Source: an optimization exercise on an open RTL-to-GDS flow (aim: small area, a short achievable clock period and few clock cycles per item). Production flows keep margins and buffers that such runs may drop.
Where RTL was checked, it was by simulation tests only, not by an equivalence proof against the original.
The series may have gaps, and a smaller design here may also do less where the tests do not look.
The RTL of runs 2 to 7, 18 and 19 was laid out without a check of its function.
Power and IR drop assume default switching activity.

==> design/flow/run.sh <==
#!/bin/bash
# synth_recipe.tcl (not shown) runs the flow's synth.tcl, then flattens the netlist and writes it again
# the make line also repeats each setting of config.mk as NAME=value (left out here)
make -C /OpenROAD-flow-scripts/flow DESIGN_CONFIG=/design/flow/config.mk WORK_HOME=/design/flow/orfs CLKGATE_MAP_FILE= SYNTH_SCRIPT=/design/flow/synth_recipe.tcl finish
==> design/flow/config.mk <==
export PLATFORM = sky130hd
export DESIGN_NAME = Neuron
export DESIGN_NICKNAME = Neuron
export VERILOG_FILES = /design/flow/design.v
export SDC_FILE = /design/flow/constraint.sdc
export NUM_CORES = 4
export LEC_CHECK = 0
export CAP_MARGIN = 20
export CORE_MARGIN = 2
export CORE_UTILIZATION = 40
export PLACE_DENSITY = 0.6
export SLEW_MARGIN = 20
export SYNTH_HIERARCHICAL = 1
export SYNTH_MINIMUM_KEEP_SIZE = 0
==> design/flow/constraint.sdc <==
create_clock -name core_clock -period 4.0 [get_ports {clk}]
set_input_delay 0.8000 -clock core_clock [delete_from_list [all_inputs] [get_ports {clk}]]
set_output_delay 0.8000 -clock core_clock [all_outputs]
set_load 0.01 [all_outputs]
==> design/flow/design.v <==
module synBusSatRnd ( inp, outp);
   parameter inp_width = 16;
   parameter out_width = 16;
   parameter infrac = 0;
   parameter outfrac = 0;
   parameter round = 0;
   parameter sat = 0;
   parameter datatype = "SS";
   input [inp_width-1:0] inp; 
   output reg [out_width-1:0] outp;
   parameter signed inputIntWidth = inp_width - infrac;
   parameter signed outputIntWidth = out_width - outfrac;
   parameter doRnd = (round >= 1) && ( infrac > outfrac);
   parameter rounded = doRnd ? 1 : 0;
   parameter doSat = (sat == 1) && ( datatype == "SU" || ( rounded + (datatype == "US" ? 1 : 0) + inputIntWidth) > outputIntWidth  );
   parameter maximumWidth = inputIntWidth + outputIntWidth + infrac + outfrac + 2;
   parameter shiftLeftAmount = outfrac - infrac;
   parameter ShiftOutputWidth = maximumWidth + (shiftLeftAmount < 0 ? shiftLeftAmount : 0);
   wire [maximumWidth - 1 : 0] rndInput;
   wire [maximumWidth - 1 : 0] rndOutput;
   wire [ShiftOutputWidth - 1 : 0] shiftOutput;
   generate
	  begin
		 if ( datatype == "SU" || datatype == "SS" )
		   assign rndInput = $signed(inp);
		 else
		   assign rndInput = $unsigned(inp);
		 if (doRnd )
		   begin
			  if(round == 1 || ((datatype=="US" || datatype=="UU") && round==5))   
				begin
				   if( shiftLeftAmount == -1)
					 assign rndOutput = rndInput + { 1'b1 };
				   else
					 assign rndOutput = rndInput + { 1'b1, { -shiftLeftAmount-1{1'b0} } };
				end
			  else
				if (round==4)  
				  begin
					 assign rndOutput = rndInput + { -shiftLeftAmount{1'b1} };
				  end
				else
				  if (round==3)	 
					begin
					   if ( datatype == "SS" || datatype == "SU")
						 assign rndOutput = rndInput + { -shiftLeftAmount{rndInput[ maximumWidth-1]} };
					   else
						 assign rndOutput = rndInput;
					end
				  else
					if(round==2)  
					  begin
						 if( shiftLeftAmount == -1)		
						   assign rndOutput = (rndInput & {1'b1}  ) == { 1'b1 } ? 
											  rndInput + rndInput[1]: 
											  rndInput + { 1'b1};		     
						 else
						   assign rndOutput = (rndInput & { (-shiftLeftAmount) {1'b1} } ) == { 1'b1, { (-shiftLeftAmount  - 1) {1'b0} } } ? 
											  rndInput + {rndInput[ -shiftLeftAmount ] , { -shiftLeftAmount -1 {1'b0}}}: 
											  rndInput + { 1'b1, { - shiftLeftAmount - 1 {1'b0} } };
 					  end
					else
					  if(round==5)  
						begin
						   if( shiftLeftAmount == -1)					    
							 assign rndOutput =rndInput[maximumWidth-1]?
											   rndInput : 
											   rndInput + { 1'b1}; 
						   else
							 assign rndOutput =rndInput[maximumWidth-1]?
											   rndInput + { -shiftLeftAmount-1{1'b1} }: 
											   rndInput + { 1'b1, { - shiftLeftAmount - 1 {1'b0} } }; 				  
						end
           end
		 else
		   assign rndOutput = rndInput;     
		 if ( shiftLeftAmount < 0 )
		   assign shiftOutput = rndOutput[maximumWidth -1 : - shiftLeftAmount];
		 else
		   assign shiftOutput = rndOutput << shiftLeftAmount;
	  end
   endgenerate
   generate
	  begin
		 always@(shiftOutput)
		   if ( doSat )
			 begin
				if ( datatype == "SS" && ( { ShiftOutputWidth - out_width {shiftOutput[ ShiftOutputWidth- 1]}} != shiftOutput[ShiftOutputWidth - 2 : out_width - 1] ) )
				  begin
					 if ( shiftOutput[ ShiftOutputWidth- 1] == 1)
					   outp = { 1'b1, { out_width - 1 {1'b0} } };
					 else
					   outp = { 1'b0, { out_width - 1 {1'b1}}};
				  end
				else if ( datatype == "SU" && ( { ShiftOutputWidth - out_width {1'b0}} != shiftOutput[ShiftOutputWidth - 1 : out_width] ) )
				  begin
					 if ( shiftOutput[ ShiftOutputWidth- 1] == 1)
					   outp = { out_width {1'b0} };
					 else
					   outp = { out_width {1'b1} };
				  end
				else if ( datatype == "UU" && ( { ShiftOutputWidth - out_width {1'b0}} != shiftOutput[ShiftOutputWidth - 1 : out_width] ) )
				  outp = { out_width {1'b1} };
				else if ( datatype == "US" && ( { ShiftOutputWidth - out_width + 1 {1'b0}} != shiftOutput[ShiftOutputWidth - 1 : out_width - 1] ) )
				  outp = { 1'b0, { out_width - 1 {1'b1}}};
				else
				  outp = shiftOutput[out_width - 1 : 0];
			 end
		   else
			 outp = shiftOutput[out_width - 1 : 0];
	  end
   endgenerate
endmodule  
module singleDelayWithEnableGeneric(clk, grst, rst, en, inp,outp);
   parameter   bitwidth = 16;
   input  clk, grst, rst, en;
   input [bitwidth-1:0] inp;
   output [bitwidth-1:0] outp;
   reg [bitwidth-1:0] 	 outreg;
   always @(posedge clk or posedge grst)
     begin
        if (grst==1)
          outreg <= {bitwidth{1'b0}};
        else if (rst==1)
          outreg <= {bitwidth{1'b0}};
        else if (en)
          outreg <= inp;
     end
   assign outp = outreg;
endmodule  
module synDelayWithEnableGeneric(clk, grst, rst, en, inp,outp);
   parameter   preferRAMImpl = 1;
   parameter   bitwidth = 16;
   parameter   delaylength = 100;
   parameter decompRegs = 2;
   parameter decompThresholdMin = 9;
   parameter ramThreshold = 68;
   parameter forceRAMThreshold = 4000;
   parameter cntWidth = ((delaylength) <= (1<<0) ? 0 : (delaylength) <= (1<<1) ? 1 :
						(delaylength) <= (1<<2) ? 2 : (delaylength) <= (1<<3) ? 3 :
						(delaylength) <= (1<<4) ? 4 : (delaylength) <= (1<<5) ? 5 :
						(delaylength) <= (1<<6) ? 6 : (delaylength) <= (1<<7) ? 7 :
						(delaylength) <= (1<<8) ? 8 : (delaylength) <= (1<<9) ? 9 :
						(delaylength) <= (1<<10) ? 10 : (delaylength) <= (1<<11) ? 11 :
						(delaylength) <= (1<<12) ? 12 : (delaylength) <= (1<<13) ? 13 :
						(delaylength) <= (1<<14) ? 14 : (delaylength) <= (1<<15) ? 15 :
						(delaylength) <= (1<<16) ? 16 : (delaylength) <= (1<<17) ? 17 :
						(delaylength) <= (1<<18) ? 18 : (delaylength) <= (1<<19) ? 19 :
						(delaylength) <= (1<<20) ? 20 : (delaylength) <= (1<<21) ? 21 :
						(delaylength) <= (1<<22) ? 22 : (delaylength) <= (1<<23) ? 23 :
						(delaylength) <= (1<<24) ? 24 : (delaylength) <= (1<<25) ? 25 :
						(delaylength) <= (1<<26) ? 26 : (delaylength) <= (1<<27) ? 27 :
						(delaylength) <= (1<<28) ? 28 : (delaylength) <= (1<<29) ? 29 :
						(delaylength) <= (1<<30) ? 30 : (delaylength) <= (1<<31) ? 31 : 32);
   parameter decompThresholdBW = (64 / bitwidth) + 2*decompRegs;
   parameter delayNRLen = delaylength-2*decompRegs > 0 ? delaylength-2*decompRegs : 0;
   parameter resetType = "asynch";
   input  clk, grst, rst, en;
   input [bitwidth-1:0] inp;
   output [bitwidth-1:0] outp;
   reg [bitwidth-1:0] 	 delayline [0:delaylength-1];
   reg [bitwidth-1:0] 	 delayLineClip [0:delayNRLen-1];
   reg [bitwidth-1:0] 	 regsL [0:decompRegs-1];
   reg [bitwidth-1:0] 	 regsR [0:decompRegs-1];
   reg [cntWidth-1:0] 	 cnt;
   reg 					 resetExpired;
   reg 					 cntDone;
   generate
	  begin: GenBlock
		 if ( resetType == "asynch" )
		   begin : asynch_implementation
			  if ((preferRAMImpl == 1 && delaylength > ramThreshold) || (delaylength > forceRAMThreshold && preferRAMImpl != 2 ) )
				begin: implementRAM
				   integer i;
				   always @ (posedge clk or posedge grst)
					 begin
						if (grst==1)
						  begin
							 resetExpired <= 1'b0;
							 cnt <= {cntWidth{1'b0}};
							 for (i=0; i < decompRegs; i=i+1)
							   begin
								  regsL[i] <= {bitwidth{1'b0}};
								  regsR[i] <= {bitwidth{1'b0}};
							   end
						  end
						else if (rst==1)
						  begin
							 resetExpired <= 1'b0;
							 cnt <= {cntWidth{1'b0}};
							 for (i=0; i < decompRegs; i=i+1)
							   begin
								  regsL[i] <= {bitwidth{1'b0}};
								  regsR[i] <= {bitwidth{1'b0}};
							   end
						  end
						else if (en)
						  begin
							 if (cnt == delayNRLen - 1) 
							   begin
								  resetExpired <= 1'b1;
								  cnt <= {cntWidth{1'b0}};
							   end
							 else
							   cnt <= cnt + 1;
							 regsL[0] <= inp;
							 for (i=1; i < decompRegs; i=i+1)
							   begin
								  regsL[i] <= regsL[i-1];
								  regsR[i] <= regsR[i-1];
							   end
							 regsR[0] <= resetExpired ? delayLineClip[cnt] : 0;
						  end
					 end  
				   always @ (posedge clk or posedge grst)
					 begin     
						if(grst==1)
						  begin
							 for (i=0; i < delayNRLen; i=i+1)
							   delayLineClip[i] <= 0;
						  end
						else if (en)
      					  delayLineClip[cnt] <= regsL[decompRegs-1];   
					 end 
				   assign outp = regsR[decompRegs-1];
				end
			  else if(preferRAMImpl == 0 && delaylength >= decompThresholdMin && delaylength >= decompThresholdBW)
				begin : norstshift
				   integer i;
				   always @ (posedge clk or posedge grst)
					 begin
						if(grst==1)
						  begin
							 cnt <= $unsigned(0);
							 cntDone <= 1'b0;
							 for (i=0; i < decompRegs; i=i+1)
							   begin
								  regsL[i] <= {bitwidth{1'b0}};
								  regsR[i] <= {bitwidth{1'b0}};
							   end
						  end
						else if(rst==1)
						  begin
							 cnt <= $unsigned(0);
							 cntDone <= 1'b0;
							 for (i=0; i < decompRegs; i=i+1)
							   begin
								  regsL[i] <= {bitwidth{1'b0}};
								  regsR[i] <= {bitwidth{1'b0}};
							   end
						  end
						else if(en)
						  begin
							 if(cnt == $unsigned(delayNRLen-1))
							   cntDone <= 1'b1;
							 if(!cntDone)
							   cnt <= cnt + 1;
							 regsL[0] <= inp;
							 for (i=1; i < decompRegs; i=i+1)
							   begin
								  regsL[i] <= regsL[i-1];
								  regsR[i] <= regsR[i-1];
							   end
							 regsR[0] <= (cntDone) ? delayLineClip[delayNRLen-1] : {bitwidth{1'b0}};
						  end
					 end  
				   always @ (posedge clk or posedge grst)
					 begin     
						if(grst==1)
						  begin
							 for (i=0; i < delayNRLen; i=i+1)
							   delayLineClip[i] <= 0;
						  end
						else if (en) 
						  begin
							 for (i=1; i < delayNRLen; i=i+1)
							   delayLineClip[i] <= delayLineClip[i-1];
							 delayLineClip[0] <= regsL[decompRegs-1];
						  end
					 end
				   assign outp = regsR[decompRegs-1];
				end  
			  else if(delaylength > 0 || preferRAMImpl == 2)
				begin : RegisterStyle
				   integer i;
				   always @(posedge clk or posedge grst)
					 begin
						if (grst==1)
						  for (i = 0; i < delaylength; i = i + 1)
							delayline[i] <= {bitwidth{1'b0}};
						else if (rst==1)
						  for (i = 0; i < delaylength; i = i + 1)
							delayline[i] <= {bitwidth{1'b0}};
						else if (en)
						  begin
							 for(i = delaylength-1; i>=1; i=i-1)
							   delayline[i] <= delayline[i-1];
							 delayline[0] <= inp;
						  end 
					 end
				   assign outp = delayline[delaylength-1];
				end  
			  else
				begin : nodelay
				   assign outp = inp;
				end
		   end  
		 if ( resetType == "synch" )
		   begin : synch_implementation
			  if ((preferRAMImpl == 1 && delaylength > ramThreshold) || (delaylength > forceRAMThreshold && preferRAMImpl != 2 ) )
				begin: implementRAM
				   integer i;
				   always @ (posedge clk or posedge grst)
					 begin
						if (grst==1 || rst==1)
						  begin
							 resetExpired <= 1'b0;
							 cnt <= {cntWidth{1'b0}};
							 for (i=0; i < decompRegs; i=i+1)
							   begin
								  regsL[i] <= {bitwidth{1'b0}};
								  regsR[i] <= {bitwidth{1'b0}};
							   end
						  end
						else if (en)
						  begin
							 if (cnt == delayNRLen - 1) 
							   begin
								  resetExpired <= 1'b1;
								  cnt <= {cntWidth{1'b0}};
							   end
							 else
							   cnt <= cnt + 1;
							 regsL[0] <= inp;
							 for (i=1; i < decompRegs; i=i+1)
							   begin
								  regsL[i] <= regsL[i-1];
								  regsR[i] <= regsR[i-1];
							   end
							 regsR[0] <= resetExpired ? delayLineClip[cnt] : 0;
						  end
					 end  
				   always @ (posedge clk or posedge grst)
					 begin
						if (grst==1)
						  for (i=0; i < delayNRLen; i=i+1)
							delayLineClip[i] <= 0;
						else if (en)
      					  delayLineClip[cnt] <= regsL[decompRegs-1];             
					 end 
				   assign outp = regsR[decompRegs-1];
				end
			  else if(preferRAMImpl == 0 && delaylength >= decompThresholdMin && delaylength >= decompThresholdBW)
				begin : norstshift
				   integer i;
				   always @ (posedge clk or posedge grst)
					 begin
						if(grst==1 || rst==1)
						  begin
							 cnt <= $unsigned(0);
							 cntDone <= 1'b0;
							 for (i=0; i < decompRegs; i=i+1)
							   begin
								  regsL[i] <= {bitwidth{1'b0}};
								  regsR[i] <= {bitwidth{1'b0}};
							   end
						  end
						else if(en)
						  begin
							 if(cnt == $unsigned(delayNRLen-1))
							   cntDone <= 1'b1;
							 if(!cntDone)
							   cnt <= cnt + 1;
							 regsL[0] <= inp;
							 for (i=1; i < decompRegs; i=i+1)
							   begin
								  regsL[i] <= regsL[i-1];
								  regsR[i] <= regsR[i-1];
							   end
							 regsR[0] <= (cntDone) ? delayLineClip[delayNRLen-1] : {bitwidth{1'b0}};
						  end
					 end  
				   always @ (posedge clk or posedge grst)
					 begin
						if (grst==1)
						  for (i=0; i < delayNRLen; i=i+1)
							delayLineClip[i] <= 0;
						else if (en) 
						  begin
							 for (i=1; i < delayNRLen; i=i+1)
							   delayLineClip[i] <= delayLineClip[i-1];
							 delayLineClip[0] <= regsL[decompRegs-1];
						  end
					 end
				   assign outp = regsR[decompRegs-1];
				end  
			  else if(delaylength > 0 || preferRAMImpl == 2)
				begin : RegisterStyle
				   integer i;
				   always @(posedge clk or posedge grst)
					 begin
						if (grst==1 || rst==1)
						  for (i = 0; i < delaylength; i = i + 1)
							delayline[i] <= {bitwidth{1'b0}};
						else if (en)
						  begin
							 for(i = delaylength-1; i>=1; i=i-1)
							   delayline[i] <= delayline[i-1];
							 delayline[0] <= inp;
						  end 
					 end
				   assign outp = delayline[delaylength-1];
				end  
			  else
				begin : nodelay
				   assign outp = inp;
				end
		   end  
	  end  
   endgenerate
endmodule
module synDelayWithEnable(clk, grst, rst, en, inp,outp);
   parameter  preferRAMImpl = 1;
   parameter  bitwidth = 16;
   parameter  delaylength = 100;
   input  clk, grst, rst, en;
   input [bitwidth-1:0] inp;
   output [bitwidth-1:0] outp;
   generate
      begin: GenBlock
		 if (delaylength == 0)
		   assign outp = inp;
		 else if (delaylength == 1)
		   singleDelayWithEnableGeneric #( .bitwidth(bitwidth)) theDelay ( .clk(clk), .en(en), .grst(grst), .rst(rst), .inp(inp), .outp(outp) );
		 else
		   synDelayWithEnableGeneric #( .bitwidth(bitwidth), .delaylength(delaylength), .preferRAMImpl(preferRAMImpl) ) theDelay ( .clk(clk), .en(en), .grst(grst), .rst(rst), .inp(inp), .outp(outp) );
      end  
   endgenerate
endmodule
module FixedPointMultiplier (
  input clk,
  input GlobalReset,
  input [11:0] WeightPort,  
  input [0:0] PixelPort,  
  output [18:0] Output_syn  
);
wire [11:0] N_1;  
wire [0:0] N_2;  
wire [11:0] N_3;  
wire [0:0] GlobalEnableSignal1;  
wire GlobalResetSel;
  wire GlobalEnable1;
  assign GlobalEnable1 = 1;
  assign GlobalEnableSignal1 = GlobalEnable1;
  assign N_3 = WeightPort;
  assign N_2 = PixelPort;
assign Output_syn = {7'b0000000,N_1};
  generate
  begin: Multiplier_12b_11f_block
    wire        [11:0] tmpOut;
    wire  	    [0:0] tmpin1;
    wire        [11:0] tmpin2;
    wire   	    [0:0] tmpin1_dly;
    wire        [11:0] tmpin2_dly;
    wire        [11:0] med;
    assign med = tmpOut ;
    synDelayWithEnable #( .bitwidth(12), .preferRAMImpl(2), .delaylength(5) ) multOut_block ( .clk(clk), .en(GlobalEnable1), .grst(GlobalResetSel), .rst(1'b0), .inp(med), .outp(N_1) );
    assign tmpin1 = N_2;
    assign tmpin2 = N_3;
    synDelayWithEnable #( .bitwidth(1), .preferRAMImpl(2), .delaylength(1) ) multInp1_block ( .clk(clk), .en(GlobalEnable1), .grst(GlobalResetSel), .rst(1'b0), .inp(tmpin1), .outp(tmpin1_dly) );
    synDelayWithEnable #( .bitwidth(12), .preferRAMImpl(2), .delaylength(1) ) multInp2_block ( .clk(clk), .en(GlobalEnable1), .grst(GlobalResetSel), .rst(1'b0), .inp(tmpin2), .outp(tmpin2_dly) );
    assign tmpOut = tmpin1_dly * tmpin2_dly;
  end  
  endgenerate
assign GlobalResetSel = GlobalReset;
endmodule
module FixedPointAdder (
  input clk,
  input GlobalReset,
  input [18:0] Port2,  
  input [18:0] Port1,  
  output [18:0] Output_syn  
);
wire [18:0] N_1;  
wire [18:0] N_2;  
wire [18:0] N_3;  
wire [0:0] GlobalEnableSignal1;  
wire GlobalResetSel;
  wire GlobalEnable1;
  assign GlobalEnable1 = 1;
  assign GlobalEnableSignal1 = GlobalEnable1;
  assign N_3 = Port2;
  assign N_2 = Port1;
assign Output_syn = N_1;
  generate
  begin: Adder_19b_18f_block
    wire enab;
    wire [19:0] tmpOut;
    wire signed [19:0] tmp_N_2_0;
    wire signed [19:0] tmp_N_3_1;
    wire [19:0] tmpOutPre;
    assign  enab= GlobalEnable1;
    assign tmp_N_2_0 = ($signed(N_2) << 0);
    assign tmp_N_3_1 = ($signed(N_3) << 0);
    assign  tmpOutPre =   tmp_N_2_0 + tmp_N_3_1;
    synDelayWithEnable #( .bitwidth(20), .preferRAMImpl(2), .delaylength(2) ) delayForLatency_block ( .clk(clk), .en(enab), .grst(GlobalResetSel), .rst(1'b0), .inp(tmpOutPre), .outp(tmpOut) );
    synBusSatRnd #( .inp_width(20), .out_width(19), .infrac(18), .outfrac(18), .round(0), .sat(0), .datatype("SS") )
    sat_tmpOut ( .inp(tmpOut), .outp(N_1) );
  end  
  endgenerate
assign GlobalResetSel = GlobalReset;
endmodule
module Neuron (
 input clk,
 input GlobalReset,             
 input Input_Valid,             
 input [11:0] Bias,             
 output Idle,
 input [335:0] Row_Wgt,         
 input [27:0] Row_Pix,          
 output Row_Ready,              
 output [18:0] NeuronOutput,
 output OutputReady);
reg busy;
reg take_r;
reg first_r;
reg [5:0] cyc;       
reg o_OutputReady;
wire start = Input_Valid & ~busy;
wire take = start | take_r;
assign Idle = ~busy;
assign Row_Ready = take;
assign OutputReady = o_OutputReady;
always @(posedge clk or negedge GlobalReset) begin
  if (!GlobalReset) begin
    busy <= 1'b0;
    take_r <= 1'b0;
    first_r <= 1'b0;
    cyc <= 6'd0;
    o_OutputReady <= 1'b0;
  end else begin
    first_r <= busy & (cyc == 6'd1);
    if (start) begin
      busy <= 1'b1;
      take_r <= 1'b1;
      cyc <= 6'd1;
      o_OutputReady <= 1'b0;
    end else if (busy) begin
      cyc <= cyc + 6'd1;
      if (cyc == 6'd27)
        take_r <= 1'b0;
      if (cyc == 6'd30) begin
        busy <= 1'b0;
        o_OutputReady <= 1'b1;
      end
    end
  end
end
reg [11:0] bias_r;
always @(posedge clk)
  if (start)
    bias_r <= Bias;
wire [11:0] pp [0:27];
genvar g;
generate
for (g = 0; g < 28; g = g + 1) begin : PP
  assign pp[g] = ~(Row_Wgt[12*g +: 12] & {12{Row_Pix[g] & take}});
end
endgenerate
wire s0l0_fs0;
wire s0l0_fc0;
wire s0l0_fs1;
wire s0l0_fc1;
wire s0l0_fs2;
wire s0l0_fc2;
wire s0l0_fs3;
wire s0l0_fc3;
wire s0l0_fs4;
wire s0l0_fc4;
wire s0l0_fs5;
wire s0l0_fc5;
wire s0l0_fs6;
wire s0l0_fc6;
wire s0l0_fs7;
wire s0l0_fc7;
wire s0l0_fs8;
wire s0l0_fc8;
wire s0l0_fs9;
wire s0l0_fc9;
wire s0l0_fs10;
wire s0l0_fc10;
wire s0l0_fs11;
wire s0l0_fc11;
wire s0l0_fs12;
wire s0l0_fc12;
wire s0l0_fs13;
wire s0l0_fc13;
wire s0l0_fs14;
wire s0l0_fc14;
wire s0l0_fs15;
wire s0l0_fc15;
wire s0l0_fs16;
wire s0l0_fc16;
wire s0l0_fs17;
wire s0l0_fc17;
wire s0l0_fs18;
wire s0l0_fc18;
wire s0l0_fs19;
wire s0l0_fc19;
wire s0l0_fs20;
wire s0l0_fc20;
wire s0l0_fs21;
wire s0l0_fc21;
wire s0l0_fs22;
wire s0l0_fc22;
wire s0l0_fs23;
wire s0l0_fc23;
wire s0l0_fs24;
wire s0l0_fc24;
wire s0l0_fs25;
wire s0l0_fc25;
wire s0l0_fs26;
wire s0l0_fc26;
wire s0l0_fs27;
wire s0l0_fc27;
wire s0l0_fs28;
wire s0l0_fc28;
wire s0l0_fs29;
wire s0l0_fc29;
wire s0l0_fs30;
wire s0l0_fc30;
wire s0l0_fs31;
wire s0l0_fc31;
wire s0l0_fs32;
wire s0l0_fc32;
wire s0l0_fs33;
wire s0l0_fc33;
wire s0l0_fs34;
wire s0l0_fc34;
wire s0l0_fs35;
wire s0l0_fc35;
wire s0l0_fs36;
wire s0l0_fc36;
wire s0l0_fs37;
wire s0l0_fc37;
wire s0l0_fs38;
wire s0l0_fc38;
wire s0l0_fs39;
wire s0l0_fc39;
wire s0l0_fs40;
wire s0l0_fc40;
wire s0l0_fs41;
wire s0l0_fc41;
wire s0l0_fs42;
wire s0l0_fc42;
wire s0l0_fs43;
wire s0l0_fc43;
wire s0l0_fs44;
wire s0l0_fc44;
wire s0l0_fs45;
wire s0l0_fc45;
wire s0l0_fs46;
wire s0l0_fc46;
wire s0l0_fs47;
wire s0l0_fc47;
wire s0l0_fs48;
wire s0l0_fc48;
wire s0l0_fs49;
wire s0l0_fc49;
wire s0l0_fs50;
wire s0l0_fc50;
wire s0l0_fs51;
wire s0l0_fc51;
wire s0l0_fs52;
wire s0l0_fc52;
wire s0l0_fs53;
wire s0l0_fc53;
wire s0l0_fs54;
wire s0l0_fc54;
wire s0l0_fs55;
wire s0l0_fc55;
wire s0l0_fs56;
wire s0l0_fc56;
wire s0l0_fs57;
wire s0l0_fc57;
wire s0l0_fs58;
wire s0l0_fc58;
wire s0l0_fs59;
wire s0l0_fc59;
wire s0l0_fs60;
wire s0l0_fc60;
wire s0l0_fs61;
wire s0l0_fc61;
wire s0l0_fs62;
wire s0l0_fc62;
wire s0l0_fs63;
wire s0l0_fc63;
wire s0l0_fs64;
wire s0l0_fc64;
wire s0l0_fs65;
wire s0l0_fc65;
wire s0l0_fs66;
wire s0l0_fc66;
wire s0l0_fs67;
wire s0l0_fc67;
wire s0l0_fs68;
wire s0l0_fc68;
wire s0l0_fs69;
wire s0l0_fc69;
wire s0l0_fs70;
wire s0l0_fc70;
wire s0l0_fs71;
wire s0l0_fc71;
wire s0l0_fs72;
wire s0l0_fc72;
wire s0l0_fs73;
wire s0l0_fc73;
wire s0l0_fs74;
wire s0l0_fc74;
wire s0l0_fs75;
wire s0l0_fc75;
wire s0l0_fs76;
wire s0l0_fc76;
wire s0l0_fs77;
wire s0l0_fc77;
wire s0l0_fs78;
wire s0l0_fc78;
wire s0l0_fs79;
wire s0l0_fc79;
wire s0l0_fs80;
wire s0l0_fc80;
wire s0l0_fs81;
wire s0l0_fc81;
wire s0l0_fs82;
wire s0l0_fc82;
wire s0l0_fs83;
wire s0l0_fc83;
wire s0l0_fs84;
wire s0l0_fc84;
wire s0l0_fs85;
wire s0l0_fc85;
wire s0l0_fs86;
wire s0l0_fc86;
wire s0l0_fs87;
wire s0l0_fc87;
wire s0l0_fs88;
wire s0l0_fc88;
wire s0l0_fs89;
wire s0l0_fc89;
wire s0l0_fs90;
wire s0l0_fc90;
wire s0l0_fs91;
wire s0l0_fc91;
wire s0l0_fs92;
wire s0l0_fc92;
wire s0l0_fs93;
wire s0l0_fc93;
wire s0l0_fs94;
wire s0l0_fc94;
wire s0l0_fs95;
wire s0l0_fc95;
wire s0l0_fs96;
wire s0l0_fc96;
wire s0l0_fs97;
wire s0l0_fc97;
wire s0l0_fs98;
wire s0l0_fc98;
wire s0l0_fs99;
wire s0l0_fc99;
wire s0l0_fs100;
wire s0l0_fc100;
wire s0l0_fs101;
wire s0l0_fc101;
wire s0l0_fs102;
wire s0l0_fc102;
wire s0l0_fs103;
wire s0l0_fc103;
wire s0l0_fs104;
wire s0l0_fc104;
wire s0l0_fs105;
wire s0l0_fc105;
wire s0l0_fs106;
wire s0l0_fc106;
wire s0l0_fs107;
wire s0l0_fc107;
wire s0l1_fs108;
wire s0l1_fc108;
wire s0l1_fs109;
wire s0l1_fc109;
wire s0l1_fs110;
wire s0l1_fc110;
wire s0l1_fs111;
wire s0l1_fc111;
wire s0l1_fs112;
wire s0l1_fc112;
wire s0l1_fs113;
wire s0l1_fc113;
wire s0l1_fs114;
wire s0l1_fc114;
wire s0l1_fs115;
wire s0l1_fc115;
wire s0l1_fs116;
wire s0l1_fc116;
wire s0l1_fs117;
wire s0l1_fc117;
wire s0l1_fs118;
wire s0l1_fc118;
wire s0l1_fs119;
wire s0l1_fc119;
wire s0l1_fs120;
wire s0l1_fc120;
wire s0l1_fs121;
wire s0l1_fc121;
wire s0l1_fs122;
wire s0l1_fc122;
wire s0l1_fs123;
wire s0l1_fc123;
wire s0l1_fs124;
wire s0l1_fc124;
wire s0l1_fs125;
wire s0l1_fc125;
wire s0l1_fs126;
wire s0l1_fc126;
wire s0l1_fs127;
wire s0l1_fc127;
wire s0l1_fs128;
wire s0l1_fc128;
wire s0l1_fs129;
wire s0l1_fc129;
wire s0l1_fs130;
wire s0l1_fc130;
wire s0l1_fs131;
wire s0l1_fc131;
wire s0l1_fs132;
wire s0l1_fc132;
wire s0l1_fs133;
wire s0l1_fc133;
wire s0l1_fs134;
wire s0l1_fc134;
wire s0l1_fs135;
wire s0l1_fc135;
wire s0l1_fs136;
wire s0l1_fc136;
wire s0l1_fs137;
wire s0l1_fc137;
wire s0l1_fs138;
wire s0l1_fc138;
wire s0l1_fs139;
wire s0l1_fc139;
wire s0l1_fs140;
wire s0l1_fc140;
wire s0l1_fs141;
wire s0l1_fc141;
wire s0l1_fs142;
wire s0l1_fc142;
wire s0l1_fs143;
wire s0l1_fc143;
wire s0l1_fs144;
wire s0l1_fc144;
wire s0l1_fs145;
wire s0l1_fc145;
wire s0l1_fs146;
wire s0l1_fc146;
wire s0l1_fs147;
wire s0l1_fc147;
wire s0l1_fs148;
wire s0l1_fc148;
wire s0l1_fs149;
wire s0l1_fc149;
wire s0l1_fs150;
wire s0l1_fc150;
wire s0l1_fs151;
wire s0l1_fc151;
wire s0l1_fs152;
wire s0l1_fc152;
wire s0l1_fs153;
wire s0l1_fc153;
wire s0l1_fs154;
wire s0l1_fc154;
wire s0l1_fs155;
wire s0l1_fc155;
wire s0l1_fs156;
wire s0l1_fc156;
wire s0l1_fs157;
wire s0l1_fc157;
wire s0l1_fs158;
wire s0l1_fc158;
wire s0l1_fs159;
wire s0l1_fc159;
wire s0l1_fs160;
wire s0l1_fc160;
wire s0l1_fs161;
wire s0l1_fc161;
wire s0l1_fs162;
wire s0l1_fc162;
wire s0l1_fs163;
wire s0l1_fc163;
wire s0l1_fs164;
wire s0l1_fc164;
wire s0l1_fs165;
wire s0l1_fc165;
wire s0l1_fs166;
wire s0l1_fc166;
wire s0l1_fs167;
wire s0l1_fc167;
wire s0l1_fs168;
wire s0l1_fc168;
wire s0l1_fs169;
wire s0l1_fc169;
wire s0l1_fs170;
wire s0l1_fc170;
wire s0l1_fs171;
wire s0l1_fc171;
wire s0l1_fs172;
wire s0l1_fc172;
wire s0l1_fs173;
wire s0l1_fc173;
wire s0l1_fs174;
wire s0l1_fc174;
wire s0l1_fs175;
wire s0l1_fc175;
wire s0l1_fs176;
wire s0l1_fc176;
wire s0l1_fs177;
wire s0l1_fc177;
wire s0l1_fs178;
wire s0l1_fc178;
wire s0l1_fs179;
wire s0l1_fc179;
wire s0l2_fs180;
wire s0l2_fc180;
wire s0l2_fs181;
wire s0l2_fc181;
wire s0l2_fs182;
wire s0l2_fc182;
wire s0l2_fs183;
wire s0l2_fc183;
wire s0l2_fs184;
wire s0l2_fc184;
wire s0l2_fs185;
wire s0l2_fc185;
wire s0l2_fs186;
wire s0l2_fc186;
wire s0l2_fs187;
wire s0l2_fc187;
wire s0l2_fs188;
wire s0l2_fc188;
wire s0l2_fs189;
wire s0l2_fc189;
wire s0l2_fs190;
wire s0l2_fc190;
wire s0l2_fs191;
wire s0l2_fc191;
wire s0l2_fs192;
wire s0l2_fc192;
wire s0l2_fs193;
wire s0l2_fc193;
wire s0l2_fs194;
wire s0l2_fc194;
wire s0l2_fs195;
wire s0l2_fc195;
wire s0l2_fs196;
wire s0l2_fc196;
wire s0l2_fs197;
wire s0l2_fc197;
wire s0l2_fs198;
wire s0l2_fc198;
wire s0l2_fs199;
wire s0l2_fc199;
wire s0l2_fs200;
wire s0l2_fc200;
wire s0l2_fs201;
wire s0l2_fc201;
wire s0l2_fs202;
wire s0l2_fc202;
wire s0l2_fs203;
wire s0l2_fc203;
wire s0l2_fs204;
wire s0l2_fc204;
wire s0l2_fs205;
wire s0l2_fc205;
wire s0l2_fs206;
wire s0l2_fc206;
wire s0l2_fs207;
wire s0l2_fc207;
wire s0l2_fs208;
wire s0l2_fc208;
wire s0l2_fs209;
wire s0l2_fc209;
wire s0l2_fs210;
wire s0l2_fc210;
wire s0l2_fs211;
wire s0l2_fc211;
wire s0l2_fs212;
wire s0l2_fc212;
wire s0l2_fs213;
wire s0l2_fc213;
wire s0l2_fs214;
wire s0l2_fc214;
wire s0l2_fs215;
wire s0l2_fc215;
wire s0l2_fs216;
wire s0l2_fc216;
wire s0l2_fs217;
wire s0l2_fc217;
wire s0l2_fs218;
wire s0l2_fc218;
wire s0l2_fs219;
wire s0l2_fc219;
wire s0l2_fs220;
wire s0l2_fc220;
wire s0l2_fs221;
wire s0l2_fc221;
wire s0l2_fs222;
wire s0l2_fc222;
wire s0l2_fs223;
wire s0l2_fc223;
wire s0l2_fs224;
wire s0l2_fc224;
wire s0l2_fs225;
wire s0l2_fc225;
wire s0l2_fs226;
wire s0l2_fc226;
wire s0l2_fs227;
wire s0l2_fc227;
FA u_s0l0_f0 (.a(pp[0][0]), .b(pp[1][0]), .c(pp[2][0]), .s(s0l0_fs0), .co(s0l0_fc0));
FA u_s0l0_f1 (.a(pp[3][0]), .b(pp[4][0]), .c(pp[5][0]), .s(s0l0_fs1), .co(s0l0_fc1));
FA u_s0l0_f2 (.a(pp[6][0]), .b(pp[7][0]), .c(pp[8][0]), .s(s0l0_fs2), .co(s0l0_fc2));
FA u_s0l0_f3 (.a(pp[9][0]), .b(pp[10][0]), .c(pp[11][0]), .s(s0l0_fs3), .co(s0l0_fc3));
FA u_s0l0_f4 (.a(pp[12][0]), .b(pp[13][0]), .c(pp[14][0]), .s(s0l0_fs4), .co(s0l0_fc4));
FA u_s0l0_f5 (.a(pp[15][0]), .b(pp[16][0]), .c(pp[17][0]), .s(s0l0_fs5), .co(s0l0_fc5));
FA u_s0l0_f6 (.a(pp[18][0]), .b(pp[19][0]), .c(pp[20][0]), .s(s0l0_fs6), .co(s0l0_fc6));
FA u_s0l0_f7 (.a(pp[21][0]), .b(pp[22][0]), .c(pp[23][0]), .s(s0l0_fs7), .co(s0l0_fc7));
FA u_s0l0_f8 (.a(pp[24][0]), .b(pp[25][0]), .c(pp[26][0]), .s(s0l0_fs8), .co(s0l0_fc8));
FA u_s0l0_f9 (.a(pp[0][1]), .b(pp[1][1]), .c(pp[2][1]), .s(s0l0_fs9), .co(s0l0_fc9));
FA u_s0l0_f10 (.a(pp[3][1]), .b(pp[4][1]), .c(pp[5][1]), .s(s0l0_fs10), .co(s0l0_fc10));
FA u_s0l0_f11 (.a(pp[6][1]), .b(pp[7][1]), .c(pp[8][1]), .s(s0l0_fs11), .co(s0l0_fc11));
FA u_s0l0_f12 (.a(pp[9][1]), .b(pp[10][1]), .c(pp[11][1]), .s(s0l0_fs12), .co(s0l0_fc12));
FA u_s0l0_f13 (.a(pp[12][1]), .b(pp[13][1]), .c(pp[14][1]), .s(s0l0_fs13), .co(s0l0_fc13));
FA u_s0l0_f14 (.a(pp[15][1]), .b(pp[16][1]), .c(pp[17][1]), .s(s0l0_fs14), .co(s0l0_fc14));
FA u_s0l0_f15 (.a(pp[18][1]), .b(pp[19][1]), .c(pp[20][1]), .s(s0l0_fs15), .co(s0l0_fc15));
FA u_s0l0_f16 (.a(pp[21][1]), .b(pp[22][1]), .c(pp[23][1]), .s(s0l0_fs16), .co(s0l0_fc16));
FA u_s0l0_f17 (.a(pp[24][1]), .b(pp[25][1]), .c(pp[26][1]), .s(s0l0_fs17), .co(s0l0_fc17));
FA u_s0l0_f18 (.a(pp[0][2]), .b(pp[1][2]), .c(pp[2][2]), .s(s0l0_fs18), .co(s0l0_fc18));
FA u_s0l0_f19 (.a(pp[3][2]), .b(pp[4][2]), .c(pp[5][2]), .s(s0l0_fs19), .co(s0l0_fc19));
FA u_s0l0_f20 (.a(pp[6][2]), .b(pp[7][2]), .c(pp[8][2]), .s(s0l0_fs20), .co(s0l0_fc20));
FA u_s0l0_f21 (.a(pp[9][2]), .b(pp[10][2]), .c(pp[11][2]), .s(s0l0_fs21), .co(s0l0_fc21));
FA u_s0l0_f22 (.a(pp[12][2]), .b(pp[13][2]), .c(pp[14][2]), .s(s0l0_fs22), .co(s0l0_fc22));
FA u_s0l0_f23 (.a(pp[15][2]), .b(pp[16][2]), .c(pp[17][2]), .s(s0l0_fs23), .co(s0l0_fc23));
FA u_s0l0_f24 (.a(pp[18][2]), .b(pp[19][2]), .c(pp[20][2]), .s(s0l0_fs24), .co(s0l0_fc24));
FA u_s0l0_f25 (.a(pp[21][2]), .b(pp[22][2]), .c(pp[23][2]), .s(s0l0_fs25), .co(s0l0_fc25));
FA u_s0l0_f26 (.a(pp[24][2]), .b(pp[25][2]), .c(pp[26][2]), .s(s0l0_fs26), .co(s0l0_fc26));
FA u_s0l0_f27 (.a(pp[0][3]), .b(pp[1][3]), .c(pp[2][3]), .s(s0l0_fs27), .co(s0l0_fc27));
FA u_s0l0_f28 (.a(pp[3][3]), .b(pp[4][3]), .c(pp[5][3]), .s(s0l0_fs28), .co(s0l0_fc28));
FA u_s0l0_f29 (.a(pp[6][3]), .b(pp[7][3]), .c(pp[8][3]), .s(s0l0_fs29), .co(s0l0_fc29));
FA u_s0l0_f30 (.a(pp[9][3]), .b(pp[10][3]), .c(pp[11][3]), .s(s0l0_fs30), .co(s0l0_fc30));
FA u_s0l0_f31 (.a(pp[12][3]), .b(pp[13][3]), .c(pp[14][3]), .s(s0l0_fs31), .co(s0l0_fc31));
FA u_s0l0_f32 (.a(pp[15][3]), .b(pp[16][3]), .c(pp[17][3]), .s(s0l0_fs32), .co(s0l0_fc32));
FA u_s0l0_f33 (.a(pp[18][3]), .b(pp[19][3]), .c(pp[20][3]), .s(s0l0_fs33), .co(s0l0_fc33));
FA u_s0l0_f34 (.a(pp[21][3]), .b(pp[22][3]), .c(pp[23][3]), .s(s0l0_fs34), .co(s0l0_fc34));
FA u_s0l0_f35 (.a(pp[24][3]), .b(pp[25][3]), .c(pp[26][3]), .s(s0l0_fs35), .co(s0l0_fc35));
FA u_s0l0_f36 (.a(pp[0][4]), .b(pp[1][4]), .c(pp[2][4]), .s(s0l0_fs36), .co(s0l0_fc36));
FA u_s0l0_f37 (.a(pp[3][4]), .b(pp[4][4]), .c(pp[5][4]), .s(s0l0_fs37), .co(s0l0_fc37));
FA u_s0l0_f38 (.a(pp[6][4]), .b(pp[7][4]), .c(pp[8][4]), .s(s0l0_fs38), .co(s0l0_fc38));
FA u_s0l0_f39 (.a(pp[9][4]), .b(pp[10][4]), .c(pp[11][4]), .s(s0l0_fs39), .co(s0l0_fc39));
FA u_s0l0_f40 (.a(pp[12][4]), .b(pp[13][4]), .c(pp[14][4]), .s(s0l0_fs40), .co(s0l0_fc40));
FA u_s0l0_f41 (.a(pp[15][4]), .b(pp[16][4]), .c(pp[17][4]), .s(s0l0_fs41), .co(s0l0_fc41));
FA u_s0l0_f42 (.a(pp[18][4]), .b(pp[19][4]), .c(pp[20][4]), .s(s0l0_fs42), .co(s0l0_fc42));
FA u_s0l0_f43 (.a(pp[21][4]), .b(pp[22][4]), .c(pp[23][4]), .s(s0l0_fs43), .co(s0l0_fc43));
FA u_s0l0_f44 (.a(pp[24][4]), .b(pp[25][4]), .c(pp[26][4]), .s(s0l0_fs44), .co(s0l0_fc44));
FA u_s0l0_f45 (.a(pp[0][5]), .b(pp[1][5]), .c(pp[2][5]), .s(s0l0_fs45), .co(s0l0_fc45));
FA u_s0l0_f46 (.a(pp[3][5]), .b(pp[4][5]), .c(pp[5][5]), .s(s0l0_fs46), .co(s0l0_fc46));
FA u_s0l0_f47 (.a(pp[6][5]), .b(pp[7][5]), .c(pp[8][5]), .s(s0l0_fs47), .co(s0l0_fc47));
FA u_s0l0_f48 (.a(pp[9][5]), .b(pp[10][5]), .c(pp[11][5]), .s(s0l0_fs48), .co(s0l0_fc48));
FA u_s0l0_f49 (.a(pp[12][5]), .b(pp[13][5]), .c(pp[14][5]), .s(s0l0_fs49), .co(s0l0_fc49));
FA u_s0l0_f50 (.a(pp[15][5]), .b(pp[16][5]), .c(pp[17][5]), .s(s0l0_fs50), .co(s0l0_fc50));
FA u_s0l0_f51 (.a(pp[18][5]), .b(pp[19][5]), .c(pp[20][5]), .s(s0l0_fs51), .co(s0l0_fc51));
FA u_s0l0_f52 (.a(pp[21][5]), .b(pp[22][5]), .c(pp[23][5]), .s(s0l0_fs52), .co(s0l0_fc52));
FA u_s0l0_f53 (.a(pp[24][5]), .b(pp[25][5]), .c(pp[26][5]), .s(s0l0_fs53), .co(s0l0_fc53));
FA u_s0l0_f54 (.a(pp[0][6]), .b(pp[1][6]), .c(pp[2][6]), .s(s0l0_fs54), .co(s0l0_fc54));
FA u_s0l0_f55 (.a(pp[3][6]), .b(pp[4][6]), .c(pp[5][6]), .s(s0l0_fs55), .co(s0l0_fc55));
FA u_s0l0_f56 (.a(pp[6][6]), .b(pp[7][6]), .c(pp[8][6]), .s(s0l0_fs56), .co(s0l0_fc56));
FA u_s0l0_f57 (.a(pp[9][6]), .b(pp[10][6]), .c(pp[11][6]), .s(s0l0_fs57), .co(s0l0_fc57));
FA u_s0l0_f58 (.a(pp[12][6]), .b(pp[13][6]), .c(pp[14][6]), .s(s0l0_fs58), .co(s0l0_fc58));
FA u_s0l0_f59 (.a(pp[15][6]), .b(pp[16][6]), .c(pp[17][6]), .s(s0l0_fs59), .co(s0l0_fc59));
FA u_s0l0_f60 (.a(pp[18][6]), .b(pp[19][6]), .c(pp[20][6]), .s(s0l0_fs60), .co(s0l0_fc60));
FA u_s0l0_f61 (.a(pp[21][6]), .b(pp[22][6]), .c(pp[23][6]), .s(s0l0_fs61), .co(s0l0_fc61));
FA u_s0l0_f62 (.a(pp[24][6]), .b(pp[25][6]), .c(pp[26][6]), .s(s0l0_fs62), .co(s0l0_fc62));
FA u_s0l0_f63 (.a(pp[0][7]), .b(pp[1][7]), .c(pp[2][7]), .s(s0l0_fs63), .co(s0l0_fc63));
FA u_s0l0_f64 (.a(pp[3][7]), .b(pp[4][7]), .c(pp[5][7]), .s(s0l0_fs64), .co(s0l0_fc64));
FA u_s0l0_f65 (.a(pp[6][7]), .b(pp[7][7]), .c(pp[8][7]), .s(s0l0_fs65), .co(s0l0_fc65));
FA u_s0l0_f66 (.a(pp[9][7]), .b(pp[10][7]), .c(pp[11][7]), .s(s0l0_fs66), .co(s0l0_fc66));
FA u_s0l0_f67 (.a(pp[12][7]), .b(pp[13][7]), .c(pp[14][7]), .s(s0l0_fs67), .co(s0l0_fc67));
FA u_s0l0_f68 (.a(pp[15][7]), .b(pp[16][7]), .c(pp[17][7]), .s(s0l0_fs68), .co(s0l0_fc68));
FA u_s0l0_f69 (.a(pp[18][7]), .b(pp[19][7]), .c(pp[20][7]), .s(s0l0_fs69), .co(s0l0_fc69));
FA u_s0l0_f70 (.a(pp[21][7]), .b(pp[22][7]), .c(pp[23][7]), .s(s0l0_fs70), .co(s0l0_fc70));
FA u_s0l0_f71 (.a(pp[24][7]), .b(pp[25][7]), .c(pp[26][7]), .s(s0l0_fs71), .co(s0l0_fc71));
FA u_s0l0_f72 (.a(pp[0][8]), .b(pp[1][8]), .c(pp[2][8]), .s(s0l0_fs72), .co(s0l0_fc72));
FA u_s0l0_f73 (.a(pp[3][8]), .b(pp[4][8]), .c(pp[5][8]), .s(s0l0_fs73), .co(s0l0_fc73));
FA u_s0l0_f74 (.a(pp[6][8]), .b(pp[7][8]), .c(pp[8][8]), .s(s0l0_fs74), .co(s0l0_fc74));
FA u_s0l0_f75 (.a(pp[9][8]), .b(pp[10][8]), .c(pp[11][8]), .s(s0l0_fs75), .co(s0l0_fc75));
FA u_s0l0_f76 (.a(pp[12][8]), .b(pp[13][8]), .c(pp[14][8]), .s(s0l0_fs76), .co(s0l0_fc76));
FA u_s0l0_f77 (.a(pp[15][8]), .b(pp[16][8]), .c(pp[17][8]), .s(s0l0_fs77), .co(s0l0_fc77));
FA u_s0l0_f78 (.a(pp[18][8]), .b(pp[19][8]), .c(pp[20][8]), .s(s0l0_fs78), .co(s0l0_fc78));
FA u_s0l0_f79 (.a(pp[21][8]), .b(pp[22][8]), .c(pp[23][8]), .s(s0l0_fs79), .co(s0l0_fc79));
FA u_s0l0_f80 (.a(pp[24][8]), .b(pp[25][8]), .c(pp[26][8]), .s(s0l0_fs80), .co(s0l0_fc80));
FA u_s0l0_f81 (.a(pp[0][9]), .b(pp[1][9]), .c(pp[2][9]), .s(s0l0_fs81), .co(s0l0_fc81));
FA u_s0l0_f82 (.a(pp[3][9]), .b(pp[4][9]), .c(pp[5][9]), .s(s0l0_fs82), .co(s0l0_fc82));
FA u_s0l0_f83 (.a(pp[6][9]), .b(pp[7][9]), .c(pp[8][9]), .s(s0l0_fs83), .co(s0l0_fc83));
FA u_s0l0_f84 (.a(pp[9][9]), .b(pp[10][9]), .c(pp[11][9]), .s(s0l0_fs84), .co(s0l0_fc84));
FA u_s0l0_f85 (.a(pp[12][9]), .b(pp[13][9]), .c(pp[14][9]), .s(s0l0_fs85), .co(s0l0_fc85));
FA u_s0l0_f86 (.a(pp[15][9]), .b(pp[16][9]), .c(pp[17][9]), .s(s0l0_fs86), .co(s0l0_fc86));
FA u_s0l0_f87 (.a(pp[18][9]), .b(pp[19][9]), .c(pp[20][9]), .s(s0l0_fs87), .co(s0l0_fc87));
FA u_s0l0_f88 (.a(pp[21][9]), .b(pp[22][9]), .c(pp[23][9]), .s(s0l0_fs88), .co(s0l0_fc88));
FA u_s0l0_f89 (.a(pp[24][9]), .b(pp[25][9]), .c(pp[26][9]), .s(s0l0_fs89), .co(s0l0_fc89));
FA u_s0l0_f90 (.a(pp[0][10]), .b(pp[1][10]), .c(pp[2][10]), .s(s0l0_fs90), .co(s0l0_fc90));
FA u_s0l0_f91 (.a(pp[3][10]), .b(pp[4][10]), .c(pp[5][10]), .s(s0l0_fs91), .co(s0l0_fc91));
FA u_s0l0_f92 (.a(pp[6][10]), .b(pp[7][10]), .c(pp[8][10]), .s(s0l0_fs92), .co(s0l0_fc92));
FA u_s0l0_f93 (.a(pp[9][10]), .b(pp[10][10]), .c(pp[11][10]), .s(s0l0_fs93), .co(s0l0_fc93));
FA u_s0l0_f94 (.a(pp[12][10]), .b(pp[13][10]), .c(pp[14][10]), .s(s0l0_fs94), .co(s0l0_fc94));
FA u_s0l0_f95 (.a(pp[15][10]), .b(pp[16][10]), .c(pp[17][10]), .s(s0l0_fs95), .co(s0l0_fc95));
FA u_s0l0_f96 (.a(pp[18][10]), .b(pp[19][10]), .c(pp[20][10]), .s(s0l0_fs96), .co(s0l0_fc96));
FA u_s0l0_f97 (.a(pp[21][10]), .b(pp[22][10]), .c(pp[23][10]), .s(s0l0_fs97), .co(s0l0_fc97));
FA u_s0l0_f98 (.a(pp[24][10]), .b(pp[25][10]), .c(pp[26][10]), .s(s0l0_fs98), .co(s0l0_fc98));
FA u_s0l0_f99 (.a(pp[0][11]), .b(pp[1][11]), .c(pp[2][11]), .s(s0l0_fs99), .co(s0l0_fc99));
FA u_s0l0_f100 (.a(pp[3][11]), .b(pp[4][11]), .c(pp[5][11]), .s(s0l0_fs100), .co(s0l0_fc100));
FA u_s0l0_f101 (.a(pp[6][11]), .b(pp[7][11]), .c(pp[8][11]), .s(s0l0_fs101), .co(s0l0_fc101));
FA u_s0l0_f102 (.a(pp[9][11]), .b(pp[10][11]), .c(pp[11][11]), .s(s0l0_fs102), .co(s0l0_fc102));
FA u_s0l0_f103 (.a(pp[12][11]), .b(pp[13][11]), .c(pp[14][11]), .s(s0l0_fs103), .co(s0l0_fc103));
FA u_s0l0_f104 (.a(pp[15][11]), .b(pp[16][11]), .c(pp[17][11]), .s(s0l0_fs104), .co(s0l0_fc104));
FA u_s0l0_f105 (.a(pp[18][11]), .b(pp[19][11]), .c(pp[20][11]), .s(s0l0_fs105), .co(s0l0_fc105));
FA u_s0l0_f106 (.a(pp[21][11]), .b(pp[22][11]), .c(pp[23][11]), .s(s0l0_fs106), .co(s0l0_fc106));
FA u_s0l0_f107 (.a(pp[24][11]), .b(pp[25][11]), .c(pp[26][11]), .s(s0l0_fs107), .co(s0l0_fc107));
FA u_s0l1_f108 (.a(s0l0_fs0), .b(s0l0_fs1), .c(s0l0_fs2), .s(s0l1_fs108), .co(s0l1_fc108));
FA u_s0l1_f109 (.a(s0l0_fs3), .b(s0l0_fs4), .c(s0l0_fs5), .s(s0l1_fs109), .co(s0l1_fc109));
FA u_s0l1_f110 (.a(s0l0_fs6), .b(s0l0_fs7), .c(s0l0_fs8), .s(s0l1_fs110), .co(s0l1_fc110));
FA u_s0l1_f111 (.a(s0l0_fc0), .b(s0l0_fc1), .c(s0l0_fc2), .s(s0l1_fs111), .co(s0l1_fc111));
FA u_s0l1_f112 (.a(s0l0_fc3), .b(s0l0_fc4), .c(s0l0_fc5), .s(s0l1_fs112), .co(s0l1_fc112));
FA u_s0l1_f113 (.a(s0l0_fc6), .b(s0l0_fc7), .c(s0l0_fc8), .s(s0l1_fs113), .co(s0l1_fc113));
FA u_s0l1_f114 (.a(s0l0_fs9), .b(s0l0_fs10), .c(s0l0_fs11), .s(s0l1_fs114), .co(s0l1_fc114));
FA u_s0l1_f115 (.a(s0l0_fs12), .b(s0l0_fs13), .c(s0l0_fs14), .s(s0l1_fs115), .co(s0l1_fc115));
FA u_s0l1_f116 (.a(s0l0_fs15), .b(s0l0_fs16), .c(s0l0_fs17), .s(s0l1_fs116), .co(s0l1_fc116));
FA u_s0l1_f117 (.a(s0l0_fc9), .b(s0l0_fc10), .c(s0l0_fc11), .s(s0l1_fs117), .co(s0l1_fc117));
FA u_s0l1_f118 (.a(s0l0_fc12), .b(s0l0_fc13), .c(s0l0_fc14), .s(s0l1_fs118), .co(s0l1_fc118));
FA u_s0l1_f119 (.a(s0l0_fc15), .b(s0l0_fc16), .c(s0l0_fc17), .s(s0l1_fs119), .co(s0l1_fc119));
FA u_s0l1_f120 (.a(s0l0_fs18), .b(s0l0_fs19), .c(s0l0_fs20), .s(s0l1_fs120), .co(s0l1_fc120));
FA u_s0l1_f121 (.a(s0l0_fs21), .b(s0l0_fs22), .c(s0l0_fs23), .s(s0l1_fs121), .co(s0l1_fc121));
FA u_s0l1_f122 (.a(s0l0_fs24), .b(s0l0_fs25), .c(s0l0_fs26), .s(s0l1_fs122), .co(s0l1_fc122));
FA u_s0l1_f123 (.a(s0l0_fc18), .b(s0l0_fc19), .c(s0l0_fc20), .s(s0l1_fs123), .co(s0l1_fc123));
FA u_s0l1_f124 (.a(s0l0_fc21), .b(s0l0_fc22), .c(s0l0_fc23), .s(s0l1_fs124), .co(s0l1_fc124));
FA u_s0l1_f125 (.a(s0l0_fc24), .b(s0l0_fc25), .c(s0l0_fc26), .s(s0l1_fs125), .co(s0l1_fc125));
FA u_s0l1_f126 (.a(s0l0_fs27), .b(s0l0_fs28), .c(s0l0_fs29), .s(s0l1_fs126), .co(s0l1_fc126));
FA u_s0l1_f127 (.a(s0l0_fs30), .b(s0l0_fs31), .c(s0l0_fs32), .s(s0l1_fs127), .co(s0l1_fc127));
FA u_s0l1_f128 (.a(s0l0_fs33), .b(s0l0_fs34), .c(s0l0_fs35), .s(s0l1_fs128), .co(s0l1_fc128));
FA u_s0l1_f129 (.a(s0l0_fc27), .b(s0l0_fc28), .c(s0l0_fc29), .s(s0l1_fs129), .co(s0l1_fc129));
FA u_s0l1_f130 (.a(s0l0_fc30), .b(s0l0_fc31), .c(s0l0_fc32), .s(s0l1_fs130), .co(s0l1_fc130));
FA u_s0l1_f131 (.a(s0l0_fc33), .b(s0l0_fc34), .c(s0l0_fc35), .s(s0l1_fs131), .co(s0l1_fc131));
FA u_s0l1_f132 (.a(s0l0_fs36), .b(s0l0_fs37), .c(s0l0_fs38), .s(s0l1_fs132), .co(s0l1_fc132));
FA u_s0l1_f133 (.a(s0l0_fs39), .b(s0l0_fs40), .c(s0l0_fs41), .s(s0l1_fs133), .co(s0l1_fc133));
FA u_s0l1_f134 (.a(s0l0_fs42), .b(s0l0_fs43), .c(s0l0_fs44), .s(s0l1_fs134), .co(s0l1_fc134));
FA u_s0l1_f135 (.a(s0l0_fc36), .b(s0l0_fc37), .c(s0l0_fc38), .s(s0l1_fs135), .co(s0l1_fc135));
FA u_s0l1_f136 (.a(s0l0_fc39), .b(s0l0_fc40), .c(s0l0_fc41), .s(s0l1_fs136), .co(s0l1_fc136));
FA u_s0l1_f137 (.a(s0l0_fc42), .b(s0l0_fc43), .c(s0l0_fc44), .s(s0l1_fs137), .co(s0l1_fc137));
FA u_s0l1_f138 (.a(s0l0_fs45), .b(s0l0_fs46), .c(s0l0_fs47), .s(s0l1_fs138), .co(s0l1_fc138));
FA u_s0l1_f139 (.a(s0l0_fs48), .b(s0l0_fs49), .c(s0l0_fs50), .s(s0l1_fs139), .co(s0l1_fc139));
FA u_s0l1_f140 (.a(s0l0_fs51), .b(s0l0_fs52), .c(s0l0_fs53), .s(s0l1_fs140), .co(s0l1_fc140));
FA u_s0l1_f141 (.a(s0l0_fc45), .b(s0l0_fc46), .c(s0l0_fc47), .s(s0l1_fs141), .co(s0l1_fc141));
FA u_s0l1_f142 (.a(s0l0_fc48), .b(s0l0_fc49), .c(s0l0_fc50), .s(s0l1_fs142), .co(s0l1_fc142));
FA u_s0l1_f143 (.a(s0l0_fc51), .b(s0l0_fc52), .c(s0l0_fc53), .s(s0l1_fs143), .co(s0l1_fc143));
FA u_s0l1_f144 (.a(s0l0_fs54), .b(s0l0_fs55), .c(s0l0_fs56), .s(s0l1_fs144), .co(s0l1_fc144));
FA u_s0l1_f145 (.a(s0l0_fs57), .b(s0l0_fs58), .c(s0l0_fs59), .s(s0l1_fs145), .co(s0l1_fc145));
FA u_s0l1_f146 (.a(s0l0_fs60), .b(s0l0_fs61), .c(s0l0_fs62), .s(s0l1_fs146), .co(s0l1_fc146));
FA u_s0l1_f147 (.a(s0l0_fc54), .b(s0l0_fc55), .c(s0l0_fc56), .s(s0l1_fs147), .co(s0l1_fc147));
FA u_s0l1_f148 (.a(s0l0_fc57), .b(s0l0_fc58), .c(s0l0_fc59), .s(s0l1_fs148), .co(s0l1_fc148));
FA u_s0l1_f149 (.a(s0l0_fc60), .b(s0l0_fc61), .c(s0l0_fc62), .s(s0l1_fs149), .co(s0l1_fc149));
FA u_s0l1_f150 (.a(s0l0_fs63), .b(s0l0_fs64), .c(s0l0_fs65), .s(s0l1_fs150), .co(s0l1_fc150));
FA u_s0l1_f151 (.a(s0l0_fs66), .b(s0l0_fs67), .c(s0l0_fs68), .s(s0l1_fs151), .co(s0l1_fc151));
FA u_s0l1_f152 (.a(s0l0_fs69), .b(s0l0_fs70), .c(s0l0_fs71), .s(s0l1_fs152), .co(s0l1_fc152));
FA u_s0l1_f153 (.a(s0l0_fc63), .b(s0l0_fc64), .c(s0l0_fc65), .s(s0l1_fs153), .co(s0l1_fc153));
FA u_s0l1_f154 (.a(s0l0_fc66), .b(s0l0_fc67), .c(s0l0_fc68), .s(s0l1_fs154), .co(s0l1_fc154));
FA u_s0l1_f155 (.a(s0l0_fc69), .b(s0l0_fc70), .c(s0l0_fc71), .s(s0l1_fs155), .co(s0l1_fc155));
FA u_s0l1_f156 (.a(s0l0_fs72), .b(s0l0_fs73), .c(s0l0_fs74), .s(s0l1_fs156), .co(s0l1_fc156));
FA u_s0l1_f157 (.a(s0l0_fs75), .b(s0l0_fs76), .c(s0l0_fs77), .s(s0l1_fs157), .co(s0l1_fc157));
FA u_s0l1_f158 (.a(s0l0_fs78), .b(s0l0_fs79), .c(s0l0_fs80), .s(s0l1_fs158), .co(s0l1_fc158));
FA u_s0l1_f159 (.a(s0l0_fc72), .b(s0l0_fc73), .c(s0l0_fc74), .s(s0l1_fs159), .co(s0l1_fc159));
FA u_s0l1_f160 (.a(s0l0_fc75), .b(s0l0_fc76), .c(s0l0_fc77), .s(s0l1_fs160), .co(s0l1_fc160));
FA u_s0l1_f161 (.a(s0l0_fc78), .b(s0l0_fc79), .c(s0l0_fc80), .s(s0l1_fs161), .co(s0l1_fc161));
FA u_s0l1_f162 (.a(s0l0_fs81), .b(s0l0_fs82), .c(s0l0_fs83), .s(s0l1_fs162), .co(s0l1_fc162));
FA u_s0l1_f163 (.a(s0l0_fs84), .b(s0l0_fs85), .c(s0l0_fs86), .s(s0l1_fs163), .co(s0l1_fc163));
FA u_s0l1_f164 (.a(s0l0_fs87), .b(s0l0_fs88), .c(s0l0_fs89), .s(s0l1_fs164), .co(s0l1_fc164));
FA u_s0l1_f165 (.a(s0l0_fc81), .b(s0l0_fc82), .c(s0l0_fc83), .s(s0l1_fs165), .co(s0l1_fc165));
FA u_s0l1_f166 (.a(s0l0_fc84), .b(s0l0_fc85), .c(s0l0_fc86), .s(s0l1_fs166), .co(s0l1_fc166));
FA u_s0l1_f167 (.a(s0l0_fc87), .b(s0l0_fc88), .c(s0l0_fc89), .s(s0l1_fs167), .co(s0l1_fc167));
FA u_s0l1_f168 (.a(s0l0_fs90), .b(s0l0_fs91), .c(s0l0_fs92), .s(s0l1_fs168), .co(s0l1_fc168));
FA u_s0l1_f169 (.a(s0l0_fs93), .b(s0l0_fs94), .c(s0l0_fs95), .s(s0l1_fs169), .co(s0l1_fc169));
FA u_s0l1_f170 (.a(s0l0_fs96), .b(s0l0_fs97), .c(s0l0_fs98), .s(s0l1_fs170), .co(s0l1_fc170));
FA u_s0l1_f171 (.a(s0l0_fc90), .b(s0l0_fc91), .c(s0l0_fc92), .s(s0l1_fs171), .co(s0l1_fc171));
FA u_s0l1_f172 (.a(s0l0_fc93), .b(s0l0_fc94), .c(s0l0_fc95), .s(s0l1_fs172), .co(s0l1_fc172));
FA u_s0l1_f173 (.a(s0l0_fc96), .b(s0l0_fc97), .c(s0l0_fc98), .s(s0l1_fs173), .co(s0l1_fc173));
FA u_s0l1_f174 (.a(s0l0_fs99), .b(s0l0_fs100), .c(s0l0_fs101), .s(s0l1_fs174), .co(s0l1_fc174));
FA u_s0l1_f175 (.a(s0l0_fs102), .b(s0l0_fs103), .c(s0l0_fs104), .s(s0l1_fs175), .co(s0l1_fc175));
FA u_s0l1_f176 (.a(s0l0_fs105), .b(s0l0_fs106), .c(s0l0_fs107), .s(s0l1_fs176), .co(s0l1_fc176));
FA u_s0l1_f177 (.a(s0l0_fc99), .b(s0l0_fc100), .c(s0l0_fc101), .s(s0l1_fs177), .co(s0l1_fc177));
FA u_s0l1_f178 (.a(s0l0_fc102), .b(s0l0_fc103), .c(s0l0_fc104), .s(s0l1_fs178), .co(s0l1_fc178));
FA u_s0l1_f179 (.a(s0l0_fc105), .b(s0l0_fc106), .c(s0l0_fc107), .s(s0l1_fs179), .co(s0l1_fc179));
FA u_s0l2_f180 (.a(s0l1_fs108), .b(s0l1_fs109), .c(s0l1_fs110), .s(s0l2_fs180), .co(s0l2_fc180));
FA u_s0l2_f181 (.a(s0l1_fc108), .b(s0l1_fc109), .c(s0l1_fc110), .s(s0l2_fs181), .co(s0l2_fc181));
FA u_s0l2_f182 (.a(s0l1_fs111), .b(s0l1_fs112), .c(s0l1_fs113), .s(s0l2_fs182), .co(s0l2_fc182));
FA u_s0l2_f183 (.a(s0l1_fs114), .b(s0l1_fs115), .c(s0l1_fs116), .s(s0l2_fs183), .co(s0l2_fc183));
FA u_s0l2_f184 (.a(s0l1_fc111), .b(s0l1_fc112), .c(s0l1_fc113), .s(s0l2_fs184), .co(s0l2_fc184));
FA u_s0l2_f185 (.a(s0l1_fc114), .b(s0l1_fc115), .c(s0l1_fc116), .s(s0l2_fs185), .co(s0l2_fc185));
FA u_s0l2_f186 (.a(s0l1_fs117), .b(s0l1_fs118), .c(s0l1_fs119), .s(s0l2_fs186), .co(s0l2_fc186));
FA u_s0l2_f187 (.a(s0l1_fs120), .b(s0l1_fs121), .c(s0l1_fs122), .s(s0l2_fs187), .co(s0l2_fc187));
FA u_s0l2_f188 (.a(s0l1_fc117), .b(s0l1_fc118), .c(s0l1_fc119), .s(s0l2_fs188), .co(s0l2_fc188));
FA u_s0l2_f189 (.a(s0l1_fc120), .b(s0l1_fc121), .c(s0l1_fc122), .s(s0l2_fs189), .co(s0l2_fc189));
FA u_s0l2_f190 (.a(s0l1_fs123), .b(s0l1_fs124), .c(s0l1_fs125), .s(s0l2_fs190), .co(s0l2_fc190));
FA u_s0l2_f191 (.a(s0l1_fs126), .b(s0l1_fs127), .c(s0l1_fs128), .s(s0l2_fs191), .co(s0l2_fc191));
FA u_s0l2_f192 (.a(s0l1_fc123), .b(s0l1_fc124), .c(s0l1_fc125), .s(s0l2_fs192), .co(s0l2_fc192));
FA u_s0l2_f193 (.a(s0l1_fc126), .b(s0l1_fc127), .c(s0l1_fc128), .s(s0l2_fs193), .co(s0l2_fc193));
FA u_s0l2_f194 (.a(s0l1_fs129), .b(s0l1_fs130), .c(s0l1_fs131), .s(s0l2_fs194), .co(s0l2_fc194));
FA u_s0l2_f195 (.a(s0l1_fs132), .b(s0l1_fs133), .c(s0l1_fs134), .s(s0l2_fs195), .co(s0l2_fc195));
FA u_s0l2_f196 (.a(s0l1_fc129), .b(s0l1_fc130), .c(s0l1_fc131), .s(s0l2_fs196), .co(s0l2_fc196));
FA u_s0l2_f197 (.a(s0l1_fc132), .b(s0l1_fc133), .c(s0l1_fc134), .s(s0l2_fs197), .co(s0l2_fc197));
FA u_s0l2_f198 (.a(s0l1_fs135), .b(s0l1_fs136), .c(s0l1_fs137), .s(s0l2_fs198), .co(s0l2_fc198));
FA u_s0l2_f199 (.a(s0l1_fs138), .b(s0l1_fs139), .c(s0l1_fs140), .s(s0l2_fs199), .co(s0l2_fc199));
FA u_s0l2_f200 (.a(s0l1_fc135), .b(s0l1_fc136), .c(s0l1_fc137), .s(s0l2_fs200), .co(s0l2_fc200));
FA u_s0l2_f201 (.a(s0l1_fc138), .b(s0l1_fc139), .c(s0l1_fc140), .s(s0l2_fs201), .co(s0l2_fc201));
FA u_s0l2_f202 (.a(s0l1_fs141), .b(s0l1_fs142), .c(s0l1_fs143), .s(s0l2_fs202), .co(s0l2_fc202));
FA u_s0l2_f203 (.a(s0l1_fs144), .b(s0l1_fs145), .c(s0l1_fs146), .s(s0l2_fs203), .co(s0l2_fc203));
FA u_s0l2_f204 (.a(s0l1_fc141), .b(s0l1_fc142), .c(s0l1_fc143), .s(s0l2_fs204), .co(s0l2_fc204));
FA u_s0l2_f205 (.a(s0l1_fc144), .b(s0l1_fc145), .c(s0l1_fc146), .s(s0l2_fs205), .co(s0l2_fc205));
FA u_s0l2_f206 (.a(s0l1_fs147), .b(s0l1_fs148), .c(s0l1_fs149), .s(s0l2_fs206), .co(s0l2_fc206));
FA u_s0l2_f207 (.a(s0l1_fs150), .b(s0l1_fs151), .c(s0l1_fs152), .s(s0l2_fs207), .co(s0l2_fc207));
FA u_s0l2_f208 (.a(s0l1_fc147), .b(s0l1_fc148), .c(s0l1_fc149), .s(s0l2_fs208), .co(s0l2_fc208));
FA u_s0l2_f209 (.a(s0l1_fc150), .b(s0l1_fc151), .c(s0l1_fc152), .s(s0l2_fs209), .co(s0l2_fc209));
FA u_s0l2_f210 (.a(s0l1_fs153), .b(s0l1_fs154), .c(s0l1_fs155), .s(s0l2_fs210), .co(s0l2_fc210));
FA u_s0l2_f211 (.a(s0l1_fs156), .b(s0l1_fs157), .c(s0l1_fs158), .s(s0l2_fs211), .co(s0l2_fc211));
FA u_s0l2_f212 (.a(s0l1_fc153), .b(s0l1_fc154), .c(s0l1_fc155), .s(s0l2_fs212), .co(s0l2_fc212));
FA u_s0l2_f213 (.a(s0l1_fc156), .b(s0l1_fc157), .c(s0l1_fc158), .s(s0l2_fs213), .co(s0l2_fc213));
FA u_s0l2_f214 (.a(s0l1_fs159), .b(s0l1_fs160), .c(s0l1_fs161), .s(s0l2_fs214), .co(s0l2_fc214));
FA u_s0l2_f215 (.a(s0l1_fs162), .b(s0l1_fs163), .c(s0l1_fs164), .s(s0l2_fs215), .co(s0l2_fc215));
FA u_s0l2_f216 (.a(s0l1_fc159), .b(s0l1_fc160), .c(s0l1_fc161), .s(s0l2_fs216), .co(s0l2_fc216));
FA u_s0l2_f217 (.a(s0l1_fc162), .b(s0l1_fc163), .c(s0l1_fc164), .s(s0l2_fs217), .co(s0l2_fc217));
FA u_s0l2_f218 (.a(s0l1_fs165), .b(s0l1_fs166), .c(s0l1_fs167), .s(s0l2_fs218), .co(s0l2_fc218));
FA u_s0l2_f219 (.a(s0l1_fs168), .b(s0l1_fs169), .c(s0l1_fs170), .s(s0l2_fs219), .co(s0l2_fc219));
FA u_s0l2_f220 (.a(s0l1_fc165), .b(s0l1_fc166), .c(s0l1_fc167), .s(s0l2_fs220), .co(s0l2_fc220));
FA u_s0l2_f221 (.a(s0l1_fc168), .b(s0l1_fc169), .c(s0l1_fc170), .s(s0l2_fs221), .co(s0l2_fc221));
FA u_s0l2_f222 (.a(s0l1_fs171), .b(s0l1_fs172), .c(s0l1_fs173), .s(s0l2_fs222), .co(s0l2_fc222));
FA u_s0l2_f223 (.a(s0l1_fs174), .b(s0l1_fs175), .c(s0l1_fs176), .s(s0l2_fs223), .co(s0l2_fc223));
FA u_s0l2_f224 (.a(s0l1_fc171), .b(s0l1_fc172), .c(s0l1_fc173), .s(s0l2_fs224), .co(s0l2_fc224));
FA u_s0l2_f225 (.a(s0l1_fc174), .b(s0l1_fc175), .c(s0l1_fc176), .s(s0l2_fs225), .co(s0l2_fc225));
FA u_s0l2_f226 (.a(s0l1_fs177), .b(s0l1_fs178), .c(s0l1_fs179), .s(s0l2_fs226), .co(s0l2_fc226));
FA u_s0l2_f227 (.a(s0l1_fc177), .b(s0l1_fc178), .c(s0l1_fc179), .s(s0l2_fs227), .co(s0l2_fc227));
reg p0_0_0;
reg p0_0_1;
reg p0_1_0;
reg p0_1_1;
reg p0_1_2;
reg p0_1_3;
reg p0_1_4;
reg p0_2_0;
reg p0_2_1;
reg p0_2_2;
reg p0_2_3;
reg p0_2_4;
reg p0_2_5;
reg p0_2_6;
reg p0_2_7;
reg p0_3_0;
reg p0_3_1;
reg p0_3_2;
reg p0_3_3;
reg p0_3_4;
reg p0_3_5;
reg p0_3_6;
reg p0_3_7;
reg p0_3_8;
reg p0_4_0;
reg p0_4_1;
reg p0_4_2;
reg p0_4_3;
reg p0_4_4;
reg p0_4_5;
reg p0_4_6;
reg p0_4_7;
reg p0_4_8;
reg p0_5_0;
reg p0_5_1;
reg p0_5_2;
reg p0_5_3;
reg p0_5_4;
reg p0_5_5;
reg p0_5_6;
reg p0_5_7;
reg p0_5_8;
reg p0_6_0;
reg p0_6_1;
reg p0_6_2;
reg p0_6_3;
reg p0_6_4;
reg p0_6_5;
reg p0_6_6;
reg p0_6_7;
reg p0_6_8;
reg p0_7_0;
reg p0_7_1;
reg p0_7_2;
reg p0_7_3;
reg p0_7_4;
reg p0_7_5;
reg p0_7_6;
reg p0_7_7;
reg p0_7_8;
reg p0_8_0;
reg p0_8_1;
reg p0_8_2;
reg p0_8_3;
reg p0_8_4;
reg p0_8_5;
reg p0_8_6;
reg p0_8_7;
reg p0_8_8;
reg p0_9_0;
reg p0_9_1;
reg p0_9_2;
reg p0_9_3;
reg p0_9_4;
reg p0_9_5;
reg p0_9_6;
reg p0_9_7;
reg p0_9_8;
reg p0_10_0;
reg p0_10_1;
reg p0_10_2;
reg p0_10_3;
reg p0_10_4;
reg p0_10_5;
reg p0_10_6;
reg p0_10_7;
reg p0_10_8;
reg p0_11_0;
reg p0_11_1;
reg p0_11_2;
reg p0_11_3;
reg p0_11_4;
reg p0_11_5;
reg p0_11_6;
reg p0_11_7;
reg p0_11_8;
reg p0_12_0;
reg p0_12_1;
reg p0_12_2;
reg p0_12_3;
reg p0_12_4;
reg p0_12_5;
reg p0_12_6;
reg p0_13_0;
reg p0_13_1;
reg p0_13_2;
reg p0_13_3;
reg p0_14_0;
always @(posedge clk) begin
  p0_0_0 <= s0l2_fs180;
  p0_0_1 <= pp[27][0];
  p0_1_0 <= s0l2_fc180;
  p0_1_1 <= s0l2_fs181;
  p0_1_2 <= s0l2_fs182;
  p0_1_3 <= s0l2_fs183;
  p0_1_4 <= pp[27][1];
  p0_2_0 <= s0l2_fc181;
  p0_2_1 <= s0l2_fc182;
  p0_2_2 <= s0l2_fc183;
  p0_2_3 <= s0l2_fs184;
  p0_2_4 <= s0l2_fs185;
  p0_2_5 <= s0l2_fs186;
  p0_2_6 <= s0l2_fs187;
  p0_2_7 <= pp[27][2];
  p0_3_0 <= s0l2_fc184;
  p0_3_1 <= s0l2_fc185;
  p0_3_2 <= s0l2_fc186;
  p0_3_3 <= s0l2_fc187;
  p0_3_4 <= s0l2_fs188;
  p0_3_5 <= s0l2_fs189;
  p0_3_6 <= s0l2_fs190;
  p0_3_7 <= s0l2_fs191;
  p0_3_8 <= pp[27][3];
  p0_4_0 <= s0l2_fc188;
  p0_4_1 <= s0l2_fc189;
  p0_4_2 <= s0l2_fc190;
  p0_4_3 <= s0l2_fc191;
  p0_4_4 <= s0l2_fs192;
  p0_4_5 <= s0l2_fs193;
  p0_4_6 <= s0l2_fs194;
  p0_4_7 <= s0l2_fs195;
  p0_4_8 <= pp[27][4];
  p0_5_0 <= s0l2_fc192;
  p0_5_1 <= s0l2_fc193;
  p0_5_2 <= s0l2_fc194;
  p0_5_3 <= s0l2_fc195;
  p0_5_4 <= s0l2_fs196;
  p0_5_5 <= s0l2_fs197;
  p0_5_6 <= s0l2_fs198;
  p0_5_7 <= s0l2_fs199;
  p0_5_8 <= pp[27][5];
  p0_6_0 <= s0l2_fc196;
  p0_6_1 <= s0l2_fc197;
  p0_6_2 <= s0l2_fc198;
  p0_6_3 <= s0l2_fc199;
  p0_6_4 <= s0l2_fs200;
  p0_6_5 <= s0l2_fs201;
  p0_6_6 <= s0l2_fs202;
  p0_6_7 <= s0l2_fs203;
  p0_6_8 <= pp[27][6];
  p0_7_0 <= s0l2_fc200;
  p0_7_1 <= s0l2_fc201;
  p0_7_2 <= s0l2_fc202;
  p0_7_3 <= s0l2_fc203;
  p0_7_4 <= s0l2_fs204;
  p0_7_5 <= s0l2_fs205;
  p0_7_6 <= s0l2_fs206;
  p0_7_7 <= s0l2_fs207;
  p0_7_8 <= pp[27][7];
  p0_8_0 <= s0l2_fc204;
  p0_8_1 <= s0l2_fc205;
  p0_8_2 <= s0l2_fc206;
  p0_8_3 <= s0l2_fc207;
  p0_8_4 <= s0l2_fs208;
  p0_8_5 <= s0l2_fs209;
  p0_8_6 <= s0l2_fs210;
  p0_8_7 <= s0l2_fs211;
  p0_8_8 <= pp[27][8];
  p0_9_0 <= s0l2_fc208;
  p0_9_1 <= s0l2_fc209;
  p0_9_2 <= s0l2_fc210;
  p0_9_3 <= s0l2_fc211;
  p0_9_4 <= s0l2_fs212;
  p0_9_5 <= s0l2_fs213;
  p0_9_6 <= s0l2_fs214;
  p0_9_7 <= s0l2_fs215;
  p0_9_8 <= pp[27][9];
  p0_10_0 <= s0l2_fc212;
  p0_10_1 <= s0l2_fc213;
  p0_10_2 <= s0l2_fc214;
  p0_10_3 <= s0l2_fc215;
  p0_10_4 <= s0l2_fs216;
  p0_10_5 <= s0l2_fs217;
  p0_10_6 <= s0l2_fs218;
  p0_10_7 <= s0l2_fs219;
  p0_10_8 <= pp[27][10];
  p0_11_0 <= s0l2_fc216;
  p0_11_1 <= s0l2_fc217;
  p0_11_2 <= s0l2_fc218;
  p0_11_3 <= s0l2_fc219;
  p0_11_4 <= s0l2_fs220;
  p0_11_5 <= s0l2_fs221;
  p0_11_6 <= s0l2_fs222;
  p0_11_7 <= s0l2_fs223;
  p0_11_8 <= pp[27][11];
  p0_12_0 <= s0l2_fc220;
  p0_12_1 <= s0l2_fc221;
  p0_12_2 <= s0l2_fc222;
  p0_12_3 <= s0l2_fc223;
  p0_12_4 <= s0l2_fs224;
  p0_12_5 <= s0l2_fs225;
  p0_12_6 <= s0l2_fs226;
  p0_13_0 <= s0l2_fc224;
  p0_13_1 <= s0l2_fc225;
  p0_13_2 <= s0l2_fc226;
  p0_13_3 <= s0l2_fs227;
  p0_14_0 <= s0l2_fc227;
end
wire s1l0_fs228;
wire s1l0_fc228;
wire s1l0_fs229;
wire s1l0_fc229;
wire s1l0_fs230;
wire s1l0_fc230;
wire s1l0_fs231;
wire s1l0_fc231;
wire s1l0_fs232;
wire s1l0_fc232;
wire s1l0_fs233;
wire s1l0_fc233;
wire s1l0_fs234;
wire s1l0_fc234;
wire s1l0_fs235;
wire s1l0_fc235;
wire s1l0_fs236;
wire s1l0_fc236;
wire s1l0_fs237;
wire s1l0_fc237;
wire s1l0_fs238;
wire s1l0_fc238;
wire s1l0_fs239;
wire s1l0_fc239;
wire s1l0_fs240;
wire s1l0_fc240;
wire s1l0_fs241;
wire s1l0_fc241;
wire s1l0_fs242;
wire s1l0_fc242;
wire s1l0_fs243;
wire s1l0_fc243;
wire s1l0_fs244;
wire s1l0_fc244;
wire s1l0_fs245;
wire s1l0_fc245;
wire s1l0_fs246;
wire s1l0_fc246;
wire s1l0_fs247;
wire s1l0_fc247;
wire s1l0_fs248;
wire s1l0_fc248;
wire s1l0_fs249;
wire s1l0_fc249;
wire s1l0_fs250;
wire s1l0_fc250;
wire s1l0_fs251;
wire s1l0_fc251;
wire s1l0_fs252;
wire s1l0_fc252;
wire s1l0_fs253;
wire s1l0_fc253;
wire s1l0_fs254;
wire s1l0_fc254;
wire s1l0_fs255;
wire s1l0_fc255;
wire s1l0_fs256;
wire s1l0_fc256;
wire s1l0_fs257;
wire s1l0_fc257;
wire s1l0_fs258;
wire s1l0_fc258;
wire s1l0_fs259;
wire s1l0_fc259;
wire s1l0_fs260;
wire s1l0_fc260;
wire s1l1_fs261;
wire s1l1_fc261;
wire s1l1_fs262;
wire s1l1_fc262;
wire s1l1_fs263;
wire s1l1_fc263;
wire s1l1_fs264;
wire s1l1_fc264;
wire s1l1_fs265;
wire s1l1_fc265;
wire s1l1_fs266;
wire s1l1_fc266;
wire s1l1_fs267;
wire s1l1_fc267;
wire s1l1_fs268;
wire s1l1_fc268;
wire s1l1_fs269;
wire s1l1_fc269;
wire s1l1_fs270;
wire s1l1_fc270;
wire s1l1_fs271;
wire s1l1_fc271;
wire s1l1_fs272;
wire s1l1_fc272;
wire s1l1_fs273;
wire s1l1_fc273;
wire s1l1_fs274;
wire s1l1_fc274;
wire s1l1_fs275;
wire s1l1_fc275;
wire s1l1_fs276;
wire s1l1_fc276;
wire s1l1_fs277;
wire s1l1_fc277;
wire s1l1_fs278;
wire s1l1_fc278;
wire s1l1_fs279;
wire s1l1_fc279;
wire s1l1_fs280;
wire s1l1_fc280;
wire s1l1_fs281;
wire s1l1_fc281;
wire s1l1_fs282;
wire s1l1_fc282;
wire s1l2_fs283;
wire s1l2_fc283;
wire s1l2_fs284;
wire s1l2_fc284;
wire s1l2_fs285;
wire s1l2_fc285;
wire s1l2_fs286;
wire s1l2_fc286;
wire s1l2_fs287;
wire s1l2_fc287;
wire s1l2_fs288;
wire s1l2_fc288;
wire s1l2_fs289;
wire s1l2_fc289;
wire s1l2_fs290;
wire s1l2_fc290;
wire s1l2_fs291;
wire s1l2_fc291;
wire s1l2_fs292;
wire s1l2_fc292;
wire s1l2_fs293;
wire s1l2_fc293;
wire s1l2_fs294;
wire s1l2_fc294;
wire s1l2_fs295;
wire s1l2_fc295;
FA u_s1l0_f228 (.a(p0_1_0), .b(p0_1_1), .c(p0_1_2), .s(s1l0_fs228), .co(s1l0_fc228));
FA u_s1l0_f229 (.a(p0_2_0), .b(p0_2_1), .c(p0_2_2), .s(s1l0_fs229), .co(s1l0_fc229));
FA u_s1l0_f230 (.a(p0_2_3), .b(p0_2_4), .c(p0_2_5), .s(s1l0_fs230), .co(s1l0_fc230));
FA u_s1l0_f231 (.a(p0_3_0), .b(p0_3_1), .c(p0_3_2), .s(s1l0_fs231), .co(s1l0_fc231));
FA u_s1l0_f232 (.a(p0_3_3), .b(p0_3_4), .c(p0_3_5), .s(s1l0_fs232), .co(s1l0_fc232));
FA u_s1l0_f233 (.a(p0_3_6), .b(p0_3_7), .c(p0_3_8), .s(s1l0_fs233), .co(s1l0_fc233));
FA u_s1l0_f234 (.a(p0_4_0), .b(p0_4_1), .c(p0_4_2), .s(s1l0_fs234), .co(s1l0_fc234));
FA u_s1l0_f235 (.a(p0_4_3), .b(p0_4_4), .c(p0_4_5), .s(s1l0_fs235), .co(s1l0_fc235));
FA u_s1l0_f236 (.a(p0_4_6), .b(p0_4_7), .c(p0_4_8), .s(s1l0_fs236), .co(s1l0_fc236));
FA u_s1l0_f237 (.a(p0_5_0), .b(p0_5_1), .c(p0_5_2), .s(s1l0_fs237), .co(s1l0_fc237));
FA u_s1l0_f238 (.a(p0_5_3), .b(p0_5_4), .c(p0_5_5), .s(s1l0_fs238), .co(s1l0_fc238));
FA u_s1l0_f239 (.a(p0_5_6), .b(p0_5_7), .c(p0_5_8), .s(s1l0_fs239), .co(s1l0_fc239));
FA u_s1l0_f240 (.a(p0_6_0), .b(p0_6_1), .c(p0_6_2), .s(s1l0_fs240), .co(s1l0_fc240));
FA u_s1l0_f241 (.a(p0_6_3), .b(p0_6_4), .c(p0_6_5), .s(s1l0_fs241), .co(s1l0_fc241));
FA u_s1l0_f242 (.a(p0_6_6), .b(p0_6_7), .c(p0_6_8), .s(s1l0_fs242), .co(s1l0_fc242));
FA u_s1l0_f243 (.a(p0_7_0), .b(p0_7_1), .c(p0_7_2), .s(s1l0_fs243), .co(s1l0_fc243));
FA u_s1l0_f244 (.a(p0_7_3), .b(p0_7_4), .c(p0_7_5), .s(s1l0_fs244), .co(s1l0_fc244));
FA u_s1l0_f245 (.a(p0_7_6), .b(p0_7_7), .c(p0_7_8), .s(s1l0_fs245), .co(s1l0_fc245));
FA u_s1l0_f246 (.a(p0_8_0), .b(p0_8_1), .c(p0_8_2), .s(s1l0_fs246), .co(s1l0_fc246));
FA u_s1l0_f247 (.a(p0_8_3), .b(p0_8_4), .c(p0_8_5), .s(s1l0_fs247), .co(s1l0_fc247));
FA u_s1l0_f248 (.a(p0_8_6), .b(p0_8_7), .c(p0_8_8), .s(s1l0_fs248), .co(s1l0_fc248));
FA u_s1l0_f249 (.a(p0_9_0), .b(p0_9_1), .c(p0_9_2), .s(s1l0_fs249), .co(s1l0_fc249));
FA u_s1l0_f250 (.a(p0_9_3), .b(p0_9_4), .c(p0_9_5), .s(s1l0_fs250), .co(s1l0_fc250));
FA u_s1l0_f251 (.a(p0_9_6), .b(p0_9_7), .c(p0_9_8), .s(s1l0_fs251), .co(s1l0_fc251));
FA u_s1l0_f252 (.a(p0_10_0), .b(p0_10_1), .c(p0_10_2), .s(s1l0_fs252), .co(s1l0_fc252));
FA u_s1l0_f253 (.a(p0_10_3), .b(p0_10_4), .c(p0_10_5), .s(s1l0_fs253), .co(s1l0_fc253));
FA u_s1l0_f254 (.a(p0_10_6), .b(p0_10_7), .c(p0_10_8), .s(s1l0_fs254), .co(s1l0_fc254));
FA u_s1l0_f255 (.a(p0_11_0), .b(p0_11_1), .c(p0_11_2), .s(s1l0_fs255), .co(s1l0_fc255));
FA u_s1l0_f256 (.a(p0_11_3), .b(p0_11_4), .c(p0_11_5), .s(s1l0_fs256), .co(s1l0_fc256));
FA u_s1l0_f257 (.a(p0_11_6), .b(p0_11_7), .c(p0_11_8), .s(s1l0_fs257), .co(s1l0_fc257));
FA u_s1l0_f258 (.a(p0_12_0), .b(p0_12_1), .c(p0_12_2), .s(s1l0_fs258), .co(s1l0_fc258));
FA u_s1l0_f259 (.a(p0_12_3), .b(p0_12_4), .c(p0_12_5), .s(s1l0_fs259), .co(s1l0_fc259));
FA u_s1l0_f260 (.a(p0_13_0), .b(p0_13_1), .c(p0_13_2), .s(s1l0_fs260), .co(s1l0_fc260));
FA u_s1l1_f261 (.a(s1l0_fs228), .b(p0_1_3), .c(p0_1_4), .s(s1l1_fs261), .co(s1l1_fc261));
FA u_s1l1_f262 (.a(s1l0_fc228), .b(s1l0_fs229), .c(s1l0_fs230), .s(s1l1_fs262), .co(s1l1_fc262));
FA u_s1l1_f263 (.a(s1l0_fc229), .b(s1l0_fc230), .c(s1l0_fs231), .s(s1l1_fs263), .co(s1l1_fc263));
FA u_s1l1_f264 (.a(s1l0_fc231), .b(s1l0_fc232), .c(s1l0_fc233), .s(s1l1_fs264), .co(s1l1_fc264));
FA u_s1l1_f265 (.a(s1l0_fs234), .b(s1l0_fs235), .c(s1l0_fs236), .s(s1l1_fs265), .co(s1l1_fc265));
FA u_s1l1_f266 (.a(s1l0_fc234), .b(s1l0_fc235), .c(s1l0_fc236), .s(s1l1_fs266), .co(s1l1_fc266));
FA u_s1l1_f267 (.a(s1l0_fs237), .b(s1l0_fs238), .c(s1l0_fs239), .s(s1l1_fs267), .co(s1l1_fc267));
FA u_s1l1_f268 (.a(s1l0_fc237), .b(s1l0_fc238), .c(s1l0_fc239), .s(s1l1_fs268), .co(s1l1_fc268));
FA u_s1l1_f269 (.a(s1l0_fs240), .b(s1l0_fs241), .c(s1l0_fs242), .s(s1l1_fs269), .co(s1l1_fc269));
FA u_s1l1_f270 (.a(s1l0_fc240), .b(s1l0_fc241), .c(s1l0_fc242), .s(s1l1_fs270), .co(s1l1_fc270));
FA u_s1l1_f271 (.a(s1l0_fs243), .b(s1l0_fs244), .c(s1l0_fs245), .s(s1l1_fs271), .co(s1l1_fc271));
FA u_s1l1_f272 (.a(s1l0_fc243), .b(s1l0_fc244), .c(s1l0_fc245), .s(s1l1_fs272), .co(s1l1_fc272));
FA u_s1l1_f273 (.a(s1l0_fs246), .b(s1l0_fs247), .c(s1l0_fs248), .s(s1l1_fs273), .co(s1l1_fc273));
FA u_s1l1_f274 (.a(s1l0_fc246), .b(s1l0_fc247), .c(s1l0_fc248), .s(s1l1_fs274), .co(s1l1_fc274));
FA u_s1l1_f275 (.a(s1l0_fs249), .b(s1l0_fs250), .c(s1l0_fs251), .s(s1l1_fs275), .co(s1l1_fc275));
FA u_s1l1_f276 (.a(s1l0_fc249), .b(s1l0_fc250), .c(s1l0_fc251), .s(s1l1_fs276), .co(s1l1_fc276));
FA u_s1l1_f277 (.a(s1l0_fs252), .b(s1l0_fs253), .c(s1l0_fs254), .s(s1l1_fs277), .co(s1l1_fc277));
FA u_s1l1_f278 (.a(s1l0_fc252), .b(s1l0_fc253), .c(s1l0_fc254), .s(s1l1_fs278), .co(s1l1_fc278));
FA u_s1l1_f279 (.a(s1l0_fs255), .b(s1l0_fs256), .c(s1l0_fs257), .s(s1l1_fs279), .co(s1l1_fc279));
FA u_s1l1_f280 (.a(s1l0_fc255), .b(s1l0_fc256), .c(s1l0_fc257), .s(s1l1_fs280), .co(s1l1_fc280));
FA u_s1l1_f281 (.a(s1l0_fs258), .b(s1l0_fs259), .c(p0_12_6), .s(s1l1_fs281), .co(s1l1_fc281));
FA u_s1l1_f282 (.a(s1l0_fc258), .b(s1l0_fc259), .c(s1l0_fs260), .s(s1l1_fs282), .co(s1l1_fc282));
FA u_s1l2_f283 (.a(s1l1_fc261), .b(s1l1_fs262), .c(p0_2_6), .s(s1l2_fs283), .co(s1l2_fc283));
FA u_s1l2_f284 (.a(s1l1_fc262), .b(s1l1_fs263), .c(s1l0_fs232), .s(s1l2_fs284), .co(s1l2_fc284));
FA u_s1l2_f285 (.a(s1l1_fc263), .b(s1l1_fs264), .c(s1l1_fs265), .s(s1l2_fs285), .co(s1l2_fc285));
FA u_s1l2_f286 (.a(s1l1_fc264), .b(s1l1_fc265), .c(s1l1_fs266), .s(s1l2_fs286), .co(s1l2_fc286));
FA u_s1l2_f287 (.a(s1l1_fc266), .b(s1l1_fc267), .c(s1l1_fs268), .s(s1l2_fs287), .co(s1l2_fc287));
FA u_s1l2_f288 (.a(s1l1_fc268), .b(s1l1_fc269), .c(s1l1_fs270), .s(s1l2_fs288), .co(s1l2_fc288));
FA u_s1l2_f289 (.a(s1l1_fc270), .b(s1l1_fc271), .c(s1l1_fs272), .s(s1l2_fs289), .co(s1l2_fc289));
FA u_s1l2_f290 (.a(s1l1_fc272), .b(s1l1_fc273), .c(s1l1_fs274), .s(s1l2_fs290), .co(s1l2_fc290));
FA u_s1l2_f291 (.a(s1l1_fc274), .b(s1l1_fc275), .c(s1l1_fs276), .s(s1l2_fs291), .co(s1l2_fc291));
FA u_s1l2_f292 (.a(s1l1_fc276), .b(s1l1_fc277), .c(s1l1_fs278), .s(s1l2_fs292), .co(s1l2_fc292));
FA u_s1l2_f293 (.a(s1l1_fc278), .b(s1l1_fc279), .c(s1l1_fs280), .s(s1l2_fs293), .co(s1l2_fc293));
FA u_s1l2_f294 (.a(s1l1_fc280), .b(s1l1_fc281), .c(s1l1_fs282), .s(s1l2_fs294), .co(s1l2_fc294));
FA u_s1l2_f295 (.a(s1l1_fc282), .b(s1l0_fc260), .c(p0_14_0), .s(s1l2_fs295), .co(s1l2_fc295));
reg p1_0_0;
reg p1_0_1;
reg p1_1_0;
reg p1_2_0;
reg p1_2_1;
reg p1_3_0;
reg p1_3_1;
reg p1_3_2;
reg p1_4_0;
reg p1_4_1;
reg p1_5_0;
reg p1_5_1;
reg p1_5_2;
reg p1_6_0;
reg p1_6_1;
reg p1_6_2;
reg p1_7_0;
reg p1_7_1;
reg p1_7_2;
reg p1_8_0;
reg p1_8_1;
reg p1_8_2;
reg p1_9_0;
reg p1_9_1;
reg p1_9_2;
reg p1_10_0;
reg p1_10_1;
reg p1_10_2;
reg p1_11_0;
reg p1_11_1;
reg p1_11_2;
reg p1_12_0;
reg p1_12_1;
reg p1_12_2;
reg p1_13_0;
reg p1_13_1;
reg p1_13_2;
reg p1_14_0;
reg p1_14_1;
reg p1_15_0;
always @(posedge clk) begin
  p1_0_0 <= p0_0_0;
  p1_0_1 <= p0_0_1;
  p1_1_0 <= s1l1_fs261;
  p1_2_0 <= s1l2_fs283;
  p1_2_1 <= p0_2_7;
  p1_3_0 <= s1l2_fc283;
  p1_3_1 <= s1l2_fs284;
  p1_3_2 <= s1l0_fs233;
  p1_4_0 <= s1l2_fc284;
  p1_4_1 <= s1l2_fs285;
  p1_5_0 <= s1l2_fc285;
  p1_5_1 <= s1l2_fs286;
  p1_5_2 <= s1l1_fs267;
  p1_6_0 <= s1l2_fc286;
  p1_6_1 <= s1l2_fs287;
  p1_6_2 <= s1l1_fs269;
  p1_7_0 <= s1l2_fc287;
  p1_7_1 <= s1l2_fs288;
  p1_7_2 <= s1l1_fs271;
  p1_8_0 <= s1l2_fc288;
  p1_8_1 <= s1l2_fs289;
  p1_8_2 <= s1l1_fs273;
  p1_9_0 <= s1l2_fc289;
  p1_9_1 <= s1l2_fs290;
  p1_9_2 <= s1l1_fs275;
  p1_10_0 <= s1l2_fc290;
  p1_10_1 <= s1l2_fs291;
  p1_10_2 <= s1l1_fs277;
  p1_11_0 <= s1l2_fc291;
  p1_11_1 <= s1l2_fs292;
  p1_11_2 <= s1l1_fs279;
  p1_12_0 <= s1l2_fc292;
  p1_12_1 <= s1l2_fs293;
  p1_12_2 <= s1l1_fs281;
  p1_13_0 <= s1l2_fc293;
  p1_13_1 <= s1l2_fs294;
  p1_13_2 <= p0_13_3;
  p1_14_0 <= s1l2_fc294;
  p1_14_1 <= s1l2_fs295;
  p1_15_0 <= s1l2_fc295;
end
reg [18:0] acc_s, acc_c;
wire [18:0] as_in = first_r ? ~{7'd0, bias_r} : acc_s;
wire [18:0] ac_in = first_r ? {19{1'b1}} : acc_c;
wire accl0_fs296;
wire accl0_fc296;
wire accl0_fs297;
wire accl0_fc297;
wire accl0_fs298;
wire accl0_fc298;
wire accl0_fs299;
wire accl0_fc299;
wire accl0_fs300;
wire accl0_fc300;
wire accl0_fs301;
wire accl0_fc301;
wire accl0_fs302;
wire accl0_fc302;
wire accl0_fs303;
wire accl0_fc303;
wire accl0_fs304;
wire accl0_fc304;
wire accl0_fs305;
wire accl0_fc305;
wire accl0_fs306;
wire accl0_fc306;
wire accl0_fs307;
wire accl0_fc307;
wire accl0_fs308;
wire accl0_fc308;
wire accl0_fs309;
wire accl0_fc309;
wire accl0_fs310;
wire accl0_fc310;
wire accl0_fs311;
wire accl0_fc311;
wire accl1_fs312;
wire accl1_fc312;
wire accl1_fs313;
wire accl1_fc313;
wire accl1_fs314;
wire accl1_fc314;
wire accl1_fs315;
wire accl1_fc315;
wire accl1_fs316;
wire accl1_fc316;
wire accl1_fs317;
wire accl1_fc317;
wire accl1_fs318;
wire accl1_fc318;
wire accl1_fs319;
wire accl1_fc319;
wire accl1_fs320;
wire accl1_fc320;
wire accl1_fs321;
wire accl1_fc321;
wire accl1_fs322;
wire accl1_fc322;
wire accl1_fs323;
wire accl1_fc323;
wire accl1_fs324;
wire accl1_fc324;
wire accl1_fs325;
wire accl1_fc325;
wire accl2_fs326;
wire accl2_fc326;
wire accl2_hs0;
wire accl2_hc0;
wire accl2_fs327;
wire accl2_fc327;
wire accl2_fs328;
wire accl2_fc328;
wire accl2_fs329;
wire accl2_fc329;
wire accl2_fs330;
wire accl2_fc330;
wire accl2_fs331;
wire accl2_fc331;
wire accl2_fs332;
wire accl2_fc332;
wire accl2_fs333;
wire accl2_fc333;
wire accl2_fs334;
wire accl2_fc334;
wire accl2_fs335;
wire accl2_fc335;
wire accl2_hs1;
wire accl2_hc1;
wire accl2_fs336;
wire accl2_fc336;
wire accl2_fs337;
wire accl2_fc337;
wire accl2_hs2;
wire accl2_hc2;
FA u_accl0_f296 (.a(p1_0_0), .b(p1_0_1), .c(as_in[0]), .s(accl0_fs296), .co(accl0_fc296));
FA u_accl0_f297 (.a(p1_1_0), .b(as_in[1]), .c(ac_in[1]), .s(accl0_fs297), .co(accl0_fc297));
FA u_accl0_f298 (.a(p1_2_0), .b(p1_2_1), .c(as_in[2]), .s(accl0_fs298), .co(accl0_fc298));
FA u_accl0_f299 (.a(p1_3_0), .b(p1_3_1), .c(p1_3_2), .s(accl0_fs299), .co(accl0_fc299));
FA u_accl0_f300 (.a(p1_4_0), .b(p1_4_1), .c(as_in[4]), .s(accl0_fs300), .co(accl0_fc300));
FA u_accl0_f301 (.a(p1_5_0), .b(p1_5_1), .c(p1_5_2), .s(accl0_fs301), .co(accl0_fc301));
FA u_accl0_f302 (.a(p1_6_0), .b(p1_6_1), .c(p1_6_2), .s(accl0_fs302), .co(accl0_fc302));
FA u_accl0_f303 (.a(p1_7_0), .b(p1_7_1), .c(p1_7_2), .s(accl0_fs303), .co(accl0_fc303));
FA u_accl0_f304 (.a(p1_8_0), .b(p1_8_1), .c(p1_8_2), .s(accl0_fs304), .co(accl0_fc304));
FA u_accl0_f305 (.a(p1_9_0), .b(p1_9_1), .c(p1_9_2), .s(accl0_fs305), .co(accl0_fc305));
FA u_accl0_f306 (.a(p1_10_0), .b(p1_10_1), .c(p1_10_2), .s(accl0_fs306), .co(accl0_fc306));
FA u_accl0_f307 (.a(p1_11_0), .b(p1_11_1), .c(p1_11_2), .s(accl0_fs307), .co(accl0_fc307));
FA u_accl0_f308 (.a(p1_12_0), .b(p1_12_1), .c(p1_12_2), .s(accl0_fs308), .co(accl0_fc308));
FA u_accl0_f309 (.a(p1_13_0), .b(p1_13_1), .c(p1_13_2), .s(accl0_fs309), .co(accl0_fc309));
FA u_accl0_f310 (.a(p1_14_0), .b(p1_14_1), .c(as_in[14]), .s(accl0_fs310), .co(accl0_fc310));
FA u_accl0_f311 (.a(p1_15_0), .b(as_in[15]), .c(ac_in[15]), .s(accl0_fs311), .co(accl0_fc311));
FA u_accl1_f312 (.a(accl0_fc297), .b(accl0_fs298), .c(ac_in[2]), .s(accl1_fs312), .co(accl1_fc312));
FA u_accl1_f313 (.a(accl0_fc298), .b(accl0_fs299), .c(as_in[3]), .s(accl1_fs313), .co(accl1_fc313));
FA u_accl1_f314 (.a(accl0_fc299), .b(accl0_fs300), .c(ac_in[4]), .s(accl1_fs314), .co(accl1_fc314));
FA u_accl1_f315 (.a(accl0_fc300), .b(accl0_fs301), .c(as_in[5]), .s(accl1_fs315), .co(accl1_fc315));
FA u_accl1_f316 (.a(accl0_fc301), .b(accl0_fs302), .c(as_in[6]), .s(accl1_fs316), .co(accl1_fc316));
FA u_accl1_f317 (.a(accl0_fc302), .b(accl0_fs303), .c(as_in[7]), .s(accl1_fs317), .co(accl1_fc317));
FA u_accl1_f318 (.a(accl0_fc303), .b(accl0_fs304), .c(as_in[8]), .s(accl1_fs318), .co(accl1_fc318));
FA u_accl1_f319 (.a(accl0_fc304), .b(accl0_fs305), .c(as_in[9]), .s(accl1_fs319), .co(accl1_fc319));
FA u_accl1_f320 (.a(accl0_fc305), .b(accl0_fs306), .c(as_in[10]), .s(accl1_fs320), .co(accl1_fc320));
FA u_accl1_f321 (.a(accl0_fc306), .b(accl0_fs307), .c(as_in[11]), .s(accl1_fs321), .co(accl1_fc321));
FA u_accl1_f322 (.a(accl0_fc307), .b(accl0_fs308), .c(as_in[12]), .s(accl1_fs322), .co(accl1_fc322));
FA u_accl1_f323 (.a(accl0_fc308), .b(accl0_fs309), .c(as_in[13]), .s(accl1_fs323), .co(accl1_fc323));
FA u_accl1_f324 (.a(accl0_fc309), .b(accl0_fs310), .c(ac_in[14]), .s(accl1_fs324), .co(accl1_fc324));
FA u_accl1_f325 (.a(accl0_fc311), .b(as_in[16]), .c(ac_in[16]), .s(accl1_fs325), .co(accl1_fc325));
FA u_accl2_f326 (.a(accl1_fc312), .b(accl1_fs313), .c(ac_in[3]), .s(accl2_fs326), .co(accl2_fc326));
HAN u_accl2_h0 (.a(accl1_fc313), .b(accl1_fs314), .s(accl2_hs0), .co(accl2_hc0));
FA u_accl2_f327 (.a(accl1_fc314), .b(accl1_fs315), .c(ac_in[5]), .s(accl2_fs327), .co(accl2_fc327));
FA u_accl2_f328 (.a(accl1_fc315), .b(accl1_fs316), .c(ac_in[6]), .s(accl2_fs328), .co(accl2_fc328));
FA u_accl2_f329 (.a(accl1_fc316), .b(accl1_fs317), .c(ac_in[7]), .s(accl2_fs329), .co(accl2_fc329));
FA u_accl2_f330 (.a(accl1_fc317), .b(accl1_fs318), .c(ac_in[8]), .s(accl2_fs330), .co(accl2_fc330));
FA u_accl2_f331 (.a(accl1_fc318), .b(accl1_fs319), .c(ac_in[9]), .s(accl2_fs331), .co(accl2_fc331));
FA u_accl2_f332 (.a(accl1_fc319), .b(accl1_fs320), .c(ac_in[10]), .s(accl2_fs332), .co(accl2_fc332));
FA u_accl2_f333 (.a(accl1_fc320), .b(accl1_fs321), .c(ac_in[11]), .s(accl2_fs333), .co(accl2_fc333));
FA u_accl2_f334 (.a(accl1_fc321), .b(accl1_fs322), .c(ac_in[12]), .s(accl2_fs334), .co(accl2_fc334));
FA u_accl2_f335 (.a(accl1_fc322), .b(accl1_fs323), .c(ac_in[13]), .s(accl2_fs335), .co(accl2_fc335));
HAN u_accl2_h1 (.a(accl1_fc323), .b(accl1_fs324), .s(accl2_hs1), .co(accl2_hc1));
FA u_accl2_f336 (.a(accl1_fc324), .b(accl0_fc310), .c(accl0_fs311), .s(accl2_fs336), .co(accl2_fc336));
FA u_accl2_f337 (.a(accl1_fc325), .b(as_in[17]), .c(ac_in[17]), .s(accl2_fs337), .co(accl2_fc337));
HAN u_accl2_h2 (.a(as_in[18]), .b(ac_in[18]), .s(accl2_hs2), .co(accl2_hc2));
always @(posedge clk) begin
  acc_s <= {accl2_fc337, accl2_fs337, accl2_fc336, accl2_hc1, accl2_fc335, accl2_fc334, accl2_fc333, accl2_fc332, accl2_fc331, accl2_fc330, accl2_fc329, accl2_fc328, accl2_fc327, accl2_hc0, accl2_fc326, accl2_fs326, accl1_fs312, accl0_fc296, accl0_fs296};
  acc_c <= {accl2_hs2, 1'b1, accl1_fs325, accl2_fs336, accl2_hs1, accl2_fs335, accl2_fs334, accl2_fs333, accl2_fs332, accl2_fs331, accl2_fs330, accl2_fs329, accl2_fs328, accl2_fs327, accl2_hs0, 1'b1, 1'b1, accl0_fs297, ac_in[0]};
end
reg [18:0] o_NeuronOutput;
always @(posedge clk)
  o_NeuronOutput <= ~acc_s + ~acc_c;
assign NeuronOutput = o_NeuronOutput;
endmodule
module FA (input a, input b, input c, output s, output co);
assign s = a ^ b ^ c;
assign co = (a & b) | (a & c) | (b & c);
endmodule
module HAN (input a, input b, output s, output co);
assign s = ~(a ^ b);
assign co = a | b;
endmodule
==> metrics.sh, run 1 <==
POST_CTS_RESIZE_COUNT=0
CLOCKROOTBUFFER='clkbuf_16'
POWER_FRAC_COMB=0.594
SETUP_SLACK_ON_THE_WORST_FLOP_TO_FLOP_PATH_PS=760
R2R_START='busy'
SEQ_POWER_SHARE=0.245
CLOCK_LATENCY_PS=540
DETAILEDPLACEMENTHPWL_UM=43200
FINALNONFILLERCELLS=2146
REQUIRED_PS=4400
FP.DIEW_UM=194
CLKTRANSATPATHREGS_PS=60
MOSTFREQUENTLAYOUTCELLS='400 x clkdlybuf4s50_1, 346 x nand2_1, 338 x fa_1'
CLOCK_BUFFER_COUNT=31
DR.FIRST_ITER.DRC_COUNT=504
TIGHTEST_SLEW_PS=975
NUMSEQUENTIALCELLS=223
CRIT_TOP_CELL='fa_1'
NUMBER_OF_FILLERS_IN_THE_FINAL_LAYOUT=3043
CRITPATHMAXFANOUT=15
PATH_CELLS='clkdlybuf4s50_1, nor2b_1, nor2_4, nor2b_1, buf_4, nand2_1, fa_1, fa_1, fa_1'
FLOORPLAN.CORE_AREA_UM2=35600
TIMING.FINAL.CRIT_PERIOD_PS=3540
RR_WORST_DEPTH=8
TIMING.CRITICAL_PATH.DEPTH=9
ANTENNA_FOUND_INITIAL=11
SYNTH_AREA_UM2=14400
CRITICAL-PATH-TOP-DELAY-FAMILY='adder cells'
TOTALNEGATIVESETUPSLACK_PS=0
CTS-HTREE-LEVELS=1
LARGESTPOWERGROUP='combinational cells'
WORSTSETUPSTARTPOINTTYPE='input port'
PWR_DENSITY_CELL_nW_PER_UM2=779
AVGSYNTHCELLAREA_UM2=12.0
GLOBAL_ROUTE.PEAK_USAGE_LAYER='met2'
NUMCLOCKSINKS=223
MIN-DELAY-START='p0_13_3'
WL_PER_CELL_UM=23.8
FINAL_COMMON_CELL='clkdlybuf4s50_1'
AREA_DELTA_SYNTH_FINAL_PCT=43.3
VIASPERCELL=4.86
BUFFER_PORTS.INSERTED=400
SLEW_VIOLATIONS=0
AREA_DOMINANT_CLASS='multi-input combinational cells'
OUTCOME='finished clean'
TIMING.MAX_SLEW.REL_SLACK=0.350
TOTAL_COUNT_OF_HOLD_CHECK_FAILURES_IN_THE_FINAL_REPORT=0
BUFFER_AREA_FRAC=0.231
PERIOD_SHARE=0.885
MULTI_INPUT_AREA_UM2=9550
P_INT_mW=9.57
N_TAP_CELL=461
STARTPOINT='Input_Valid'
POWER_FRAC_CLOCK=0.161
RSZ0062_AT_GRT='no'
FINAL.SIGNAL_INVERTER_COUNT=49
MET2_USAGE=0.486
CRITICALPATHCATEGORY='in -> reg'
GP_CONGESTION=0.986
TIMING.CRITICAL_PATH.ARRIVAL_PS=3940
SEQ_SHARE=0.224
GLOBALROUTE.TOTALOVERFLOW=0
POST-LAYOUT-TOTAL-POWER_mW=16.1
GLOBAL_ROUTE.USAGE.MET3=0.0518
Testbench counts for the RTL of run 1, summed over its fixed seeds: cycles 5,960, items 192.
==> run_1/final_placement.png <==
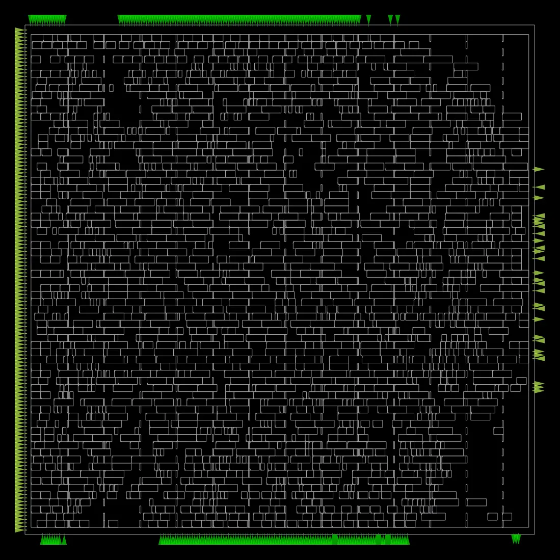
number of cell rows: 69
core utilization of the finished layout: 0.582

==> run_1/zoom.png <==
Window x 82 to 112, y 82 to 112 um. Cells in grey, sequential cells in the stronger grey; small squares are vias.
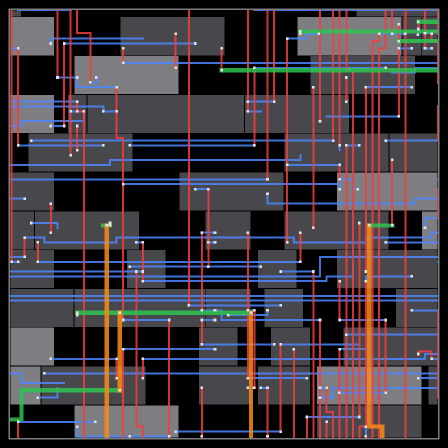
colour	layer
orange	met4
blue	met1
red	met2
green	met3
most frequent	fa_1 (10), dfxtp_1 (5), buf_4 (5)
sequential cells in the window	5
cells with their middle in the window	32

==> run_1/density.png <==
Drawn at 2 px/um. 19 x 19 tiles, from dark purple (low) to yellow (high), 0 to 100% covered.
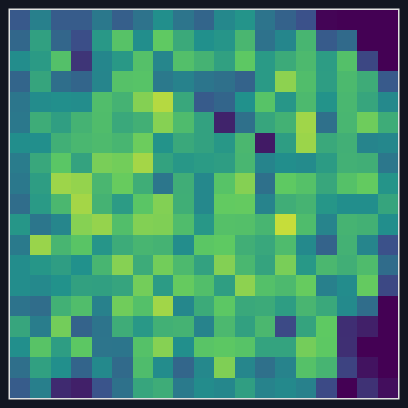
emptiest ninth of the die	lower right
fullest tile	91%
mean over tiles	53%

==> run_1/cell_classes.png <==
Drawn at 3 px/um.
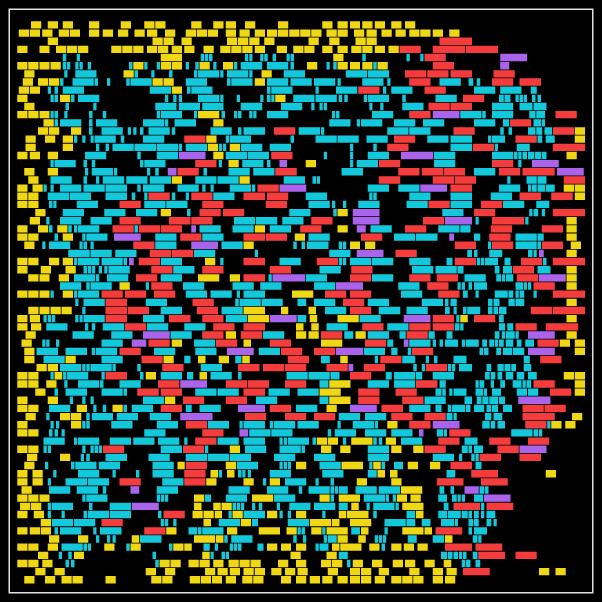

--- run 2 (diff from run 1) ---
--- a/design/flow/design.v
+++ b/design/flow/design.v
@@ -524,5 +524,4 @@
 reg busy;
 reg take_r;
-reg first_r;
 reg [5:0] cyc;       
 reg o_OutputReady;
@@ -532,13 +531,14 @@
 assign Row_Ready = take;
 assign OutputReady = o_OutputReady;
+reg [1:0] vld_r;    
 always @(posedge clk or negedge GlobalReset) begin
   if (!GlobalReset) begin
     busy <= 1'b0;
     take_r <= 1'b0;
-    first_r <= 1'b0;
     cyc <= 6'd0;
     o_OutputReady <= 1'b0;
+    vld_r <= 0;
   end else begin
-    first_r <= busy & (cyc == 6'd1);
+    vld_r <= {vld_r[0:0], take};
     if (start) begin
       busy <= 1'b1;
@@ -557,13 +557,9 @@
   end
 end
-reg [11:0] bias_r;
-always @(posedge clk)
-  if (start)
-    bias_r <= Bias;
 wire [11:0] pp [0:27];
 genvar g;
 generate
 for (g = 0; g < 28; g = g + 1) begin : PP
-  assign pp[g] = ~(Row_Wgt[12*g +: 12] & {12{Row_Pix[g] & take}});
+  assign pp[g] = ~(Row_Wgt[12*g +: 12] & {12{Row_Pix[g]}});
 end
 endgenerate
@@ -1757,6 +1753,6 @@
 end
 reg [18:0] acc_s, acc_c;
-wire [18:0] as_in = first_r ? ~{7'd0, bias_r} : acc_s;
-wire [18:0] ac_in = first_r ? {19{1'b1}} : acc_c;
+wire [18:0] as_in = acc_s;
+wire [18:0] ac_in = acc_c;
 wire accl0_fs296;
 wire accl0_fc296;
@@ -1894,11 +1890,15 @@
 FA u_accl2_f337 (.a(accl1_fc325), .b(as_in[17]), .c(ac_in[17]), .s(accl2_fs337), .co(accl2_fc337));
 HAN u_accl2_h2 (.a(as_in[18]), .b(ac_in[18]), .s(accl2_hs2), .co(accl2_hc2));
-always @(posedge clk) begin
-  acc_s <= {accl2_fc337, accl2_fs337, accl2_fc336, accl2_hc1, accl2_fc335, accl2_fc334, accl2_fc333, accl2_fc332, accl2_fc331, accl2_fc330, accl2_fc329, accl2_fc328, accl2_fc327, accl2_hc0, accl2_fc326, accl2_fs326, accl1_fs312, accl0_fc296, accl0_fs296};
-  acc_c <= {accl2_hs2, 1'b1, accl1_fs325, accl2_fs336, accl2_hs1, accl2_fs335, accl2_fs334, accl2_fs333, accl2_fs332, accl2_fs331, accl2_fs330, accl2_fs329, accl2_fs328, accl2_fs327, accl2_hs0, 1'b1, 1'b1, accl0_fs297, ac_in[0]};
-end
+always @(posedge clk)
+  if (start) begin
+    acc_s <= ~{7'd0, Bias};
+    acc_c <= {19{1'b1}};
+  end else if (vld_r[1]) begin
+    acc_s <= {accl2_fc337, accl2_fs337, accl2_fc336, accl2_hc1, accl2_fc335, accl2_fc334, accl2_fc333, accl2_fc332, accl2_fc331, accl2_fc330, accl2_fc329, accl2_fc328, accl2_fc327, accl2_hc0, accl2_fc326, accl2_fs326, accl1_fs312, accl0_fc296, accl0_fs296};
+    acc_c <= {accl2_hs2, 1'b1, accl1_fs325, accl2_fs336, accl2_hs1, accl2_fs335, accl2_fs334, accl2_fs333, accl2_fs332, accl2_fs331, accl2_fs330, accl2_fs329, accl2_fs328, accl2_fs327, accl2_hs0, 1'b1, 1'b1, accl0_fs297, ac_in[0]};
+  end
 reg [18:0] o_NeuronOutput;
 always @(posedge clk)
-  o_NeuronOutput <= ~acc_s + ~acc_c;
+  o_NeuronOutput <= ~(acc_s + acc_c + 19'd1);
 assign NeuronOutput = o_NeuronOutput;
 endmodule
==> design/flow/flow/run.sh (new file) <==
#!/bin/bash
# The standard layout (standard.sh: standard synthesis, then ORFS to
# finish), with the ports buffered by sky130_fd_sc_hd__buf_1 cells instead of
# the delay buffers buffer_ports picks by default. Make's output goes to
# flow.log; each ORFS step keeps its own log under orfs/logs/.
set -euo pipefail
bash standard.sh "BUFFER_PORTS_ARGS=-buffer_cell sky130_fd_sc_hd__buf_1" finish > flow.log 2>&1
==> design/flow/standard.sh (new file) <==
#!/bin/bash
# synth_recipe.tcl (not shown) runs the flow's synth.tcl, then flattens the netlist and writes it again
# the make line also repeats each setting of config.mk as NAME=value (left out here)
make -C /OpenROAD-flow-scripts/flow DESIGN_CONFIG=/design/flow/config.mk WORK_HOME=/design/flow/orfs CLKGATE_MAP_FILE= SYNTH_SCRIPT=/design/flow/synth_recipe.tcl "${@:-finish}"
--- a/design/flow/config.mk
+++ b/design/flow/config.mk
@@ -10,4 +10,5 @@
 export CORE_UTILIZATION = 40
 export PLACE_DENSITY = 0.6
+export SETUP_SLACK_MARGIN = 1.3
 export SLEW_MARGIN = 20
 export SYNTH_HIERARCHICAL = 1
removed: design/flow/run.sh
==> run_2/cell_classes.png <==
Drawn at 3 px/um.
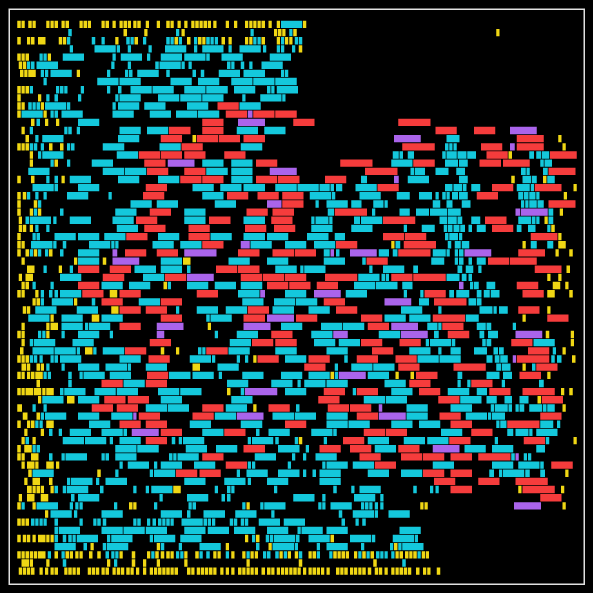
colour	class	cells	share of their area
cyan	all other logic	882	57%
red	flip-flops	212	27%
purple	clock drivers and dummy loads	42	4.6%
yellow	other buffers and delay cells	431	11%
core utilization of the finished layout: 0.491
core area: 34,500 um2
cell area after layout: 17,000 um2
sequential share of cell area: 0.265
number of cell rows: 68

==> run_2/density.png <==
Drawn at 2 px/um. 19 x 19 tiles, from dark purple (low) to yellow (high), 0 to 100% covered.
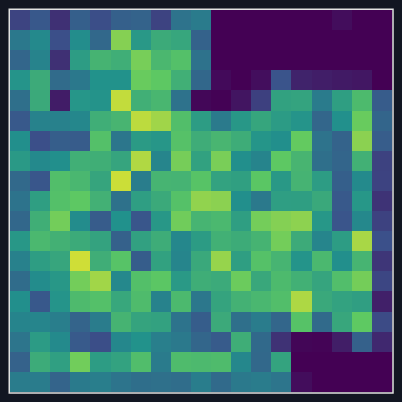
emptiest ninth of the die	upper right
fullest tile	93%
nearly empty tiles	11%
mean over tiles	45%
tiles over 75% full	8.3%
initial standard-cell utilization of the core: 0.405

==> run_2/final_placement.png <==
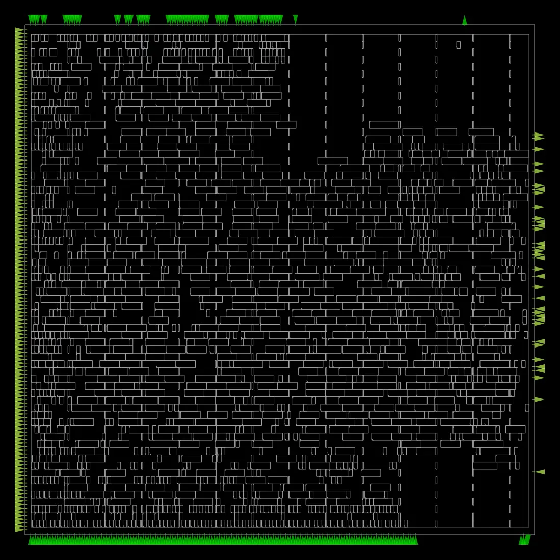
sequential cell count: 212
number of non-filler instances in the completed layout: 2,029
inserted tap cell count: 455

==> run_2/port_nets.png <==
Drawn at 3 px/um.
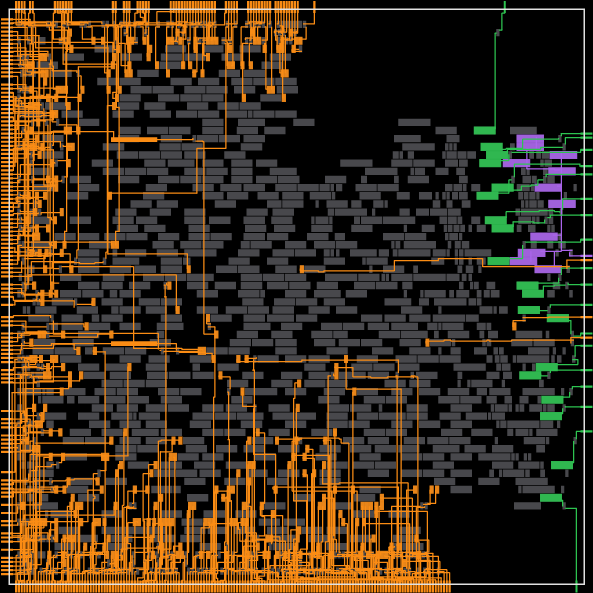
colour	port	direction	end cells	buffers	wire
purple	GlobalReset	input	11	1	84.6 um
green	NeuronOutput	output	19	19	426 um
orange	Row_Wgt	input	336	336	11,000 um
Ports: 401
count of buffers from port buffering: 400

==> run 2 against run 1 <==
  * Flip-flop and latch count is 11 lower
  * Combinational power is about 30% lower
  * Die area is 2.9% lower
  * Total power is 21% lower
  * Synthesized area is 3.0% lower
  * Sequential power hardly changed
  * Sequential share of layout area is 4.1 points higher
  * Global-route usage is 0.86 points lower
  * Wire length is 8.2% lower
  * Critical path depth is 3 lower
  * Highest routed layer unchanged
==> metrics.sh, run 2 <==
OUTCOME='finished clean'
MULTI_INPUT_AREA_UM2=9310
REQUIRED_PS=4380
AREA_DOMINANT_CLASS='multi-input combinational cells'
NUMCLOCKSINKS=212
CLKTRANSATPATHREGS_PS=60
P_INT_mW=7.70
LARGESTPOWERGROUP='combinational cells'
RSZ0062_AT_GRT='no'
GLOBAL_ROUTE.PEAK_USAGE_LAYER='met2'
FP.DIEW_UM=191
CLOCK_LATENCY_PS=510
NUMBER_OF_FILLERS_IN_THE_FINAL_LAYOUT=3244
POWER_FRAC_CLOCK=0.166
CRIT-REG2REG-CAPTURE='acc_s[3]'
CRITICALPATHCATEGORY='in -> reg'
WL_PER_CELL_UM=23.1
DETAILEDPLACEMENTHPWL_UM=40500
PERIOD_SHARE=0.658
R2R_START='acc_s[2]'
AVGSYNTHCELLAREA_UM2=12.4
POST-LAYOUT-TOTAL-POWER_mW=12.7
DR.FIRST_ITER.DRC_COUNT=584
SEQ_POWER_SHARE=0.309
FINAL.SIGNAL_INVERTER_COUNT=21
PATH_CELLS='buf_1, buf_4, nand2_1, fa_1, fa_1, fa_1'
POWER_FRAC_COMB=0.525
REPORT.FINAL.SETUP_VIOL=0
SETUP_SLACK_ON_THE_WORST_FLOP_TO_FLOP_PATH_PS=1730
CRITPATHMAXFANOUT=9
SYNTH_AREA_UM2=14000
SEQ_CELL_POWER_mW=3.93
CLOCKROOTBUFFER='clkbuf_16'
STARTPOINT='Row_Pix[24]'
GLOBAL_ROUTE.USAGE.MET3=0.0472
GP_CONGESTION=0.954
WORSTSETUPSTARTPOINTTYPE='input port'
TOTALNEGATIVESETUPSLACK_PS=0
TIMING.FINAL.CRIT_PERIOD_PS=2630
FINAL_COMMON_CELL='buf_1'
CRIT_TOP_CELL='fa_1'
DRT_FIRST_PASS_ITERS=5
TRITONCTS='built'
TIGHTEST_SLEW_PS=1020
TIMING.CRITICAL_PATH.DEPTH=6
CLOCK_BUFFER_COUNT=31
ANTENNA_FOUND_INITIAL=9
GLOBALROUTE.TOTALOVERFLOW=0
TIMING.MAX_SLEW.REL_SLACK=0.323
POST_CTS_RESIZE_COUNT=4
TRITONCTS.NUM_BUFFERS=23
AREA_DELTA_SYNTH_FINAL_PCT=21.1
CTS-HTREE-LEVELS=1
TOTAL_COUNT_OF_HOLD_CHECK_FAILURES_IN_THE_FINAL_REPORT=0
CLOCKNETWORKPOWER_mW=2.11
PWR_DENSITY_CELL_nW_PER_UM2=750
BUFFER_AREA_FRAC=0.103
RR_WORST_DEPTH=5
MOSTFREQUENTLAYOUTCELLS='396 x buf_1, 378 x nand2_1, 338 x fa_1'
STATIC_POWER_DUE_TO_LEAKAGE_nW=6.21
SLEW_VIOLATIONS=0
MET2_USAGE=0.450
TIMING.CRITICAL_PATH.ARRIVAL_PS=3010
CRITICAL-PATH-TOP-DELAY-FAMILY='adder cells'
--- run 3 (diff from run 2) ---
--- a/design/flow/config.mk
+++ b/design/flow/config.mk
@@ -10,5 +10,5 @@
 export CORE_UTILIZATION = 40
 export PLACE_DENSITY = 0.6
-export SETUP_SLACK_MARGIN = 1.3
+export SETUP_SLACK_MARGIN = 1.6
 export SLEW_MARGIN = 20
 export SYNTH_HIERARCHICAL = 1
==> run_3/port_nets.png <==
Drawn at 3 px/um.
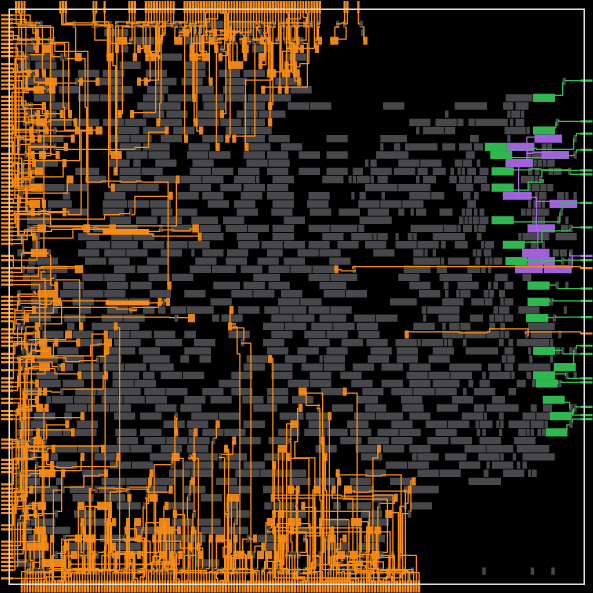
colour	port	direction	end cells	buffers	wire
purple	GlobalReset	input	11	1	90.2 um
green	NeuronOutput	output	19	19	294 um
orange	Row_Wgt	input	336	336	10,600 um

==> run_3/cell_classes.png <==
Drawn at 3 px/um.
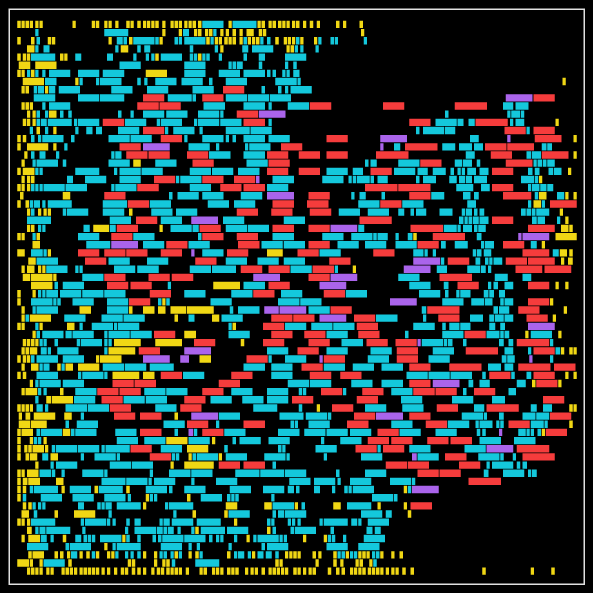
colour	class	cells	share of their area
yellow	other buffers and delay cells	455	14%
cyan	all other logic	882	56%
purple	clock drivers and dummy loads	38	4.0%
red	flip-flops	212	26%
core utilization of the finished layout: 0.515
sequential share of cell area: 0.252
cell area after layout: 17,800 um2

==> run 3 against run 2 <==
  * Still clean on timing, DRC and antenna
  * Combinational power increased by 3.3%
  * Fmax increased by 8.2%
  * Design area increased by 4.9%
  * Clock skew decreased by 11 ps
  * Clock-buffer cell count increased by 4
  * Total power increased by 0.55%
  * Non-clock buffer count increased by 24
  * Die area unchanged
  * Worst hold slack improved by 23 ps
  * Synthesized area unchanged
  * Worst setup slack improved by 200 ps
  * Largest cell class unchanged
  * Largest power group unchanged
  * Highest routed layer unchanged
==> metrics.sh, run 3 <==
OUTCOME='finished clean'
DRT_FIRST_PASS_ITERS=7
TIMING.CRITICAL_PATH.ARRIVAL_PS=2810
SYNTH_AREA_UM2=14000
FINAL.SIGNAL_INVERTER_COUNT=21
SETUP_SLACK_ON_THE_WORST_FLOP_TO_FLOP_PATH_PS=1740
LARGESTPOWERGROUP='combinational cells'
MULTI_INPUT_AREA_UM2=9580
TIMING.MAX_SLEW.REL_SLACK=0.534
PLACEMENT_ROWS=68
TRITONCTS.NUM_BUFFERS=23
REPORT.FINAL.SETUP_VIOL=0
P_INT_mW=7.71
DR.FIRST_ITER.DRC_COUNT=669
BUFFER_AREA_FRAC=0.134
TOTALNEGATIVESETUPSLACK_PS=0
NUMSEQUENTIALCELLS=212
N_TAP_CELL=455
POST_CTS_RESIZE_COUNT=67
AREA_DELTA_SYNTH_FINAL_PCT=27.1
DRC=0
FINAL_COMMON_CELL='buf_1'
AREA_DOMINANT_CLASS='multi-input combinational cells'
PERIOD_SHARE=0.608
CRITPATHMAXFANOUT=6
RSZ0062_AT_GRT='yes'
PIN_COUNT=401
TRITONCTS='built'
FP.DIEW_UM=191
MET2_USAGE=0.468
SLEW_VIOLATIONS=0
WL_PER_CELL_UM=25.0
GP_CONGESTION=0.944
CRITICALPATHCATEGORY='in -> reg'
STATIC_POWER_DUE_TO_LEAKAGE_nW=6.55
POWER_FRAC_CLOCK=0.155
POWER_FRAC_COMB=0.539
ANTENNA_FOUND_INITIAL=4
DETAILEDPLACEMENTHPWL_UM=39800
FLOORPLAN.CORE_AREA_UM2=34500
TIMING.CRITICAL_PATH.DEPTH=6
CTS-HTREE-LEVELS=1
CRIT-REG2REG-CAPTURE='acc_s[3]'
CLOCK_BUFFER_COUNT=35
GLOBALROUTE.TOTALOVERFLOW=0
PLACEMENT.CELL_AREA_UM2=16400
CLKTRANSATPATHREGS_PS=60
TIMING.FINAL.CRIT_PERIOD_PS=2430
AVGSYNTHCELLAREA_UM2=12.4
TIGHTEST_SLEW_PS=699
WORSTSETUPSTARTPOINTTYPE='input port'
NUMCLOCKSINKS=212
POST-LAYOUT-TOTAL-POWER_mW=12.8
CLOCK_LATENCY_PS=500
CLOCKNETWORKPOWER_mW=1.99
PWR_DENSITY_CELL_nW_PER_UM2=718
TOTAL_COUNT_OF_HOLD_CHECK_FAILURES_IN_THE_FINAL_REPORT=0
GRT_FIRST_PASS_WIRELENGTH_UM=69000
CLOCKROOTBUFFER='clkbuf_16'
PATH_CELLS='clkbuf_4, clkbuf_16, nand2_1, fa_1, fa_2, fa_1'
SEQ_CELL_POWER_mW=3.91
SEQ_POWER_SHARE=0.306
RR_WORST_DEPTH=5
STARTPOINT='Row_Pix[26]'
MOSTFREQUENTLAYOUTCELLS='378 x buf_1, 324 x nand2_1, 306 x fa_1'
GLOBAL_ROUTE.USAGE.MET3=0.0485
CRITICAL-PATH-TOP-DELAY-FAMILY='adder cells'
VIASPERCELL=5.00
R2R_START='acc_s[2]'
BUFFER_PORTS.INSERTED=400
FLOORPLAN.INITIALDENSITY=0.405
==> run_3/density.png <==
Drawn at 2 px/um. 19 x 19 tiles, from dark purple (low) to yellow (high), 0 to 100% covered.
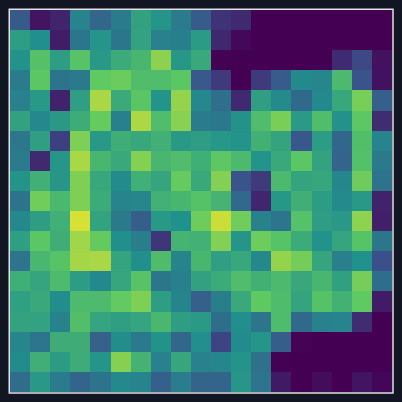
mean over tiles	47%
emptiest ninth of the die	upper right
nearly empty tiles	10%

==> run_3/final_placement.png <==
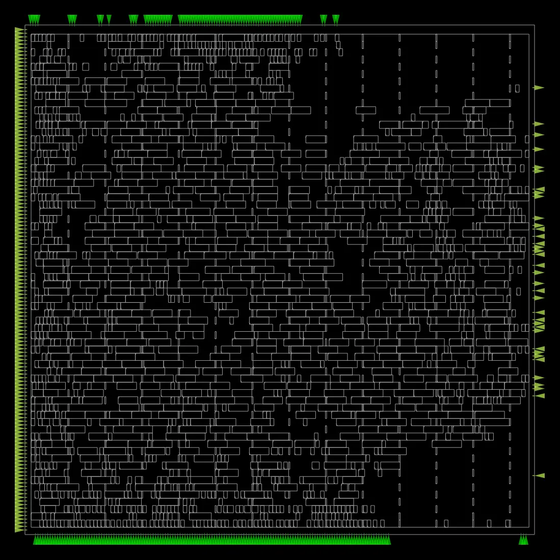
number of fillers in the final layout: 3,146
number of non-filler instances in the completed layout: 2,044

--- run 4 (diff from run 3) ---
--- a/design/flow/config.mk
+++ b/design/flow/config.mk
@@ -9,4 +9,6 @@
 export CORE_MARGIN = 2
 export CORE_UTILIZATION = 40
+export CTS_CLUSTER_DIAMETER = 100
+export CTS_CLUSTER_SIZE = 30
 export PLACE_DENSITY = 0.6
 export SETUP_SLACK_MARGIN = 1.6
==> run_4/density.png <==
Drawn at 2 px/um. 19 x 19 tiles, from dark purple (low) to yellow (high), 0 to 100% covered.
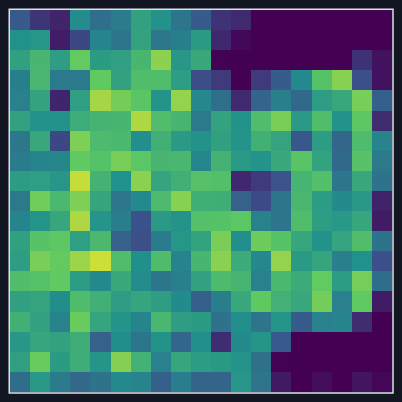
nearly empty tiles	10%
mean over tiles	47%
tiles over 75% full	10%
fullest tile	92%

==> run_4/cell_classes.png <==
Drawn at 3 px/um.
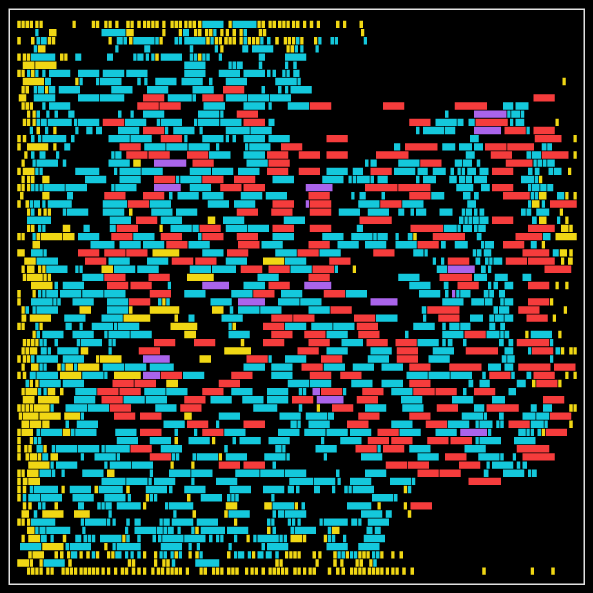
colour	class	cells	share of their area
cyan	all other logic	882	57%
purple	clock drivers and dummy loads	17	2.2%
red	flip-flops	212	26%
yellow	other buffers and delay cells	463	15%
core utilization of the finished layout: 0.510
cell area after layout: 17,600 um2
sequential share of cell area: 0.255

==> run_4/final_placement.png <==
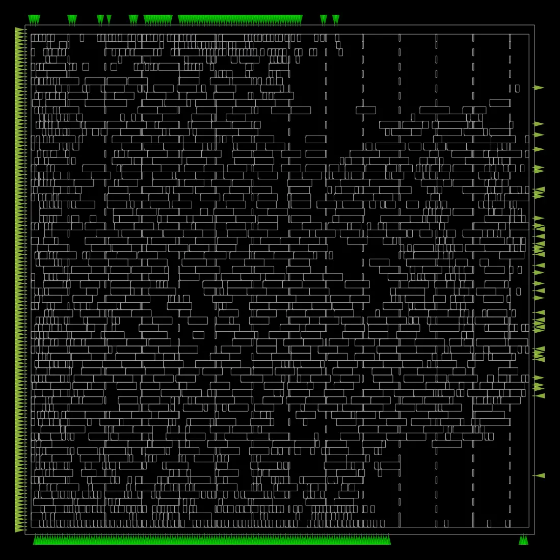
number of non-filler instances in the completed layout: 2,032
number of fillers in the final layout: 3,153

==> run_4/port_nets.png <==
Drawn at 3 px/um.
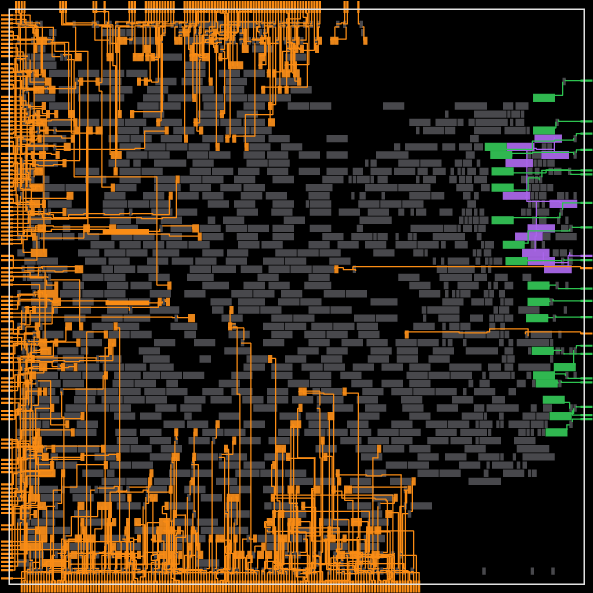
colour	port	direction	end cells	buffers	wire
purple	GlobalReset	input	11	1	82.9 um
green	NeuronOutput	output	19	19	292 um
orange	Row_Wgt	input	336	336	10,700 um

==> run 4 against run 3 <==
  * Worst hold slack improved by 11 ps
  * Wire length fell by 2.3%
  * Synthesized area unchanged
  * Register-to-register slack about the same
  * Critical path depth unchanged
  * Sequential power about the same
  * Core utilization decreased by 0.58 points
  * Total power fell by 5.1%
  * Combinational power hardly changed
  * Largest power group unchanged
  * Highest routed layer unchanged
==> metrics.sh, run 4 <==
TRITONCTS.NUM_BUFFERS=11
TIMING.CRITICAL_PATH.ARRIVAL_PS=2790
GLOBAL_ROUTE.PEAK_USAGE_LAYER='met2'
PWR_DENSITY_CELL_nW_PER_UM2=689
LARGESTPOWERGROUP='combinational cells'
PLACEMENT_ROWS=68
WORSTSETUPSTARTPOINTTYPE='input port'
R2R_START='acc_s[2]'
GLOBAL_ROUTE.USAGE.MET3=0.0430
VIASPERCELL=4.98
CLOCK_BUFFER_COUNT=13
GRT_FIRST_PASS_WIRELENGTH_UM=68000
CLOCK_LATENCY_PS=470
DR.FIRST_ITER.DRC_COUNT=721
N_TAP_CELL=455
FLOORPLAN.INITIALDENSITY=0.405
BUFFER_PORTS.INSERTED=400
MET2_USAGE=0.465
CLKTRANSATPATHREGS_PS=120
AREA_DELTA_SYNTH_FINAL_PCT=25.7
CRITPATHMAXFANOUT=5
GLOBALROUTE.TOTALOVERFLOW=0
AVGSYNTHCELLAREA_UM2=12.4
DETAILEDPLACEMENTHPWL_UM=39800
ANTENNA_FOUND_INITIAL=5
PATH_CELLS='buf_4, buf_4, nand2_1, fa_1, fa_1, fa_1'
NUMCLOCKSINKS=212
BUFFER_AREA_FRAC=0.142
SYNTH_AREA_UM2=14000
PIN_COUNT=401
FINAL_COMMON_CELL='buf_1'
NUMSEQUENTIALCELLS=212
CRIT-REG2REG-CAPTURE='acc_s[3]'
CLOCKROOTBUFFER='clkbuf_16'
SLEW_VIOLATIONS=0
MOSTFREQUENTLAYOUTCELLS='378 x buf_1, 315 x nand2_1, 306 x fa_1'
DRC=0
REPORT.FINAL.SETUP_VIOL=0
GP_CONGESTION=0.944
OUTCOME='finished clean'
SETUP_SLACK_ON_THE_WORST_FLOP_TO_FLOP_PATH_PS=1740
TIMING.FINAL.CRIT_PERIOD_PS=2430
TRITONCTS='built'
TIGHTEST_SLEW_PS=685
SEQ_CELL_POWER_mW=3.90
DRT_FIRST_PASS_ITERS=5
STARTPOINT='Row_Pix[3]'
WL_PER_CELL_UM=24.5
FLOORPLAN.CORE_AREA_UM2=34500
CTS-HTREE-LEVELS=1
==> run_4/zoom.png <==
Window x 81 to 111, y 81 to 111 um. Cells in grey, sequential cells in the stronger grey; small squares are vias.
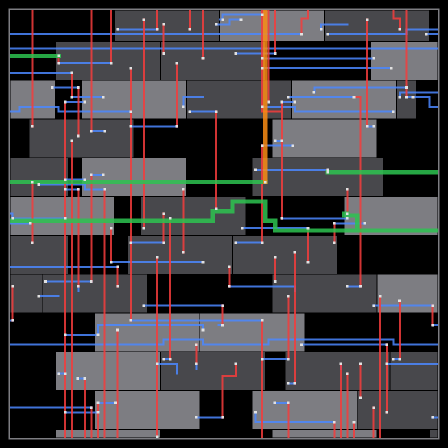

--- run 5 (diff from run 4) ---
--- a/design/flow/config.mk
+++ b/design/flow/config.mk
@@ -9,6 +9,7 @@
 export CORE_MARGIN = 2
 export CORE_UTILIZATION = 40
-export CTS_CLUSTER_DIAMETER = 100
-export CTS_CLUSTER_SIZE = 30
+export CTS_BUF_LIST = sky130_fd_sc_hd__clkbuf_8
+export CTS_CLUSTER_DIAMETER = 60
+export CTS_CLUSTER_SIZE = 16
 export PLACE_DENSITY = 0.6
 export SETUP_SLACK_MARGIN = 1.6
==> run_5/zoom.png <==
Window x 81 to 111, y 81 to 111 um. Cells in grey, sequential cells in the stronger grey; small squares are vias.
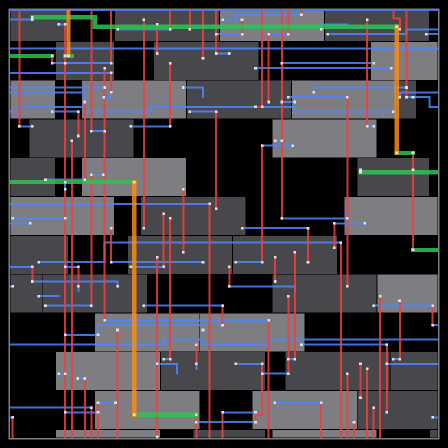
colour	layer
blue	met1
red	met2
orange	met4
green	met3
sequential cells in the window	14
most frequent	fa_1 (14), dfxtp_1 (14), clkbuf_8 (3)
cells with their middle in the window	33

==> run_5/density.png <==
Drawn at 2 px/um. 19 x 19 tiles, from dark purple (low) to yellow (high), 0 to 100% covered.
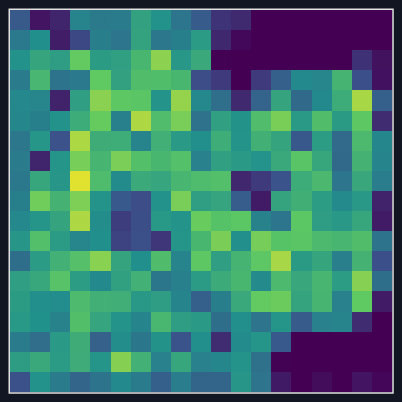
fullest tile	96%
mean over tiles	45%
tiles over 75% full	7.8%
nearly empty tiles	10%
core utilization of the finished layout: 0.494

==> run 5 against run 4 <==
  * Core utilization decreased by 1.5 points
  * Largest cell class unchanged
  * Still clean
  * Global-route usage decreased by 0.13 points
  * Worst hold slack got worse by 38 ps
  * Clock power decreased by 7%
  * Via count fell by 2.6%
  * First-iteration DRC count decreased by 33%
  * Highest routed layer unchanged
  * Sequential share of layout area increased by 0.80 points
  * Sequential power about the same
==> metrics.sh, run 5 <==
POST_CTS_RESIZE_COUNT=44
PLACEMENT_ROWS=68
CLOCKROOTBUFFER='clkbuf_8'
FINAL_CELL_AREA_UM2=17100
POWER_FRAC_CLOCK=0.106
PERIOD_SHARE=0.607
GLOBAL_ROUTE.USAGE.MET3=0.0444
PLACEMENT.CELL_AREA_UM2=16400
CTS-HTREE-LEVELS=1
POST-LAYOUT-TOTAL-POWER_mW=12.0
DRC=0
TOTAL_COUNT_OF_HOLD_CHECK_FAILURES_IN_THE_FINAL_REPORT=0
RSZ0062_AT_GRT='yes'
DRT_FIRST_PASS_ITERS=4
BUFFER_AREA_FRAC=0.118
TRITONCTS='built'
MET2_USAGE=0.461
NUMSEQUENTIALCELLS=212
PATH_CELLS='buf_1, buf_4, nand2_1, fa_1, fa_1, fa_1'
CRITICAL-PATH-TOP-DELAY-FAMILY='adder cells'
FINAL_COMMON_CELL='buf_1'
GRT_FIRST_PASS_WIRELENGTH_UM=67700
TIMING.FINAL.CRIT_PERIOD_PS=2430
SYNTH_AREA_UM2=14000
AVGSYNTHCELLAREA_UM2=12.4
NUMBER_OF_FILLERS_IN_THE_FINAL_LAYOUT=3204
DETAILEDPLACEMENTHPWL_UM=39800
CLOCK_LATENCY_PS=520
SETUP_SLACK_ON_THE_WORST_FLOP_TO_FLOP_PATH_PS=1740
SEQ_POWER_SHARE=0.327
OUTCOME='finished clean'
CLOCKNETWORKPOWER_mW=1.26
GLOBALROUTE.TOTALOVERFLOW=0
BUFFER_PORTS.INSERTED=400
CLKTRANSATPATHREGS_PS=100
LARGESTPOWERGROUP='combinational cells'
REQUIRED_PS=4390
FLOORPLAN.CORE_AREA_UM2=34500
PWR_DENSITY_CELL_nW_PER_UM2=701
RR_WORST_DEPTH=5
FP.DIEW_UM=191
TIGHTEST_SLEW_PS=674
STARTPOINT='Row_Pix[22]'
R2R_START='acc_s[2]'
STATIC_POWER_DUE_TO_LEAKAGE_nW=6.21
SLEW_VIOLATIONS=0
DR.FIRST_ITER.DRC_COUNT=480
GP_CONGESTION=0.944
FINAL.SIGNAL_INVERTER_COUNT=21
AREA_DELTA_SYNTH_FINAL_PCT=21.8
NUMCLOCKSINKS=212
TIMING.CRITICAL_PATH.DEPTH=6
MULTI_INPUT_AREA_UM2=9550
==> run_5/final_placement.png <==
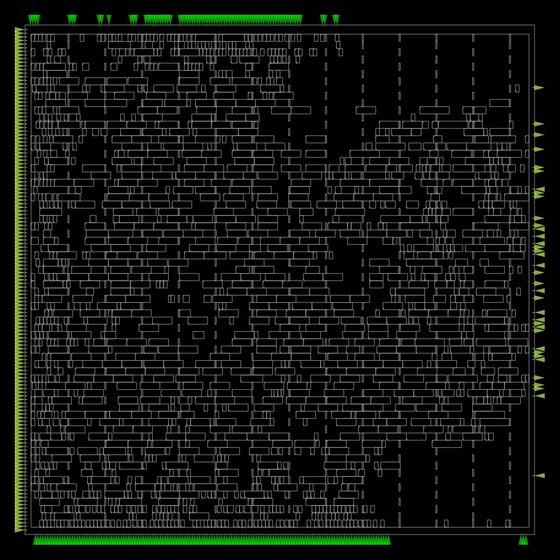
sequential share of cell area: 0.263
number of non-filler instances in the completed layout: 2,019

==> run_5/cell_classes.png <==
Drawn at 3 px/um.
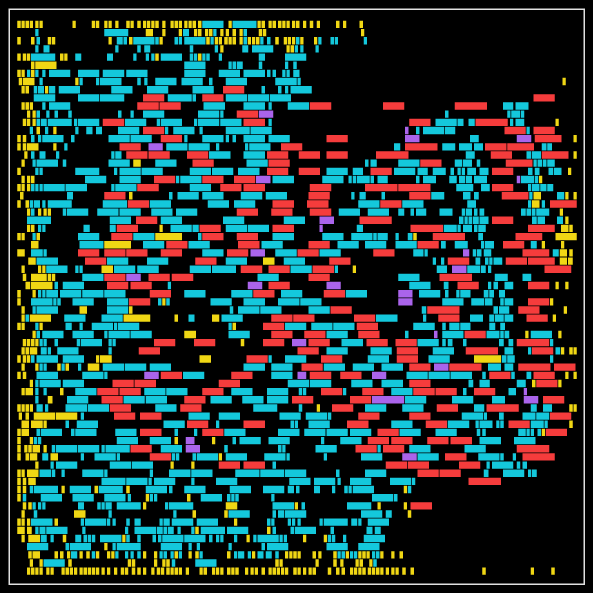
colour	class	cells	share of their area
red	flip-flops	212	27%
cyan	all other logic	882	58%
purple	clock drivers and dummy loads	29	2.1%
yellow	other buffers and delay cells	437	12%

--- run 6 (diff from run 5) ---
--- a/design/flow/config.mk
+++ b/design/flow/config.mk
@@ -13,5 +13,5 @@
 export CTS_CLUSTER_SIZE = 16
 export PLACE_DENSITY = 0.6
-export SETUP_SLACK_MARGIN = 1.6
+export SETUP_SLACK_MARGIN = 1.9
 export SLEW_MARGIN = 20
 export SYNTH_HIERARCHICAL = 1
==> run_6/cell_classes.png <==
Drawn at 3 px/um.
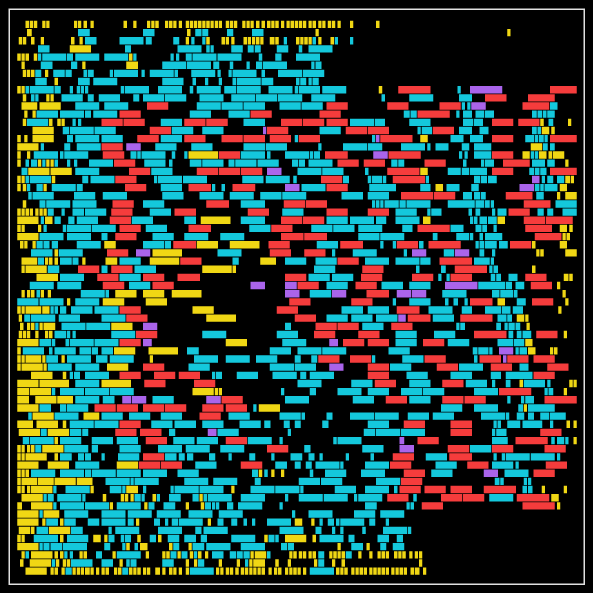
colour	class	cells	share of their area
purple	clock drivers and dummy loads	34	2.2%
cyan	all other logic	882	57%
red	flip-flops	212	24%
yellow	other buffers and delay cells	480	17%

==> run_6/port_nets.png <==
Drawn at 3 px/um.
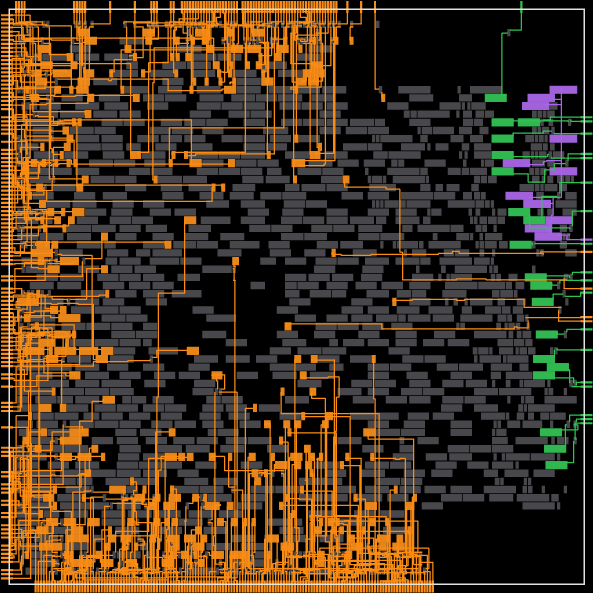
colour	port	direction	end cells	buffers	wire
green	NeuronOutput	output	19	19	340 um
orange	Row_Wgt	input	336	336	12,000 um
purple	GlobalReset	input	11	1	99.9 um

==> run_6/zoom.png <==
Window x 81 to 111, y 81 to 111 um. Cells in grey, sequential cells in the stronger grey; small squares are vias.
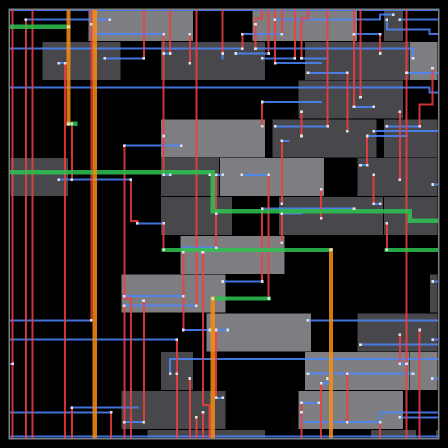
colour	layer
green	met3
orange	met4
red	met2
blue	met1
cells with their middle in the window	25
most frequent	fa_1 (9), dfxtp_1 (9), clkbuf_8 (3)
sequential cells in the window	9

==> run_6/density.png <==
Drawn at 2 px/um. 19 x 19 tiles, from dark purple (low) to yellow (high), 0 to 100% covered.
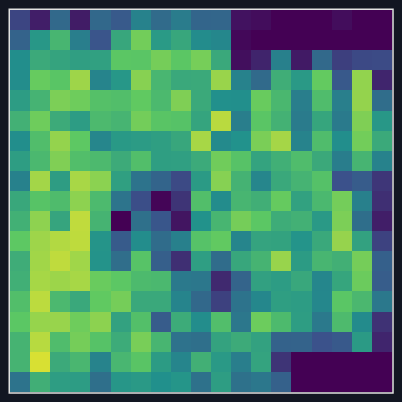
mean over tiles	52%
nearly empty tiles	6.6%
fullest tile	94%
tiles over 75% full	18%
core utilization of the finished layout: 0.568

==> run 6 against run 5 <==
  * Still clean on timing, DRC and antenna
  * Combinational power increased by 13%
  * Non-clock buffer count rose by 43
  * Synthesized cell count unchanged
  * Global-route usage increased by 3.9 points
  * Synthesized area unchanged
  * Register-to-register slack better by 70 ps
  * Total power rose by 9.7%
  * Wire length up 14%
  * Final cell count increased by 2.3%
  * Fmax increased by 6.5%
==> metrics.sh, run 6 <==
POST-LAYOUT-TOTAL-POWER_mW=13.1
AREA_DELTA_SYNTH_FINAL_PCT=40.2
FINAL.SIGNAL_INVERTER_COUNT=21
NUMBER_OF_FILLERS_IN_THE_FINAL_LAYOUT=2905
WL_PER_CELL_UM=26.1
BUFFER_AREA_FRAC=0.164
CLKTRANSATPATHREGS_PS=100
TRITONCTS.NUM_BUFFERS=20
TIGHTEST_SLEW_PS=1030
AREA_DOMINANT_CLASS='multi-input combinational cells'
PATH_CELLS='buf_12, buf_12, nand2_1, fa_2, fa_2, fa_2'
TRITONCTS='built'
SYNTH_AREA_UM2=14000
FLOORPLAN.INITIALDENSITY=0.405
PIN_COUNT=401
CLOCKNETWORKPOWER_mW=1.44
VIASPERCELL=5.08
AVGSYNTHCELLAREA_UM2=12.4
CRITICAL-PATH-TOP-DELAY-FAMILY='adder cells'
FP.DIEW_UM=191
TIMING.FINAL.CRIT_PERIOD_PS=2280
NUMSEQUENTIALCELLS=212
PLACEMENT_ROWS=68
POWER_FRAC_COMB=0.587
MOSTFREQUENTLAYOUTCELLS='363 x buf_1, 198 x fa_2, 189 x nand2_1'
REPORT.FINAL.SETUP_VIOL=0
CRIT_TOP_CELL='fa_2'
R2R_START='p1_13_1'
PERIOD_SHARE=0.570
POWER_FRAC_CLOCK=0.110
DRT_FIRST_PASS_ITERS=5
CRITICALPATHCATEGORY='in -> reg'
RSZ0062_AT_GRT='yes'
GP_CONGESTION=0.975
GLOBALROUTE.TOTALOVERFLOW=0
SLEW_VIOLATIONS=0
CRITPATHMAXFANOUT=6
OUTCOME='finished clean'
MULTI_INPUT_AREA_UM2=10800
TIMING.CRITICAL_PATH.ARRIVAL_PS=2700
RR_WORST_DEPTH=5
SEQ_SHARE=0.230
GRT_FIRST_PASS_WIRELENGTH_UM=76100
GLOBAL_ROUTE.USAGE.MET3=0.0551
NUMCLOCKSINKS=212
TIMING.MAX_SLEW.REL_SLACK=0.310
CTS-HTREE-LEVELS=1
CRIT-REG2REG-CAPTURE='acc_c[13]'
ANTENNA_FOUND_INITIAL=4
--- run 7 (diff from run 6) ---
--- a/design/flow/config.mk
+++ b/design/flow/config.mk
@@ -9,9 +9,9 @@
 export CORE_MARGIN = 2
 export CORE_UTILIZATION = 40
-export CTS_BUF_LIST = sky130_fd_sc_hd__clkbuf_8
-export CTS_CLUSTER_DIAMETER = 60
-export CTS_CLUSTER_SIZE = 16
+export CTS_BUF_LIST = sky130_fd_sc_hd__clkbuf_4
+export CTS_CLUSTER_DIAMETER = 40
+export CTS_CLUSTER_SIZE = 10
 export PLACE_DENSITY = 0.6
-export SETUP_SLACK_MARGIN = 1.9
+export SETUP_SLACK_MARGIN = 1.6
 export SLEW_MARGIN = 20
 export SYNTH_HIERARCHICAL = 1
==> run_7/density.png <==
Drawn at 2 px/um. 19 x 19 tiles, from dark purple (low) to yellow (high), 0 to 100% covered.
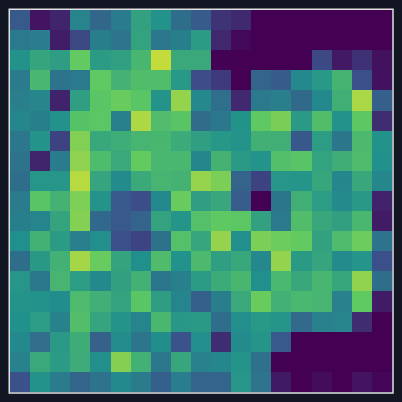
fullest tile	91%
tiles over 75% full	8.0%
nearly empty tiles	10%
mean over tiles	45%
core utilization of the finished layout: 0.497

==> run_7/cell_classes.png <==
Drawn at 3 px/um.
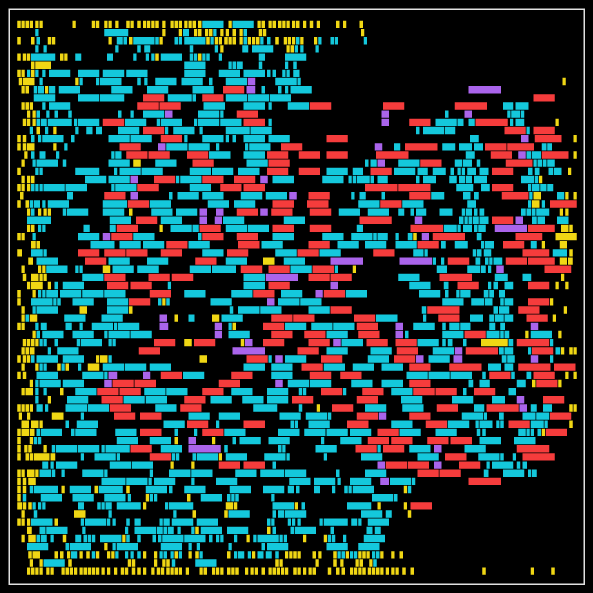
colour	class	cells	share of their area
cyan	all other logic	882	58%
red	flip-flops	212	27%
yellow	other buffers and delay cells	433	11%
purple	clock drivers and dummy loads	61	3.8%

==> run 7 against run 6 <==
  * Still clean on timing, DRC and antenna
  * Design area is 13% lower
  * Clock power is 29% higher
  * Total power is 4.6% lower
  * Flip-flop and latch count stayed put
  * Synthesized area stayed put
  * Worst hold slack worse by 76 ps
  * Wire length is 13% lower
  * Combinational power is 12% lower
  * Critical endpoint is now p0_0_0
==> metrics.sh, run 7 <==
GRT_START_MAX_NET_PINS=33
CLOCK-SKEW-FINAL_PS=34.5
POWER_FRAC_COMB=0.539
STATIC_POWER_DUE_TO_LEAKAGE_nW=6.28
DRC=0
NUMCLOCKSINKS=212
TIMING.CRITICAL_PATH.ARRIVAL_PS=2890
GRT_FIRST_PASS_WIRELENGTH_UM=68000
CLKTRANSATPATHREGS_PS=90
PERIOD_SHARE=0.607
FINAL.SIGNAL_INVERTER_COUNT=21
SLEW_VIOLATIONS=0
TIMING.FINAL.CRIT_PERIOD_PS=2430
GP_CONGESTION=0.944
GRT.MET1_USAGE=0.326
SEQ_CELL_POWER_mW=3.90
CRITPATHMAXFANOUT=12
YS_WARN_COUNT=7
POSTSYNTHCELLCOUNT=1128
MET2_USAGE=0.463
P_INT_mW=7.51
POWER.SHARE.SWITCHING=0.400
MOSTFREQUENTLAYOUTCELLS='390 x buf_1, 326 x nand2_1, 317 x fa_1'
CLOCK_LATENCY_PS=610
WORST_PATH_MAX_DELAY_CELL='fa_1'
TOTALNEGATIVESETUPSLACK_PS=0
PLACEMENT.CELL_AREA_UM2=16400
RR_WORST_DEPTH=5
WL_PER_CELL_UM=22.9
DR.FIRST_ITER.DRC_COUNT=513
DRV.MAX_CAP_VIOLATION_COUNT=0
DRT_FIRST_PASS_ITERS=5
CRIT-REG2REG-CAPTURE='acc_s[3]'
CLOCKNETWORKPOWER_mW=1.86
AREA_DELTA_SYNTH_FINAL_PCT=22.4
NUMSEQUENTIALCELLS=212
REQUIRED_PS=4460
SYNTH_AREA_UM2=14000
PLACEMENT_ROWS=68
RSZ0062_AT_GRT='yes'
LARGESTPOWERGROUP='combinational cells'
VIASPERCELL=4.92
GLOBAL_ROUTE.USAGE.MET3=0.0483
TIGHTEST_SLEW_PS=693
TOTAL_COUNT_OF_HOLD_CHECK_FAILURES_IN_THE_FINAL_REPORT=0
PWR_DENSITY_CELL_nW_PER_UM2=729
FINAL.SETUP.WORST_SLACK_PS=1570
MULTI_INPUT_GATES=861
DETAILEDPLACEMENTHPWL_UM=39800
CTS.REPAIR_TIMING.SETUP_BUFFER_COUNT=2
CRIT_TOP_CELL='fa_1'
BUFFER_PORTS.INSERTED=400
HP-CLASS='in -> async'
POWER_FRAC_CLOCK=0.149
SETUP_SLACK_ON_THE_WORST_FLOP_TO_FLOP_PATH_PS=1740
CLOCK_BUFFER_COUNT=47
BUFFER_AREA_FRAC=0.107
PWR.GROUP.COMBINATIONAL_mW=6.74
CLOCKROOTBUFFER='clkbuf_4'
CLOCK_CELL_AREA_SHARE=0.0363
REPORT.FINAL.SETUP_VIOL=0
GLOBALROUTE.TOTALOVERFLOW=0
TIMING.CRITICAL_PATH.TO_TYPE='flop'
PIN_COUNT=401
AREA_DOMINANT_CLASS='multi-input combinational cells'
N_TAP_CELL=455
PLACEMENT_STAGE_WORST_SETUP_SLACK_PS=638
TRITONCTS.NUM_BUFFERS=35
POST_CTS_RESIZE_COUNT=19
NET-SWITCHING-POWER_mW=5.00
R2R_START='acc_s[2]'
FINAL_COMMON_CELL='buf_1'
ANTENNA_FOUND_INITIAL=8
LAYOUT-DRIVE-GT1-SHARE=0.117
STARTPOINT='Row_Pix[3]'
FLOORPLAN.CORE_AREA_UM2=34500
FLOORPLAN.INITIALDENSITY=0.405
GLOBAL_ROUTE.PEAK_USAGE_LAYER='met2'
AVGSYNTHCELLAREA_UM2=12.4
CRITICAL_PATH_BUF_INV_COUNT=2
LAYOUT.AREA.SEQ_UM2=4490
CRITICALPATHCATEGORY='in -> reg'
FINAL_CELL_AREA_UM2=17200
HOLDBUFCOUNTCTS=0
DETAILROUTE.WIRELENGTH.MET3_UM=2750
WORSTSETUPSTARTPOINTTYPE='input port'
OUTCOME='finished clean'
SHARE_OF_CELL_AREA_TAKEN_BY_MULTI_INPUT_LOGIC_GATES=0.557
TRITONCTS='built'
PATH_CELLS='buf_1, buf_4, nand2_1, fa_1, fa_1, fa_1'
FP.DIEW_UM=191
POST-LAYOUT-TOTAL-POWER_mW=12.5
TIMING.MAX_SLEW.REL_SLACK=0.538
CTS-HTREE-LEVELS=2
DRT-TOTAL-WL_UM=47000
TIMING.CRITICAL_PATH.DEPTH=6
SEQ_POWER_SHARE=0.312
MULTI_INPUT_AREA_UM2=9550
NNONCLKBUFFERS=433
CRITICAL-PATH-TOP-DELAY-FAMILY='adder cells'
==> run_7/final_placement.png <==
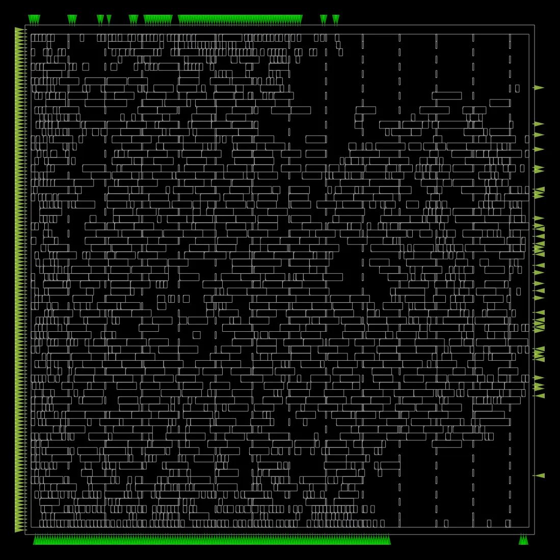
sequential share of cell area: 0.262
number of non-filler instances in the completed layout: 2,047
number of fillers in the final layout: 3,238

==> run_7/zoom.png <==
Window x 81 to 111, y 81 to 111 um. Cells in grey, sequential cells in the stronger grey; small squares are vias.
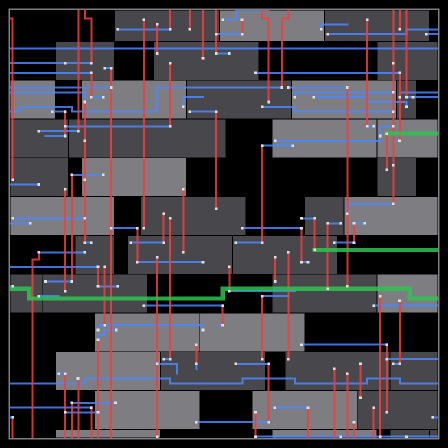
colour	layer
green	met3
blue	met1
red	met2
sequential cells in the window	14
cells with their middle in the window	34
most frequent	fa_1 (14), dfxtp_1 (14), clkbuf_4 (3)

--- run 8 (diff from run 7) ---
--- a/design/flow/design.v
+++ b/design/flow/design.v
@@ -1711,44 +1711,44 @@
 reg p1_15_0;
 always @(posedge clk) begin
-  p1_0_0 <= p0_0_0;
-  p1_0_1 <= p0_0_1;
-  p1_1_0 <= s1l1_fs261;
-  p1_2_0 <= s1l2_fs283;
-  p1_2_1 <= p0_2_7;
-  p1_3_0 <= s1l2_fc283;
-  p1_3_1 <= s1l2_fs284;
-  p1_3_2 <= s1l0_fs233;
-  p1_4_0 <= s1l2_fc284;
-  p1_4_1 <= s1l2_fs285;
-  p1_5_0 <= s1l2_fc285;
-  p1_5_1 <= s1l2_fs286;
-  p1_5_2 <= s1l1_fs267;
-  p1_6_0 <= s1l2_fc286;
-  p1_6_1 <= s1l2_fs287;
-  p1_6_2 <= s1l1_fs269;
-  p1_7_0 <= s1l2_fc287;
-  p1_7_1 <= s1l2_fs288;
-  p1_7_2 <= s1l1_fs271;
-  p1_8_0 <= s1l2_fc288;
-  p1_8_1 <= s1l2_fs289;
-  p1_8_2 <= s1l1_fs273;
-  p1_9_0 <= s1l2_fc289;
-  p1_9_1 <= s1l2_fs290;
-  p1_9_2 <= s1l1_fs275;
-  p1_10_0 <= s1l2_fc290;
-  p1_10_1 <= s1l2_fs291;
-  p1_10_2 <= s1l1_fs277;
-  p1_11_0 <= s1l2_fc291;
-  p1_11_1 <= s1l2_fs292;
-  p1_11_2 <= s1l1_fs279;
-  p1_12_0 <= s1l2_fc292;
-  p1_12_1 <= s1l2_fs293;
-  p1_12_2 <= s1l1_fs281;
-  p1_13_0 <= s1l2_fc293;
-  p1_13_1 <= s1l2_fs294;
-  p1_13_2 <= p0_13_3;
-  p1_14_0 <= s1l2_fc294;
-  p1_14_1 <= s1l2_fs295;
-  p1_15_0 <= s1l2_fc295;
+  p1_0_0 <= p0_0_0 | ~vld_r[0];
+  p1_0_1 <= p0_0_1 | ~vld_r[0];
+  p1_1_0 <= s1l1_fs261 | ~vld_r[0];
+  p1_2_0 <= s1l2_fs283 | ~vld_r[0];
+  p1_2_1 <= p0_2_7 | ~vld_r[0];
+  p1_3_0 <= s1l2_fc283 | ~vld_r[0];
+  p1_3_1 <= s1l2_fs284 | ~vld_r[0];
+  p1_3_2 <= s1l0_fs233 | ~vld_r[0];
+  p1_4_0 <= s1l2_fc284 | ~vld_r[0];
+  p1_4_1 <= s1l2_fs285 | ~vld_r[0];
+  p1_5_0 <= s1l2_fc285 | ~vld_r[0];
+  p1_5_1 <= s1l2_fs286 | ~vld_r[0];
+  p1_5_2 <= s1l1_fs267 | ~vld_r[0];
+  p1_6_0 <= s1l2_fc286 | ~vld_r[0];
+  p1_6_1 <= s1l2_fs287 | ~vld_r[0];
+  p1_6_2 <= s1l1_fs269 | ~vld_r[0];
+  p1_7_0 <= s1l2_fc287 | ~vld_r[0];
+  p1_7_1 <= s1l2_fs288 | ~vld_r[0];
+  p1_7_2 <= s1l1_fs271 | ~vld_r[0];
+  p1_8_0 <= s1l2_fc288 | ~vld_r[0];
+  p1_8_1 <= s1l2_fs289 | ~vld_r[0];
+  p1_8_2 <= s1l1_fs273 | ~vld_r[0];
+  p1_9_0 <= s1l2_fc289 | ~vld_r[0];
+  p1_9_1 <= s1l2_fs290 | ~vld_r[0];
+  p1_9_2 <= s1l1_fs275 | ~vld_r[0];
+  p1_10_0 <= s1l2_fc290 | ~vld_r[0];
+  p1_10_1 <= s1l2_fs291 | ~vld_r[0];
+  p1_10_2 <= s1l1_fs277 | ~vld_r[0];
+  p1_11_0 <= s1l2_fc291 | ~vld_r[0];
+  p1_11_1 <= s1l2_fs292 | ~vld_r[0];
+  p1_11_2 <= s1l1_fs279 | ~vld_r[0];
+  p1_12_0 <= s1l2_fc292 | ~vld_r[0];
+  p1_12_1 <= s1l2_fs293 | ~vld_r[0];
+  p1_12_2 <= s1l1_fs281 | ~vld_r[0];
+  p1_13_0 <= s1l2_fc293 | ~vld_r[0];
+  p1_13_1 <= s1l2_fs294 | ~vld_r[0];
+  p1_13_2 <= p0_13_3 | ~vld_r[0];
+  p1_14_0 <= s1l2_fc294 | ~vld_r[0];
+  p1_14_1 <= s1l2_fs295 | ~vld_r[0];
+  p1_15_0 <= s1l2_fc295 | ~vld_r[0];
 end
 reg [18:0] acc_s, acc_c;
@@ -1894,5 +1894,5 @@
     acc_s <= ~{7'd0, Bias};
     acc_c <= {19{1'b1}};
-  end else if (vld_r[1]) begin
+  end else begin
     acc_s <= {accl2_fc337, accl2_fs337, accl2_fc336, accl2_hc1, accl2_fc335, accl2_fc334, accl2_fc333, accl2_fc332, accl2_fc331, accl2_fc330, accl2_fc329, accl2_fc328, accl2_fc327, accl2_hc0, accl2_fc326, accl2_fs326, accl1_fs312, accl0_fc296, accl0_fs296};
     acc_c <= {accl2_hs2, 1'b1, accl1_fs325, accl2_fs336, accl2_hs1, accl2_fs335, accl2_fs334, accl2_fs333, accl2_fs332, accl2_fs331, accl2_fs330, accl2_fs329, accl2_fs328, accl2_fs327, accl2_hs0, 1'b1, 1'b1, accl0_fs297, ac_in[0]};
--- a/design/flow/config.mk
+++ b/design/flow/config.mk
@@ -9,7 +9,7 @@
 export CORE_MARGIN = 2
 export CORE_UTILIZATION = 40
-export CTS_BUF_LIST = sky130_fd_sc_hd__clkbuf_4
-export CTS_CLUSTER_DIAMETER = 40
-export CTS_CLUSTER_SIZE = 10
+export CTS_BUF_LIST = sky130_fd_sc_hd__clkbuf_8
+export CTS_CLUSTER_DIAMETER = 60
+export CTS_CLUSTER_SIZE = 16
 export PLACE_DENSITY = 0.6
 export SETUP_SLACK_MARGIN = 1.6
==> run_8/final_placement.png <==
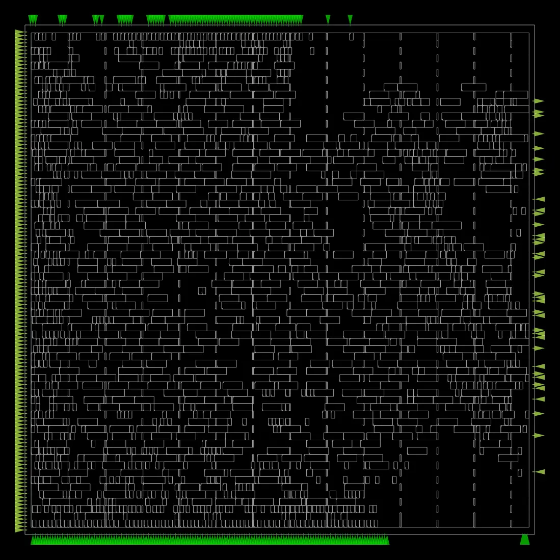
sequential share of cell area: 0.253
number of non-filler instances in the completed layout: 2,035
core area: 34,500 um2
number of fillers in the final layout: 3,215

==> run_8/port_nets.png <==
Drawn at 3 px/um.
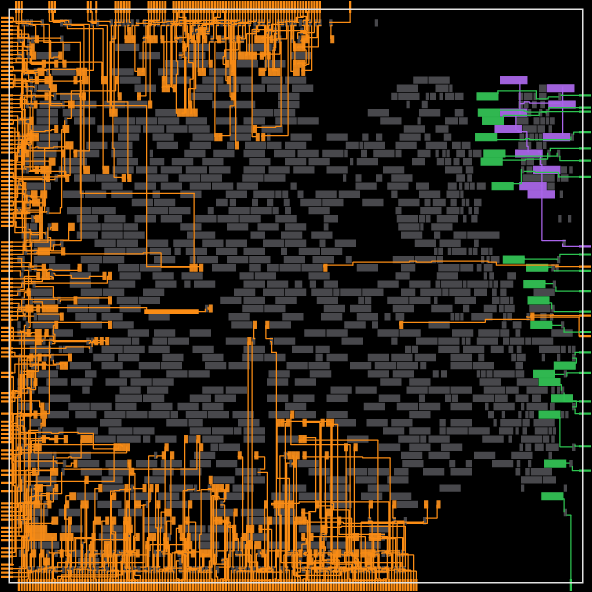
colour	port	direction	end cells	buffers	wire
orange	Row_Wgt	input	336	336	10,400 um
purple	GlobalReset	input	10	1	104 um
green	NeuronOutput	output	19	19	348 um

==> run_8/density.png <==
Drawn at 2 px/um. 19 x 19 tiles, from dark purple (low) to yellow (high), 0 to 100% covered.
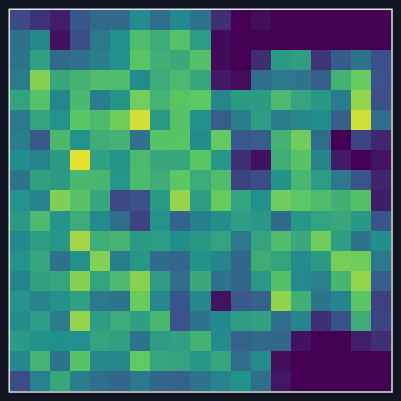
fullest tile	96%
tiles over 75% full	7.2%
nearly empty tiles	8.3%
mean over tiles	45%

==> run_8/zoom.png <==
Window x 80 to 110, y 80 to 110 um. Cells in grey, sequential cells in the stronger grey; small squares are vias.
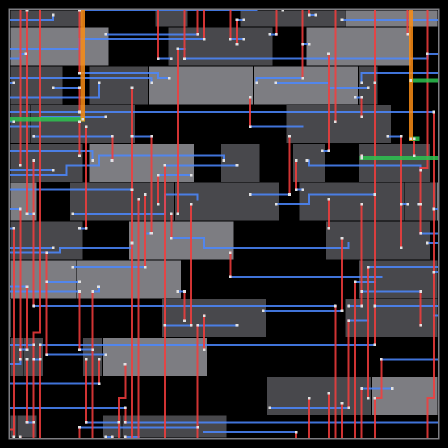
colour	layer
blue	met1
red	met2
green	met3
orange	met4
most frequent	fa_1 (14), dfxtp_1 (10), nand2_1 (3)
sequential cells in the window	10
cells with their middle in the window	35

==> run 8 against run 7 <==
  * Register-to-register slack better by 90 ps
  * Clock-buffer cell count is 28 lower
  * Wire length is 1.5% lower
  * Final cell count decreased by 0.59%
  * Design area shrank 1.4%
  * First-iteration DRC count decreased by 13%
  * Die area shrank 0.52%
  * Core utilization is 0.58 points lower
  * Total power fell by 12%
  * Via count shrank 1.8%
  * Sequential power decreased by 9.5%
  * Critical endpoint is now p0_5_7
==> metrics.sh, run 8 <==
YS_WARN_COUNT=7
CTS.REPAIR_TIMING.SETUP_BUFFER_COUNT=0
TIMING.MAX_SLEW.REL_SLACK=0.361
TRITONCTS.NUM_BUFFERS=18
P_INT_mW=6.62
TRITONCTS='built'
DRT-TOTAL-WL_UM=46300
DETAILROUTE.WIRELENGTH.MET3_UM=2770
DETAILEDPLACEMENTHPWL_UM=39700
CTS-HTREE-LEVELS=1
MULTI_INPUT_AREA_UM2=9670
PERIOD_SHARE=0.613
SYNTH_AREA_UM2=13900
SETUP_SLACK_ON_THE_WORST_FLOP_TO_FLOP_PATH_PS=1830
FLOORPLAN.INITIALDENSITY=0.404
AVGSYNTHCELLAREA_UM2=12.1
LARGESTPOWERGROUP='combinational cells'
TIMING.CRITICAL_PATH.TO_TYPE='flop'
NUMCLOCKSINKS=211
CRITICAL_PATH_BUF_INV_COUNT=2
NET-SWITCHING-POWER_mW=4.39
CRIT-REG2REG-CAPTURE='p1_2_0'
SLEW_VIOLATIONS=0
BUFFER_AREA_FRAC=0.115
REPORT.FINAL.SETUP_VIOL=0
WORSTSETUPSTARTPOINTTYPE='input port'
TOTALNEGATIVESETUPSLACK_PS=0
SHARE_OF_CELL_AREA_TAKEN_BY_MULTI_INPUT_LOGIC_GATES=0.572
POWER.SHARE.SWITCHING=0.399
FINAL_CELL_AREA_UM2=16900
FP.DIEW_UM=191
CLKTRANSATPATHREGS_PS=100
TIMING.FINAL.CRIT_PERIOD_PS=2450
MET2_USAGE=0.474
GLOBALROUTE.TOTALOVERFLOW=0
PATH_CELLS='buf_1, buf_4, nand2_1, fa_1, fa_1, fa_1'
FINAL.SETUP.WORST_SLACK_PS=1550
CLOCKNETWORKPOWER_mW=1.30
CRITPATHMAXFANOUT=12
PWR.GROUP.COMBINATIONAL_mW=6.18
ANTENNA-DIODE-COUNT=1
VIASPERCELL=4.86
RSZ0062_AT_GRT='yes'
ANTENNA_FOUND_INITIAL=3
PLACEMENT.CELL_AREA_UM2=16300
TIMING.CRITICAL_PATH.ARRIVAL_PS=2850
TIGHTEST_SLEW_PS=958
GLOBAL_ROUTE.PEAK_USAGE_LAYER='met2'
STATIC_POWER_DUE_TO_LEAKAGE_nW=6.07
TIMING.CRITICAL_PATH.DEPTH=6
CLOCK_CELL_AREA_SHARE=0.0214
OUTCOME='finished clean'
SEQ_CELL_POWER_mW=3.53
GRT.MET1_USAGE=0.321
CLOCK-SKEW-FINAL_PS=14.1
CLOCK_LATENCY_PS=520
BUFFER_PORTS.INSERTED=400
RR_WORST_DEPTH=4
MOSTFREQUENTLAYOUTCELLS='386 x buf_1, 315 x fa_1, 312 x nand2_1'
PLACEMENT_ROWS=68
POST-LAYOUT-TOTAL-POWER_mW=11.0
DRV.MAX_CAP_VIOLATION_COUNT=0
R2R_START='p0_2_0'
LAYOUT-DRIVE-GT1-SHARE=0.0975
DRT_FIRST_PASS_ITERS=4
AREA_DOMINANT_CLASS='multi-input combinational cells'
NNONCLKBUFFERS=434
PWR_DENSITY_CELL_nW_PER_UM2=651
SEQ_POWER_SHARE=0.321
GRT_FIRST_PASS_WIRELENGTH_UM=67600
CRITICALPATHCATEGORY='in -> reg'
FINAL.SIGNAL_INVERTER_COUNT=21
NUMSEQUENTIALCELLS=211
GRT_START_MAX_NET_PINS=50
CLOCKROOTBUFFER='clkbuf_8'
POWER_FRAC_CLOCK=0.118
GP_CONGESTION=0.952
CLOCK_BUFFER_COUNT=19
HP-CLASS='in -> async'
N_TAP_CELL=455
DRC=0
WL_PER_CELL_UM=22.7
REQUIRED_PS=4390
CRIT_TOP_CELL='fa_1'
Testbench counts for the RTL of run 8, summed over its fixed seeds: cycles 5,960, items 192.
--- run 9 (diff from run 8) ---
--- a/design/flow/config.mk
+++ b/design/flow/config.mk
@@ -8,9 +8,9 @@
 export CAP_MARGIN = 20
 export CORE_MARGIN = 2
-export CORE_UTILIZATION = 40
+export CORE_UTILIZATION = 65
 export CTS_BUF_LIST = sky130_fd_sc_hd__clkbuf_8
 export CTS_CLUSTER_DIAMETER = 60
 export CTS_CLUSTER_SIZE = 16
-export PLACE_DENSITY = 0.6
+export PLACE_DENSITY = 0.85
 export SETUP_SLACK_MARGIN = 1.6
 export SLEW_MARGIN = 20
==> run_9/final_placement.png <==
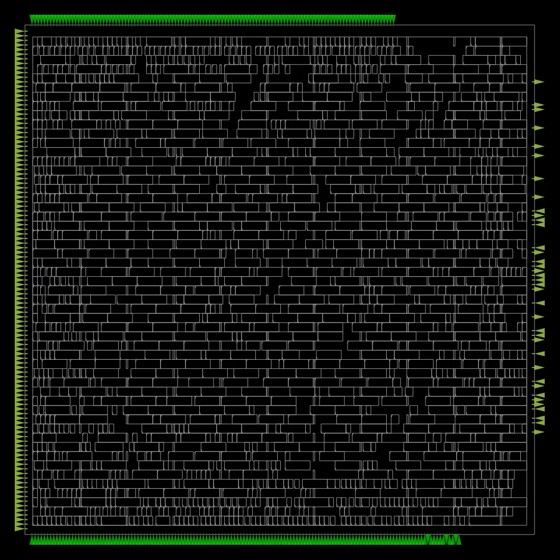
number of cell rows: 53
sequential cell count: 211

==> run_9/zoom.png <==
Window x 60 to 90, y 60 to 90 um. Cells in grey, sequential cells in the stronger grey; small squares are vias.
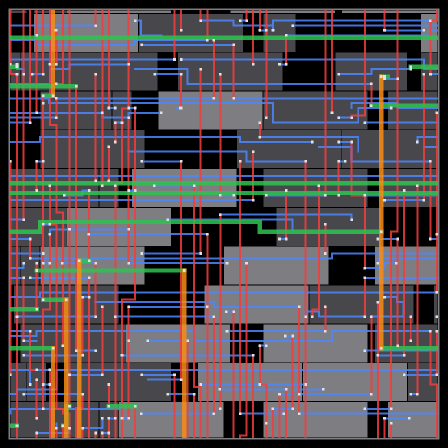
colour	layer
green	met3
red	met2
orange	met4
blue	met1
cells with their middle in the window	44
sequential cells in the window	14
most frequent	fa_1 (16), dfxtp_1 (14), nand2_1 (6)

==> run 9 against run 8 <==
  * Via count increased by 8.2%
  * Highest routed layer is now met4
  * Combinational power rose by 3.2%
  * Total power rose by 0.54%
  * First-iteration DRC count is 100% higher
  * Worst setup slack gained 11 ps
==> metrics.sh, run 9 <==
CRIT_TOP_CELL='fa_1'
P_INT_mW=6.56
OUTCOME='finished clean'
POSTSYNTHCELLCOUNT=1153
REQUIRED_PS=4380
PATH_CELLS='clkbuf_4, buf_12, nand2_2, fa_1, fa_1, fa_1'
HP-CLASS='in -> async'
POWER.SHARE.SWITCHING=0.407
FP.DIEW_UM=150
BUFFER_PORTS.INSERTED=400
CTS-HTREE-LEVELS=1
VIASPERCELL=5.79
CRIT-REG2REG-CAPTURE='p1_14_1'
STATIC_POWER_DUE_TO_LEAKAGE_nW=6.07
REPORT.FINAL.SETUP_VIOL=0
CLOCK_BUFFER_COUNT=18
BUFFER_AREA_FRAC=0.123
GRT_FIRST_PASS_WIRELENGTH_UM=63500
DRT_FIRST_PASS_ITERS=5
LARGESTPOWERGROUP='combinational cells'
PWR_DENSITY_CELL_nW_PER_UM2=663
NUMCLOCKSINKS=211
MOSTFREQUENTLAYOUTCELLS='381 x buf_1, 318 x fa_1, 312 x nand2_1'
SEQ_SHARE=0.256
GLOBALROUTE.TOTALOVERFLOW=0
TOTAL_COUNT_OF_HOLD_CHECK_FAILURES_IN_THE_FINAL_REPORT=0
NET-SWITCHING-POWER_mW=4.51
ANTENNA-DIODE-COUNT=2
POWER_FRAC_COMB=0.576
FLOORPLAN.CORE_AREA_UM2=21000
CLOCK_CELL_AREA_SHARE=0.0163
R2R_START='p0_12_0'
GRT_START_MAX_NET_PINS=50
NNONCLKBUFFERS=432
DETAILROUTE.WIRELENGTH.MET3_UM=4380
RR_WORST_DEPTH=4
CLOCKNETWORKPOWER_mW=1.09
POST_CTS_RESIZE_COUNT=43
TRITONCTS='built'
MET2_USAGE=0.663
==> run_9/density.png <==
Drawn at 2 px/um. 15 x 15 tiles, from dark purple (low) to yellow (high), 0 to 100% covered.
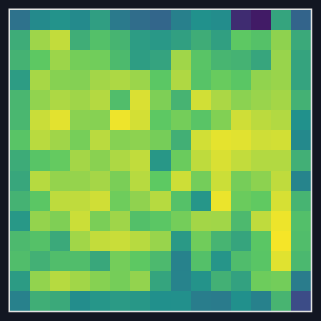
mean over tiles	72%
tiles over 75% full	50%
fullest tile	99%

==> run_9/cell_classes.png <==
Drawn at 4 px/um.
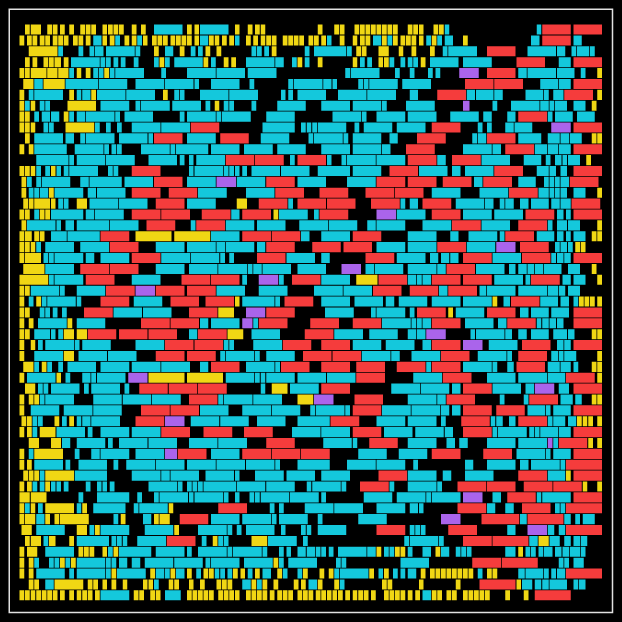
colour	class	cells	share of their area
yellow	other buffers and delay cells	432	13%
purple	clock drivers and dummy loads	22	1.7%
cyan	all other logic	906	60%
red	flip-flops	211	26%

--- run 10 (diff from run 9) ---
--- a/design/flow/config.mk
+++ b/design/flow/config.mk
@@ -8,9 +8,9 @@
 export CAP_MARGIN = 20
 export CORE_MARGIN = 2
-export CORE_UTILIZATION = 65
+export CORE_UTILIZATION = 55
 export CTS_BUF_LIST = sky130_fd_sc_hd__clkbuf_8
 export CTS_CLUSTER_DIAMETER = 60
 export CTS_CLUSTER_SIZE = 16
-export PLACE_DENSITY = 0.85
+export PLACE_DENSITY = 0.75
 export SETUP_SLACK_MARGIN = 1.6
 export SLEW_MARGIN = 20
==> run 10 against run 9 <==
  * Still clean on timing, DRC and antenna
  * Clock skew fell by 8.9 ps
  * Sequential power is 1% lower
  * Flip-flop and latch count unchanged
  * Wire length shrank 3.2%
  * Via count fell by 3.8%
  * Final cell count is 3.0% higher
  * First-iteration DRC count fell by 0.56%
  * Synthesized area stayed put
  * Global-route usage is 6.4 points lower
  * Core utilization is 13 points lower
  * Die area rose by 18%
  * Largest power group unchanged
  * Highest routed layer is now met5
==> metrics.sh, run 10 <==
OUTCOME='finished clean'
POST-LAYOUT-TOTAL-POWER_mW=10.7
PIN_COUNT=401
GP_CONGESTION=1.01
ANTENNA-DIODE-COUNT=0
AVGSYNTHCELLAREA_UM2=12.1
POWER.SHARE.SWITCHING=0.397
BUFFER_PORTS.INSERTED=400
LAYOUT.AREA.SEQ_UM2=4270
SEQ_CELL_POWER_mW=3.55
POWER_FRAC_COMB=0.561
NUMSEQUENTIALCELLS=211
WL_PER_CELL_UM=23.2
FINAL_CELL_AREA_UM2=16700
POSTLAYOUTCOREUTIL=0.666
PLACE_INST=1875
SETUP_SLACK_ON_THE_WORST_FLOP_TO_FLOP_PATH_PS=1850
LARGESTPOWERGROUP='combinational cells'
HP-CLASS='in -> async'
TIGHTEST_SLEW_PS=1070
CLOCKNETWORKPOWER_mW=1.16
GLOBAL_ROUTE.USAGE.MET3=0.0503
HOLDBUFCOUNTCTS=0
PERIOD_SHARE=0.604
DRV.MAX_CAP_VIOLATION_COUNT=0
TRITONCTS='built'
AREA_DELTA_SYNTH_FINAL_PCT=19.7
PATH_CELLS='buf_2, clkbuf_16, nand2_2, fa_1, fa_1, fa_1'
SHARE_OF_CELL_AREA_TAKEN_BY_MULTI_INPUT_LOGIC_GATES=0.579
SLEW_VIOLATIONS=0
FIN_HOLD_WS_PS=220
FINAL_COMMON_CELL='buf_1'
STARTPOINT='Row_Pix[8]'
NET-SWITCHING-POWER_mW=4.27
CRITICAL-PATH-TOP-DELAY-FAMILY='adder cells'
PWR.GROUP.COMBINATIONAL_mW=6.03
TOTALNEGATIVESETUPSLACK_PS=0
GLOBAL_ROUTE.PEAK_USAGE_LAYER='met2'
DETAILEDPLACEMENTHPWL_UM=36800
CLKTRANSATPATHREGS_PS=100
CRITPATHMAXFANOUT=6
POSTSYNTHCELLCOUNT=1153
TIMING.FINAL.CRIT_PERIOD_PS=2420
GRT_START_MAX_NET_PINS=50
CTS.REPAIR_TIMING.SETUP_BUFFER_COUNT=0
ANTENNA_FOUND_INITIAL=1
TIMING.CRITICAL_PATH.DEPTH=6
MOSTFREQUENTLAYOUTCELLS='383 x buf_1, 317 x fa_1, 312 x nand2_1'
POST_CTS_RESIZE_COUNT=39
RR_WORST_DEPTH=4
TIMING.CRITICAL_PATH.ARRIVAL_PS=2810
CLOCK_LATENCY_PS=520
CRITICAL_PATH_BUF_INV_COUNT=2
GLOBALROUTE.TOTALOVERFLOW=0
CLOCK_CELL_AREA_SHARE=0.0181
YS_WARN_COUNT=7
CLOCK-SKEW-FINAL_PS=20.5
CLOCK_BUFFER_COUNT=18
CRITICALPATHCATEGORY='in -> reg'
NNONCLKBUFFERS=432
WORST_PATH_MAX_DELAY_CELL='fa_1'
CRIT_TOP_CELL='fa_1'
CTS-HTREE-LEVELS=1
MULTI_INPUT_GATES=885
POWER_FRAC_CLOCK=0.108
BUFFER_AREA_FRAC=0.117
R2R_START='p0_4_0'
P_INT_mW=6.48
DRC=0
REPORT.FINAL.SETUP_VIOL=0
PWR_DENSITY_CELL_nW_PER_UM2=644
FINAL.SIGNAL_INVERTER_COUNT=21
TIMING.MAX_SLEW.REL_SLACK=0.286
SEQ_POWER_SHARE=0.331
CRIT-REG2REG-CAPTURE='p1_4_1'
TIMING.CRITICAL_PATH.TO_TYPE='flop'
TOTAL_COUNT_OF_HOLD_CHECK_FAILURES_IN_THE_FINAL_REPORT=0
AREA_DOMINANT_CLASS='multi-input combinational cells'
DETAILROUTE.WIRELENGTH.MET3_UM=3960
DR.FIRST_ITER.DRC_COUNT=888
DRT_FIRST_PASS_ITERS=5
==> run_10/zoom.png <==
Window x 67 to 97, y 67 to 97 um. Cells in grey, sequential cells in the stronger grey; small squares are vias.
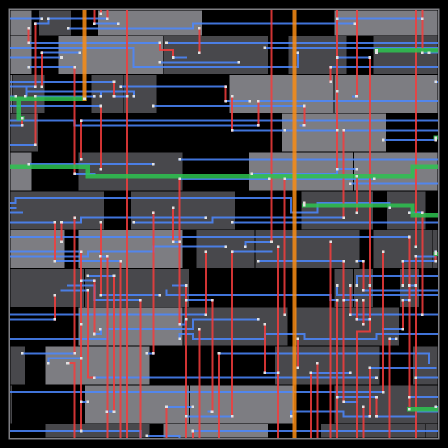
colour	layer
green	met3
red	met2
orange	met4
blue	met1
sequential cells in the window	14
most frequent	dfxtp_1 (14), fa_1 (11), nand2b_1 (4)
cells with their middle in the window	38

==> run_10/port_nets.png <==
Drawn at 3 px/um.
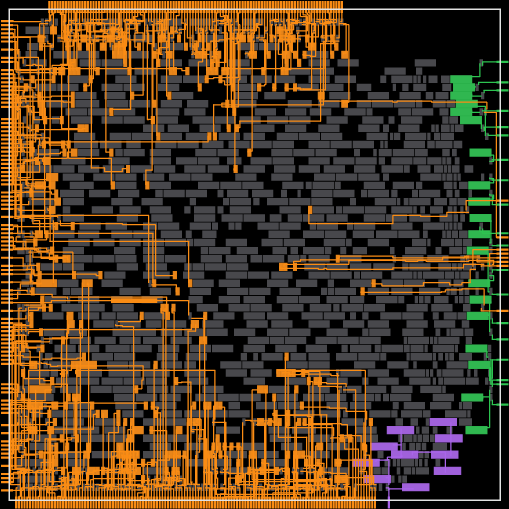
colour	port	direction	end cells	buffers	wire
purple	GlobalReset	input	10	1	76.1 um
orange	Row_Wgt	input	336	336	10,500 um
green	NeuronOutput	output	19	19	194 um

==> run_10/final_placement.png <==
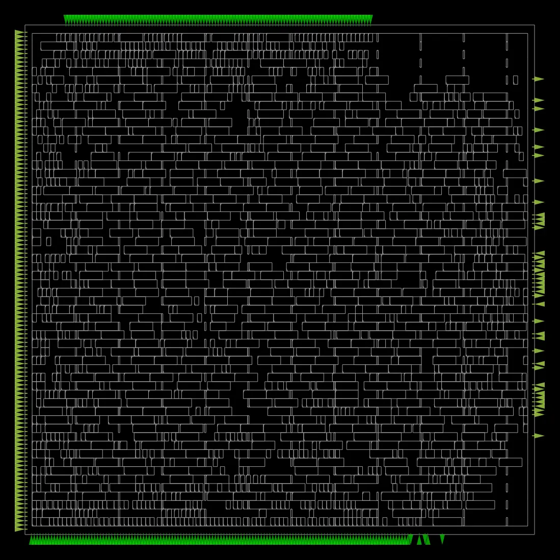
inserted tap cell count: 330
core area: 25,000 um2
number of fillers in the final layout: 2,011
number of cell rows: 58
sequential share of cell area: 0.256

==> run_10/density.png <==
Drawn at 2 px/um. 16 x 16 tiles, from dark purple (low) to yellow (high), 0 to 100% covered.
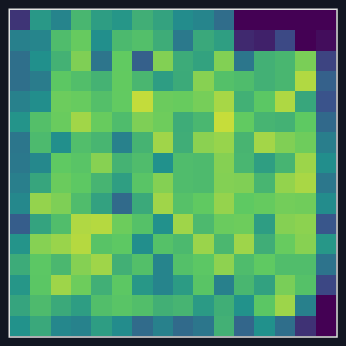
tiles over 75% full	28%
fullest tile	91%
emptiest ninth of the die	upper right

==> run_10/cell_classes.png <==
Drawn at 3 px/um.
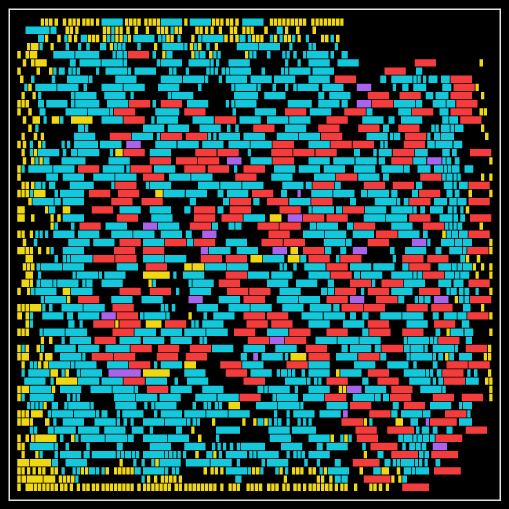

--- run 11 (diff from run 10) ---
--- a/design/flow/config.mk
+++ b/design/flow/config.mk
@@ -13,5 +13,5 @@
 export CTS_CLUSTER_SIZE = 16
 export PLACE_DENSITY = 0.75
-export SETUP_SLACK_MARGIN = 1.6
+export SETUP_SLACK_MARGIN = 1.45
 export SLEW_MARGIN = 20
 export SYNTH_HIERARCHICAL = 1
==> run_11/cell_classes.png <==
Drawn at 3 px/um.
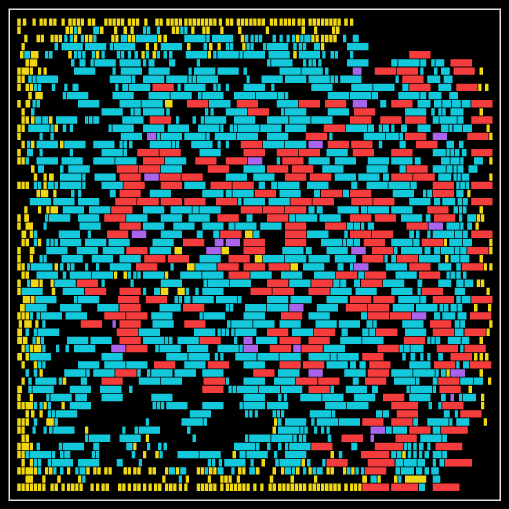
colour	class	cells	share of their area
purple	clock drivers and dummy loads	26	1.9%
yellow	other buffers and delay cells	425	11%
cyan	all other logic	906	60%
red	flip-flops	211	27%

==> run_11/final_placement.png <==
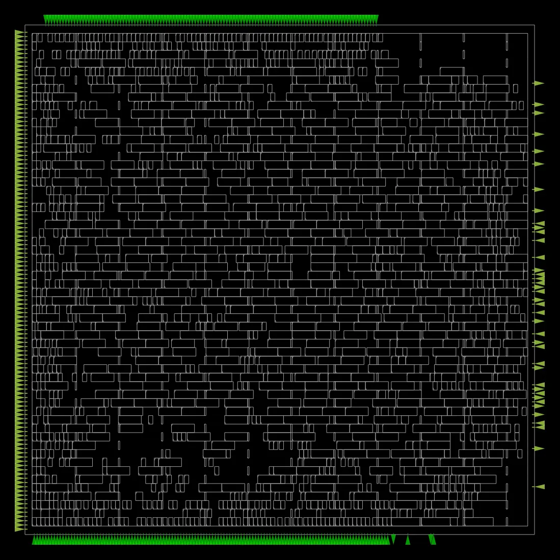
number of fillers in the final layout: 2,027
sequential share of cell area: 0.262

==> run_11/density.png <==
Drawn at 2 px/um. 16 x 16 tiles, from dark purple (low) to yellow (high), 0 to 100% covered.
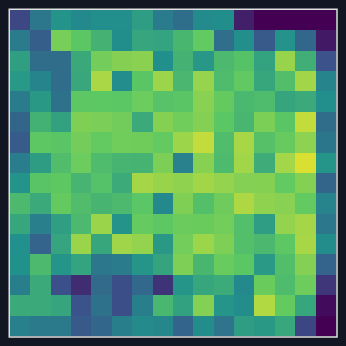
tiles over 75% full	30%
fullest tile	95%
nearly empty tiles	2.0%
core utilization of the finished layout: 0.653
initial standard-cell utilization of the core: 0.557

==> run_11/port_nets.png <==
Drawn at 3 px/um.
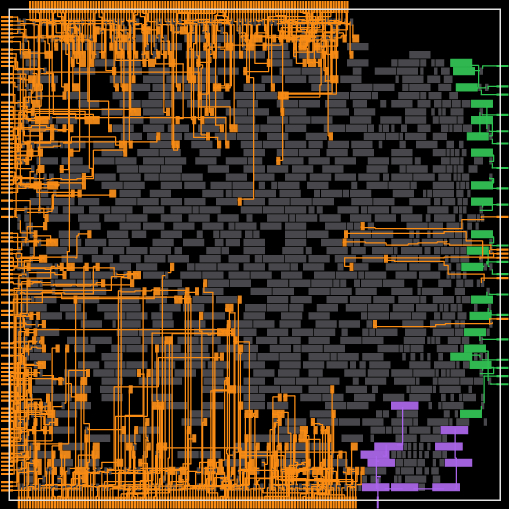
colour	port	direction	end cells	buffers	wire
green	NeuronOutput	output	19	19	184 um
orange	Row_Wgt	input	336	336	10,800 um
purple	GlobalReset	input	10	1	76.0 um

==> run 11 against run 10 <==
  * Still clean
  * Worst hold slack worse by 16 ps
  * Critical path depth stayed put
  * Total power hardly changed
  * Clock power hardly changed
  * Design area is 2.0% lower
  * Fmax is 4.1% lower
  * Worst setup slack worse by 100 ps
  * Sequential power hardly changed
  * Core utilization is 1.4 points lower
  * Synthesized area stayed put
==> metrics.sh, run 11 <==
GRT.MET1_USAGE=0.444
STATIC_POWER_DUE_TO_LEAKAGE_nW=5.92
DRC=0
CLOCK_LATENCY_PS=530
FLOORPLAN.CORE_AREA_UM2=25000
MULTI_INPUT_AREA_UM2=9550
CRITICALPATHCATEGORY='in -> reg'
REPORT.FINAL.SETUP_VIOL=0
FINALNONFILLERCELLS=1900
ANTENNA_FOUND_INITIAL=2
WORST_PATH_MAX_DELAY_CELL='fa_1'
HOLDBUFCOUNTCTS=0
CRIT_TOP_CELL='fa_1'
PLACEMENT_ROWS=58
TIMING.MAX_SLEW.REL_SLACK=0.429
FINAL_COMMON_CELL='buf_1'
TOTAL_COUNT_OF_HOLD_CHECK_FAILURES_IN_THE_FINAL_REPORT=0
CRITICAL-PATH-TOP-DELAY-FAMILY='adder cells'
DRV.MAX_CAP_VIOLATION_COUNT=0
FINAL.SIGNAL_INVERTER_COUNT=21
AVGSYNTHCELLAREA_UM2=12.1
CLKTRANSATPATHREGS_PS=90
SYNTH_AREA_UM2=13900
PLACEMENT_STAGE_WORST_SETUP_SLACK_PS=650
CTS-HTREE-LEVELS=1
POST_CTS_RESIZE_COUNT=15
POWER_FRAC_COMB=0.561
CLOCKROOTBUFFER='clkbuf_8'
CRITICAL_PATH_BUF_INV_COUNT=2
SEQ_CELL_POWER_mW=3.58
GP_CONGESTION=1.00
SEQ_POWER_SHARE=0.333
GRT_START_MAX_NET_PINS=51
HP-CLASS='in -> async'
BUFFER_AREA_FRAC=0.105
SETUP_SLACK_ON_THE_WORST_FLOP_TO_FLOP_PATH_PS=1820
POWER.SHARE.SWITCHING=0.401
TOTALNEGATIVESETUPSLACK_PS=0
CLOCK_BUFFER_COUNT=18
FINAL.SETUP.WORST_SLACK_PS=1480
AREA_DELTA_SYNTH_FINAL_PCT=17.3
WORSTSETUPSTARTPOINTTYPE='input port'
POST-LAYOUT-TOTAL-POWER_mW=10.8
LAYOUT-DRIVE-GT1-SHARE=0.0689
TIMING.CRITICAL_PATH.ARRIVAL_PS=2910
R2R_START='p0_4_0'
N_TAP_CELL=330
CRIT-REG2REG-CAPTURE='p1_4_1'
GLOBALROUTE.TOTALOVERFLOW=0
CRITPATHMAXFANOUT=8
PIN_COUNT=401
TIMING.CRITICAL_PATH.TO_TYPE='flop'
P_INT_mW=6.44
ANTENNA-DIODE-COUNT=2
TRITONCTS='built'
CTS.REPAIR_TIMING.SETUP_BUFFER_COUNT=0
REQUIRED_PS=4390
POWER_FRAC_CLOCK=0.105
GLOBAL_ROUTE.USAGE.MET3=0.0551
MULTI_INPUT_GATES=885
LARGESTPOWERGROUP='combinational cells'
NET-SWITCHING-POWER_mW=4.31
PATH_CELLS='buf_2, buf_4, nand2_1, fa_1, fa_1, fa_1'
RR_WORST_DEPTH=4
BUFFER_PORTS.INSERTED=400
NUMSEQUENTIALCELLS=211
DR.FIRST_ITER.DRC_COUNT=801
TIGHTEST_SLEW_PS=857
OUTCOME='finished clean'
POSTSYNTHCELLCOUNT=1153
DRT-TOTAL-WL_UM=43800
DETAILROUTE.WIRELENGTH.MET3_UM=3170
GRT_FIRST_PASS_WIRELENGTH_UM=63800
PLACEMENT.CELL_AREA_UM2=16000
PLACE_INST=1872
LAYOUT.AREA.SEQ_UM2=4280
MET2_USAGE=0.568
--- run 12 (diff from run 11) ---
--- a/design/flow/config.mk
+++ b/design/flow/config.mk
@@ -13,5 +13,5 @@
 export CTS_CLUSTER_SIZE = 16
 export PLACE_DENSITY = 0.75
-export SETUP_SLACK_MARGIN = 1.45
+export SETUP_SLACK_MARGIN = 1.75
 export SLEW_MARGIN = 20
 export SYNTH_HIERARCHICAL = 1
==> run_12/zoom.png <==
Window x 67 to 97, y 67 to 97 um. Cells in grey, sequential cells in the stronger grey; small squares are vias.
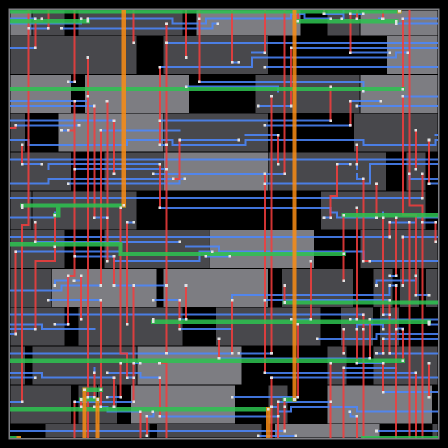
colour	layer
blue	met1
orange	met4
green	met3
red	met2
most frequent	fa_1 (13), dfxtp_1 (13), nand2_1 (6)
sequential cells in the window	13
cells with their middle in the window	44

==> run_12/port_nets.png <==
Drawn at 3 px/um.
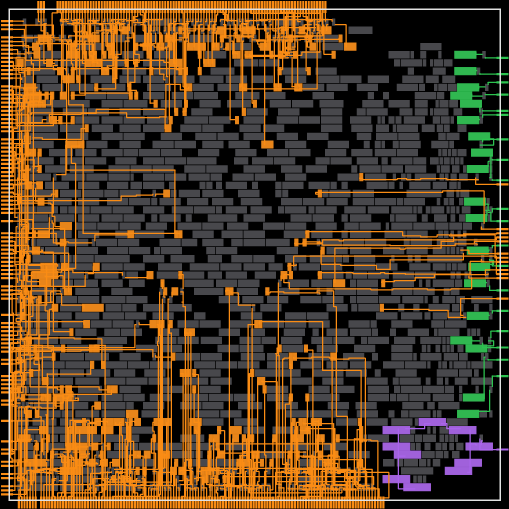
colour	port	direction	end cells	buffers	wire
green	NeuronOutput	output	19	19	159 um
orange	Row_Wgt	input	336	336	11,000 um
purple	GlobalReset	input	10	1	75.0 um

==> run 12 against run 11 <==
  * Critical endpoint is now p0_11_7
  * Non-clock buffer count up 46
  * Fmax up 8.2%
  * Worst hold slack better by 14 ps
  * Clock power up 9%
  * Worst setup slack better by 190 ps
  * Still clean on timing, DRC and antenna
  * Clock skew down 18 ps
==> metrics.sh, run 12 <==
OUTCOME='finished clean'
WL_PER_CELL_UM=25.8
DRT-TOTAL-WL_UM=50200
LAYOUT-DRIVE-GT1-SHARE=0.211
STATIC_POWER_DUE_TO_LEAKAGE_nW=6.66
PERIOD_SHARE=0.582
TRITONCTS='built'
NUMCLOCKSINKS=211
CRIT-REG2REG-CAPTURE='p1_4_1'
TOTAL_COUNT_OF_HOLD_CHECK_FAILURES_IN_THE_FINAL_REPORT=0
R2R_START='p0_4_0'
SEQ_POWER_SHARE=0.316
BUFFER_PORTS.INSERTED=400
POWER.SHARE.SWITCHING=0.398
TIMING.MAX_SLEW.REL_SLACK=0.489
FINALNONFILLERCELLS=1949
TIMING.CRITICAL_PATH.ARRIVAL_PS=2790
FLOORPLAN.INITIALDENSITY=0.557
GLOBAL_ROUTE.USAGE.MET3=0.0894
POWER_FRAC_CLOCK=0.110
GP_CONGESTION=0.975
AREA_DOMINANT_CLASS='multi-input combinational cells'
SETUP_SLACK_ON_THE_WORST_FLOP_TO_FLOP_PATH_PS=1820
WORSTSETUPSTARTPOINTTYPE='input port'
SEQ_SHARE=0.235
FINAL_COMMON_CELL='buf_1'
MULTI_INPUT_GATES=885
GRT_START_MAX_NET_PINS=41
CRITICALPATHCATEGORY='in -> reg'
ANTENNA-DIODE-COUNT=5
CTS.REPAIR_TIMING.SETUP_BUFFER_COUNT=16
CTS-HTREE-LEVELS=1
PLACEMENT.CELL_AREA_UM2=16400
FINAL.SIGNAL_INVERTER_COUNT=21
N_TAP_CELL=330
DRV.MAX_CAP_VIOLATION_COUNT=0
TIMING.FINAL.CRIT_PERIOD_PS=2330
POWER_FRAC_COMB=0.573
SLEW_VIOLATIONS=0
PWR_DENSITY_CELL_nW_PER_UM2=614
LARGESTPOWERGROUP='combinational cells'
PWR.GROUP.COMBINATIONAL_mW=6.40
CLKTRANSATPATHREGS_PS=100
DR.FIRST_ITER.DRC_COUNT=1080
PIN_COUNT=401
SHARE_OF_CELL_AREA_TAKEN_BY_MULTI_INPUT_LOGIC_GATES=0.559
GLOBALROUTE.TOTALOVERFLOW=0
YS_WARN_COUNT=7
GRT_FIRST_PASS_WIRELENGTH_UM=71100
FIN_HOLD_WS_PS=218
CLOCK_CELL_AREA_SHARE=0.0184
DRC=0
REPORT.FINAL.SETUP_VIOL=0
CLOCK_BUFFER_COUNT=19
DETAILROUTE.WIRELENGTH.MET3_UM=4680
CRIT_TOP_CELL='fa_2'
POSTSYNTHCELLCOUNT=1153
PATH_CELLS='buf_4, buf_8, nand2_1, fa_2, fa_2, fa_2'
GRT.MET1_USAGE=0.440
CLOCKROOTBUFFER='clkbuf_8'
TOTALNEGATIVESETUPSLACK_PS=0
SEQ_CELL_POWER_mW=3.53
NUMSEQUENTIALCELLS=211
CRITPATHMAXFANOUT=6
CLOCKNETWORKPOWER_mW=1.23
ANTENNA_FOUND_INITIAL=5
FLOORPLAN.CORE_AREA_UM2=25000
GLOBAL_ROUTE.PEAK_USAGE_LAYER='met2'
RR_WORST_DEPTH=4
DRT_FIRST_PASS_ITERS=5
HOLDBUFCOUNTCTS=0
VIASPERCELL=5.61
CRITICAL-PATH-TOP-DELAY-FAMILY='adder cells'
WORST_PATH_MAX_DELAY_CELL='fa_2'
BUFFER_AREA_FRAC=0.160
POST-LAYOUT-TOTAL-POWER_mW=11.2
AREA_DELTA_SYNTH_FINAL_PCT=30.5
HP-CLASS='in -> async'
STARTPOINT='Row_Pix[4]'
NET-SWITCHING-POWER_mW=4.45
PLACE_INST=1877
MULTI_INPUT_AREA_UM2=10200
PLACEMENT_STAGE_WORST_SETUP_SLACK_PS=688
MET2_USAGE=0.633
TIMING.CRITICAL_PATH.TO_TYPE='flop'
POST_CTS_RESIZE_COUNT=214
FINAL.SETUP.WORST_SLACK_PS=1670
CLOCK_LATENCY_PS=520
CRITICAL_PATH_BUF_INV_COUNT=2
RSZ0062_AT_GRT='yes'
TRITONCTS.NUM_BUFFERS=18
NNONCLKBUFFERS=471
==> run_12/final_placement.png <==
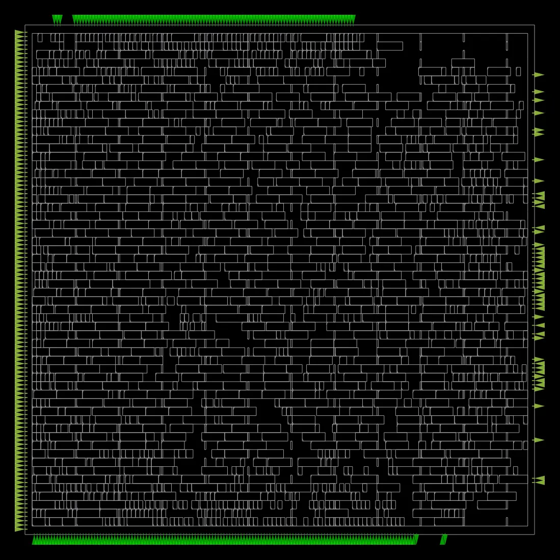
core utilization of the finished layout: 0.726
number of fillers in the final layout: 1,709

==> run_12/cell_classes.png <==
Drawn at 3 px/um.
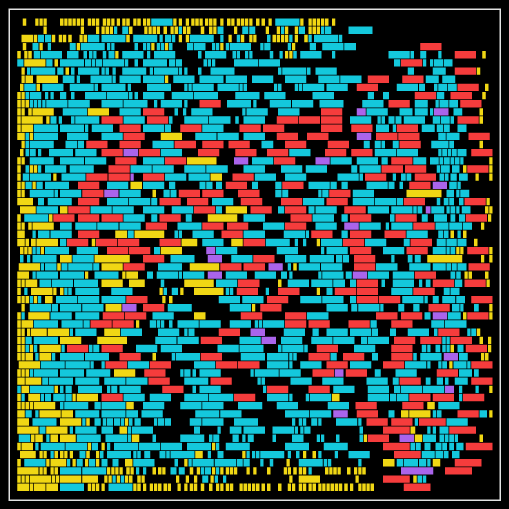
colour	class	cells	share of their area
red	flip-flops	211	24%
cyan	all other logic	906	58%
purple	clock drivers and dummy loads	26	1.9%
yellow	other buffers and delay cells	471	16%

--- run 13 (diff from run 12) ---
--- a/design/flow/design.v
+++ b/design/flow/design.v
@@ -523,10 +523,11 @@
  output OutputReady);
 reg busy;
+reg idle_r;
 reg take_r;
 reg [5:0] cyc;       
 reg o_OutputReady;
-wire start = Input_Valid & ~busy;
+wire start = Input_Valid & idle_r;
 wire take = start | take_r;
-assign Idle = ~busy;
+assign Idle = idle_r;
 assign Row_Ready = take;
 assign OutputReady = o_OutputReady;
@@ -535,4 +536,5 @@
   if (!GlobalReset) begin
     busy <= 1'b0;
+    idle_r <= 1'b0;
     take_r <= 1'b0;
     cyc <= 6'd0;
@@ -543,4 +545,5 @@
     if (start) begin
       busy <= 1'b1;
+      idle_r <= 1'b0;
       take_r <= 1'b1;
       cyc <= 6'd1;
@@ -552,7 +555,9 @@
       if (cyc == 6'd30) begin
         busy <= 1'b0;
+        idle_r <= 1'b1;
         o_OutputReady <= 1'b1;
       end
-    end
+    end else
+      idle_r <= 1'b1;
   end
 end
--- a/design/flow/config.mk
+++ b/design/flow/config.mk
@@ -13,5 +13,5 @@
 export CTS_CLUSTER_SIZE = 16
 export PLACE_DENSITY = 0.75
-export SETUP_SLACK_MARGIN = 1.75
+export SETUP_SLACK_MARGIN = 1.6
 export SLEW_MARGIN = 20
 export SYNTH_HIERARCHICAL = 1
==> run_13/density.png <==
Drawn at 2 px/um. 16 x 16 tiles, from dark purple (low) to yellow (high), 0 to 100% covered.
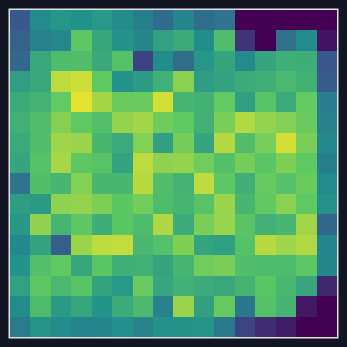
mean over tiles	61%
nearly empty tiles	3.5%
emptiest ninth of the die	upper right
core utilization of the finished layout: 0.669
initial standard-cell utilization of the core: 0.558

==> run_13/zoom.png <==
Window x 67 to 97, y 67 to 97 um. Cells in grey, sequential cells in the stronger grey; small squares are vias.
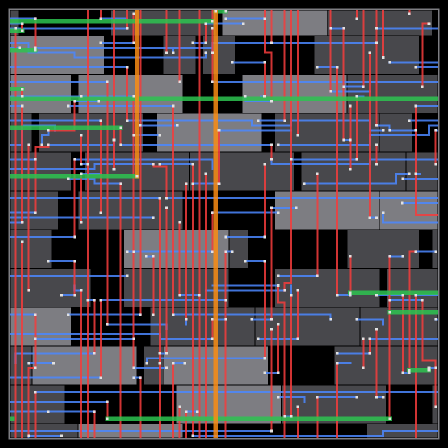
colour	layer
blue	met1
green	met3
orange	met4
red	met2
cells with their middle in the window	40
most frequent	fa_1 (18), dfxtp_1 (13), nand2b_1 (4)
sequential cells in the window	13

==> run_13/cell_classes.png <==
Drawn at 3 px/um.
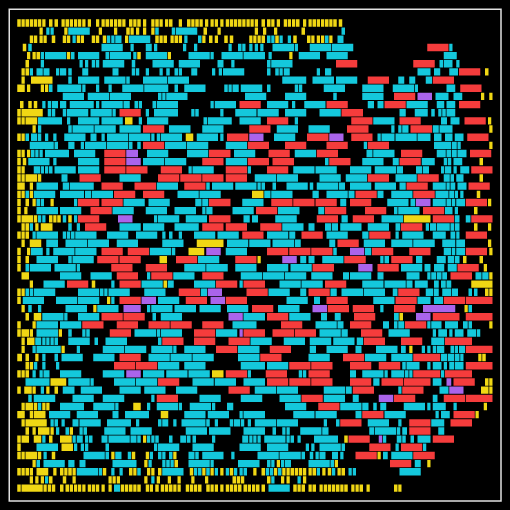
colour	class	cells	share of their area
purple	clock drivers and dummy loads	25	2.0%
red	flip-flops	212	26%
yellow	other buffers and delay cells	430	12%
cyan	all other logic	909	60%

==> run_13/port_nets.png <==
Drawn at 3 px/um.
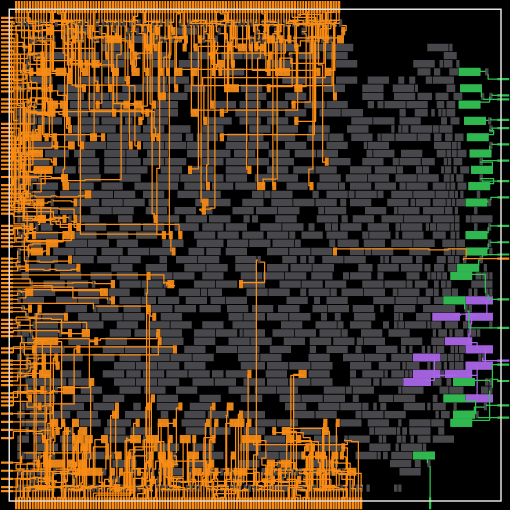
colour	port	direction	end cells	buffers	wire
green	NeuronOutput	output	19	19	196 um
purple	GlobalReset	input	11	1	71.5 um
orange	Row_Wgt	input	336	336	10,200 um

==> run 13 against run 12 <==
  * Largest cell class unchanged
  * Total power is 9.5% higher
  * First-iteration DRC count fell by 19%
  * Synthesized area grew 0.35%
  * Wire length is 13% lower
  * Still clean
  * Via count shrank 6.9%
  * Global-route usage down 5.2 points
  * Die area grew 0.34%
==> metrics.sh, run 13 <==
CLOCKNETWORKPOWER_mW=1.22
SETUP_SLACK_ON_THE_WORST_FLOP_TO_FLOP_PATH_PS=1850
PIN_COUNT=401
TIMING.FINAL.CRIT_PERIOD_PS=2410
CRIT_PATH_MAX_INCR_DELAY_PS=620
DRT_FIRST_PASS_ITERS=7
TOTAL_COUNT_OF_HOLD_CHECK_FAILURES_IN_THE_FINAL_REPORT=0
GLOBAL_ROUTE.PEAK_USAGE_LAYER='met2'
FLOORPLAN.CORE_AREA_UM2=25000
PLACEMENT_STAGE_WORST_SETUP_SLACK_PS=668
CLOCK_BUFFER_COUNT=19
LARGESTPOWERGROUP='combinational cells'
WORSTSETUPSTARTPOINTTYPE='input port'
SHARE_OF_CELL_AREA_TAKEN_BY_MULTI_INPUT_LOGIC_GATES=0.579
TIMING.CRITICAL_PATH.DEPTH=6
POST_CTS_RESIZE_COUNT=25
FP.DIEW_UM=163
NNONCLKBUFFERS=430
CRITICAL_PATH_BUF_INV_COUNT=2
N_TAP_CELL=330
HOLDBUFCOUNTCTS=0
NET-SWITCHING-POWER_mW=4.94
P_INT_mW=7.29
LAYOUT-DRIVE-GT1-SHARE=0.0914
R2R_START='p0_1_0'
HP-CLASS='in -> async'
RR_WORST_DEPTH=4
CLOCK_LATENCY_PS=500
DETAILEDPLACEMENTHPWL_UM=36600
TRITONCTS.NUM_BUFFERS=18
CRITICALPATHCATEGORY='in -> reg'
FINALNONFILLERCELLS=1909
FIN_HOLD_WS_PS=251
CTS.REPAIR_TIMING.SETUP_BUFFER_COUNT=0
VIASPERCELL=5.33
MULTI_INPUT_AREA_UM2=9690
NUMSEQUENTIALCELLS=212
POWER_FRAC_CLOCK=0.100
DR.FIRST_ITER.DRC_COUNT=874
GRT.MET1_USAGE=0.410
AREA_DOMINANT_CLASS='multi-input combinational cells'
CLOCK_CELL_AREA_SHARE=0.0198
TIMING.MAX_SLEW.REL_SLACK=0.424
WL_PER_CELL_UM=22.9
BUFFER_PORTS.INSERTED=400
AREA_DELTA_SYNTH_FINAL_PCT=19.8
PATH_CELLS='buf_1, buf_4, nand2_1, fa_1, fa_2, fa_1'
GLOBALROUTE.TOTALOVERFLOW=0
CLKTRANSATPATHREGS_PS=100
PLACEMENT.CELL_AREA_UM2=16200
NUMBER_OF_FILLERS_IN_THE_FINAL_LAYOUT=1984
FINAL_CELL_AREA_UM2=16700
CLOCKROOTBUFFER='clkbuf_8'
TIGHTEST_SLEW_PS=865
PERIOD_SHARE=0.602
CTS-HTREE-LEVELS=1
DRT-TOTAL-WL_UM=43700
PWR.GROUP.COMBINATIONAL_mW=7.24
DRC=0
ANTENNA-DIODE-COUNT=3
GRT_START_MAX_NET_PINS=51
PLACE_INST=1879
CRIT_TOP_CELL='fa_1'
WORST_PATH_MAX_DELAY_CELL='fa_2'
NUMCLOCKSINKS=212
POST-LAYOUT-TOTAL-POWER_mW=12.2
GLOBAL_ROUTE.USAGE.MET3=0.0673
POWER_FRAC_COMB=0.592
CLOCK-SKEW-FINAL_PS=17.3
FINAL_COMMON_CELL='buf_1'
STATIC_POWER_DUE_TO_LEAKAGE_nW=6.16
SLEW_VIOLATIONS=0
ANTENNA_FOUND_INITIAL=3
CRITICAL-PATH-TOP-DELAY-FAMILY='adder cells'
POSTSYNTHCELLCOUNT=1159
GRT_FIRST_PASS_WIRELENGTH_UM=62800
GP_CONGESTION=0.948
CRIT-REG2REG-CAPTURE='p1_2_0'
PWR_DENSITY_CELL_nW_PER_UM2=731
FINAL.SETUP.WORST_SLACK_PS=1590
OUTCOME='finished clean'
TRITONCTS='built'
MULTI_INPUT_GATES=888
SYNTH_AREA_UM2=14000
MOSTFREQUENTLAYOUTCELLS='390 x buf_1, 315 x fa_1, 314 x nand2_1'
Testbench counts for the RTL of run 13, summed over its fixed seeds: cycles 5,960, items 192.
--- run 14 (diff from run 13) ---
--- a/design/flow/config.mk
+++ b/design/flow/config.mk
@@ -6,4 +6,5 @@
 export NUM_CORES = 4
 export LEC_CHECK = 0
+export ABC_AREA = 1
 export CAP_MARGIN = 20
 export CORE_MARGIN = 2
==> run_14/final_placement.png <==
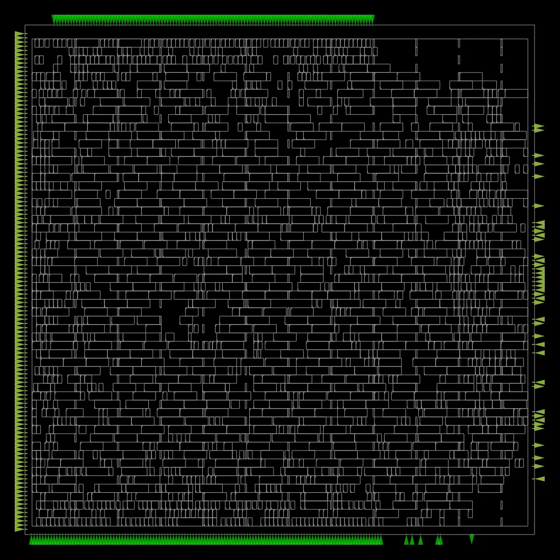
number of non-filler instances in the completed layout: 2,056
core area: 25,300 um2

==> run_14/port_nets.png <==
Drawn at 3 px/um.
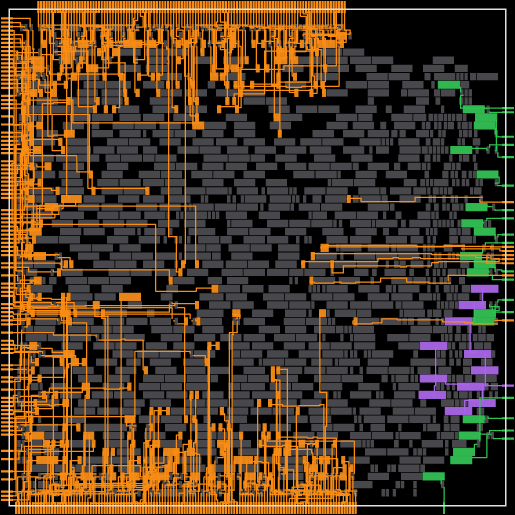
colour	port	direction	end cells	buffers	wire
green	NeuronOutput	output	19	19	181 um
purple	GlobalReset	input	11	1	88.5 um
orange	Row_Wgt	input	336	336	10,200 um

==> run 14 against run 13 <==
  * Register-to-register slack got worse by 120 ps
  * Still clean
  * Core utilization increased by 0.85 points
  * Sequential share of layout area decreased by 0.61 points
  * Synthesized area increased by 2.0%
  * Clock-buffer cell count did not move
==> metrics.sh, run 14 <==
OUTCOME='finished clean'
NUMBER_OF_FILLERS_IN_THE_FINAL_LAYOUT=1995
LAYOUT.AREA.SEQ_UM2=4300
RSZ0062_AT_GRT='yes'
TIGHTEST_SLEW_PS=864
ANTENNA_FOUND_INITIAL=7
R2R_START='p1_13_0'
LAYOUT-DRIVE-GT1-SHARE=0.114
MOSTFREQUENTLAYOUTCELLS='420 x nand2_1, 387 x buf_1, 318 x fa_1'
N_TAP_CELL=330
PATH_CELLS='clkbuf_4, clkbuf_16, nand2_2, fa_1, fa_1, fa_1'
MULTI_INPUT_AREA_UM2=9700
PLACEMENT.CELL_AREA_UM2=16500
GP_CONGESTION=1.00
CTS-HTREE-LEVELS=1
GRT.MET1_USAGE=0.418
BUFFER_PORTS.INSERTED=400
SHARE_OF_CELL_AREA_TAKEN_BY_MULTI_INPUT_LOGIC_GATES=0.566
MET2_USAGE=0.562
DRT_FIRST_PASS_ITERS=5
CRIT-REG2REG-CAPTURE='acc_c[13]'
AREA_DELTA_SYNTH_FINAL_PCT=20.3
SETUP_SLACK_ON_THE_WORST_FLOP_TO_FLOP_PATH_PS=1730
AREA_DOMINANT_CLASS='multi-input combinational cells'
ANTENNA-DIODE-COUNT=6
AVGSYNTHCELLAREA_UM2=11.1
DRV.MAX_CAP_VIOLATION_COUNT=0
REPORT.FINAL.SETUP_VIOL=0
SEQ_CELL_POWER_mW=3.62
FIN_HOLD_WS_PS=253
POWER.SHARE.SWITCHING=0.424
PLACEMENT_ROWS=58
FP.DIEW_UM=165
SLEW_VIOLATIONS=0
WL_PER_CELL_UM=21.7
YS_WARN_COUNT=7
TOTALNEGATIVESETUPSLACK_PS=0
NUMCLOCKSINKS=212
PLACEMENT_STAGE_WORST_SETUP_SLACK_PS=648
CRITPATHMAXFANOUT=6
STATIC_POWER_DUE_TO_LEAKAGE_nW=6.69
HP-CLASS='in -> async'
TIMING.CRITICAL_PATH.TO_TYPE='flop'
LARGESTPOWERGROUP='combinational cells'
NNONCLKBUFFERS=441
FINAL.SIGNAL_INVERTER_COUNT=93
POWER_FRAC_CLOCK=0.097
TIMING.MAX_SLEW.REL_SLACK=0.424
DETAILEDPLACEMENTHPWL_UM=36700
CLOCK-SKEW-FINAL_PS=28.0
CRITICALPATHCATEGORY='in -> reg'
GRT_FIRST_PASS_WIRELENGTH_UM=64500
CLOCK_LATENCY_PS=530
POSTSYNTHCELLCOUNT=1285
TIMING.FINAL.CRIT_PERIOD_PS=2420
DETAILROUTE.WIRELENGTH.MET3_UM=3850
PLACE_INST=2010
CLOCKNETWORKPOWER_mW=1.15
FINAL.SETUP.WORST_SLACK_PS=1580
DRT-TOTAL-WL_UM=44700
TIMING.CRITICAL_PATH.DEPTH=6
NET-SWITCHING-POWER_mW=5.04
CLOCKROOTBUFFER='clkbuf_8'
NUMSEQUENTIALCELLS=212
CRIT_TOP_CELL='fa_1'
WORSTSETUPSTARTPOINTTYPE='input port'
WORST_PATH_MAX_DELAY_CELL='fa_1'
PWR_DENSITY_CELL_nW_PER_UM2=693
GRT_START_MAX_NET_PINS=28
CRITICAL-PATH-TOP-DELAY-FAMILY='adder cells'
TIMING.CRITICAL_PATH.ARRIVAL_PS=2890
STARTPOINT='Row_Pix[8]'
PIN_COUNT=401
FINAL_COMMON_CELL='nand2_1'
SYNTH_AREA_UM2=14300
REQUIRED_PS=4470
CLOCK_CELL_AREA_SHARE=0.0183
GLOBAL_ROUTE.PEAK_USAGE_LAYER='met2'
DR.FIRST_ITER.DRC_COUNT=800
==> run_14/cell_classes.png <==
Drawn at 3 px/um.
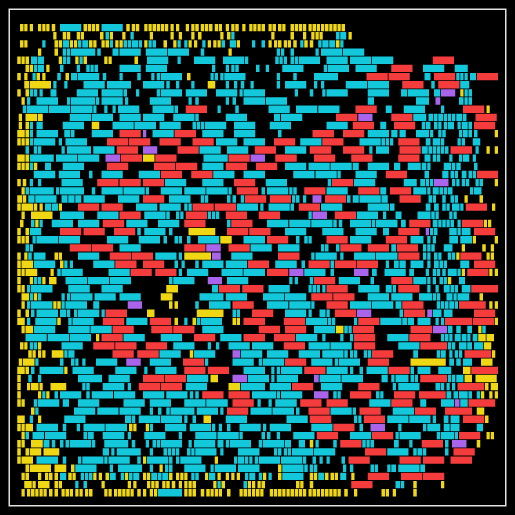
colour	class	cells	share of their area
yellow	other buffers and delay cells	441	12%
cyan	all other logic	1,039	60%
purple	clock drivers and dummy loads	28	1.9%
red	flip-flops	212	26%
sequential share of cell area: 0.251
core utilization of the finished layout: 0.677
cell area after layout: 17,200 um2

==> run_14/density.png <==
Drawn at 2 px/um. 16 x 16 tiles, from dark purple (low) to yellow (high), 0 to 100% covered.
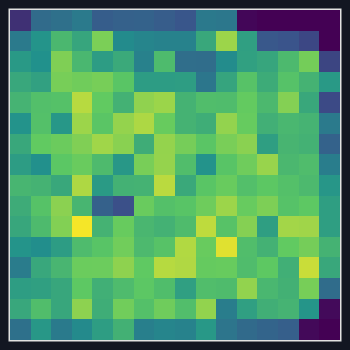
tiles over 75% full	27%
mean over tiles	61%
emptiest ninth of the die	upper right
nearly empty tiles	2.7%
fullest tile	99%

--- run 15 (diff from run 14) ---
--- a/design/flow/config.mk
+++ b/design/flow/config.mk
@@ -6,5 +6,4 @@
 export NUM_CORES = 4
 export LEC_CHECK = 0
-export ABC_AREA = 1
 export CAP_MARGIN = 20
 export CORE_MARGIN = 2
@@ -13,4 +12,5 @@
 export CTS_CLUSTER_DIAMETER = 60
 export CTS_CLUSTER_SIZE = 16
+export HOLD_SLACK_MARGIN = 0
 export PLACE_DENSITY = 0.75
 export SETUP_SLACK_MARGIN = 1.6
@@ -18,2 +18,3 @@
 export SYNTH_HIERARCHICAL = 1
 export SYNTH_MINIMUM_KEEP_SIZE = 0
+export TNS_END_PERCENT = 100
==> run_15/final_placement.png <==
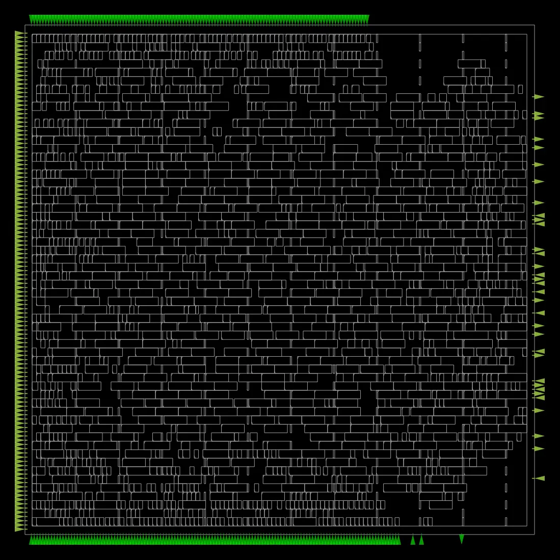
number of fillers in the final layout: 1,984
core area: 25,000 um2

==> run 15 against run 14 <==
  * Still clean
  * Total power up 2.9%
  * Synthesized cell count fell by 9.8%
  * Fmax increased by 0.39%
  * Worst hold slack worse by 1.9 ps
  * Global-route usage is 0.37 points lower
  * Core utilization is 0.85 points lower
  * Clock power rose by 6%
  * Die area is 1.9% lower
  * Critical path type unchanged
  * Largest power group unchanged
==> metrics.sh, run 15 <==
OUTCOME='finished clean'
GRT.MET1_USAGE=0.410
CLOCK_BUFFER_COUNT=19
MET2_USAGE=0.566
CLOCK_CELL_AREA_SHARE=0.0198
SLEW_VIOLATIONS=0
PIN_COUNT=401
POST-LAYOUT-TOTAL-POWER_mW=12.2
GRT_START_MAX_NET_PINS=51
P_INT_mW=7.29
MULTI_INPUT_AREA_UM2=9690
NUMBER_OF_GLOBAL_ROUTE_VIAS_BEFORE_REPAIR=11300
FP.DIEW_UM=163
TIMING.CRITICAL_PATH.DEPTH=6
RR_WORST_DEPTH=4
TIMING.CRITICAL_PATH.ARRIVAL_PS=2800
PWR_DENSITY_CELL_nW_PER_UM2=731
CRITPATHMAXFANOUT=12
DETAILROUTE.VIA_COUNT=10200
HOLDBUFCOUNTCTS=0
SEQ_POWER_SHARE=0.309
NET-SWITCHING-POWER_mW=4.94
POSTSYNTHCELLCOUNT=1159
DRC=0
FIN_HOLD_WS_PS=251
SETUP_SLACK_ON_THE_WORST_FLOP_TO_FLOP_PATH_PS=1850
TIMING.CRITICAL_PATH.TO_TYPE='flop'
REPORT.FINAL.SETUP_VIOL=0
PATH_CELLS='buf_1, buf_4, nand2_1, fa_1, fa_2, fa_1'
YS_WARN_COUNT=7
MULTI_INPUT_GATES=888
ANTENNA-DIODE-COUNT=3
RSZ0062_AT_GRT='yes'
POWER_FRAC_COMB=0.592
GLOBALROUTE.TOTALOVERFLOW=0
ANTENNA_FOUND_INITIAL=3
NUMSEQUENTIALCELLS=212
DRT_FIRST_PASS_ITERS=7
LARGESTPOWERGROUP='combinational cells'
STARTPOINT='Row_Pix[2]'
TOTAL_COUNT_OF_HOLD_CHECK_FAILURES_IN_THE_FINAL_REPORT=0
LAYOUT-DRIVE-GT1-SHARE=0.0914
GRT_FIRST_PASS_WIRELENGTH_UM=62800
SEQ_CELL_POWER_mW=3.78
POSTLAYOUTCOREUTIL=0.669
BUFFER_PORTS.INSERTED=400
CRIT_PATH_MAX_INCR_DELAY_PS=620
CLOCKROOTBUFFER='clkbuf_8'
CRITICALPATHCATEGORY='in -> reg'
PLACEMENT_ROWS=58
PWR.GROUP.COMBINATIONAL_mW=7.24
SHARE_OF_CELL_AREA_TAKEN_BY_MULTI_INPUT_LOGIC_GATES=0.579
CLOCK_LATENCY_PS=500
CTS.REPAIR_TIMING.SETUP_BUFFER_COUNT=0
TIGHTEST_SLEW_PS=865
R2R_START='p0_1_0'
NNONCLKBUFFERS=430
FINAL.SIGNAL_INVERTER_COUNT=21
FINAL_COMMON_CELL='buf_1'
CLOCKNETWORKPOWER_mW=1.22
VIASPERCELL=5.33
PLACE_INST=1879
LAYOUT.AREA.SEQ_UM2=4300
DRT-TOTAL-WL_UM=43700
AREA_DOMINANT_CLASS='multi-input combinational cells'
CLKTRANSATPATHREGS_PS=100
CLOCK-SKEW-FINAL_PS=17.3
TRITONCTS='built'
WL_PER_CELL_UM=22.9
TIMING.MAX_SLEW.REL_SLACK=0.424
PERIOD_SHARE=0.602
TOTALNEGATIVESETUPSLACK_PS=0
TRITONCTS.NUM_BUFFERS=18
REQUIRED_PS=4390
FINALNONFILLERCELLS=1909
DR.FIRST_ITER.DRC_COUNT=874
CTS-HTREE-LEVELS=1
POST_CTS_RESIZE_COUNT=25
DETAILEDPLACEMENTHPWL_UM=36600
CRITICAL_PATH_BUF_INV_COUNT=2
GLOBAL_ROUTE.PEAK_USAGE_LAYER='met2'
FINAL.SETUP.WORST_SLACK_PS=1590
DRV.MAX_CAP_VIOLATION_COUNT=0
HP-CLASS='in -> async'
FINAL_CELL_AREA_UM2=16700
WORST_SETUP_PATH_ENDPOINT='p0_6_6'
SYNTH_AREA_UM2=14000
AVGSYNTHCELLAREA_UM2=12.1
PLACEMENT.CELL_AREA_UM2=16200
POWER.SHARE.SWITCHING=0.404
CRIT-REG2REG-CAPTURE='p1_2_0'
STATIC_POWER_DUE_TO_LEAKAGE_nW=6.16
N_TAP_CELL=330
PLACEMENT_STAGE_WORST_SETUP_SLACK_PS=668
FLOORPLAN.INITIALDENSITY=0.558
CRITICAL-PATH-TOP-DELAY-FAMILY='adder cells'
TIMING.FINAL.CRIT_PERIOD_PS=2410
LARGEST_REGISTERS='acc_s (19), o_NeuronOutput (19), acc_c (15)'
WORST_PATH_MAX_DELAY_CELL='fa_2'
WORSTSETUPSTARTPOINTTYPE='input port'
CRIT_TOP_CELL='fa_1'
MOSTFREQUENTLAYOUTCELLS='390 x buf_1, 315 x fa_1, 314 x nand2_1'
BUFFER_AREA_FRAC=0.115
SEQ_SHARE=0.257
NUMCLOCKSINKS=212
DETAILROUTE.WIRELENGTH.MET3_UM=3540
POWER_FRAC_CLOCK=0.100
GP_CONGESTION=0.948
GLOBAL_ROUTE.USAGE.MET3=0.0673
AREA_DELTA_SYNTH_FINAL_PCT=19.8
--- run 16 (diff from run 15) ---
--- a/design/flow/config.mk
+++ b/design/flow/config.mk
@@ -6,5 +6,5 @@
 export NUM_CORES = 4
 export LEC_CHECK = 0
-export CAP_MARGIN = 20
+export CAP_MARGIN = 5
 export CORE_MARGIN = 2
 export CORE_UTILIZATION = 55
@@ -12,9 +12,7 @@
 export CTS_CLUSTER_DIAMETER = 60
 export CTS_CLUSTER_SIZE = 16
-export HOLD_SLACK_MARGIN = 0
 export PLACE_DENSITY = 0.75
 export SETUP_SLACK_MARGIN = 1.6
-export SLEW_MARGIN = 20
+export SLEW_MARGIN = 5
 export SYNTH_HIERARCHICAL = 1
 export SYNTH_MINIMUM_KEEP_SIZE = 0
-export TNS_END_PERCENT = 100
==> run 16 against run 15 <==
  * Core utilization did not move
  * Total power did not move
  * Clock power barely moved
  * Largest cell class unchanged
  * Critical path type unchanged
  * First-iteration DRC count did not move
  * Register-to-register slack barely moved
  * Combinational power barely moved
  * Sequential share of layout area did not move
  * Still clean on timing, DRC and antenna
  * Wire length did not move
  * Non-clock buffer count did not move
  * Synthesized area did not move
  * Sequential power barely moved
  * Design area did not move
==> metrics.sh, run 16 <==
OUTCOME='finished clean'
PWR.GROUP.COMBINATIONAL_mW=7.24
CLOCK-SKEW-FINAL_PS=17.3
CRITICALPATHCATEGORY='in -> reg'
PWR_DENSITY_CELL_nW_PER_UM2=731
TIMING.MAX_SLEW.REL_SLACK=0.424
POWER_FRAC_CLOCK=0.100
LAYOUT-DRIVE-GT1-SHARE=0.0914
TOTAL_COUNT_OF_HOLD_CHECK_FAILURES_IN_THE_FINAL_REPORT=0
CRIT_TOP_CELL='fa_1'
CTS.REPAIR_TIMING.SETUP_BUFFER_COUNT=0
FP.DIEW_UM=163
AREA_DELTA_SYNTH_FINAL_PCT=19.8
POWER.SHARE.SWITCHING=0.404
CLOCK_LATENCY_PS=500
CLOCKNETWORKPOWER_mW=1.22
ANTENNA-DIODE-COUNT=3
CRITPATHMAXFANOUT=12
DRT_FIRST_PASS_ITERS=7
FLOORPLAN.CORE_AREA_UM2=25000
POSTSYNTHCELLCOUNT=1159
TOTALNEGATIVESETUPSLACK_PS=0
RR_WORST_DEPTH=4
PIN_COUNT=401
CLOCK_CELL_AREA_SHARE=0.0198
CRIT_PATH_MAX_INCR_DELAY_PS=620
WORST_SETUP_PATH_ENDPOINT='p0_6_6'
YS_WARN_COUNT=7
GRT_FIRST_PASS_WIRELENGTH_UM=62800
NUMCLOCKSINKS=212
PLACE_INST=1879
AREA_DOMINANT_CLASS='multi-input combinational cells'
SEQ_CELL_POWER_mW=3.78
ANTENNA_FOUND_INITIAL=3
CLOCKROOTBUFFER='clkbuf_8'
MOSTFREQUENTLAYOUTCELLS='390 x buf_1, 315 x fa_1, 314 x nand2_1'
PATH_CELLS='buf_1, buf_4, nand2_1, fa_1, fa_2, fa_1'
SEQ_POWER_SHARE=0.309
MULTI_INPUT_GATES=888
DESIGN.DIE.AREA_UM2=26700
POST-LAYOUT-TOTAL-POWER_mW=12.2
NUMSEQUENTIALCELLS=212
DRC=0
POWER_FRAC_COMB=0.592
SLEW_VIOLATIONS=0
TIMING.CRITICAL_PATH.TO_TYPE='flop'
TRITONCTS.NUM_BUFFERS=18
LARGESTPOWERGROUP='combinational cells'
FINAL.SIGNAL_INVERTER_COUNT=21
PLACEMENT_ROWS=58
R2R_START='p0_1_0'
MULTI_INPUT_AREA_UM2=9690
HP-CLASS='in -> async'
WL_PER_CELL_UM=22.9
DRV.MAX_CAP_VIOLATION_COUNT=0
CRITICAL-PATH-TOP-DELAY-FAMILY='adder cells'
N_TAP_CELL=330
CRIT-REG2REG-CAPTURE='p1_2_0'
GLOBAL_ROUTE.PEAK_USAGE_LAYER='met2'
NUMBER_OF_GLOBAL_ROUTE_VIAS_BEFORE_REPAIR=11300
DR.FIRST_ITER.DRC_COUNT=874
TIMING.CRITICAL_PATH.ARRIVAL_PS=2800
FINAL_COMMON_CELL='buf_1'
DRT-TOTAL-WL_UM=43700
GP_CONGESTION=0.948
GRT_START_MAX_NET_PINS=51
NUMBER_OF_FILLERS_IN_THE_FINAL_LAYOUT=1984
VIASPERCELL=5.33
CLOCK_BUFFER_COUNT=19
WORST_PATH_MAX_DELAY_CELL='fa_2'
CTS-HTREE-LEVELS=1
POST_CTS_RESIZE_COUNT=25
FIN_HOLD_WS_PS=251
DETAILEDPLACEMENTHPWL_UM=36600
WORSTSETUPSTARTPOINTTYPE='input port'
FLOORPLAN.INITIALDENSITY=0.558
LAYOUT.AREA.SEQ_UM2=4300
SHARE_OF_CELL_AREA_TAKEN_BY_MULTI_INPUT_LOGIC_GATES=0.579
P_INT_mW=7.29
ROUTE.ANTENNA.REMAINING_NETS=0
GLOBALROUTE.TOTALOVERFLOW=0
AVGSYNTHCELLAREA_UM2=12.1
STATIC_POWER_DUE_TO_LEAKAGE_nW=6.16
DETAILROUTE.VIA_COUNT=10200
TRITONCTS='built'
GLOBAL_ROUTE.USAGE.MET3=0.0673
STARTPOINT='Row_Pix[2]'
TIMING.FINAL.CRIT_PERIOD_PS=2410
HOLDBUFCOUNTCTS=0
PLACEMENT.CELL_AREA_UM2=16200
LARGEST_REGISTERS='acc_s (19), o_NeuronOutput (19), acc_c (15)'
SEQ_SHARE=0.257
RSZ0062_AT_GRT='yes'
CLKTRANSATPATHREGS_PS=100
BUFFER_PORTS.INSERTED=400
NET-SWITCHING-POWER_mW=4.94
TIMING.CRITICAL_PATH.DEPTH=6
GRT.MET1_USAGE=0.410
ROUTE.LAYER.MET1.WL_UM=16100
SETUP_SLACK_ON_THE_WORST_FLOP_TO_FLOP_PATH_PS=1850
REPORT.FINAL.SETUP_VIOL=0
PLACEMENT_STAGE_WORST_SETUP_SLACK_PS=668
DETAILROUTE.WIRELENGTH.MET3_UM=3540
FINAL_CELL_AREA_UM2=16700
MET2_USAGE=0.566
FINAL.SETUP.WORST_SLACK_PS=1590
--- run 17 (diff from run 16) ---
==> design/flow/config.mk (replaced) <==
export PLATFORM = sky130hd
export DESIGN_NAME = Neuron
export DESIGN_NICKNAME = Neuron
export VERILOG_FILES = /design/flow/design.v
export SDC_FILE = /design/flow/constraint.sdc
export NUM_CORES = 4
export LEC_CHECK = 0
export CAP_MARGIN = 20
export CORE_MARGIN = 2
export CORE_UTILIZATION = 55
export CTS_BUF_LIST = sky130_fd_sc_hd__clkbuf_8
export CTS_CLUSTER_DIAMETER = 50
export CTS_CLUSTER_SIZE = 24
export PLACE_DENSITY = 0.75
export SETUP_SLACK_MARGIN = 1.6
export SLEW_MARGIN = 20
export SYNTH_HIERARCHICAL = 1
export SYNTH_MINIMUM_KEEP_SIZE = 0
==> run 17 against run 16 <==
  * Still clean on timing, DRC and antenna
  * Clock power rose by 24%
  * Flip-flop and latch count unchanged
  * Die area unchanged
  * Combinational power hardly changed
  * Sequential power about the same
  * Register-to-register slack barely moved
  * Sequential share of layout area is 0.24 points lower
  * Worst setup slack gained 0.90 ps
==> metrics.sh, run 17 <==
PIN_COUNT=401
FIN_HOLD_WS_PS=229
WORST_SETUP_PATH_ENDPOINT='p0_3_7'
N_TAP_CELL=330
CRIT-REG2REG-CAPTURE='p1_2_0'
R2R_START='p0_1_0'
POWER.SHARE.SWITCHING=0.406
DRT-TOTAL-WL_UM=44000
NUMBER_OF_GLOBAL_ROUTE_VIAS_BEFORE_REPAIR=11300
POST-LAYOUT-TOTAL-POWER_mW=12.5
CTS.REPAIR_TIMING.SETUP_BUFFER_COUNT=0
CLOCK_BUFFER_COUNT=23
FINAL.SIGNAL_INVERTER_COUNT=21
GLOBALROUTE.TOTALOVERFLOW=0
PLACE_INST=1879
NUMCLOCKSINKS=212
DR.FIRST_ITER.DRC_COUNT=915
AREA_DOMINANT_CLASS='multi-input combinational cells'
ANTENNA_FOUND_INITIAL=4
OUTCOME='finished clean'
CRIT_TOP_CELL='fa_1'
ROUTE.LAYER.MET1.WL_UM=16300
FLOORPLAN.INITIALDENSITY=0.558
CLOCKNETWORKPOWER_mW=1.51
FLOORPLAN.CORE_AREA_UM2=25000
TRITONCTS='built'
MULTI_INPUT_GATES=888
CRIT_PATH_MAX_INCR_DELAY_PS=640
CRITPATHMAXFANOUT=12
BUFFER_PORTS.INSERTED=400
DRV.MAX_CAP_VIOLATION_COUNT=0
GP_CONGESTION=0.948
POWER_FRAC_CLOCK=0.120
RR_WORST_DEPTH=4
NET-SWITCHING-POWER_mW=5.08
CLOCK-SKEW-FINAL_PS=25.1
SETUP_SLACK_ON_THE_WORST_FLOP_TO_FLOP_PATH_PS=1840
CLKTRANSATPATHREGS_PS=110
TIMING.CRITICAL_PATH.TO_TYPE='flop'
SEQ_CELL_POWER_mW=3.77
WL_PER_CELL_UM=22.9
TIMING.FINAL.CRIT_PERIOD_PS=2410
ROUTE.ANTENNA.REMAINING_NETS=0
BUFFER_AREA_FRAC=0.114
AREA_DELTA_SYNTH_FINAL_PCT=20.9
TIMING.MAX_SLEW.REL_SLACK=0.441
GLOBAL_ROUTE.USAGE.MET3=0.0675
FINAL.SETUP.WORST_SLACK_PS=1590
PERIOD_SHARE=0.602
P_INT_mW=7.44
TIMING.CRITICAL_PATH.ARRIVAL_PS=2830
GRT.MET1_USAGE=0.413
REPORT.FINAL.SETUP_VIOL=0
YS_WARN_COUNT=7
GLOBAL_ROUTE.PEAK_USAGE_LAYER='met2'
CLOCKROOTBUFFER='clkbuf_8'
TIMING.CRITICAL_PATH.DEPTH=6
SLEW_VIOLATIONS=0
NNONCLKBUFFERS=431
PLACEMENT_ROWS=58
SHARE_OF_CELL_AREA_TAKEN_BY_MULTI_INPUT_LOGIC_GATES=0.574
MULTI_INPUT_AREA_UM2=9700
==> run_17/cell_classes.png <==
Drawn at 3 px/um.
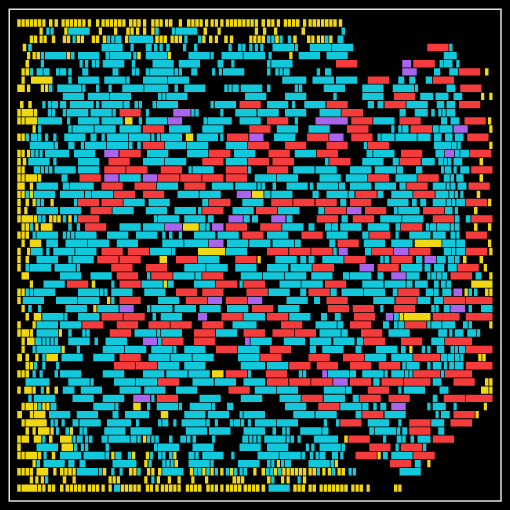
colour	class	cells	share of their area
yellow	other buffers and delay cells	431	12%
cyan	all other logic	909	59%
purple	clock drivers and dummy loads	37	2.9%
red	flip-flops	212	26%
core utilization of the finished layout: 0.675
sequential share of cell area: 0.254
cell area after layout: 16,900 um2

==> run_17/port_nets.png <==
Drawn at 3 px/um.
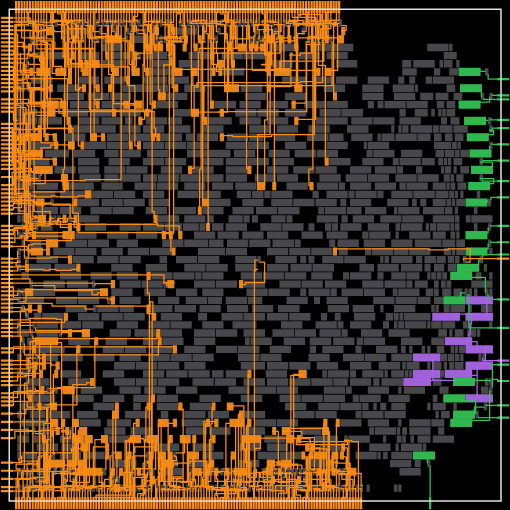
colour	port	direction	end cells	buffers	wire
orange	Row_Wgt	input	336	336	10,200 um
purple	GlobalReset	input	11	1	77.9 um
green	NeuronOutput	output	19	19	203 um

==> run_17/density.png <==
Drawn at 2 px/um. 16 x 16 tiles, from dark purple (low) to yellow (high), 0 to 100% covered.
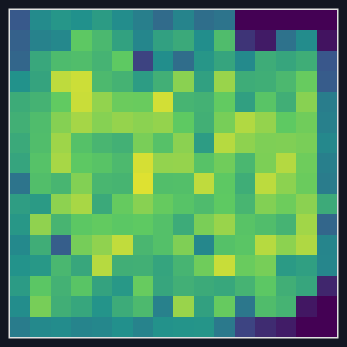
tiles over 75% full	30%
emptiest ninth of the die	upper right
nearly empty tiles	3.1%
mean over tiles	62%
fullest tile	95%

==> run_17/final_placement.png <==
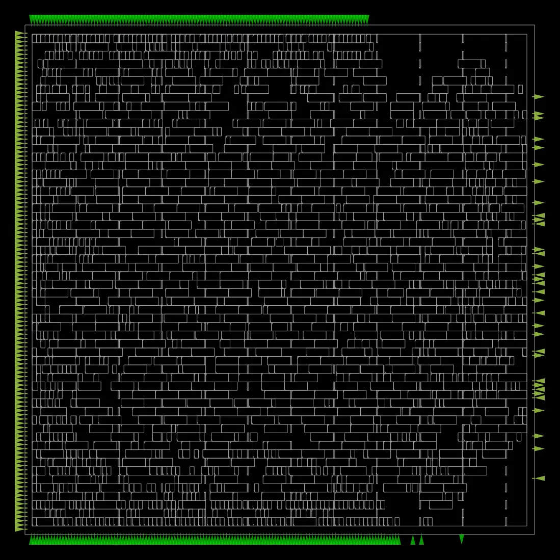
sequential cell count: 212
number of fillers in the final layout: 1,945
number of non-filler instances in the completed layout: 1,923

--- run 18: outline of the changes from run 17 ---
design/flow/design.v: 1917 -> 1842 lines; modules unchanged: 8
  Neuron: edited, 1397 -> 1322 lines
==> design/flow/config.mk (replaced) <==
export PLATFORM = sky130hd
export DESIGN_NAME = Neuron
export DESIGN_NICKNAME = Neuron
export VERILOG_FILES = /design/flow/design.v
export SDC_FILE = /design/flow/constraint.sdc
export NUM_CORES = 4
export LEC_CHECK = 0
export CAP_MARGIN = 20
export CORE_MARGIN = 2
export CORE_UTILIZATION = 40
export PLACE_DENSITY = 0.6
export SLEW_MARGIN = 20
export SYNTH_HIERARCHICAL = 1
export SYNTH_MINIMUM_KEEP_SIZE = 0
==> run 18 against run 17 <==
  * Still clean on timing, DRC and antenna
  * Wire length grew 3.0%
  * Synthesized area is 4.5% lower
  * Worst setup slack worse by 1100 ps
  * Worst hold slack improved by 110 ps
  * Total power increased by 4.6%
  * Largest cell class unchanged
==> metrics.sh, run 18 <==
DESIGN.DIE.AREA_UM2=34800
HOLDBUFCOUNTCTS=0
CLOCKNETWORKPOWER_mW=1.72
PATH_CELLS='buf_4, nor2_1, a21oi_1, fa_1, inv_1, ha_1, a21oi_1, o21ai_0, o2111ai_1, nand3_1, xnor2_1'
BUFFER_AREA_FRAC=0.109
POWER_FRAC_COMB=0.607
TIGHTEST_SLEW_PS=962
ROUTE.ANTENNA.REMAINING_NETS=0
AVGSYNTHCELLAREA_UM2=11.8
ANTENNA_FOUND_INITIAL=4
TRITONCTS.NUM_BUFFERS=17
SLEW_VIOLATIONS=0
TIMING.FINAL.CRIT_PERIOD_PS=3460
PWR.GROUP.COMBINATIONAL_mW=7.95
GLOBAL_ROUTE.USAGE.MET3=0.0519
GRT_FIRST_PASS_WIRELENGTH_UM=66000
GRT.MET1_USAGE=0.321
DRT-TOTAL-WL_UM=45300
PLACEMENT_STAGE_WORST_SETUP_SLACK_PS=530
POSTSYNTHCELLCOUNT=1127
TOTALNEGATIVESETUPSLACK_PS=0
SYNTH_AREA_UM2=13300
WORST_SETUP_PATH_ENDPOINT='acc[16]'
ANTENNA-DIODE-COUNT=3
PLACE_INST=1965
YS_WARN_COUNT=7
TIMING.MAX_SLEW.REL_SLACK=0.359
MIN-DELAY-START='p0_0_1'
DETAILROUTE.VIA_COUNT=9638
AREA_DELTA_SYNTH_FINAL_PCT=20.7
SEQ_SHARE=0.248
NUMBER_OF_GLOBAL_ROUTE_VIAS_BEFORE_REPAIR=11000
CLOCK-SKEW-FINAL_PS=12.9
DRC=0
CTS.REPAIR_TIMING.SETUP_BUFFER_COUNT=0
STATIC_POWER_DUE_TO_LEAKAGE_nW=5.95
POST-LAYOUT-TOTAL-POWER_mW=13.1
SEQ_CELL_POWER_mW=3.42
HP-CLASS='reg -> reg'
FP.DIEW_UM=187
MOSTFREQUENTLAYOUTCELLS='400 x buf_1, 347 x nand2_1, 321 x fa_1'
P_INT_mW=7.32
MULTI_INPUT_GATES=837
MULTI_INPUT_AREA_UM2=8920
MET2_USAGE=0.462
CRITICAL-PATH-TOP-DELAY-FAMILY='compound AO/OA/AOI/OAI gates'
N_TAP_CELL=442
RR_WORST_DEPTH=11
PWR_DENSITY_CELL_nW_PER_UM2=813
OUTCOME='finished clean'
R2R_START='first_r'
REPORT.FINAL.SETUP_VIOL=0
WORST_PATH_MAX_DELAY_CELL='dfrtp_1'
CLKTRANSATPATHREGS_PS=80
==> run_18/density.png <==
Drawn at 2 px/um. 19 x 19 tiles, from dark purple (low) to yellow (high), 0 to 100% covered.
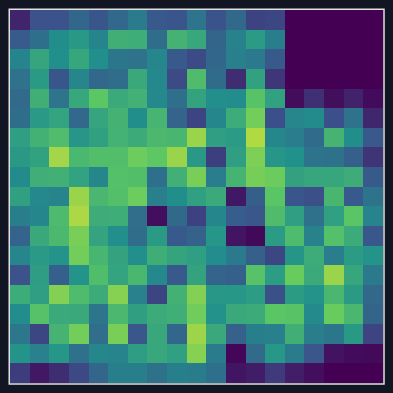
fullest tile	88%
emptiest ninth of the die	upper right
nearly empty tiles	6.6%
tiles over 75% full	7.2%
densest ninth of the die	middle left
core area: 32,700 um2
initial standard-cell utilization of the core: 0.408
core utilization of the finished layout: 0.492

==> run_18/cell_classes.png <==
Drawn at 3 px/um.
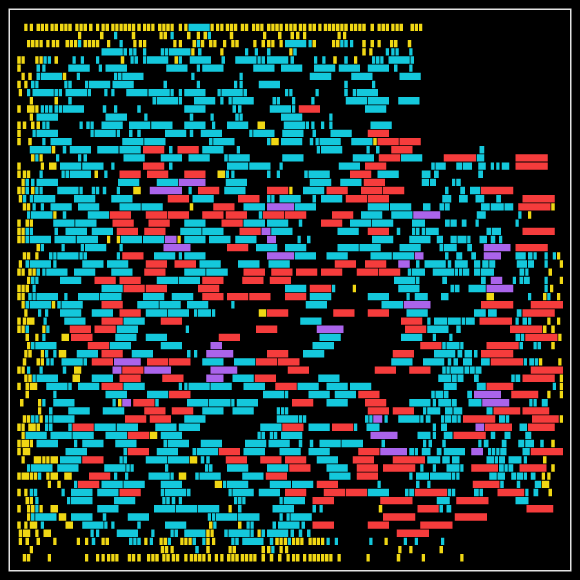
colour	class	cells	share of their area
cyan	all other logic	909	59%
red	flip-flops	181	26%
yellow	other buffers and delay cells	433	11%
purple	clock drivers and dummy loads	32	3.9%
cell area after layout: 16,100 um2
number of cell rows: 66

==> run_18/zoom.png <==
Window x 78 to 108, y 78 to 108 um. Cells in grey, sequential cells in the stronger grey; small squares are vias.
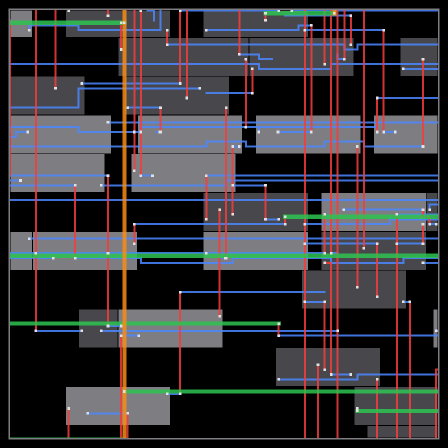
colour	layer
orange	met4
green	met3
blue	met1
red	met2
most frequent	dfxtp_1 (11), fa_1 (9), clkbuf_16 (2)
sequential cells in the window	11
cells with their middle in the window	24

==> run_18/port_nets.png <==
Drawn at 3 px/um.
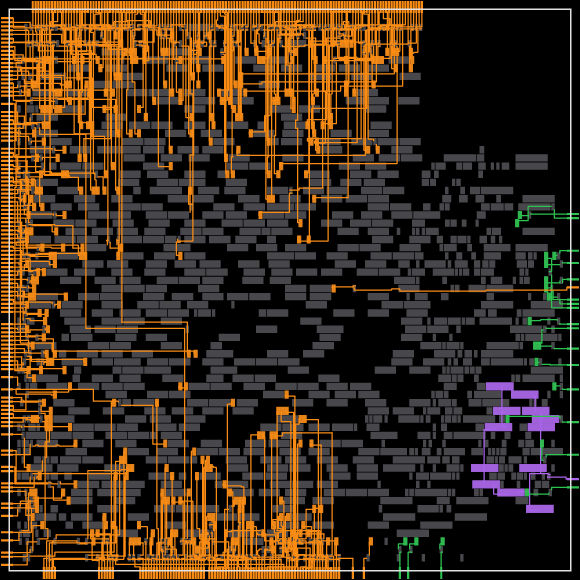
colour	port	direction	end cells	buffers	wire
purple	GlobalReset	input	12	1	109 um
orange	Row_Wgt	input	336	336	11,200 um
green	NeuronOutput	output	19	19	227 um

--- run 19 (diff from run 18) ---
--- a/design/flow/design.v
+++ b/design/flow/design.v
@@ -523,11 +523,11 @@
  output OutputReady);
 reg busy;
+reg idle_r;
 reg take_r;
-reg first_r;
 reg [5:0] cyc;       
 reg o_OutputReady;
-wire start = Input_Valid & ~busy;
+wire start = Input_Valid & idle_r;
 wire take = start | take_r;
-assign Idle = ~busy;
+assign Idle = idle_r;
 assign Row_Ready = take;
 assign OutputReady = o_OutputReady;
@@ -536,14 +536,14 @@
   if (!GlobalReset) begin
     busy <= 1'b0;
+    idle_r <= 1'b0;
     take_r <= 1'b0;
-    first_r <= 1'b0;
     cyc <= 6'd0;
     o_OutputReady <= 1'b0;
     vld_r <= 0;
   end else begin
-    first_r <= busy & (cyc == 6'd1);
     vld_r <= {vld_r[0:0], take};
     if (start) begin
       busy <= 1'b1;
+      idle_r <= 1'b0;
       take_r <= 1'b1;
       cyc <= 6'd1;
@@ -555,13 +555,11 @@
       if (cyc == 6'd29) begin
         busy <= 1'b0;
+        idle_r <= 1'b1;
         o_OutputReady <= 1'b1;
       end
-    end
+    end else
+      idle_r <= 1'b1;
   end
 end
-reg [11:0] bias_r;
-always @(posedge clk)
-  if (start)
-    bias_r <= Bias;
 wire [11:0] pp [0:27];
 genvar g;
@@ -1744,37 +1742,37 @@
 reg p1_15_1;
 always @(posedge clk) begin
-  p1_0_0 <= p0_0_0;
-  p1_0_1 <= p0_0_1;
-  p1_1_0 <= s1l1_fs261;
-  p1_2_0 <= s1l2_fs283;
-  p1_2_1 <= p0_2_7;
-  p1_3_0 <= s1l3_fs296;
-  p1_4_0 <= s1l3_fc296;
-  p1_4_1 <= s1l3_hs0;
-  p1_5_0 <= s1l3_hc0;
-  p1_5_1 <= s1l3_fs297;
-  p1_6_0 <= s1l3_fc297;
-  p1_6_1 <= s1l3_fs298;
-  p1_7_0 <= s1l3_fc298;
-  p1_7_1 <= s1l3_fs299;
-  p1_8_0 <= s1l3_fc299;
-  p1_8_1 <= s1l3_fs300;
-  p1_9_0 <= s1l3_fc300;
-  p1_9_1 <= s1l3_fs301;
-  p1_10_0 <= s1l3_fc301;
-  p1_10_1 <= s1l3_fs302;
-  p1_11_0 <= s1l3_fc302;
-  p1_11_1 <= s1l3_fs303;
-  p1_12_0 <= s1l3_fc303;
-  p1_12_1 <= s1l3_fs304;
-  p1_13_0 <= s1l3_fc304;
-  p1_13_1 <= s1l3_fs305;
-  p1_14_0 <= s1l3_fc305;
-  p1_14_1 <= s1l3_hs1;
-  p1_15_0 <= s1l3_hc1;
-  p1_15_1 <= s1l2_fc295;
+  p1_0_0 <= p0_0_0 | ~vld_r[0];
+  p1_0_1 <= p0_0_1 | ~vld_r[0];
+  p1_1_0 <= s1l1_fs261 | ~vld_r[0];
+  p1_2_0 <= s1l2_fs283 | ~vld_r[0];
+  p1_2_1 <= p0_2_7 | ~vld_r[0];
+  p1_3_0 <= s1l3_fs296 | ~vld_r[0];
+  p1_4_0 <= s1l3_fc296 | ~vld_r[0];
+  p1_4_1 <= s1l3_hs0 | ~vld_r[0];
+  p1_5_0 <= s1l3_hc0 | ~vld_r[0];
+  p1_5_1 <= s1l3_fs297 | ~vld_r[0];
+  p1_6_0 <= s1l3_fc297 | ~vld_r[0];
+  p1_6_1 <= s1l3_fs298 | ~vld_r[0];
+  p1_7_0 <= s1l3_fc298 | ~vld_r[0];
+  p1_7_1 <= s1l3_fs299 | ~vld_r[0];
+  p1_8_0 <= s1l3_fc299 | ~vld_r[0];
+  p1_8_1 <= s1l3_fs300 | ~vld_r[0];
+  p1_9_0 <= s1l3_fc300 | ~vld_r[0];
+  p1_9_1 <= s1l3_fs301 | ~vld_r[0];
+  p1_10_0 <= s1l3_fc301 | ~vld_r[0];
+  p1_10_1 <= s1l3_fs302 | ~vld_r[0];
+  p1_11_0 <= s1l3_fc302 | ~vld_r[0];
+  p1_11_1 <= s1l3_fs303 | ~vld_r[0];
+  p1_12_0 <= s1l3_fc303 | ~vld_r[0];
+  p1_12_1 <= s1l3_fs304 | ~vld_r[0];
+  p1_13_0 <= s1l3_fc304 | ~vld_r[0];
+  p1_13_1 <= s1l3_fs305 | ~vld_r[0];
+  p1_14_0 <= s1l3_fc305 | ~vld_r[0];
+  p1_14_1 <= s1l3_hs1 | ~vld_r[0];
+  p1_15_0 <= s1l3_hc1 | ~vld_r[0];
+  p1_15_1 <= s1l2_fc295 | ~vld_r[0];
 end
 reg [18:0] acc;
-wire [18:0] a_in = first_r ? ~{7'd0, bias_r} : acc;
+wire [18:0] a_in = acc;
 wire accl0_fs306;
 wire accl0_fc306;
@@ -1828,6 +1826,8 @@
 wire [18:0] sum_b = {1'b1, 1'b1, a_in[16], accl0_fs319, accl0_fs318, accl0_fs317, accl0_fs316, accl0_fs315, accl0_fs314, accl0_fs313, accl0_fs312, accl0_fs311, accl0_fs310, accl0_fs309, accl0_fs308, accl0_hs3, accl0_fs307, accl0_hs2, 1'b1};
 always @(posedge clk)
-  if (vld_r[1]) begin
-    acc <= ~(~sum_a + ~sum_b);
+  if (start) begin
+    acc <= ~{7'd0, Bias};
+  end else begin
+    acc <= sum_a + sum_b + 1;
   end
 assign NeuronOutput = ~acc;
--- a/design/flow/config.mk
+++ b/design/flow/config.mk
@@ -8,6 +8,10 @@
 export CAP_MARGIN = 20
 export CORE_MARGIN = 2
-export CORE_UTILIZATION = 40
-export PLACE_DENSITY = 0.6
+export CORE_UTILIZATION = 55
+export CTS_BUF_LIST = sky130_fd_sc_hd__clkbuf_8
+export CTS_CLUSTER_DIAMETER = 60
+export CTS_CLUSTER_SIZE = 16
+export PLACE_DENSITY = 0.75
+export SETUP_SLACK_MARGIN = 1.6
 export SLEW_MARGIN = 20
 export SYNTH_HIERARCHICAL = 1
==> run 19 against run 18 <==
  * Critical path type unchanged
  * Synthesized area decreased by 3.9%
  * Global-route usage increased by 11 points
  * Largest power group unchanged
  * Sequential power shrank about 10%
  * Clock skew increased by 3.2 ps
  * Still clean on timing, DRC and antenna
  * First-iteration DRC count grew 82%
  * Worst setup slack better by 760 ps
  * Highest routed layer is now met5
  * Via count rose by 9.6%
  * Critical path depth shrank 6
  * Non-clock buffer count up 34
  * Combinational power is 36% higher
  * Clock-buffer cell count increased by 1
  * Register-to-register slack improved by 760 ps
==> metrics.sh, run 19 <==
OUTCOME='finished clean'
TOTALNEGATIVESETUPSLACK_PS=0
RR_WORST_DEPTH=5
NUMSEQUENTIALCELLS=168
LARGEST_REGISTERS='acc (19), cyc (6)'
DETAILROUTE.WIRELENGTH.MET3_UM=5270
PLACEMENT.CELL_AREA_UM2=15000
FIN_HOLD_WS_PS=277
DESIGN.DIE.AREA_UM2=24600
GRT.MET1_USAGE=0.461
ROUTE.ANTENNA.REMAINING_NETS=0
ROUTE.LAYER.MET1.WL_UM=16200
AREA_DOMINANT_CLASS='multi-input combinational cells'
CLKTRANSATPATHREGS_PS=100
NNONCLKBUFFERS=467
SETUP_SLACK_ON_THE_WORST_FLOP_TO_FLOP_PATH_PS=1310
GLOBAL_ROUTE.PEAK_USAGE_LAYER='met2'
PATH_CELLS='fa_2, fa_2, fa_1, fa_2, nand2b_1'
POWER.SHARE.SWITCHING=0.440
P_INT_mW=8.43
ANTENNA_FOUND_INITIAL=6
GLOBALROUTE.TOTALOVERFLOW=0
DETAILEDPLACEMENTHPWL_UM=35200
LAYOUT-DRIVE-GT1-SHARE=0.221
SEQ_CELL_POWER_mW=3.07
NET-SWITCHING-POWER_mW=6.62
PIN_COUNT=401
GRT_START_MAX_NET_PINS=31
DRC=0
CLOCK_CELL_AREA_SHARE=0.0229
PLACE_INST=1814
SEQ_POWER_SHARE=0.204
STATIC_POWER_DUE_TO_LEAKAGE_nW=6.13
TRITONCTS='built'
LAYOUT.AREA.SEQ_UM2=3470
DRV.MAX_CAP_VIOLATION_COUNT=0
REQUIRED_PS=4340
CLOCK_LATENCY_PS=480
MET2_USAGE=0.614
POSTLAYOUTCOREUTIL=0.735
NUMBER_OF_FILLERS_IN_THE_FINAL_LAYOUT=1552
FINAL_COMMON_CELL='buf_1'
HP-CLASS='in -> async'
REPORT.FINAL.SETUP_VIOL=0
DETAILROUTE.VIA_COUNT=10600
==> run_19/cell_classes.png <==
Drawn at 4 px/um.
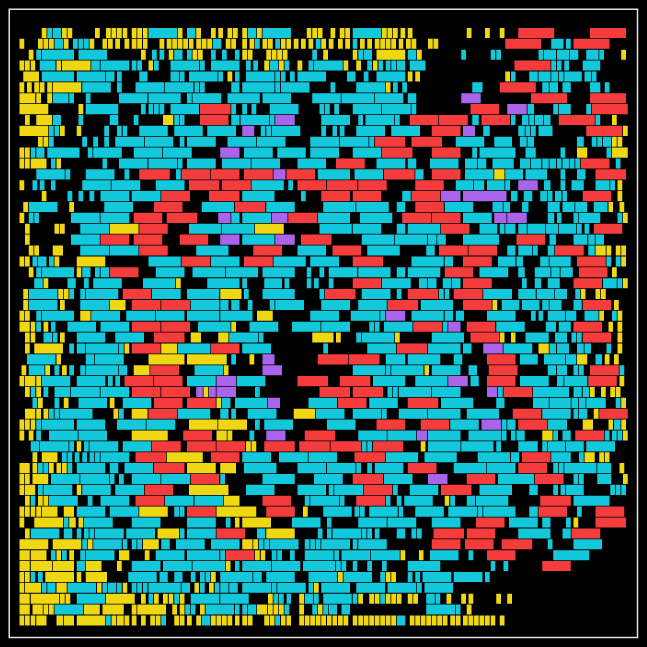
colour	class	cells	share of their area
purple	clock drivers and dummy loads	32	2.4%
yellow	other buffers and delay cells	467	16%
cyan	all other logic	905	60%
red	flip-flops	168	21%
number of cell rows: 55
core area: 22,800 um2
sequential share of cell area: 0.207
cell area after layout: 16,800 um2

==> run_19/port_nets.png <==
Drawn at 4 px/um.
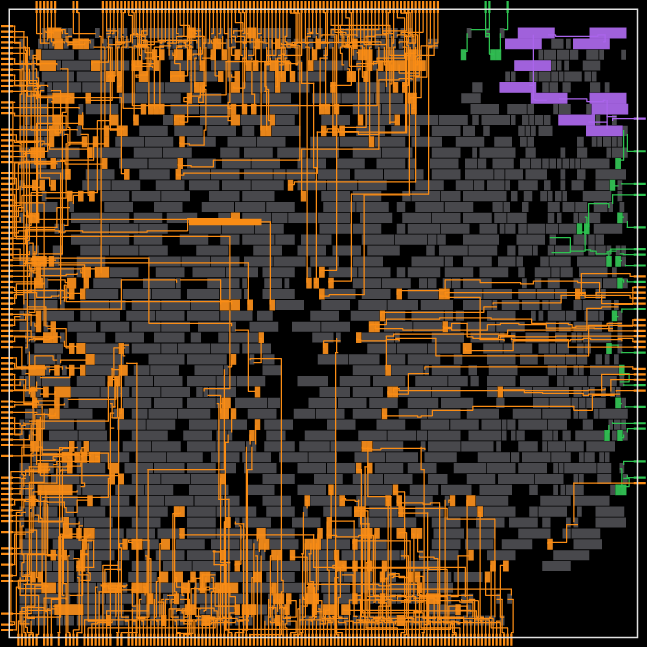
colour	port	direction	end cells	buffers	wire
orange	Row_Wgt	input	336	336	11,100 um
purple	GlobalReset	input	11	1	69.9 um
green	NeuronOutput	output	19	19	186 um

==> run_19/final_placement.png <==
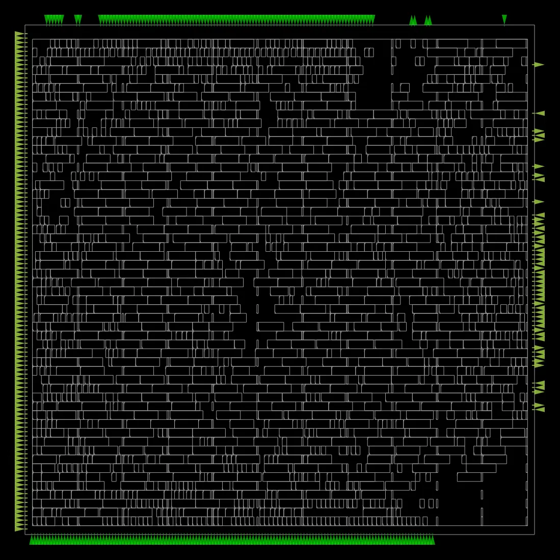
inserted tap cell count: 313
number of non-filler instances in the completed layout: 1,891

==> run_19/zoom.png <==
Window x 63 to 93, y 63 to 93 um. Cells in grey, sequential cells in the stronger grey; small squares are vias.
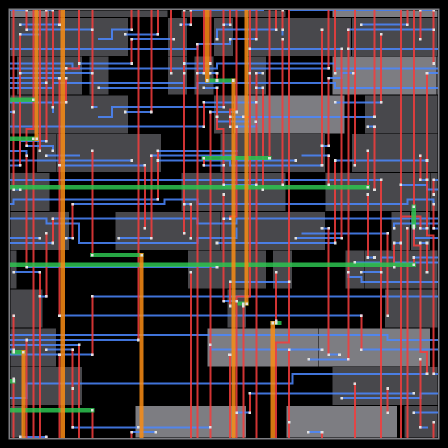
colour	layer
red	met2
orange	met4
green	met3
blue	met1
cells with their middle in the window	40
most frequent	fa_1 (11), nand2_1 (10)
sequential cells in the window	6


==> screenshots <==
Close-up of the layout.
Plate I
Window x 81 to 111, y 81 to 111 um. Cells in grey, sequential cells in the stronger grey; small squares are vias.
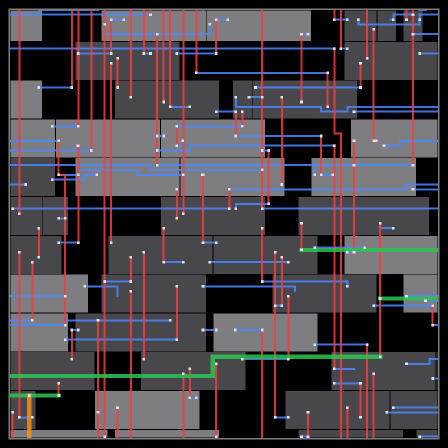
Plate II
Window x 67 to 97, y 67 to 97 um. Cells in grey, sequential cells in the stronger grey; small squares are vias.
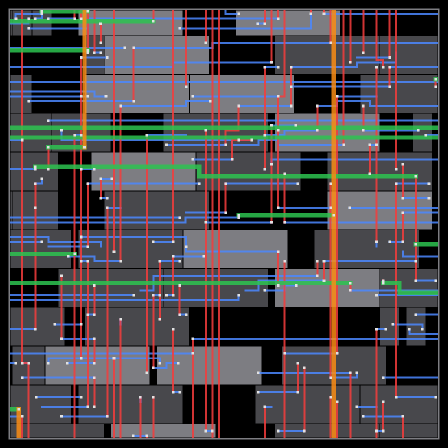
Plate III
Window x 67 to 97, y 67 to 97 um. Cells in grey, sequential cells in the stronger grey; small squares are vias.
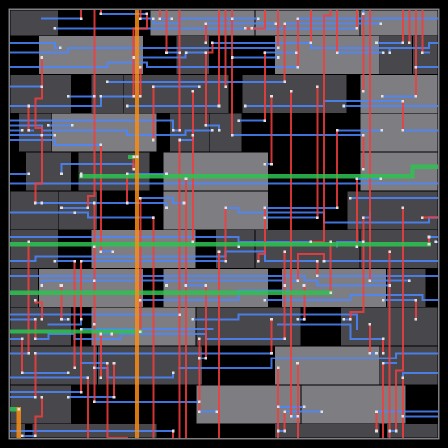
Plate IV
Window x 67 to 97, y 67 to 97 um. Cells in grey, sequential cells in the stronger grey; small squares are vias.
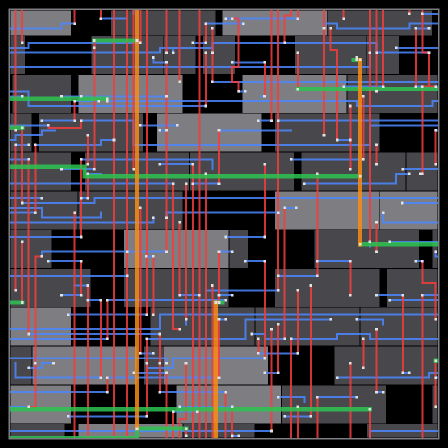
Plate V
Window x 81 to 111, y 81 to 111 um. Cells in grey, sequential cells in the stronger grey; small squares are vias.
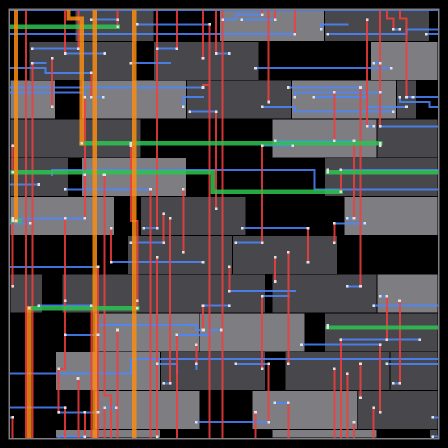
| from | picture |
|---|---|
| run 2 | Plate I |
| run 17 | Plate IV |
| run 3 | Plate V |
| run 11 | Plate III |
| run 14 | Plate II |

Key to Plate IV:
colour	layer
orange	met4
blue	met1
red	met2
green	met3
most frequent	fa_1 (18), dfxtp_1 (13), nand2b_1 (4)
sequential cells in the window	13
cells with their middle in the window	42


==> layout pictures side by side <==
Wires at chosen ports, followed through buffers.
panel A
Drawn at 3 px/um.
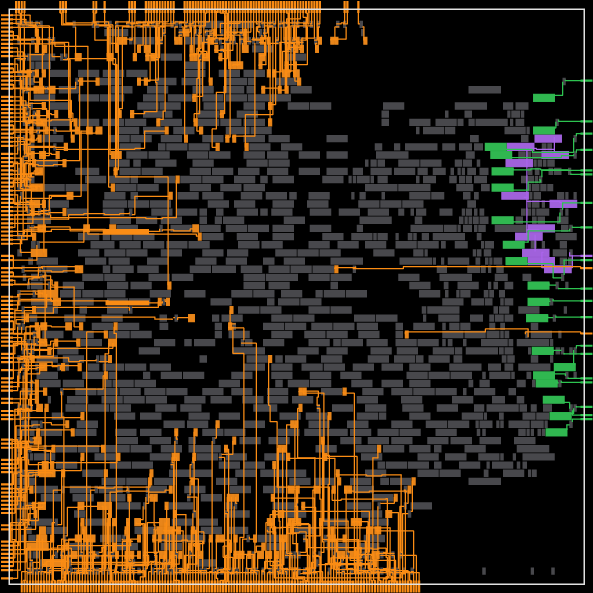
panel B
Drawn at 3 px/um.
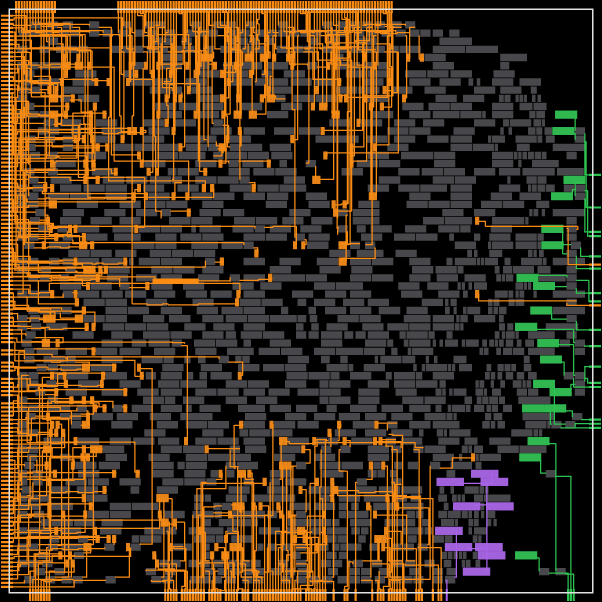
panel C
Drawn at 4 px/um.
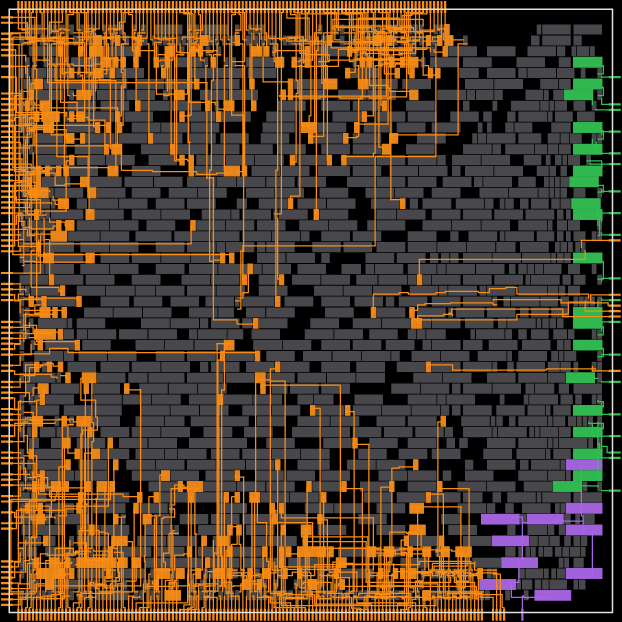
| from | picture |
|---|---|
| run 9 | panel C |
| run 7 | panel A |
| run 1 | panel B |
- smallest die: panel C

## static timing again, ports no longer ideal
The results above use ideal ports. As a check the final layouts listed here were re-extracted and re-timed, cells and wires unchanged.
Step 1, drivers: a clkbuf_16 drives clk and a buf_2 each remaining input, both assumed.
Step 2, shift: input delay + t, output delay - t, t = (earliest + latest rising clock arrival at the registers) / 2. This alone moves slack from input paths to output paths.
Slacks: no drivers / after step 1 / after step 2; pairs: no drivers / after step 1.
run | shift t [ns] | setup slack, ns
run 1 | 0.581 | 0.458 / 0.487 / -0.094
run 2 | 0.550 | 1.369 / 1.388 / 0.837
run 3 | 0.543 | 1.568 / 1.578 / 1.035
run 4 | 0.510 | 1.574 / 1.596 / 1.086
run 5 | 0.555 | 1.570 / 1.592 / 1.036
run 6 | 0.568 | 1.718 / 1.702 / 1.134
run 7 | 0.633 | 1.574 / 1.588 / 0.955
run 8 | 0.562 | 1.548 / 1.568 / 1.006
run 9 | 0.554 | 1.560 / 1.577 / 1.022
run 10 | 0.550 | 1.584 / 1.599 / 1.049
run 11 | 0.555 | 1.481 / 1.498 / 0.943
run 12 | 0.557 | 1.672 / 1.636 / 1.079
run 13 | 0.536 | 1.590 / 1.605 / 1.069
run 14 | 0.555 | 1.581 / 1.585 / 1.044
run 15 | 0.536 | 1.590 / 1.605 / 1.069
run 16 | 0.536 | 1.590 / 1.605 / 1.069
run 17 | 0.559 | 1.591 / 1.612 / 1.053
run 18 | 0.483 | 0.541 / 0.541 / 0.526
run 19 | 0.506 | 1.305 / 1.305 / 1.034
With both steps, setup timing fails in run 1, where it was met with ideal ports.
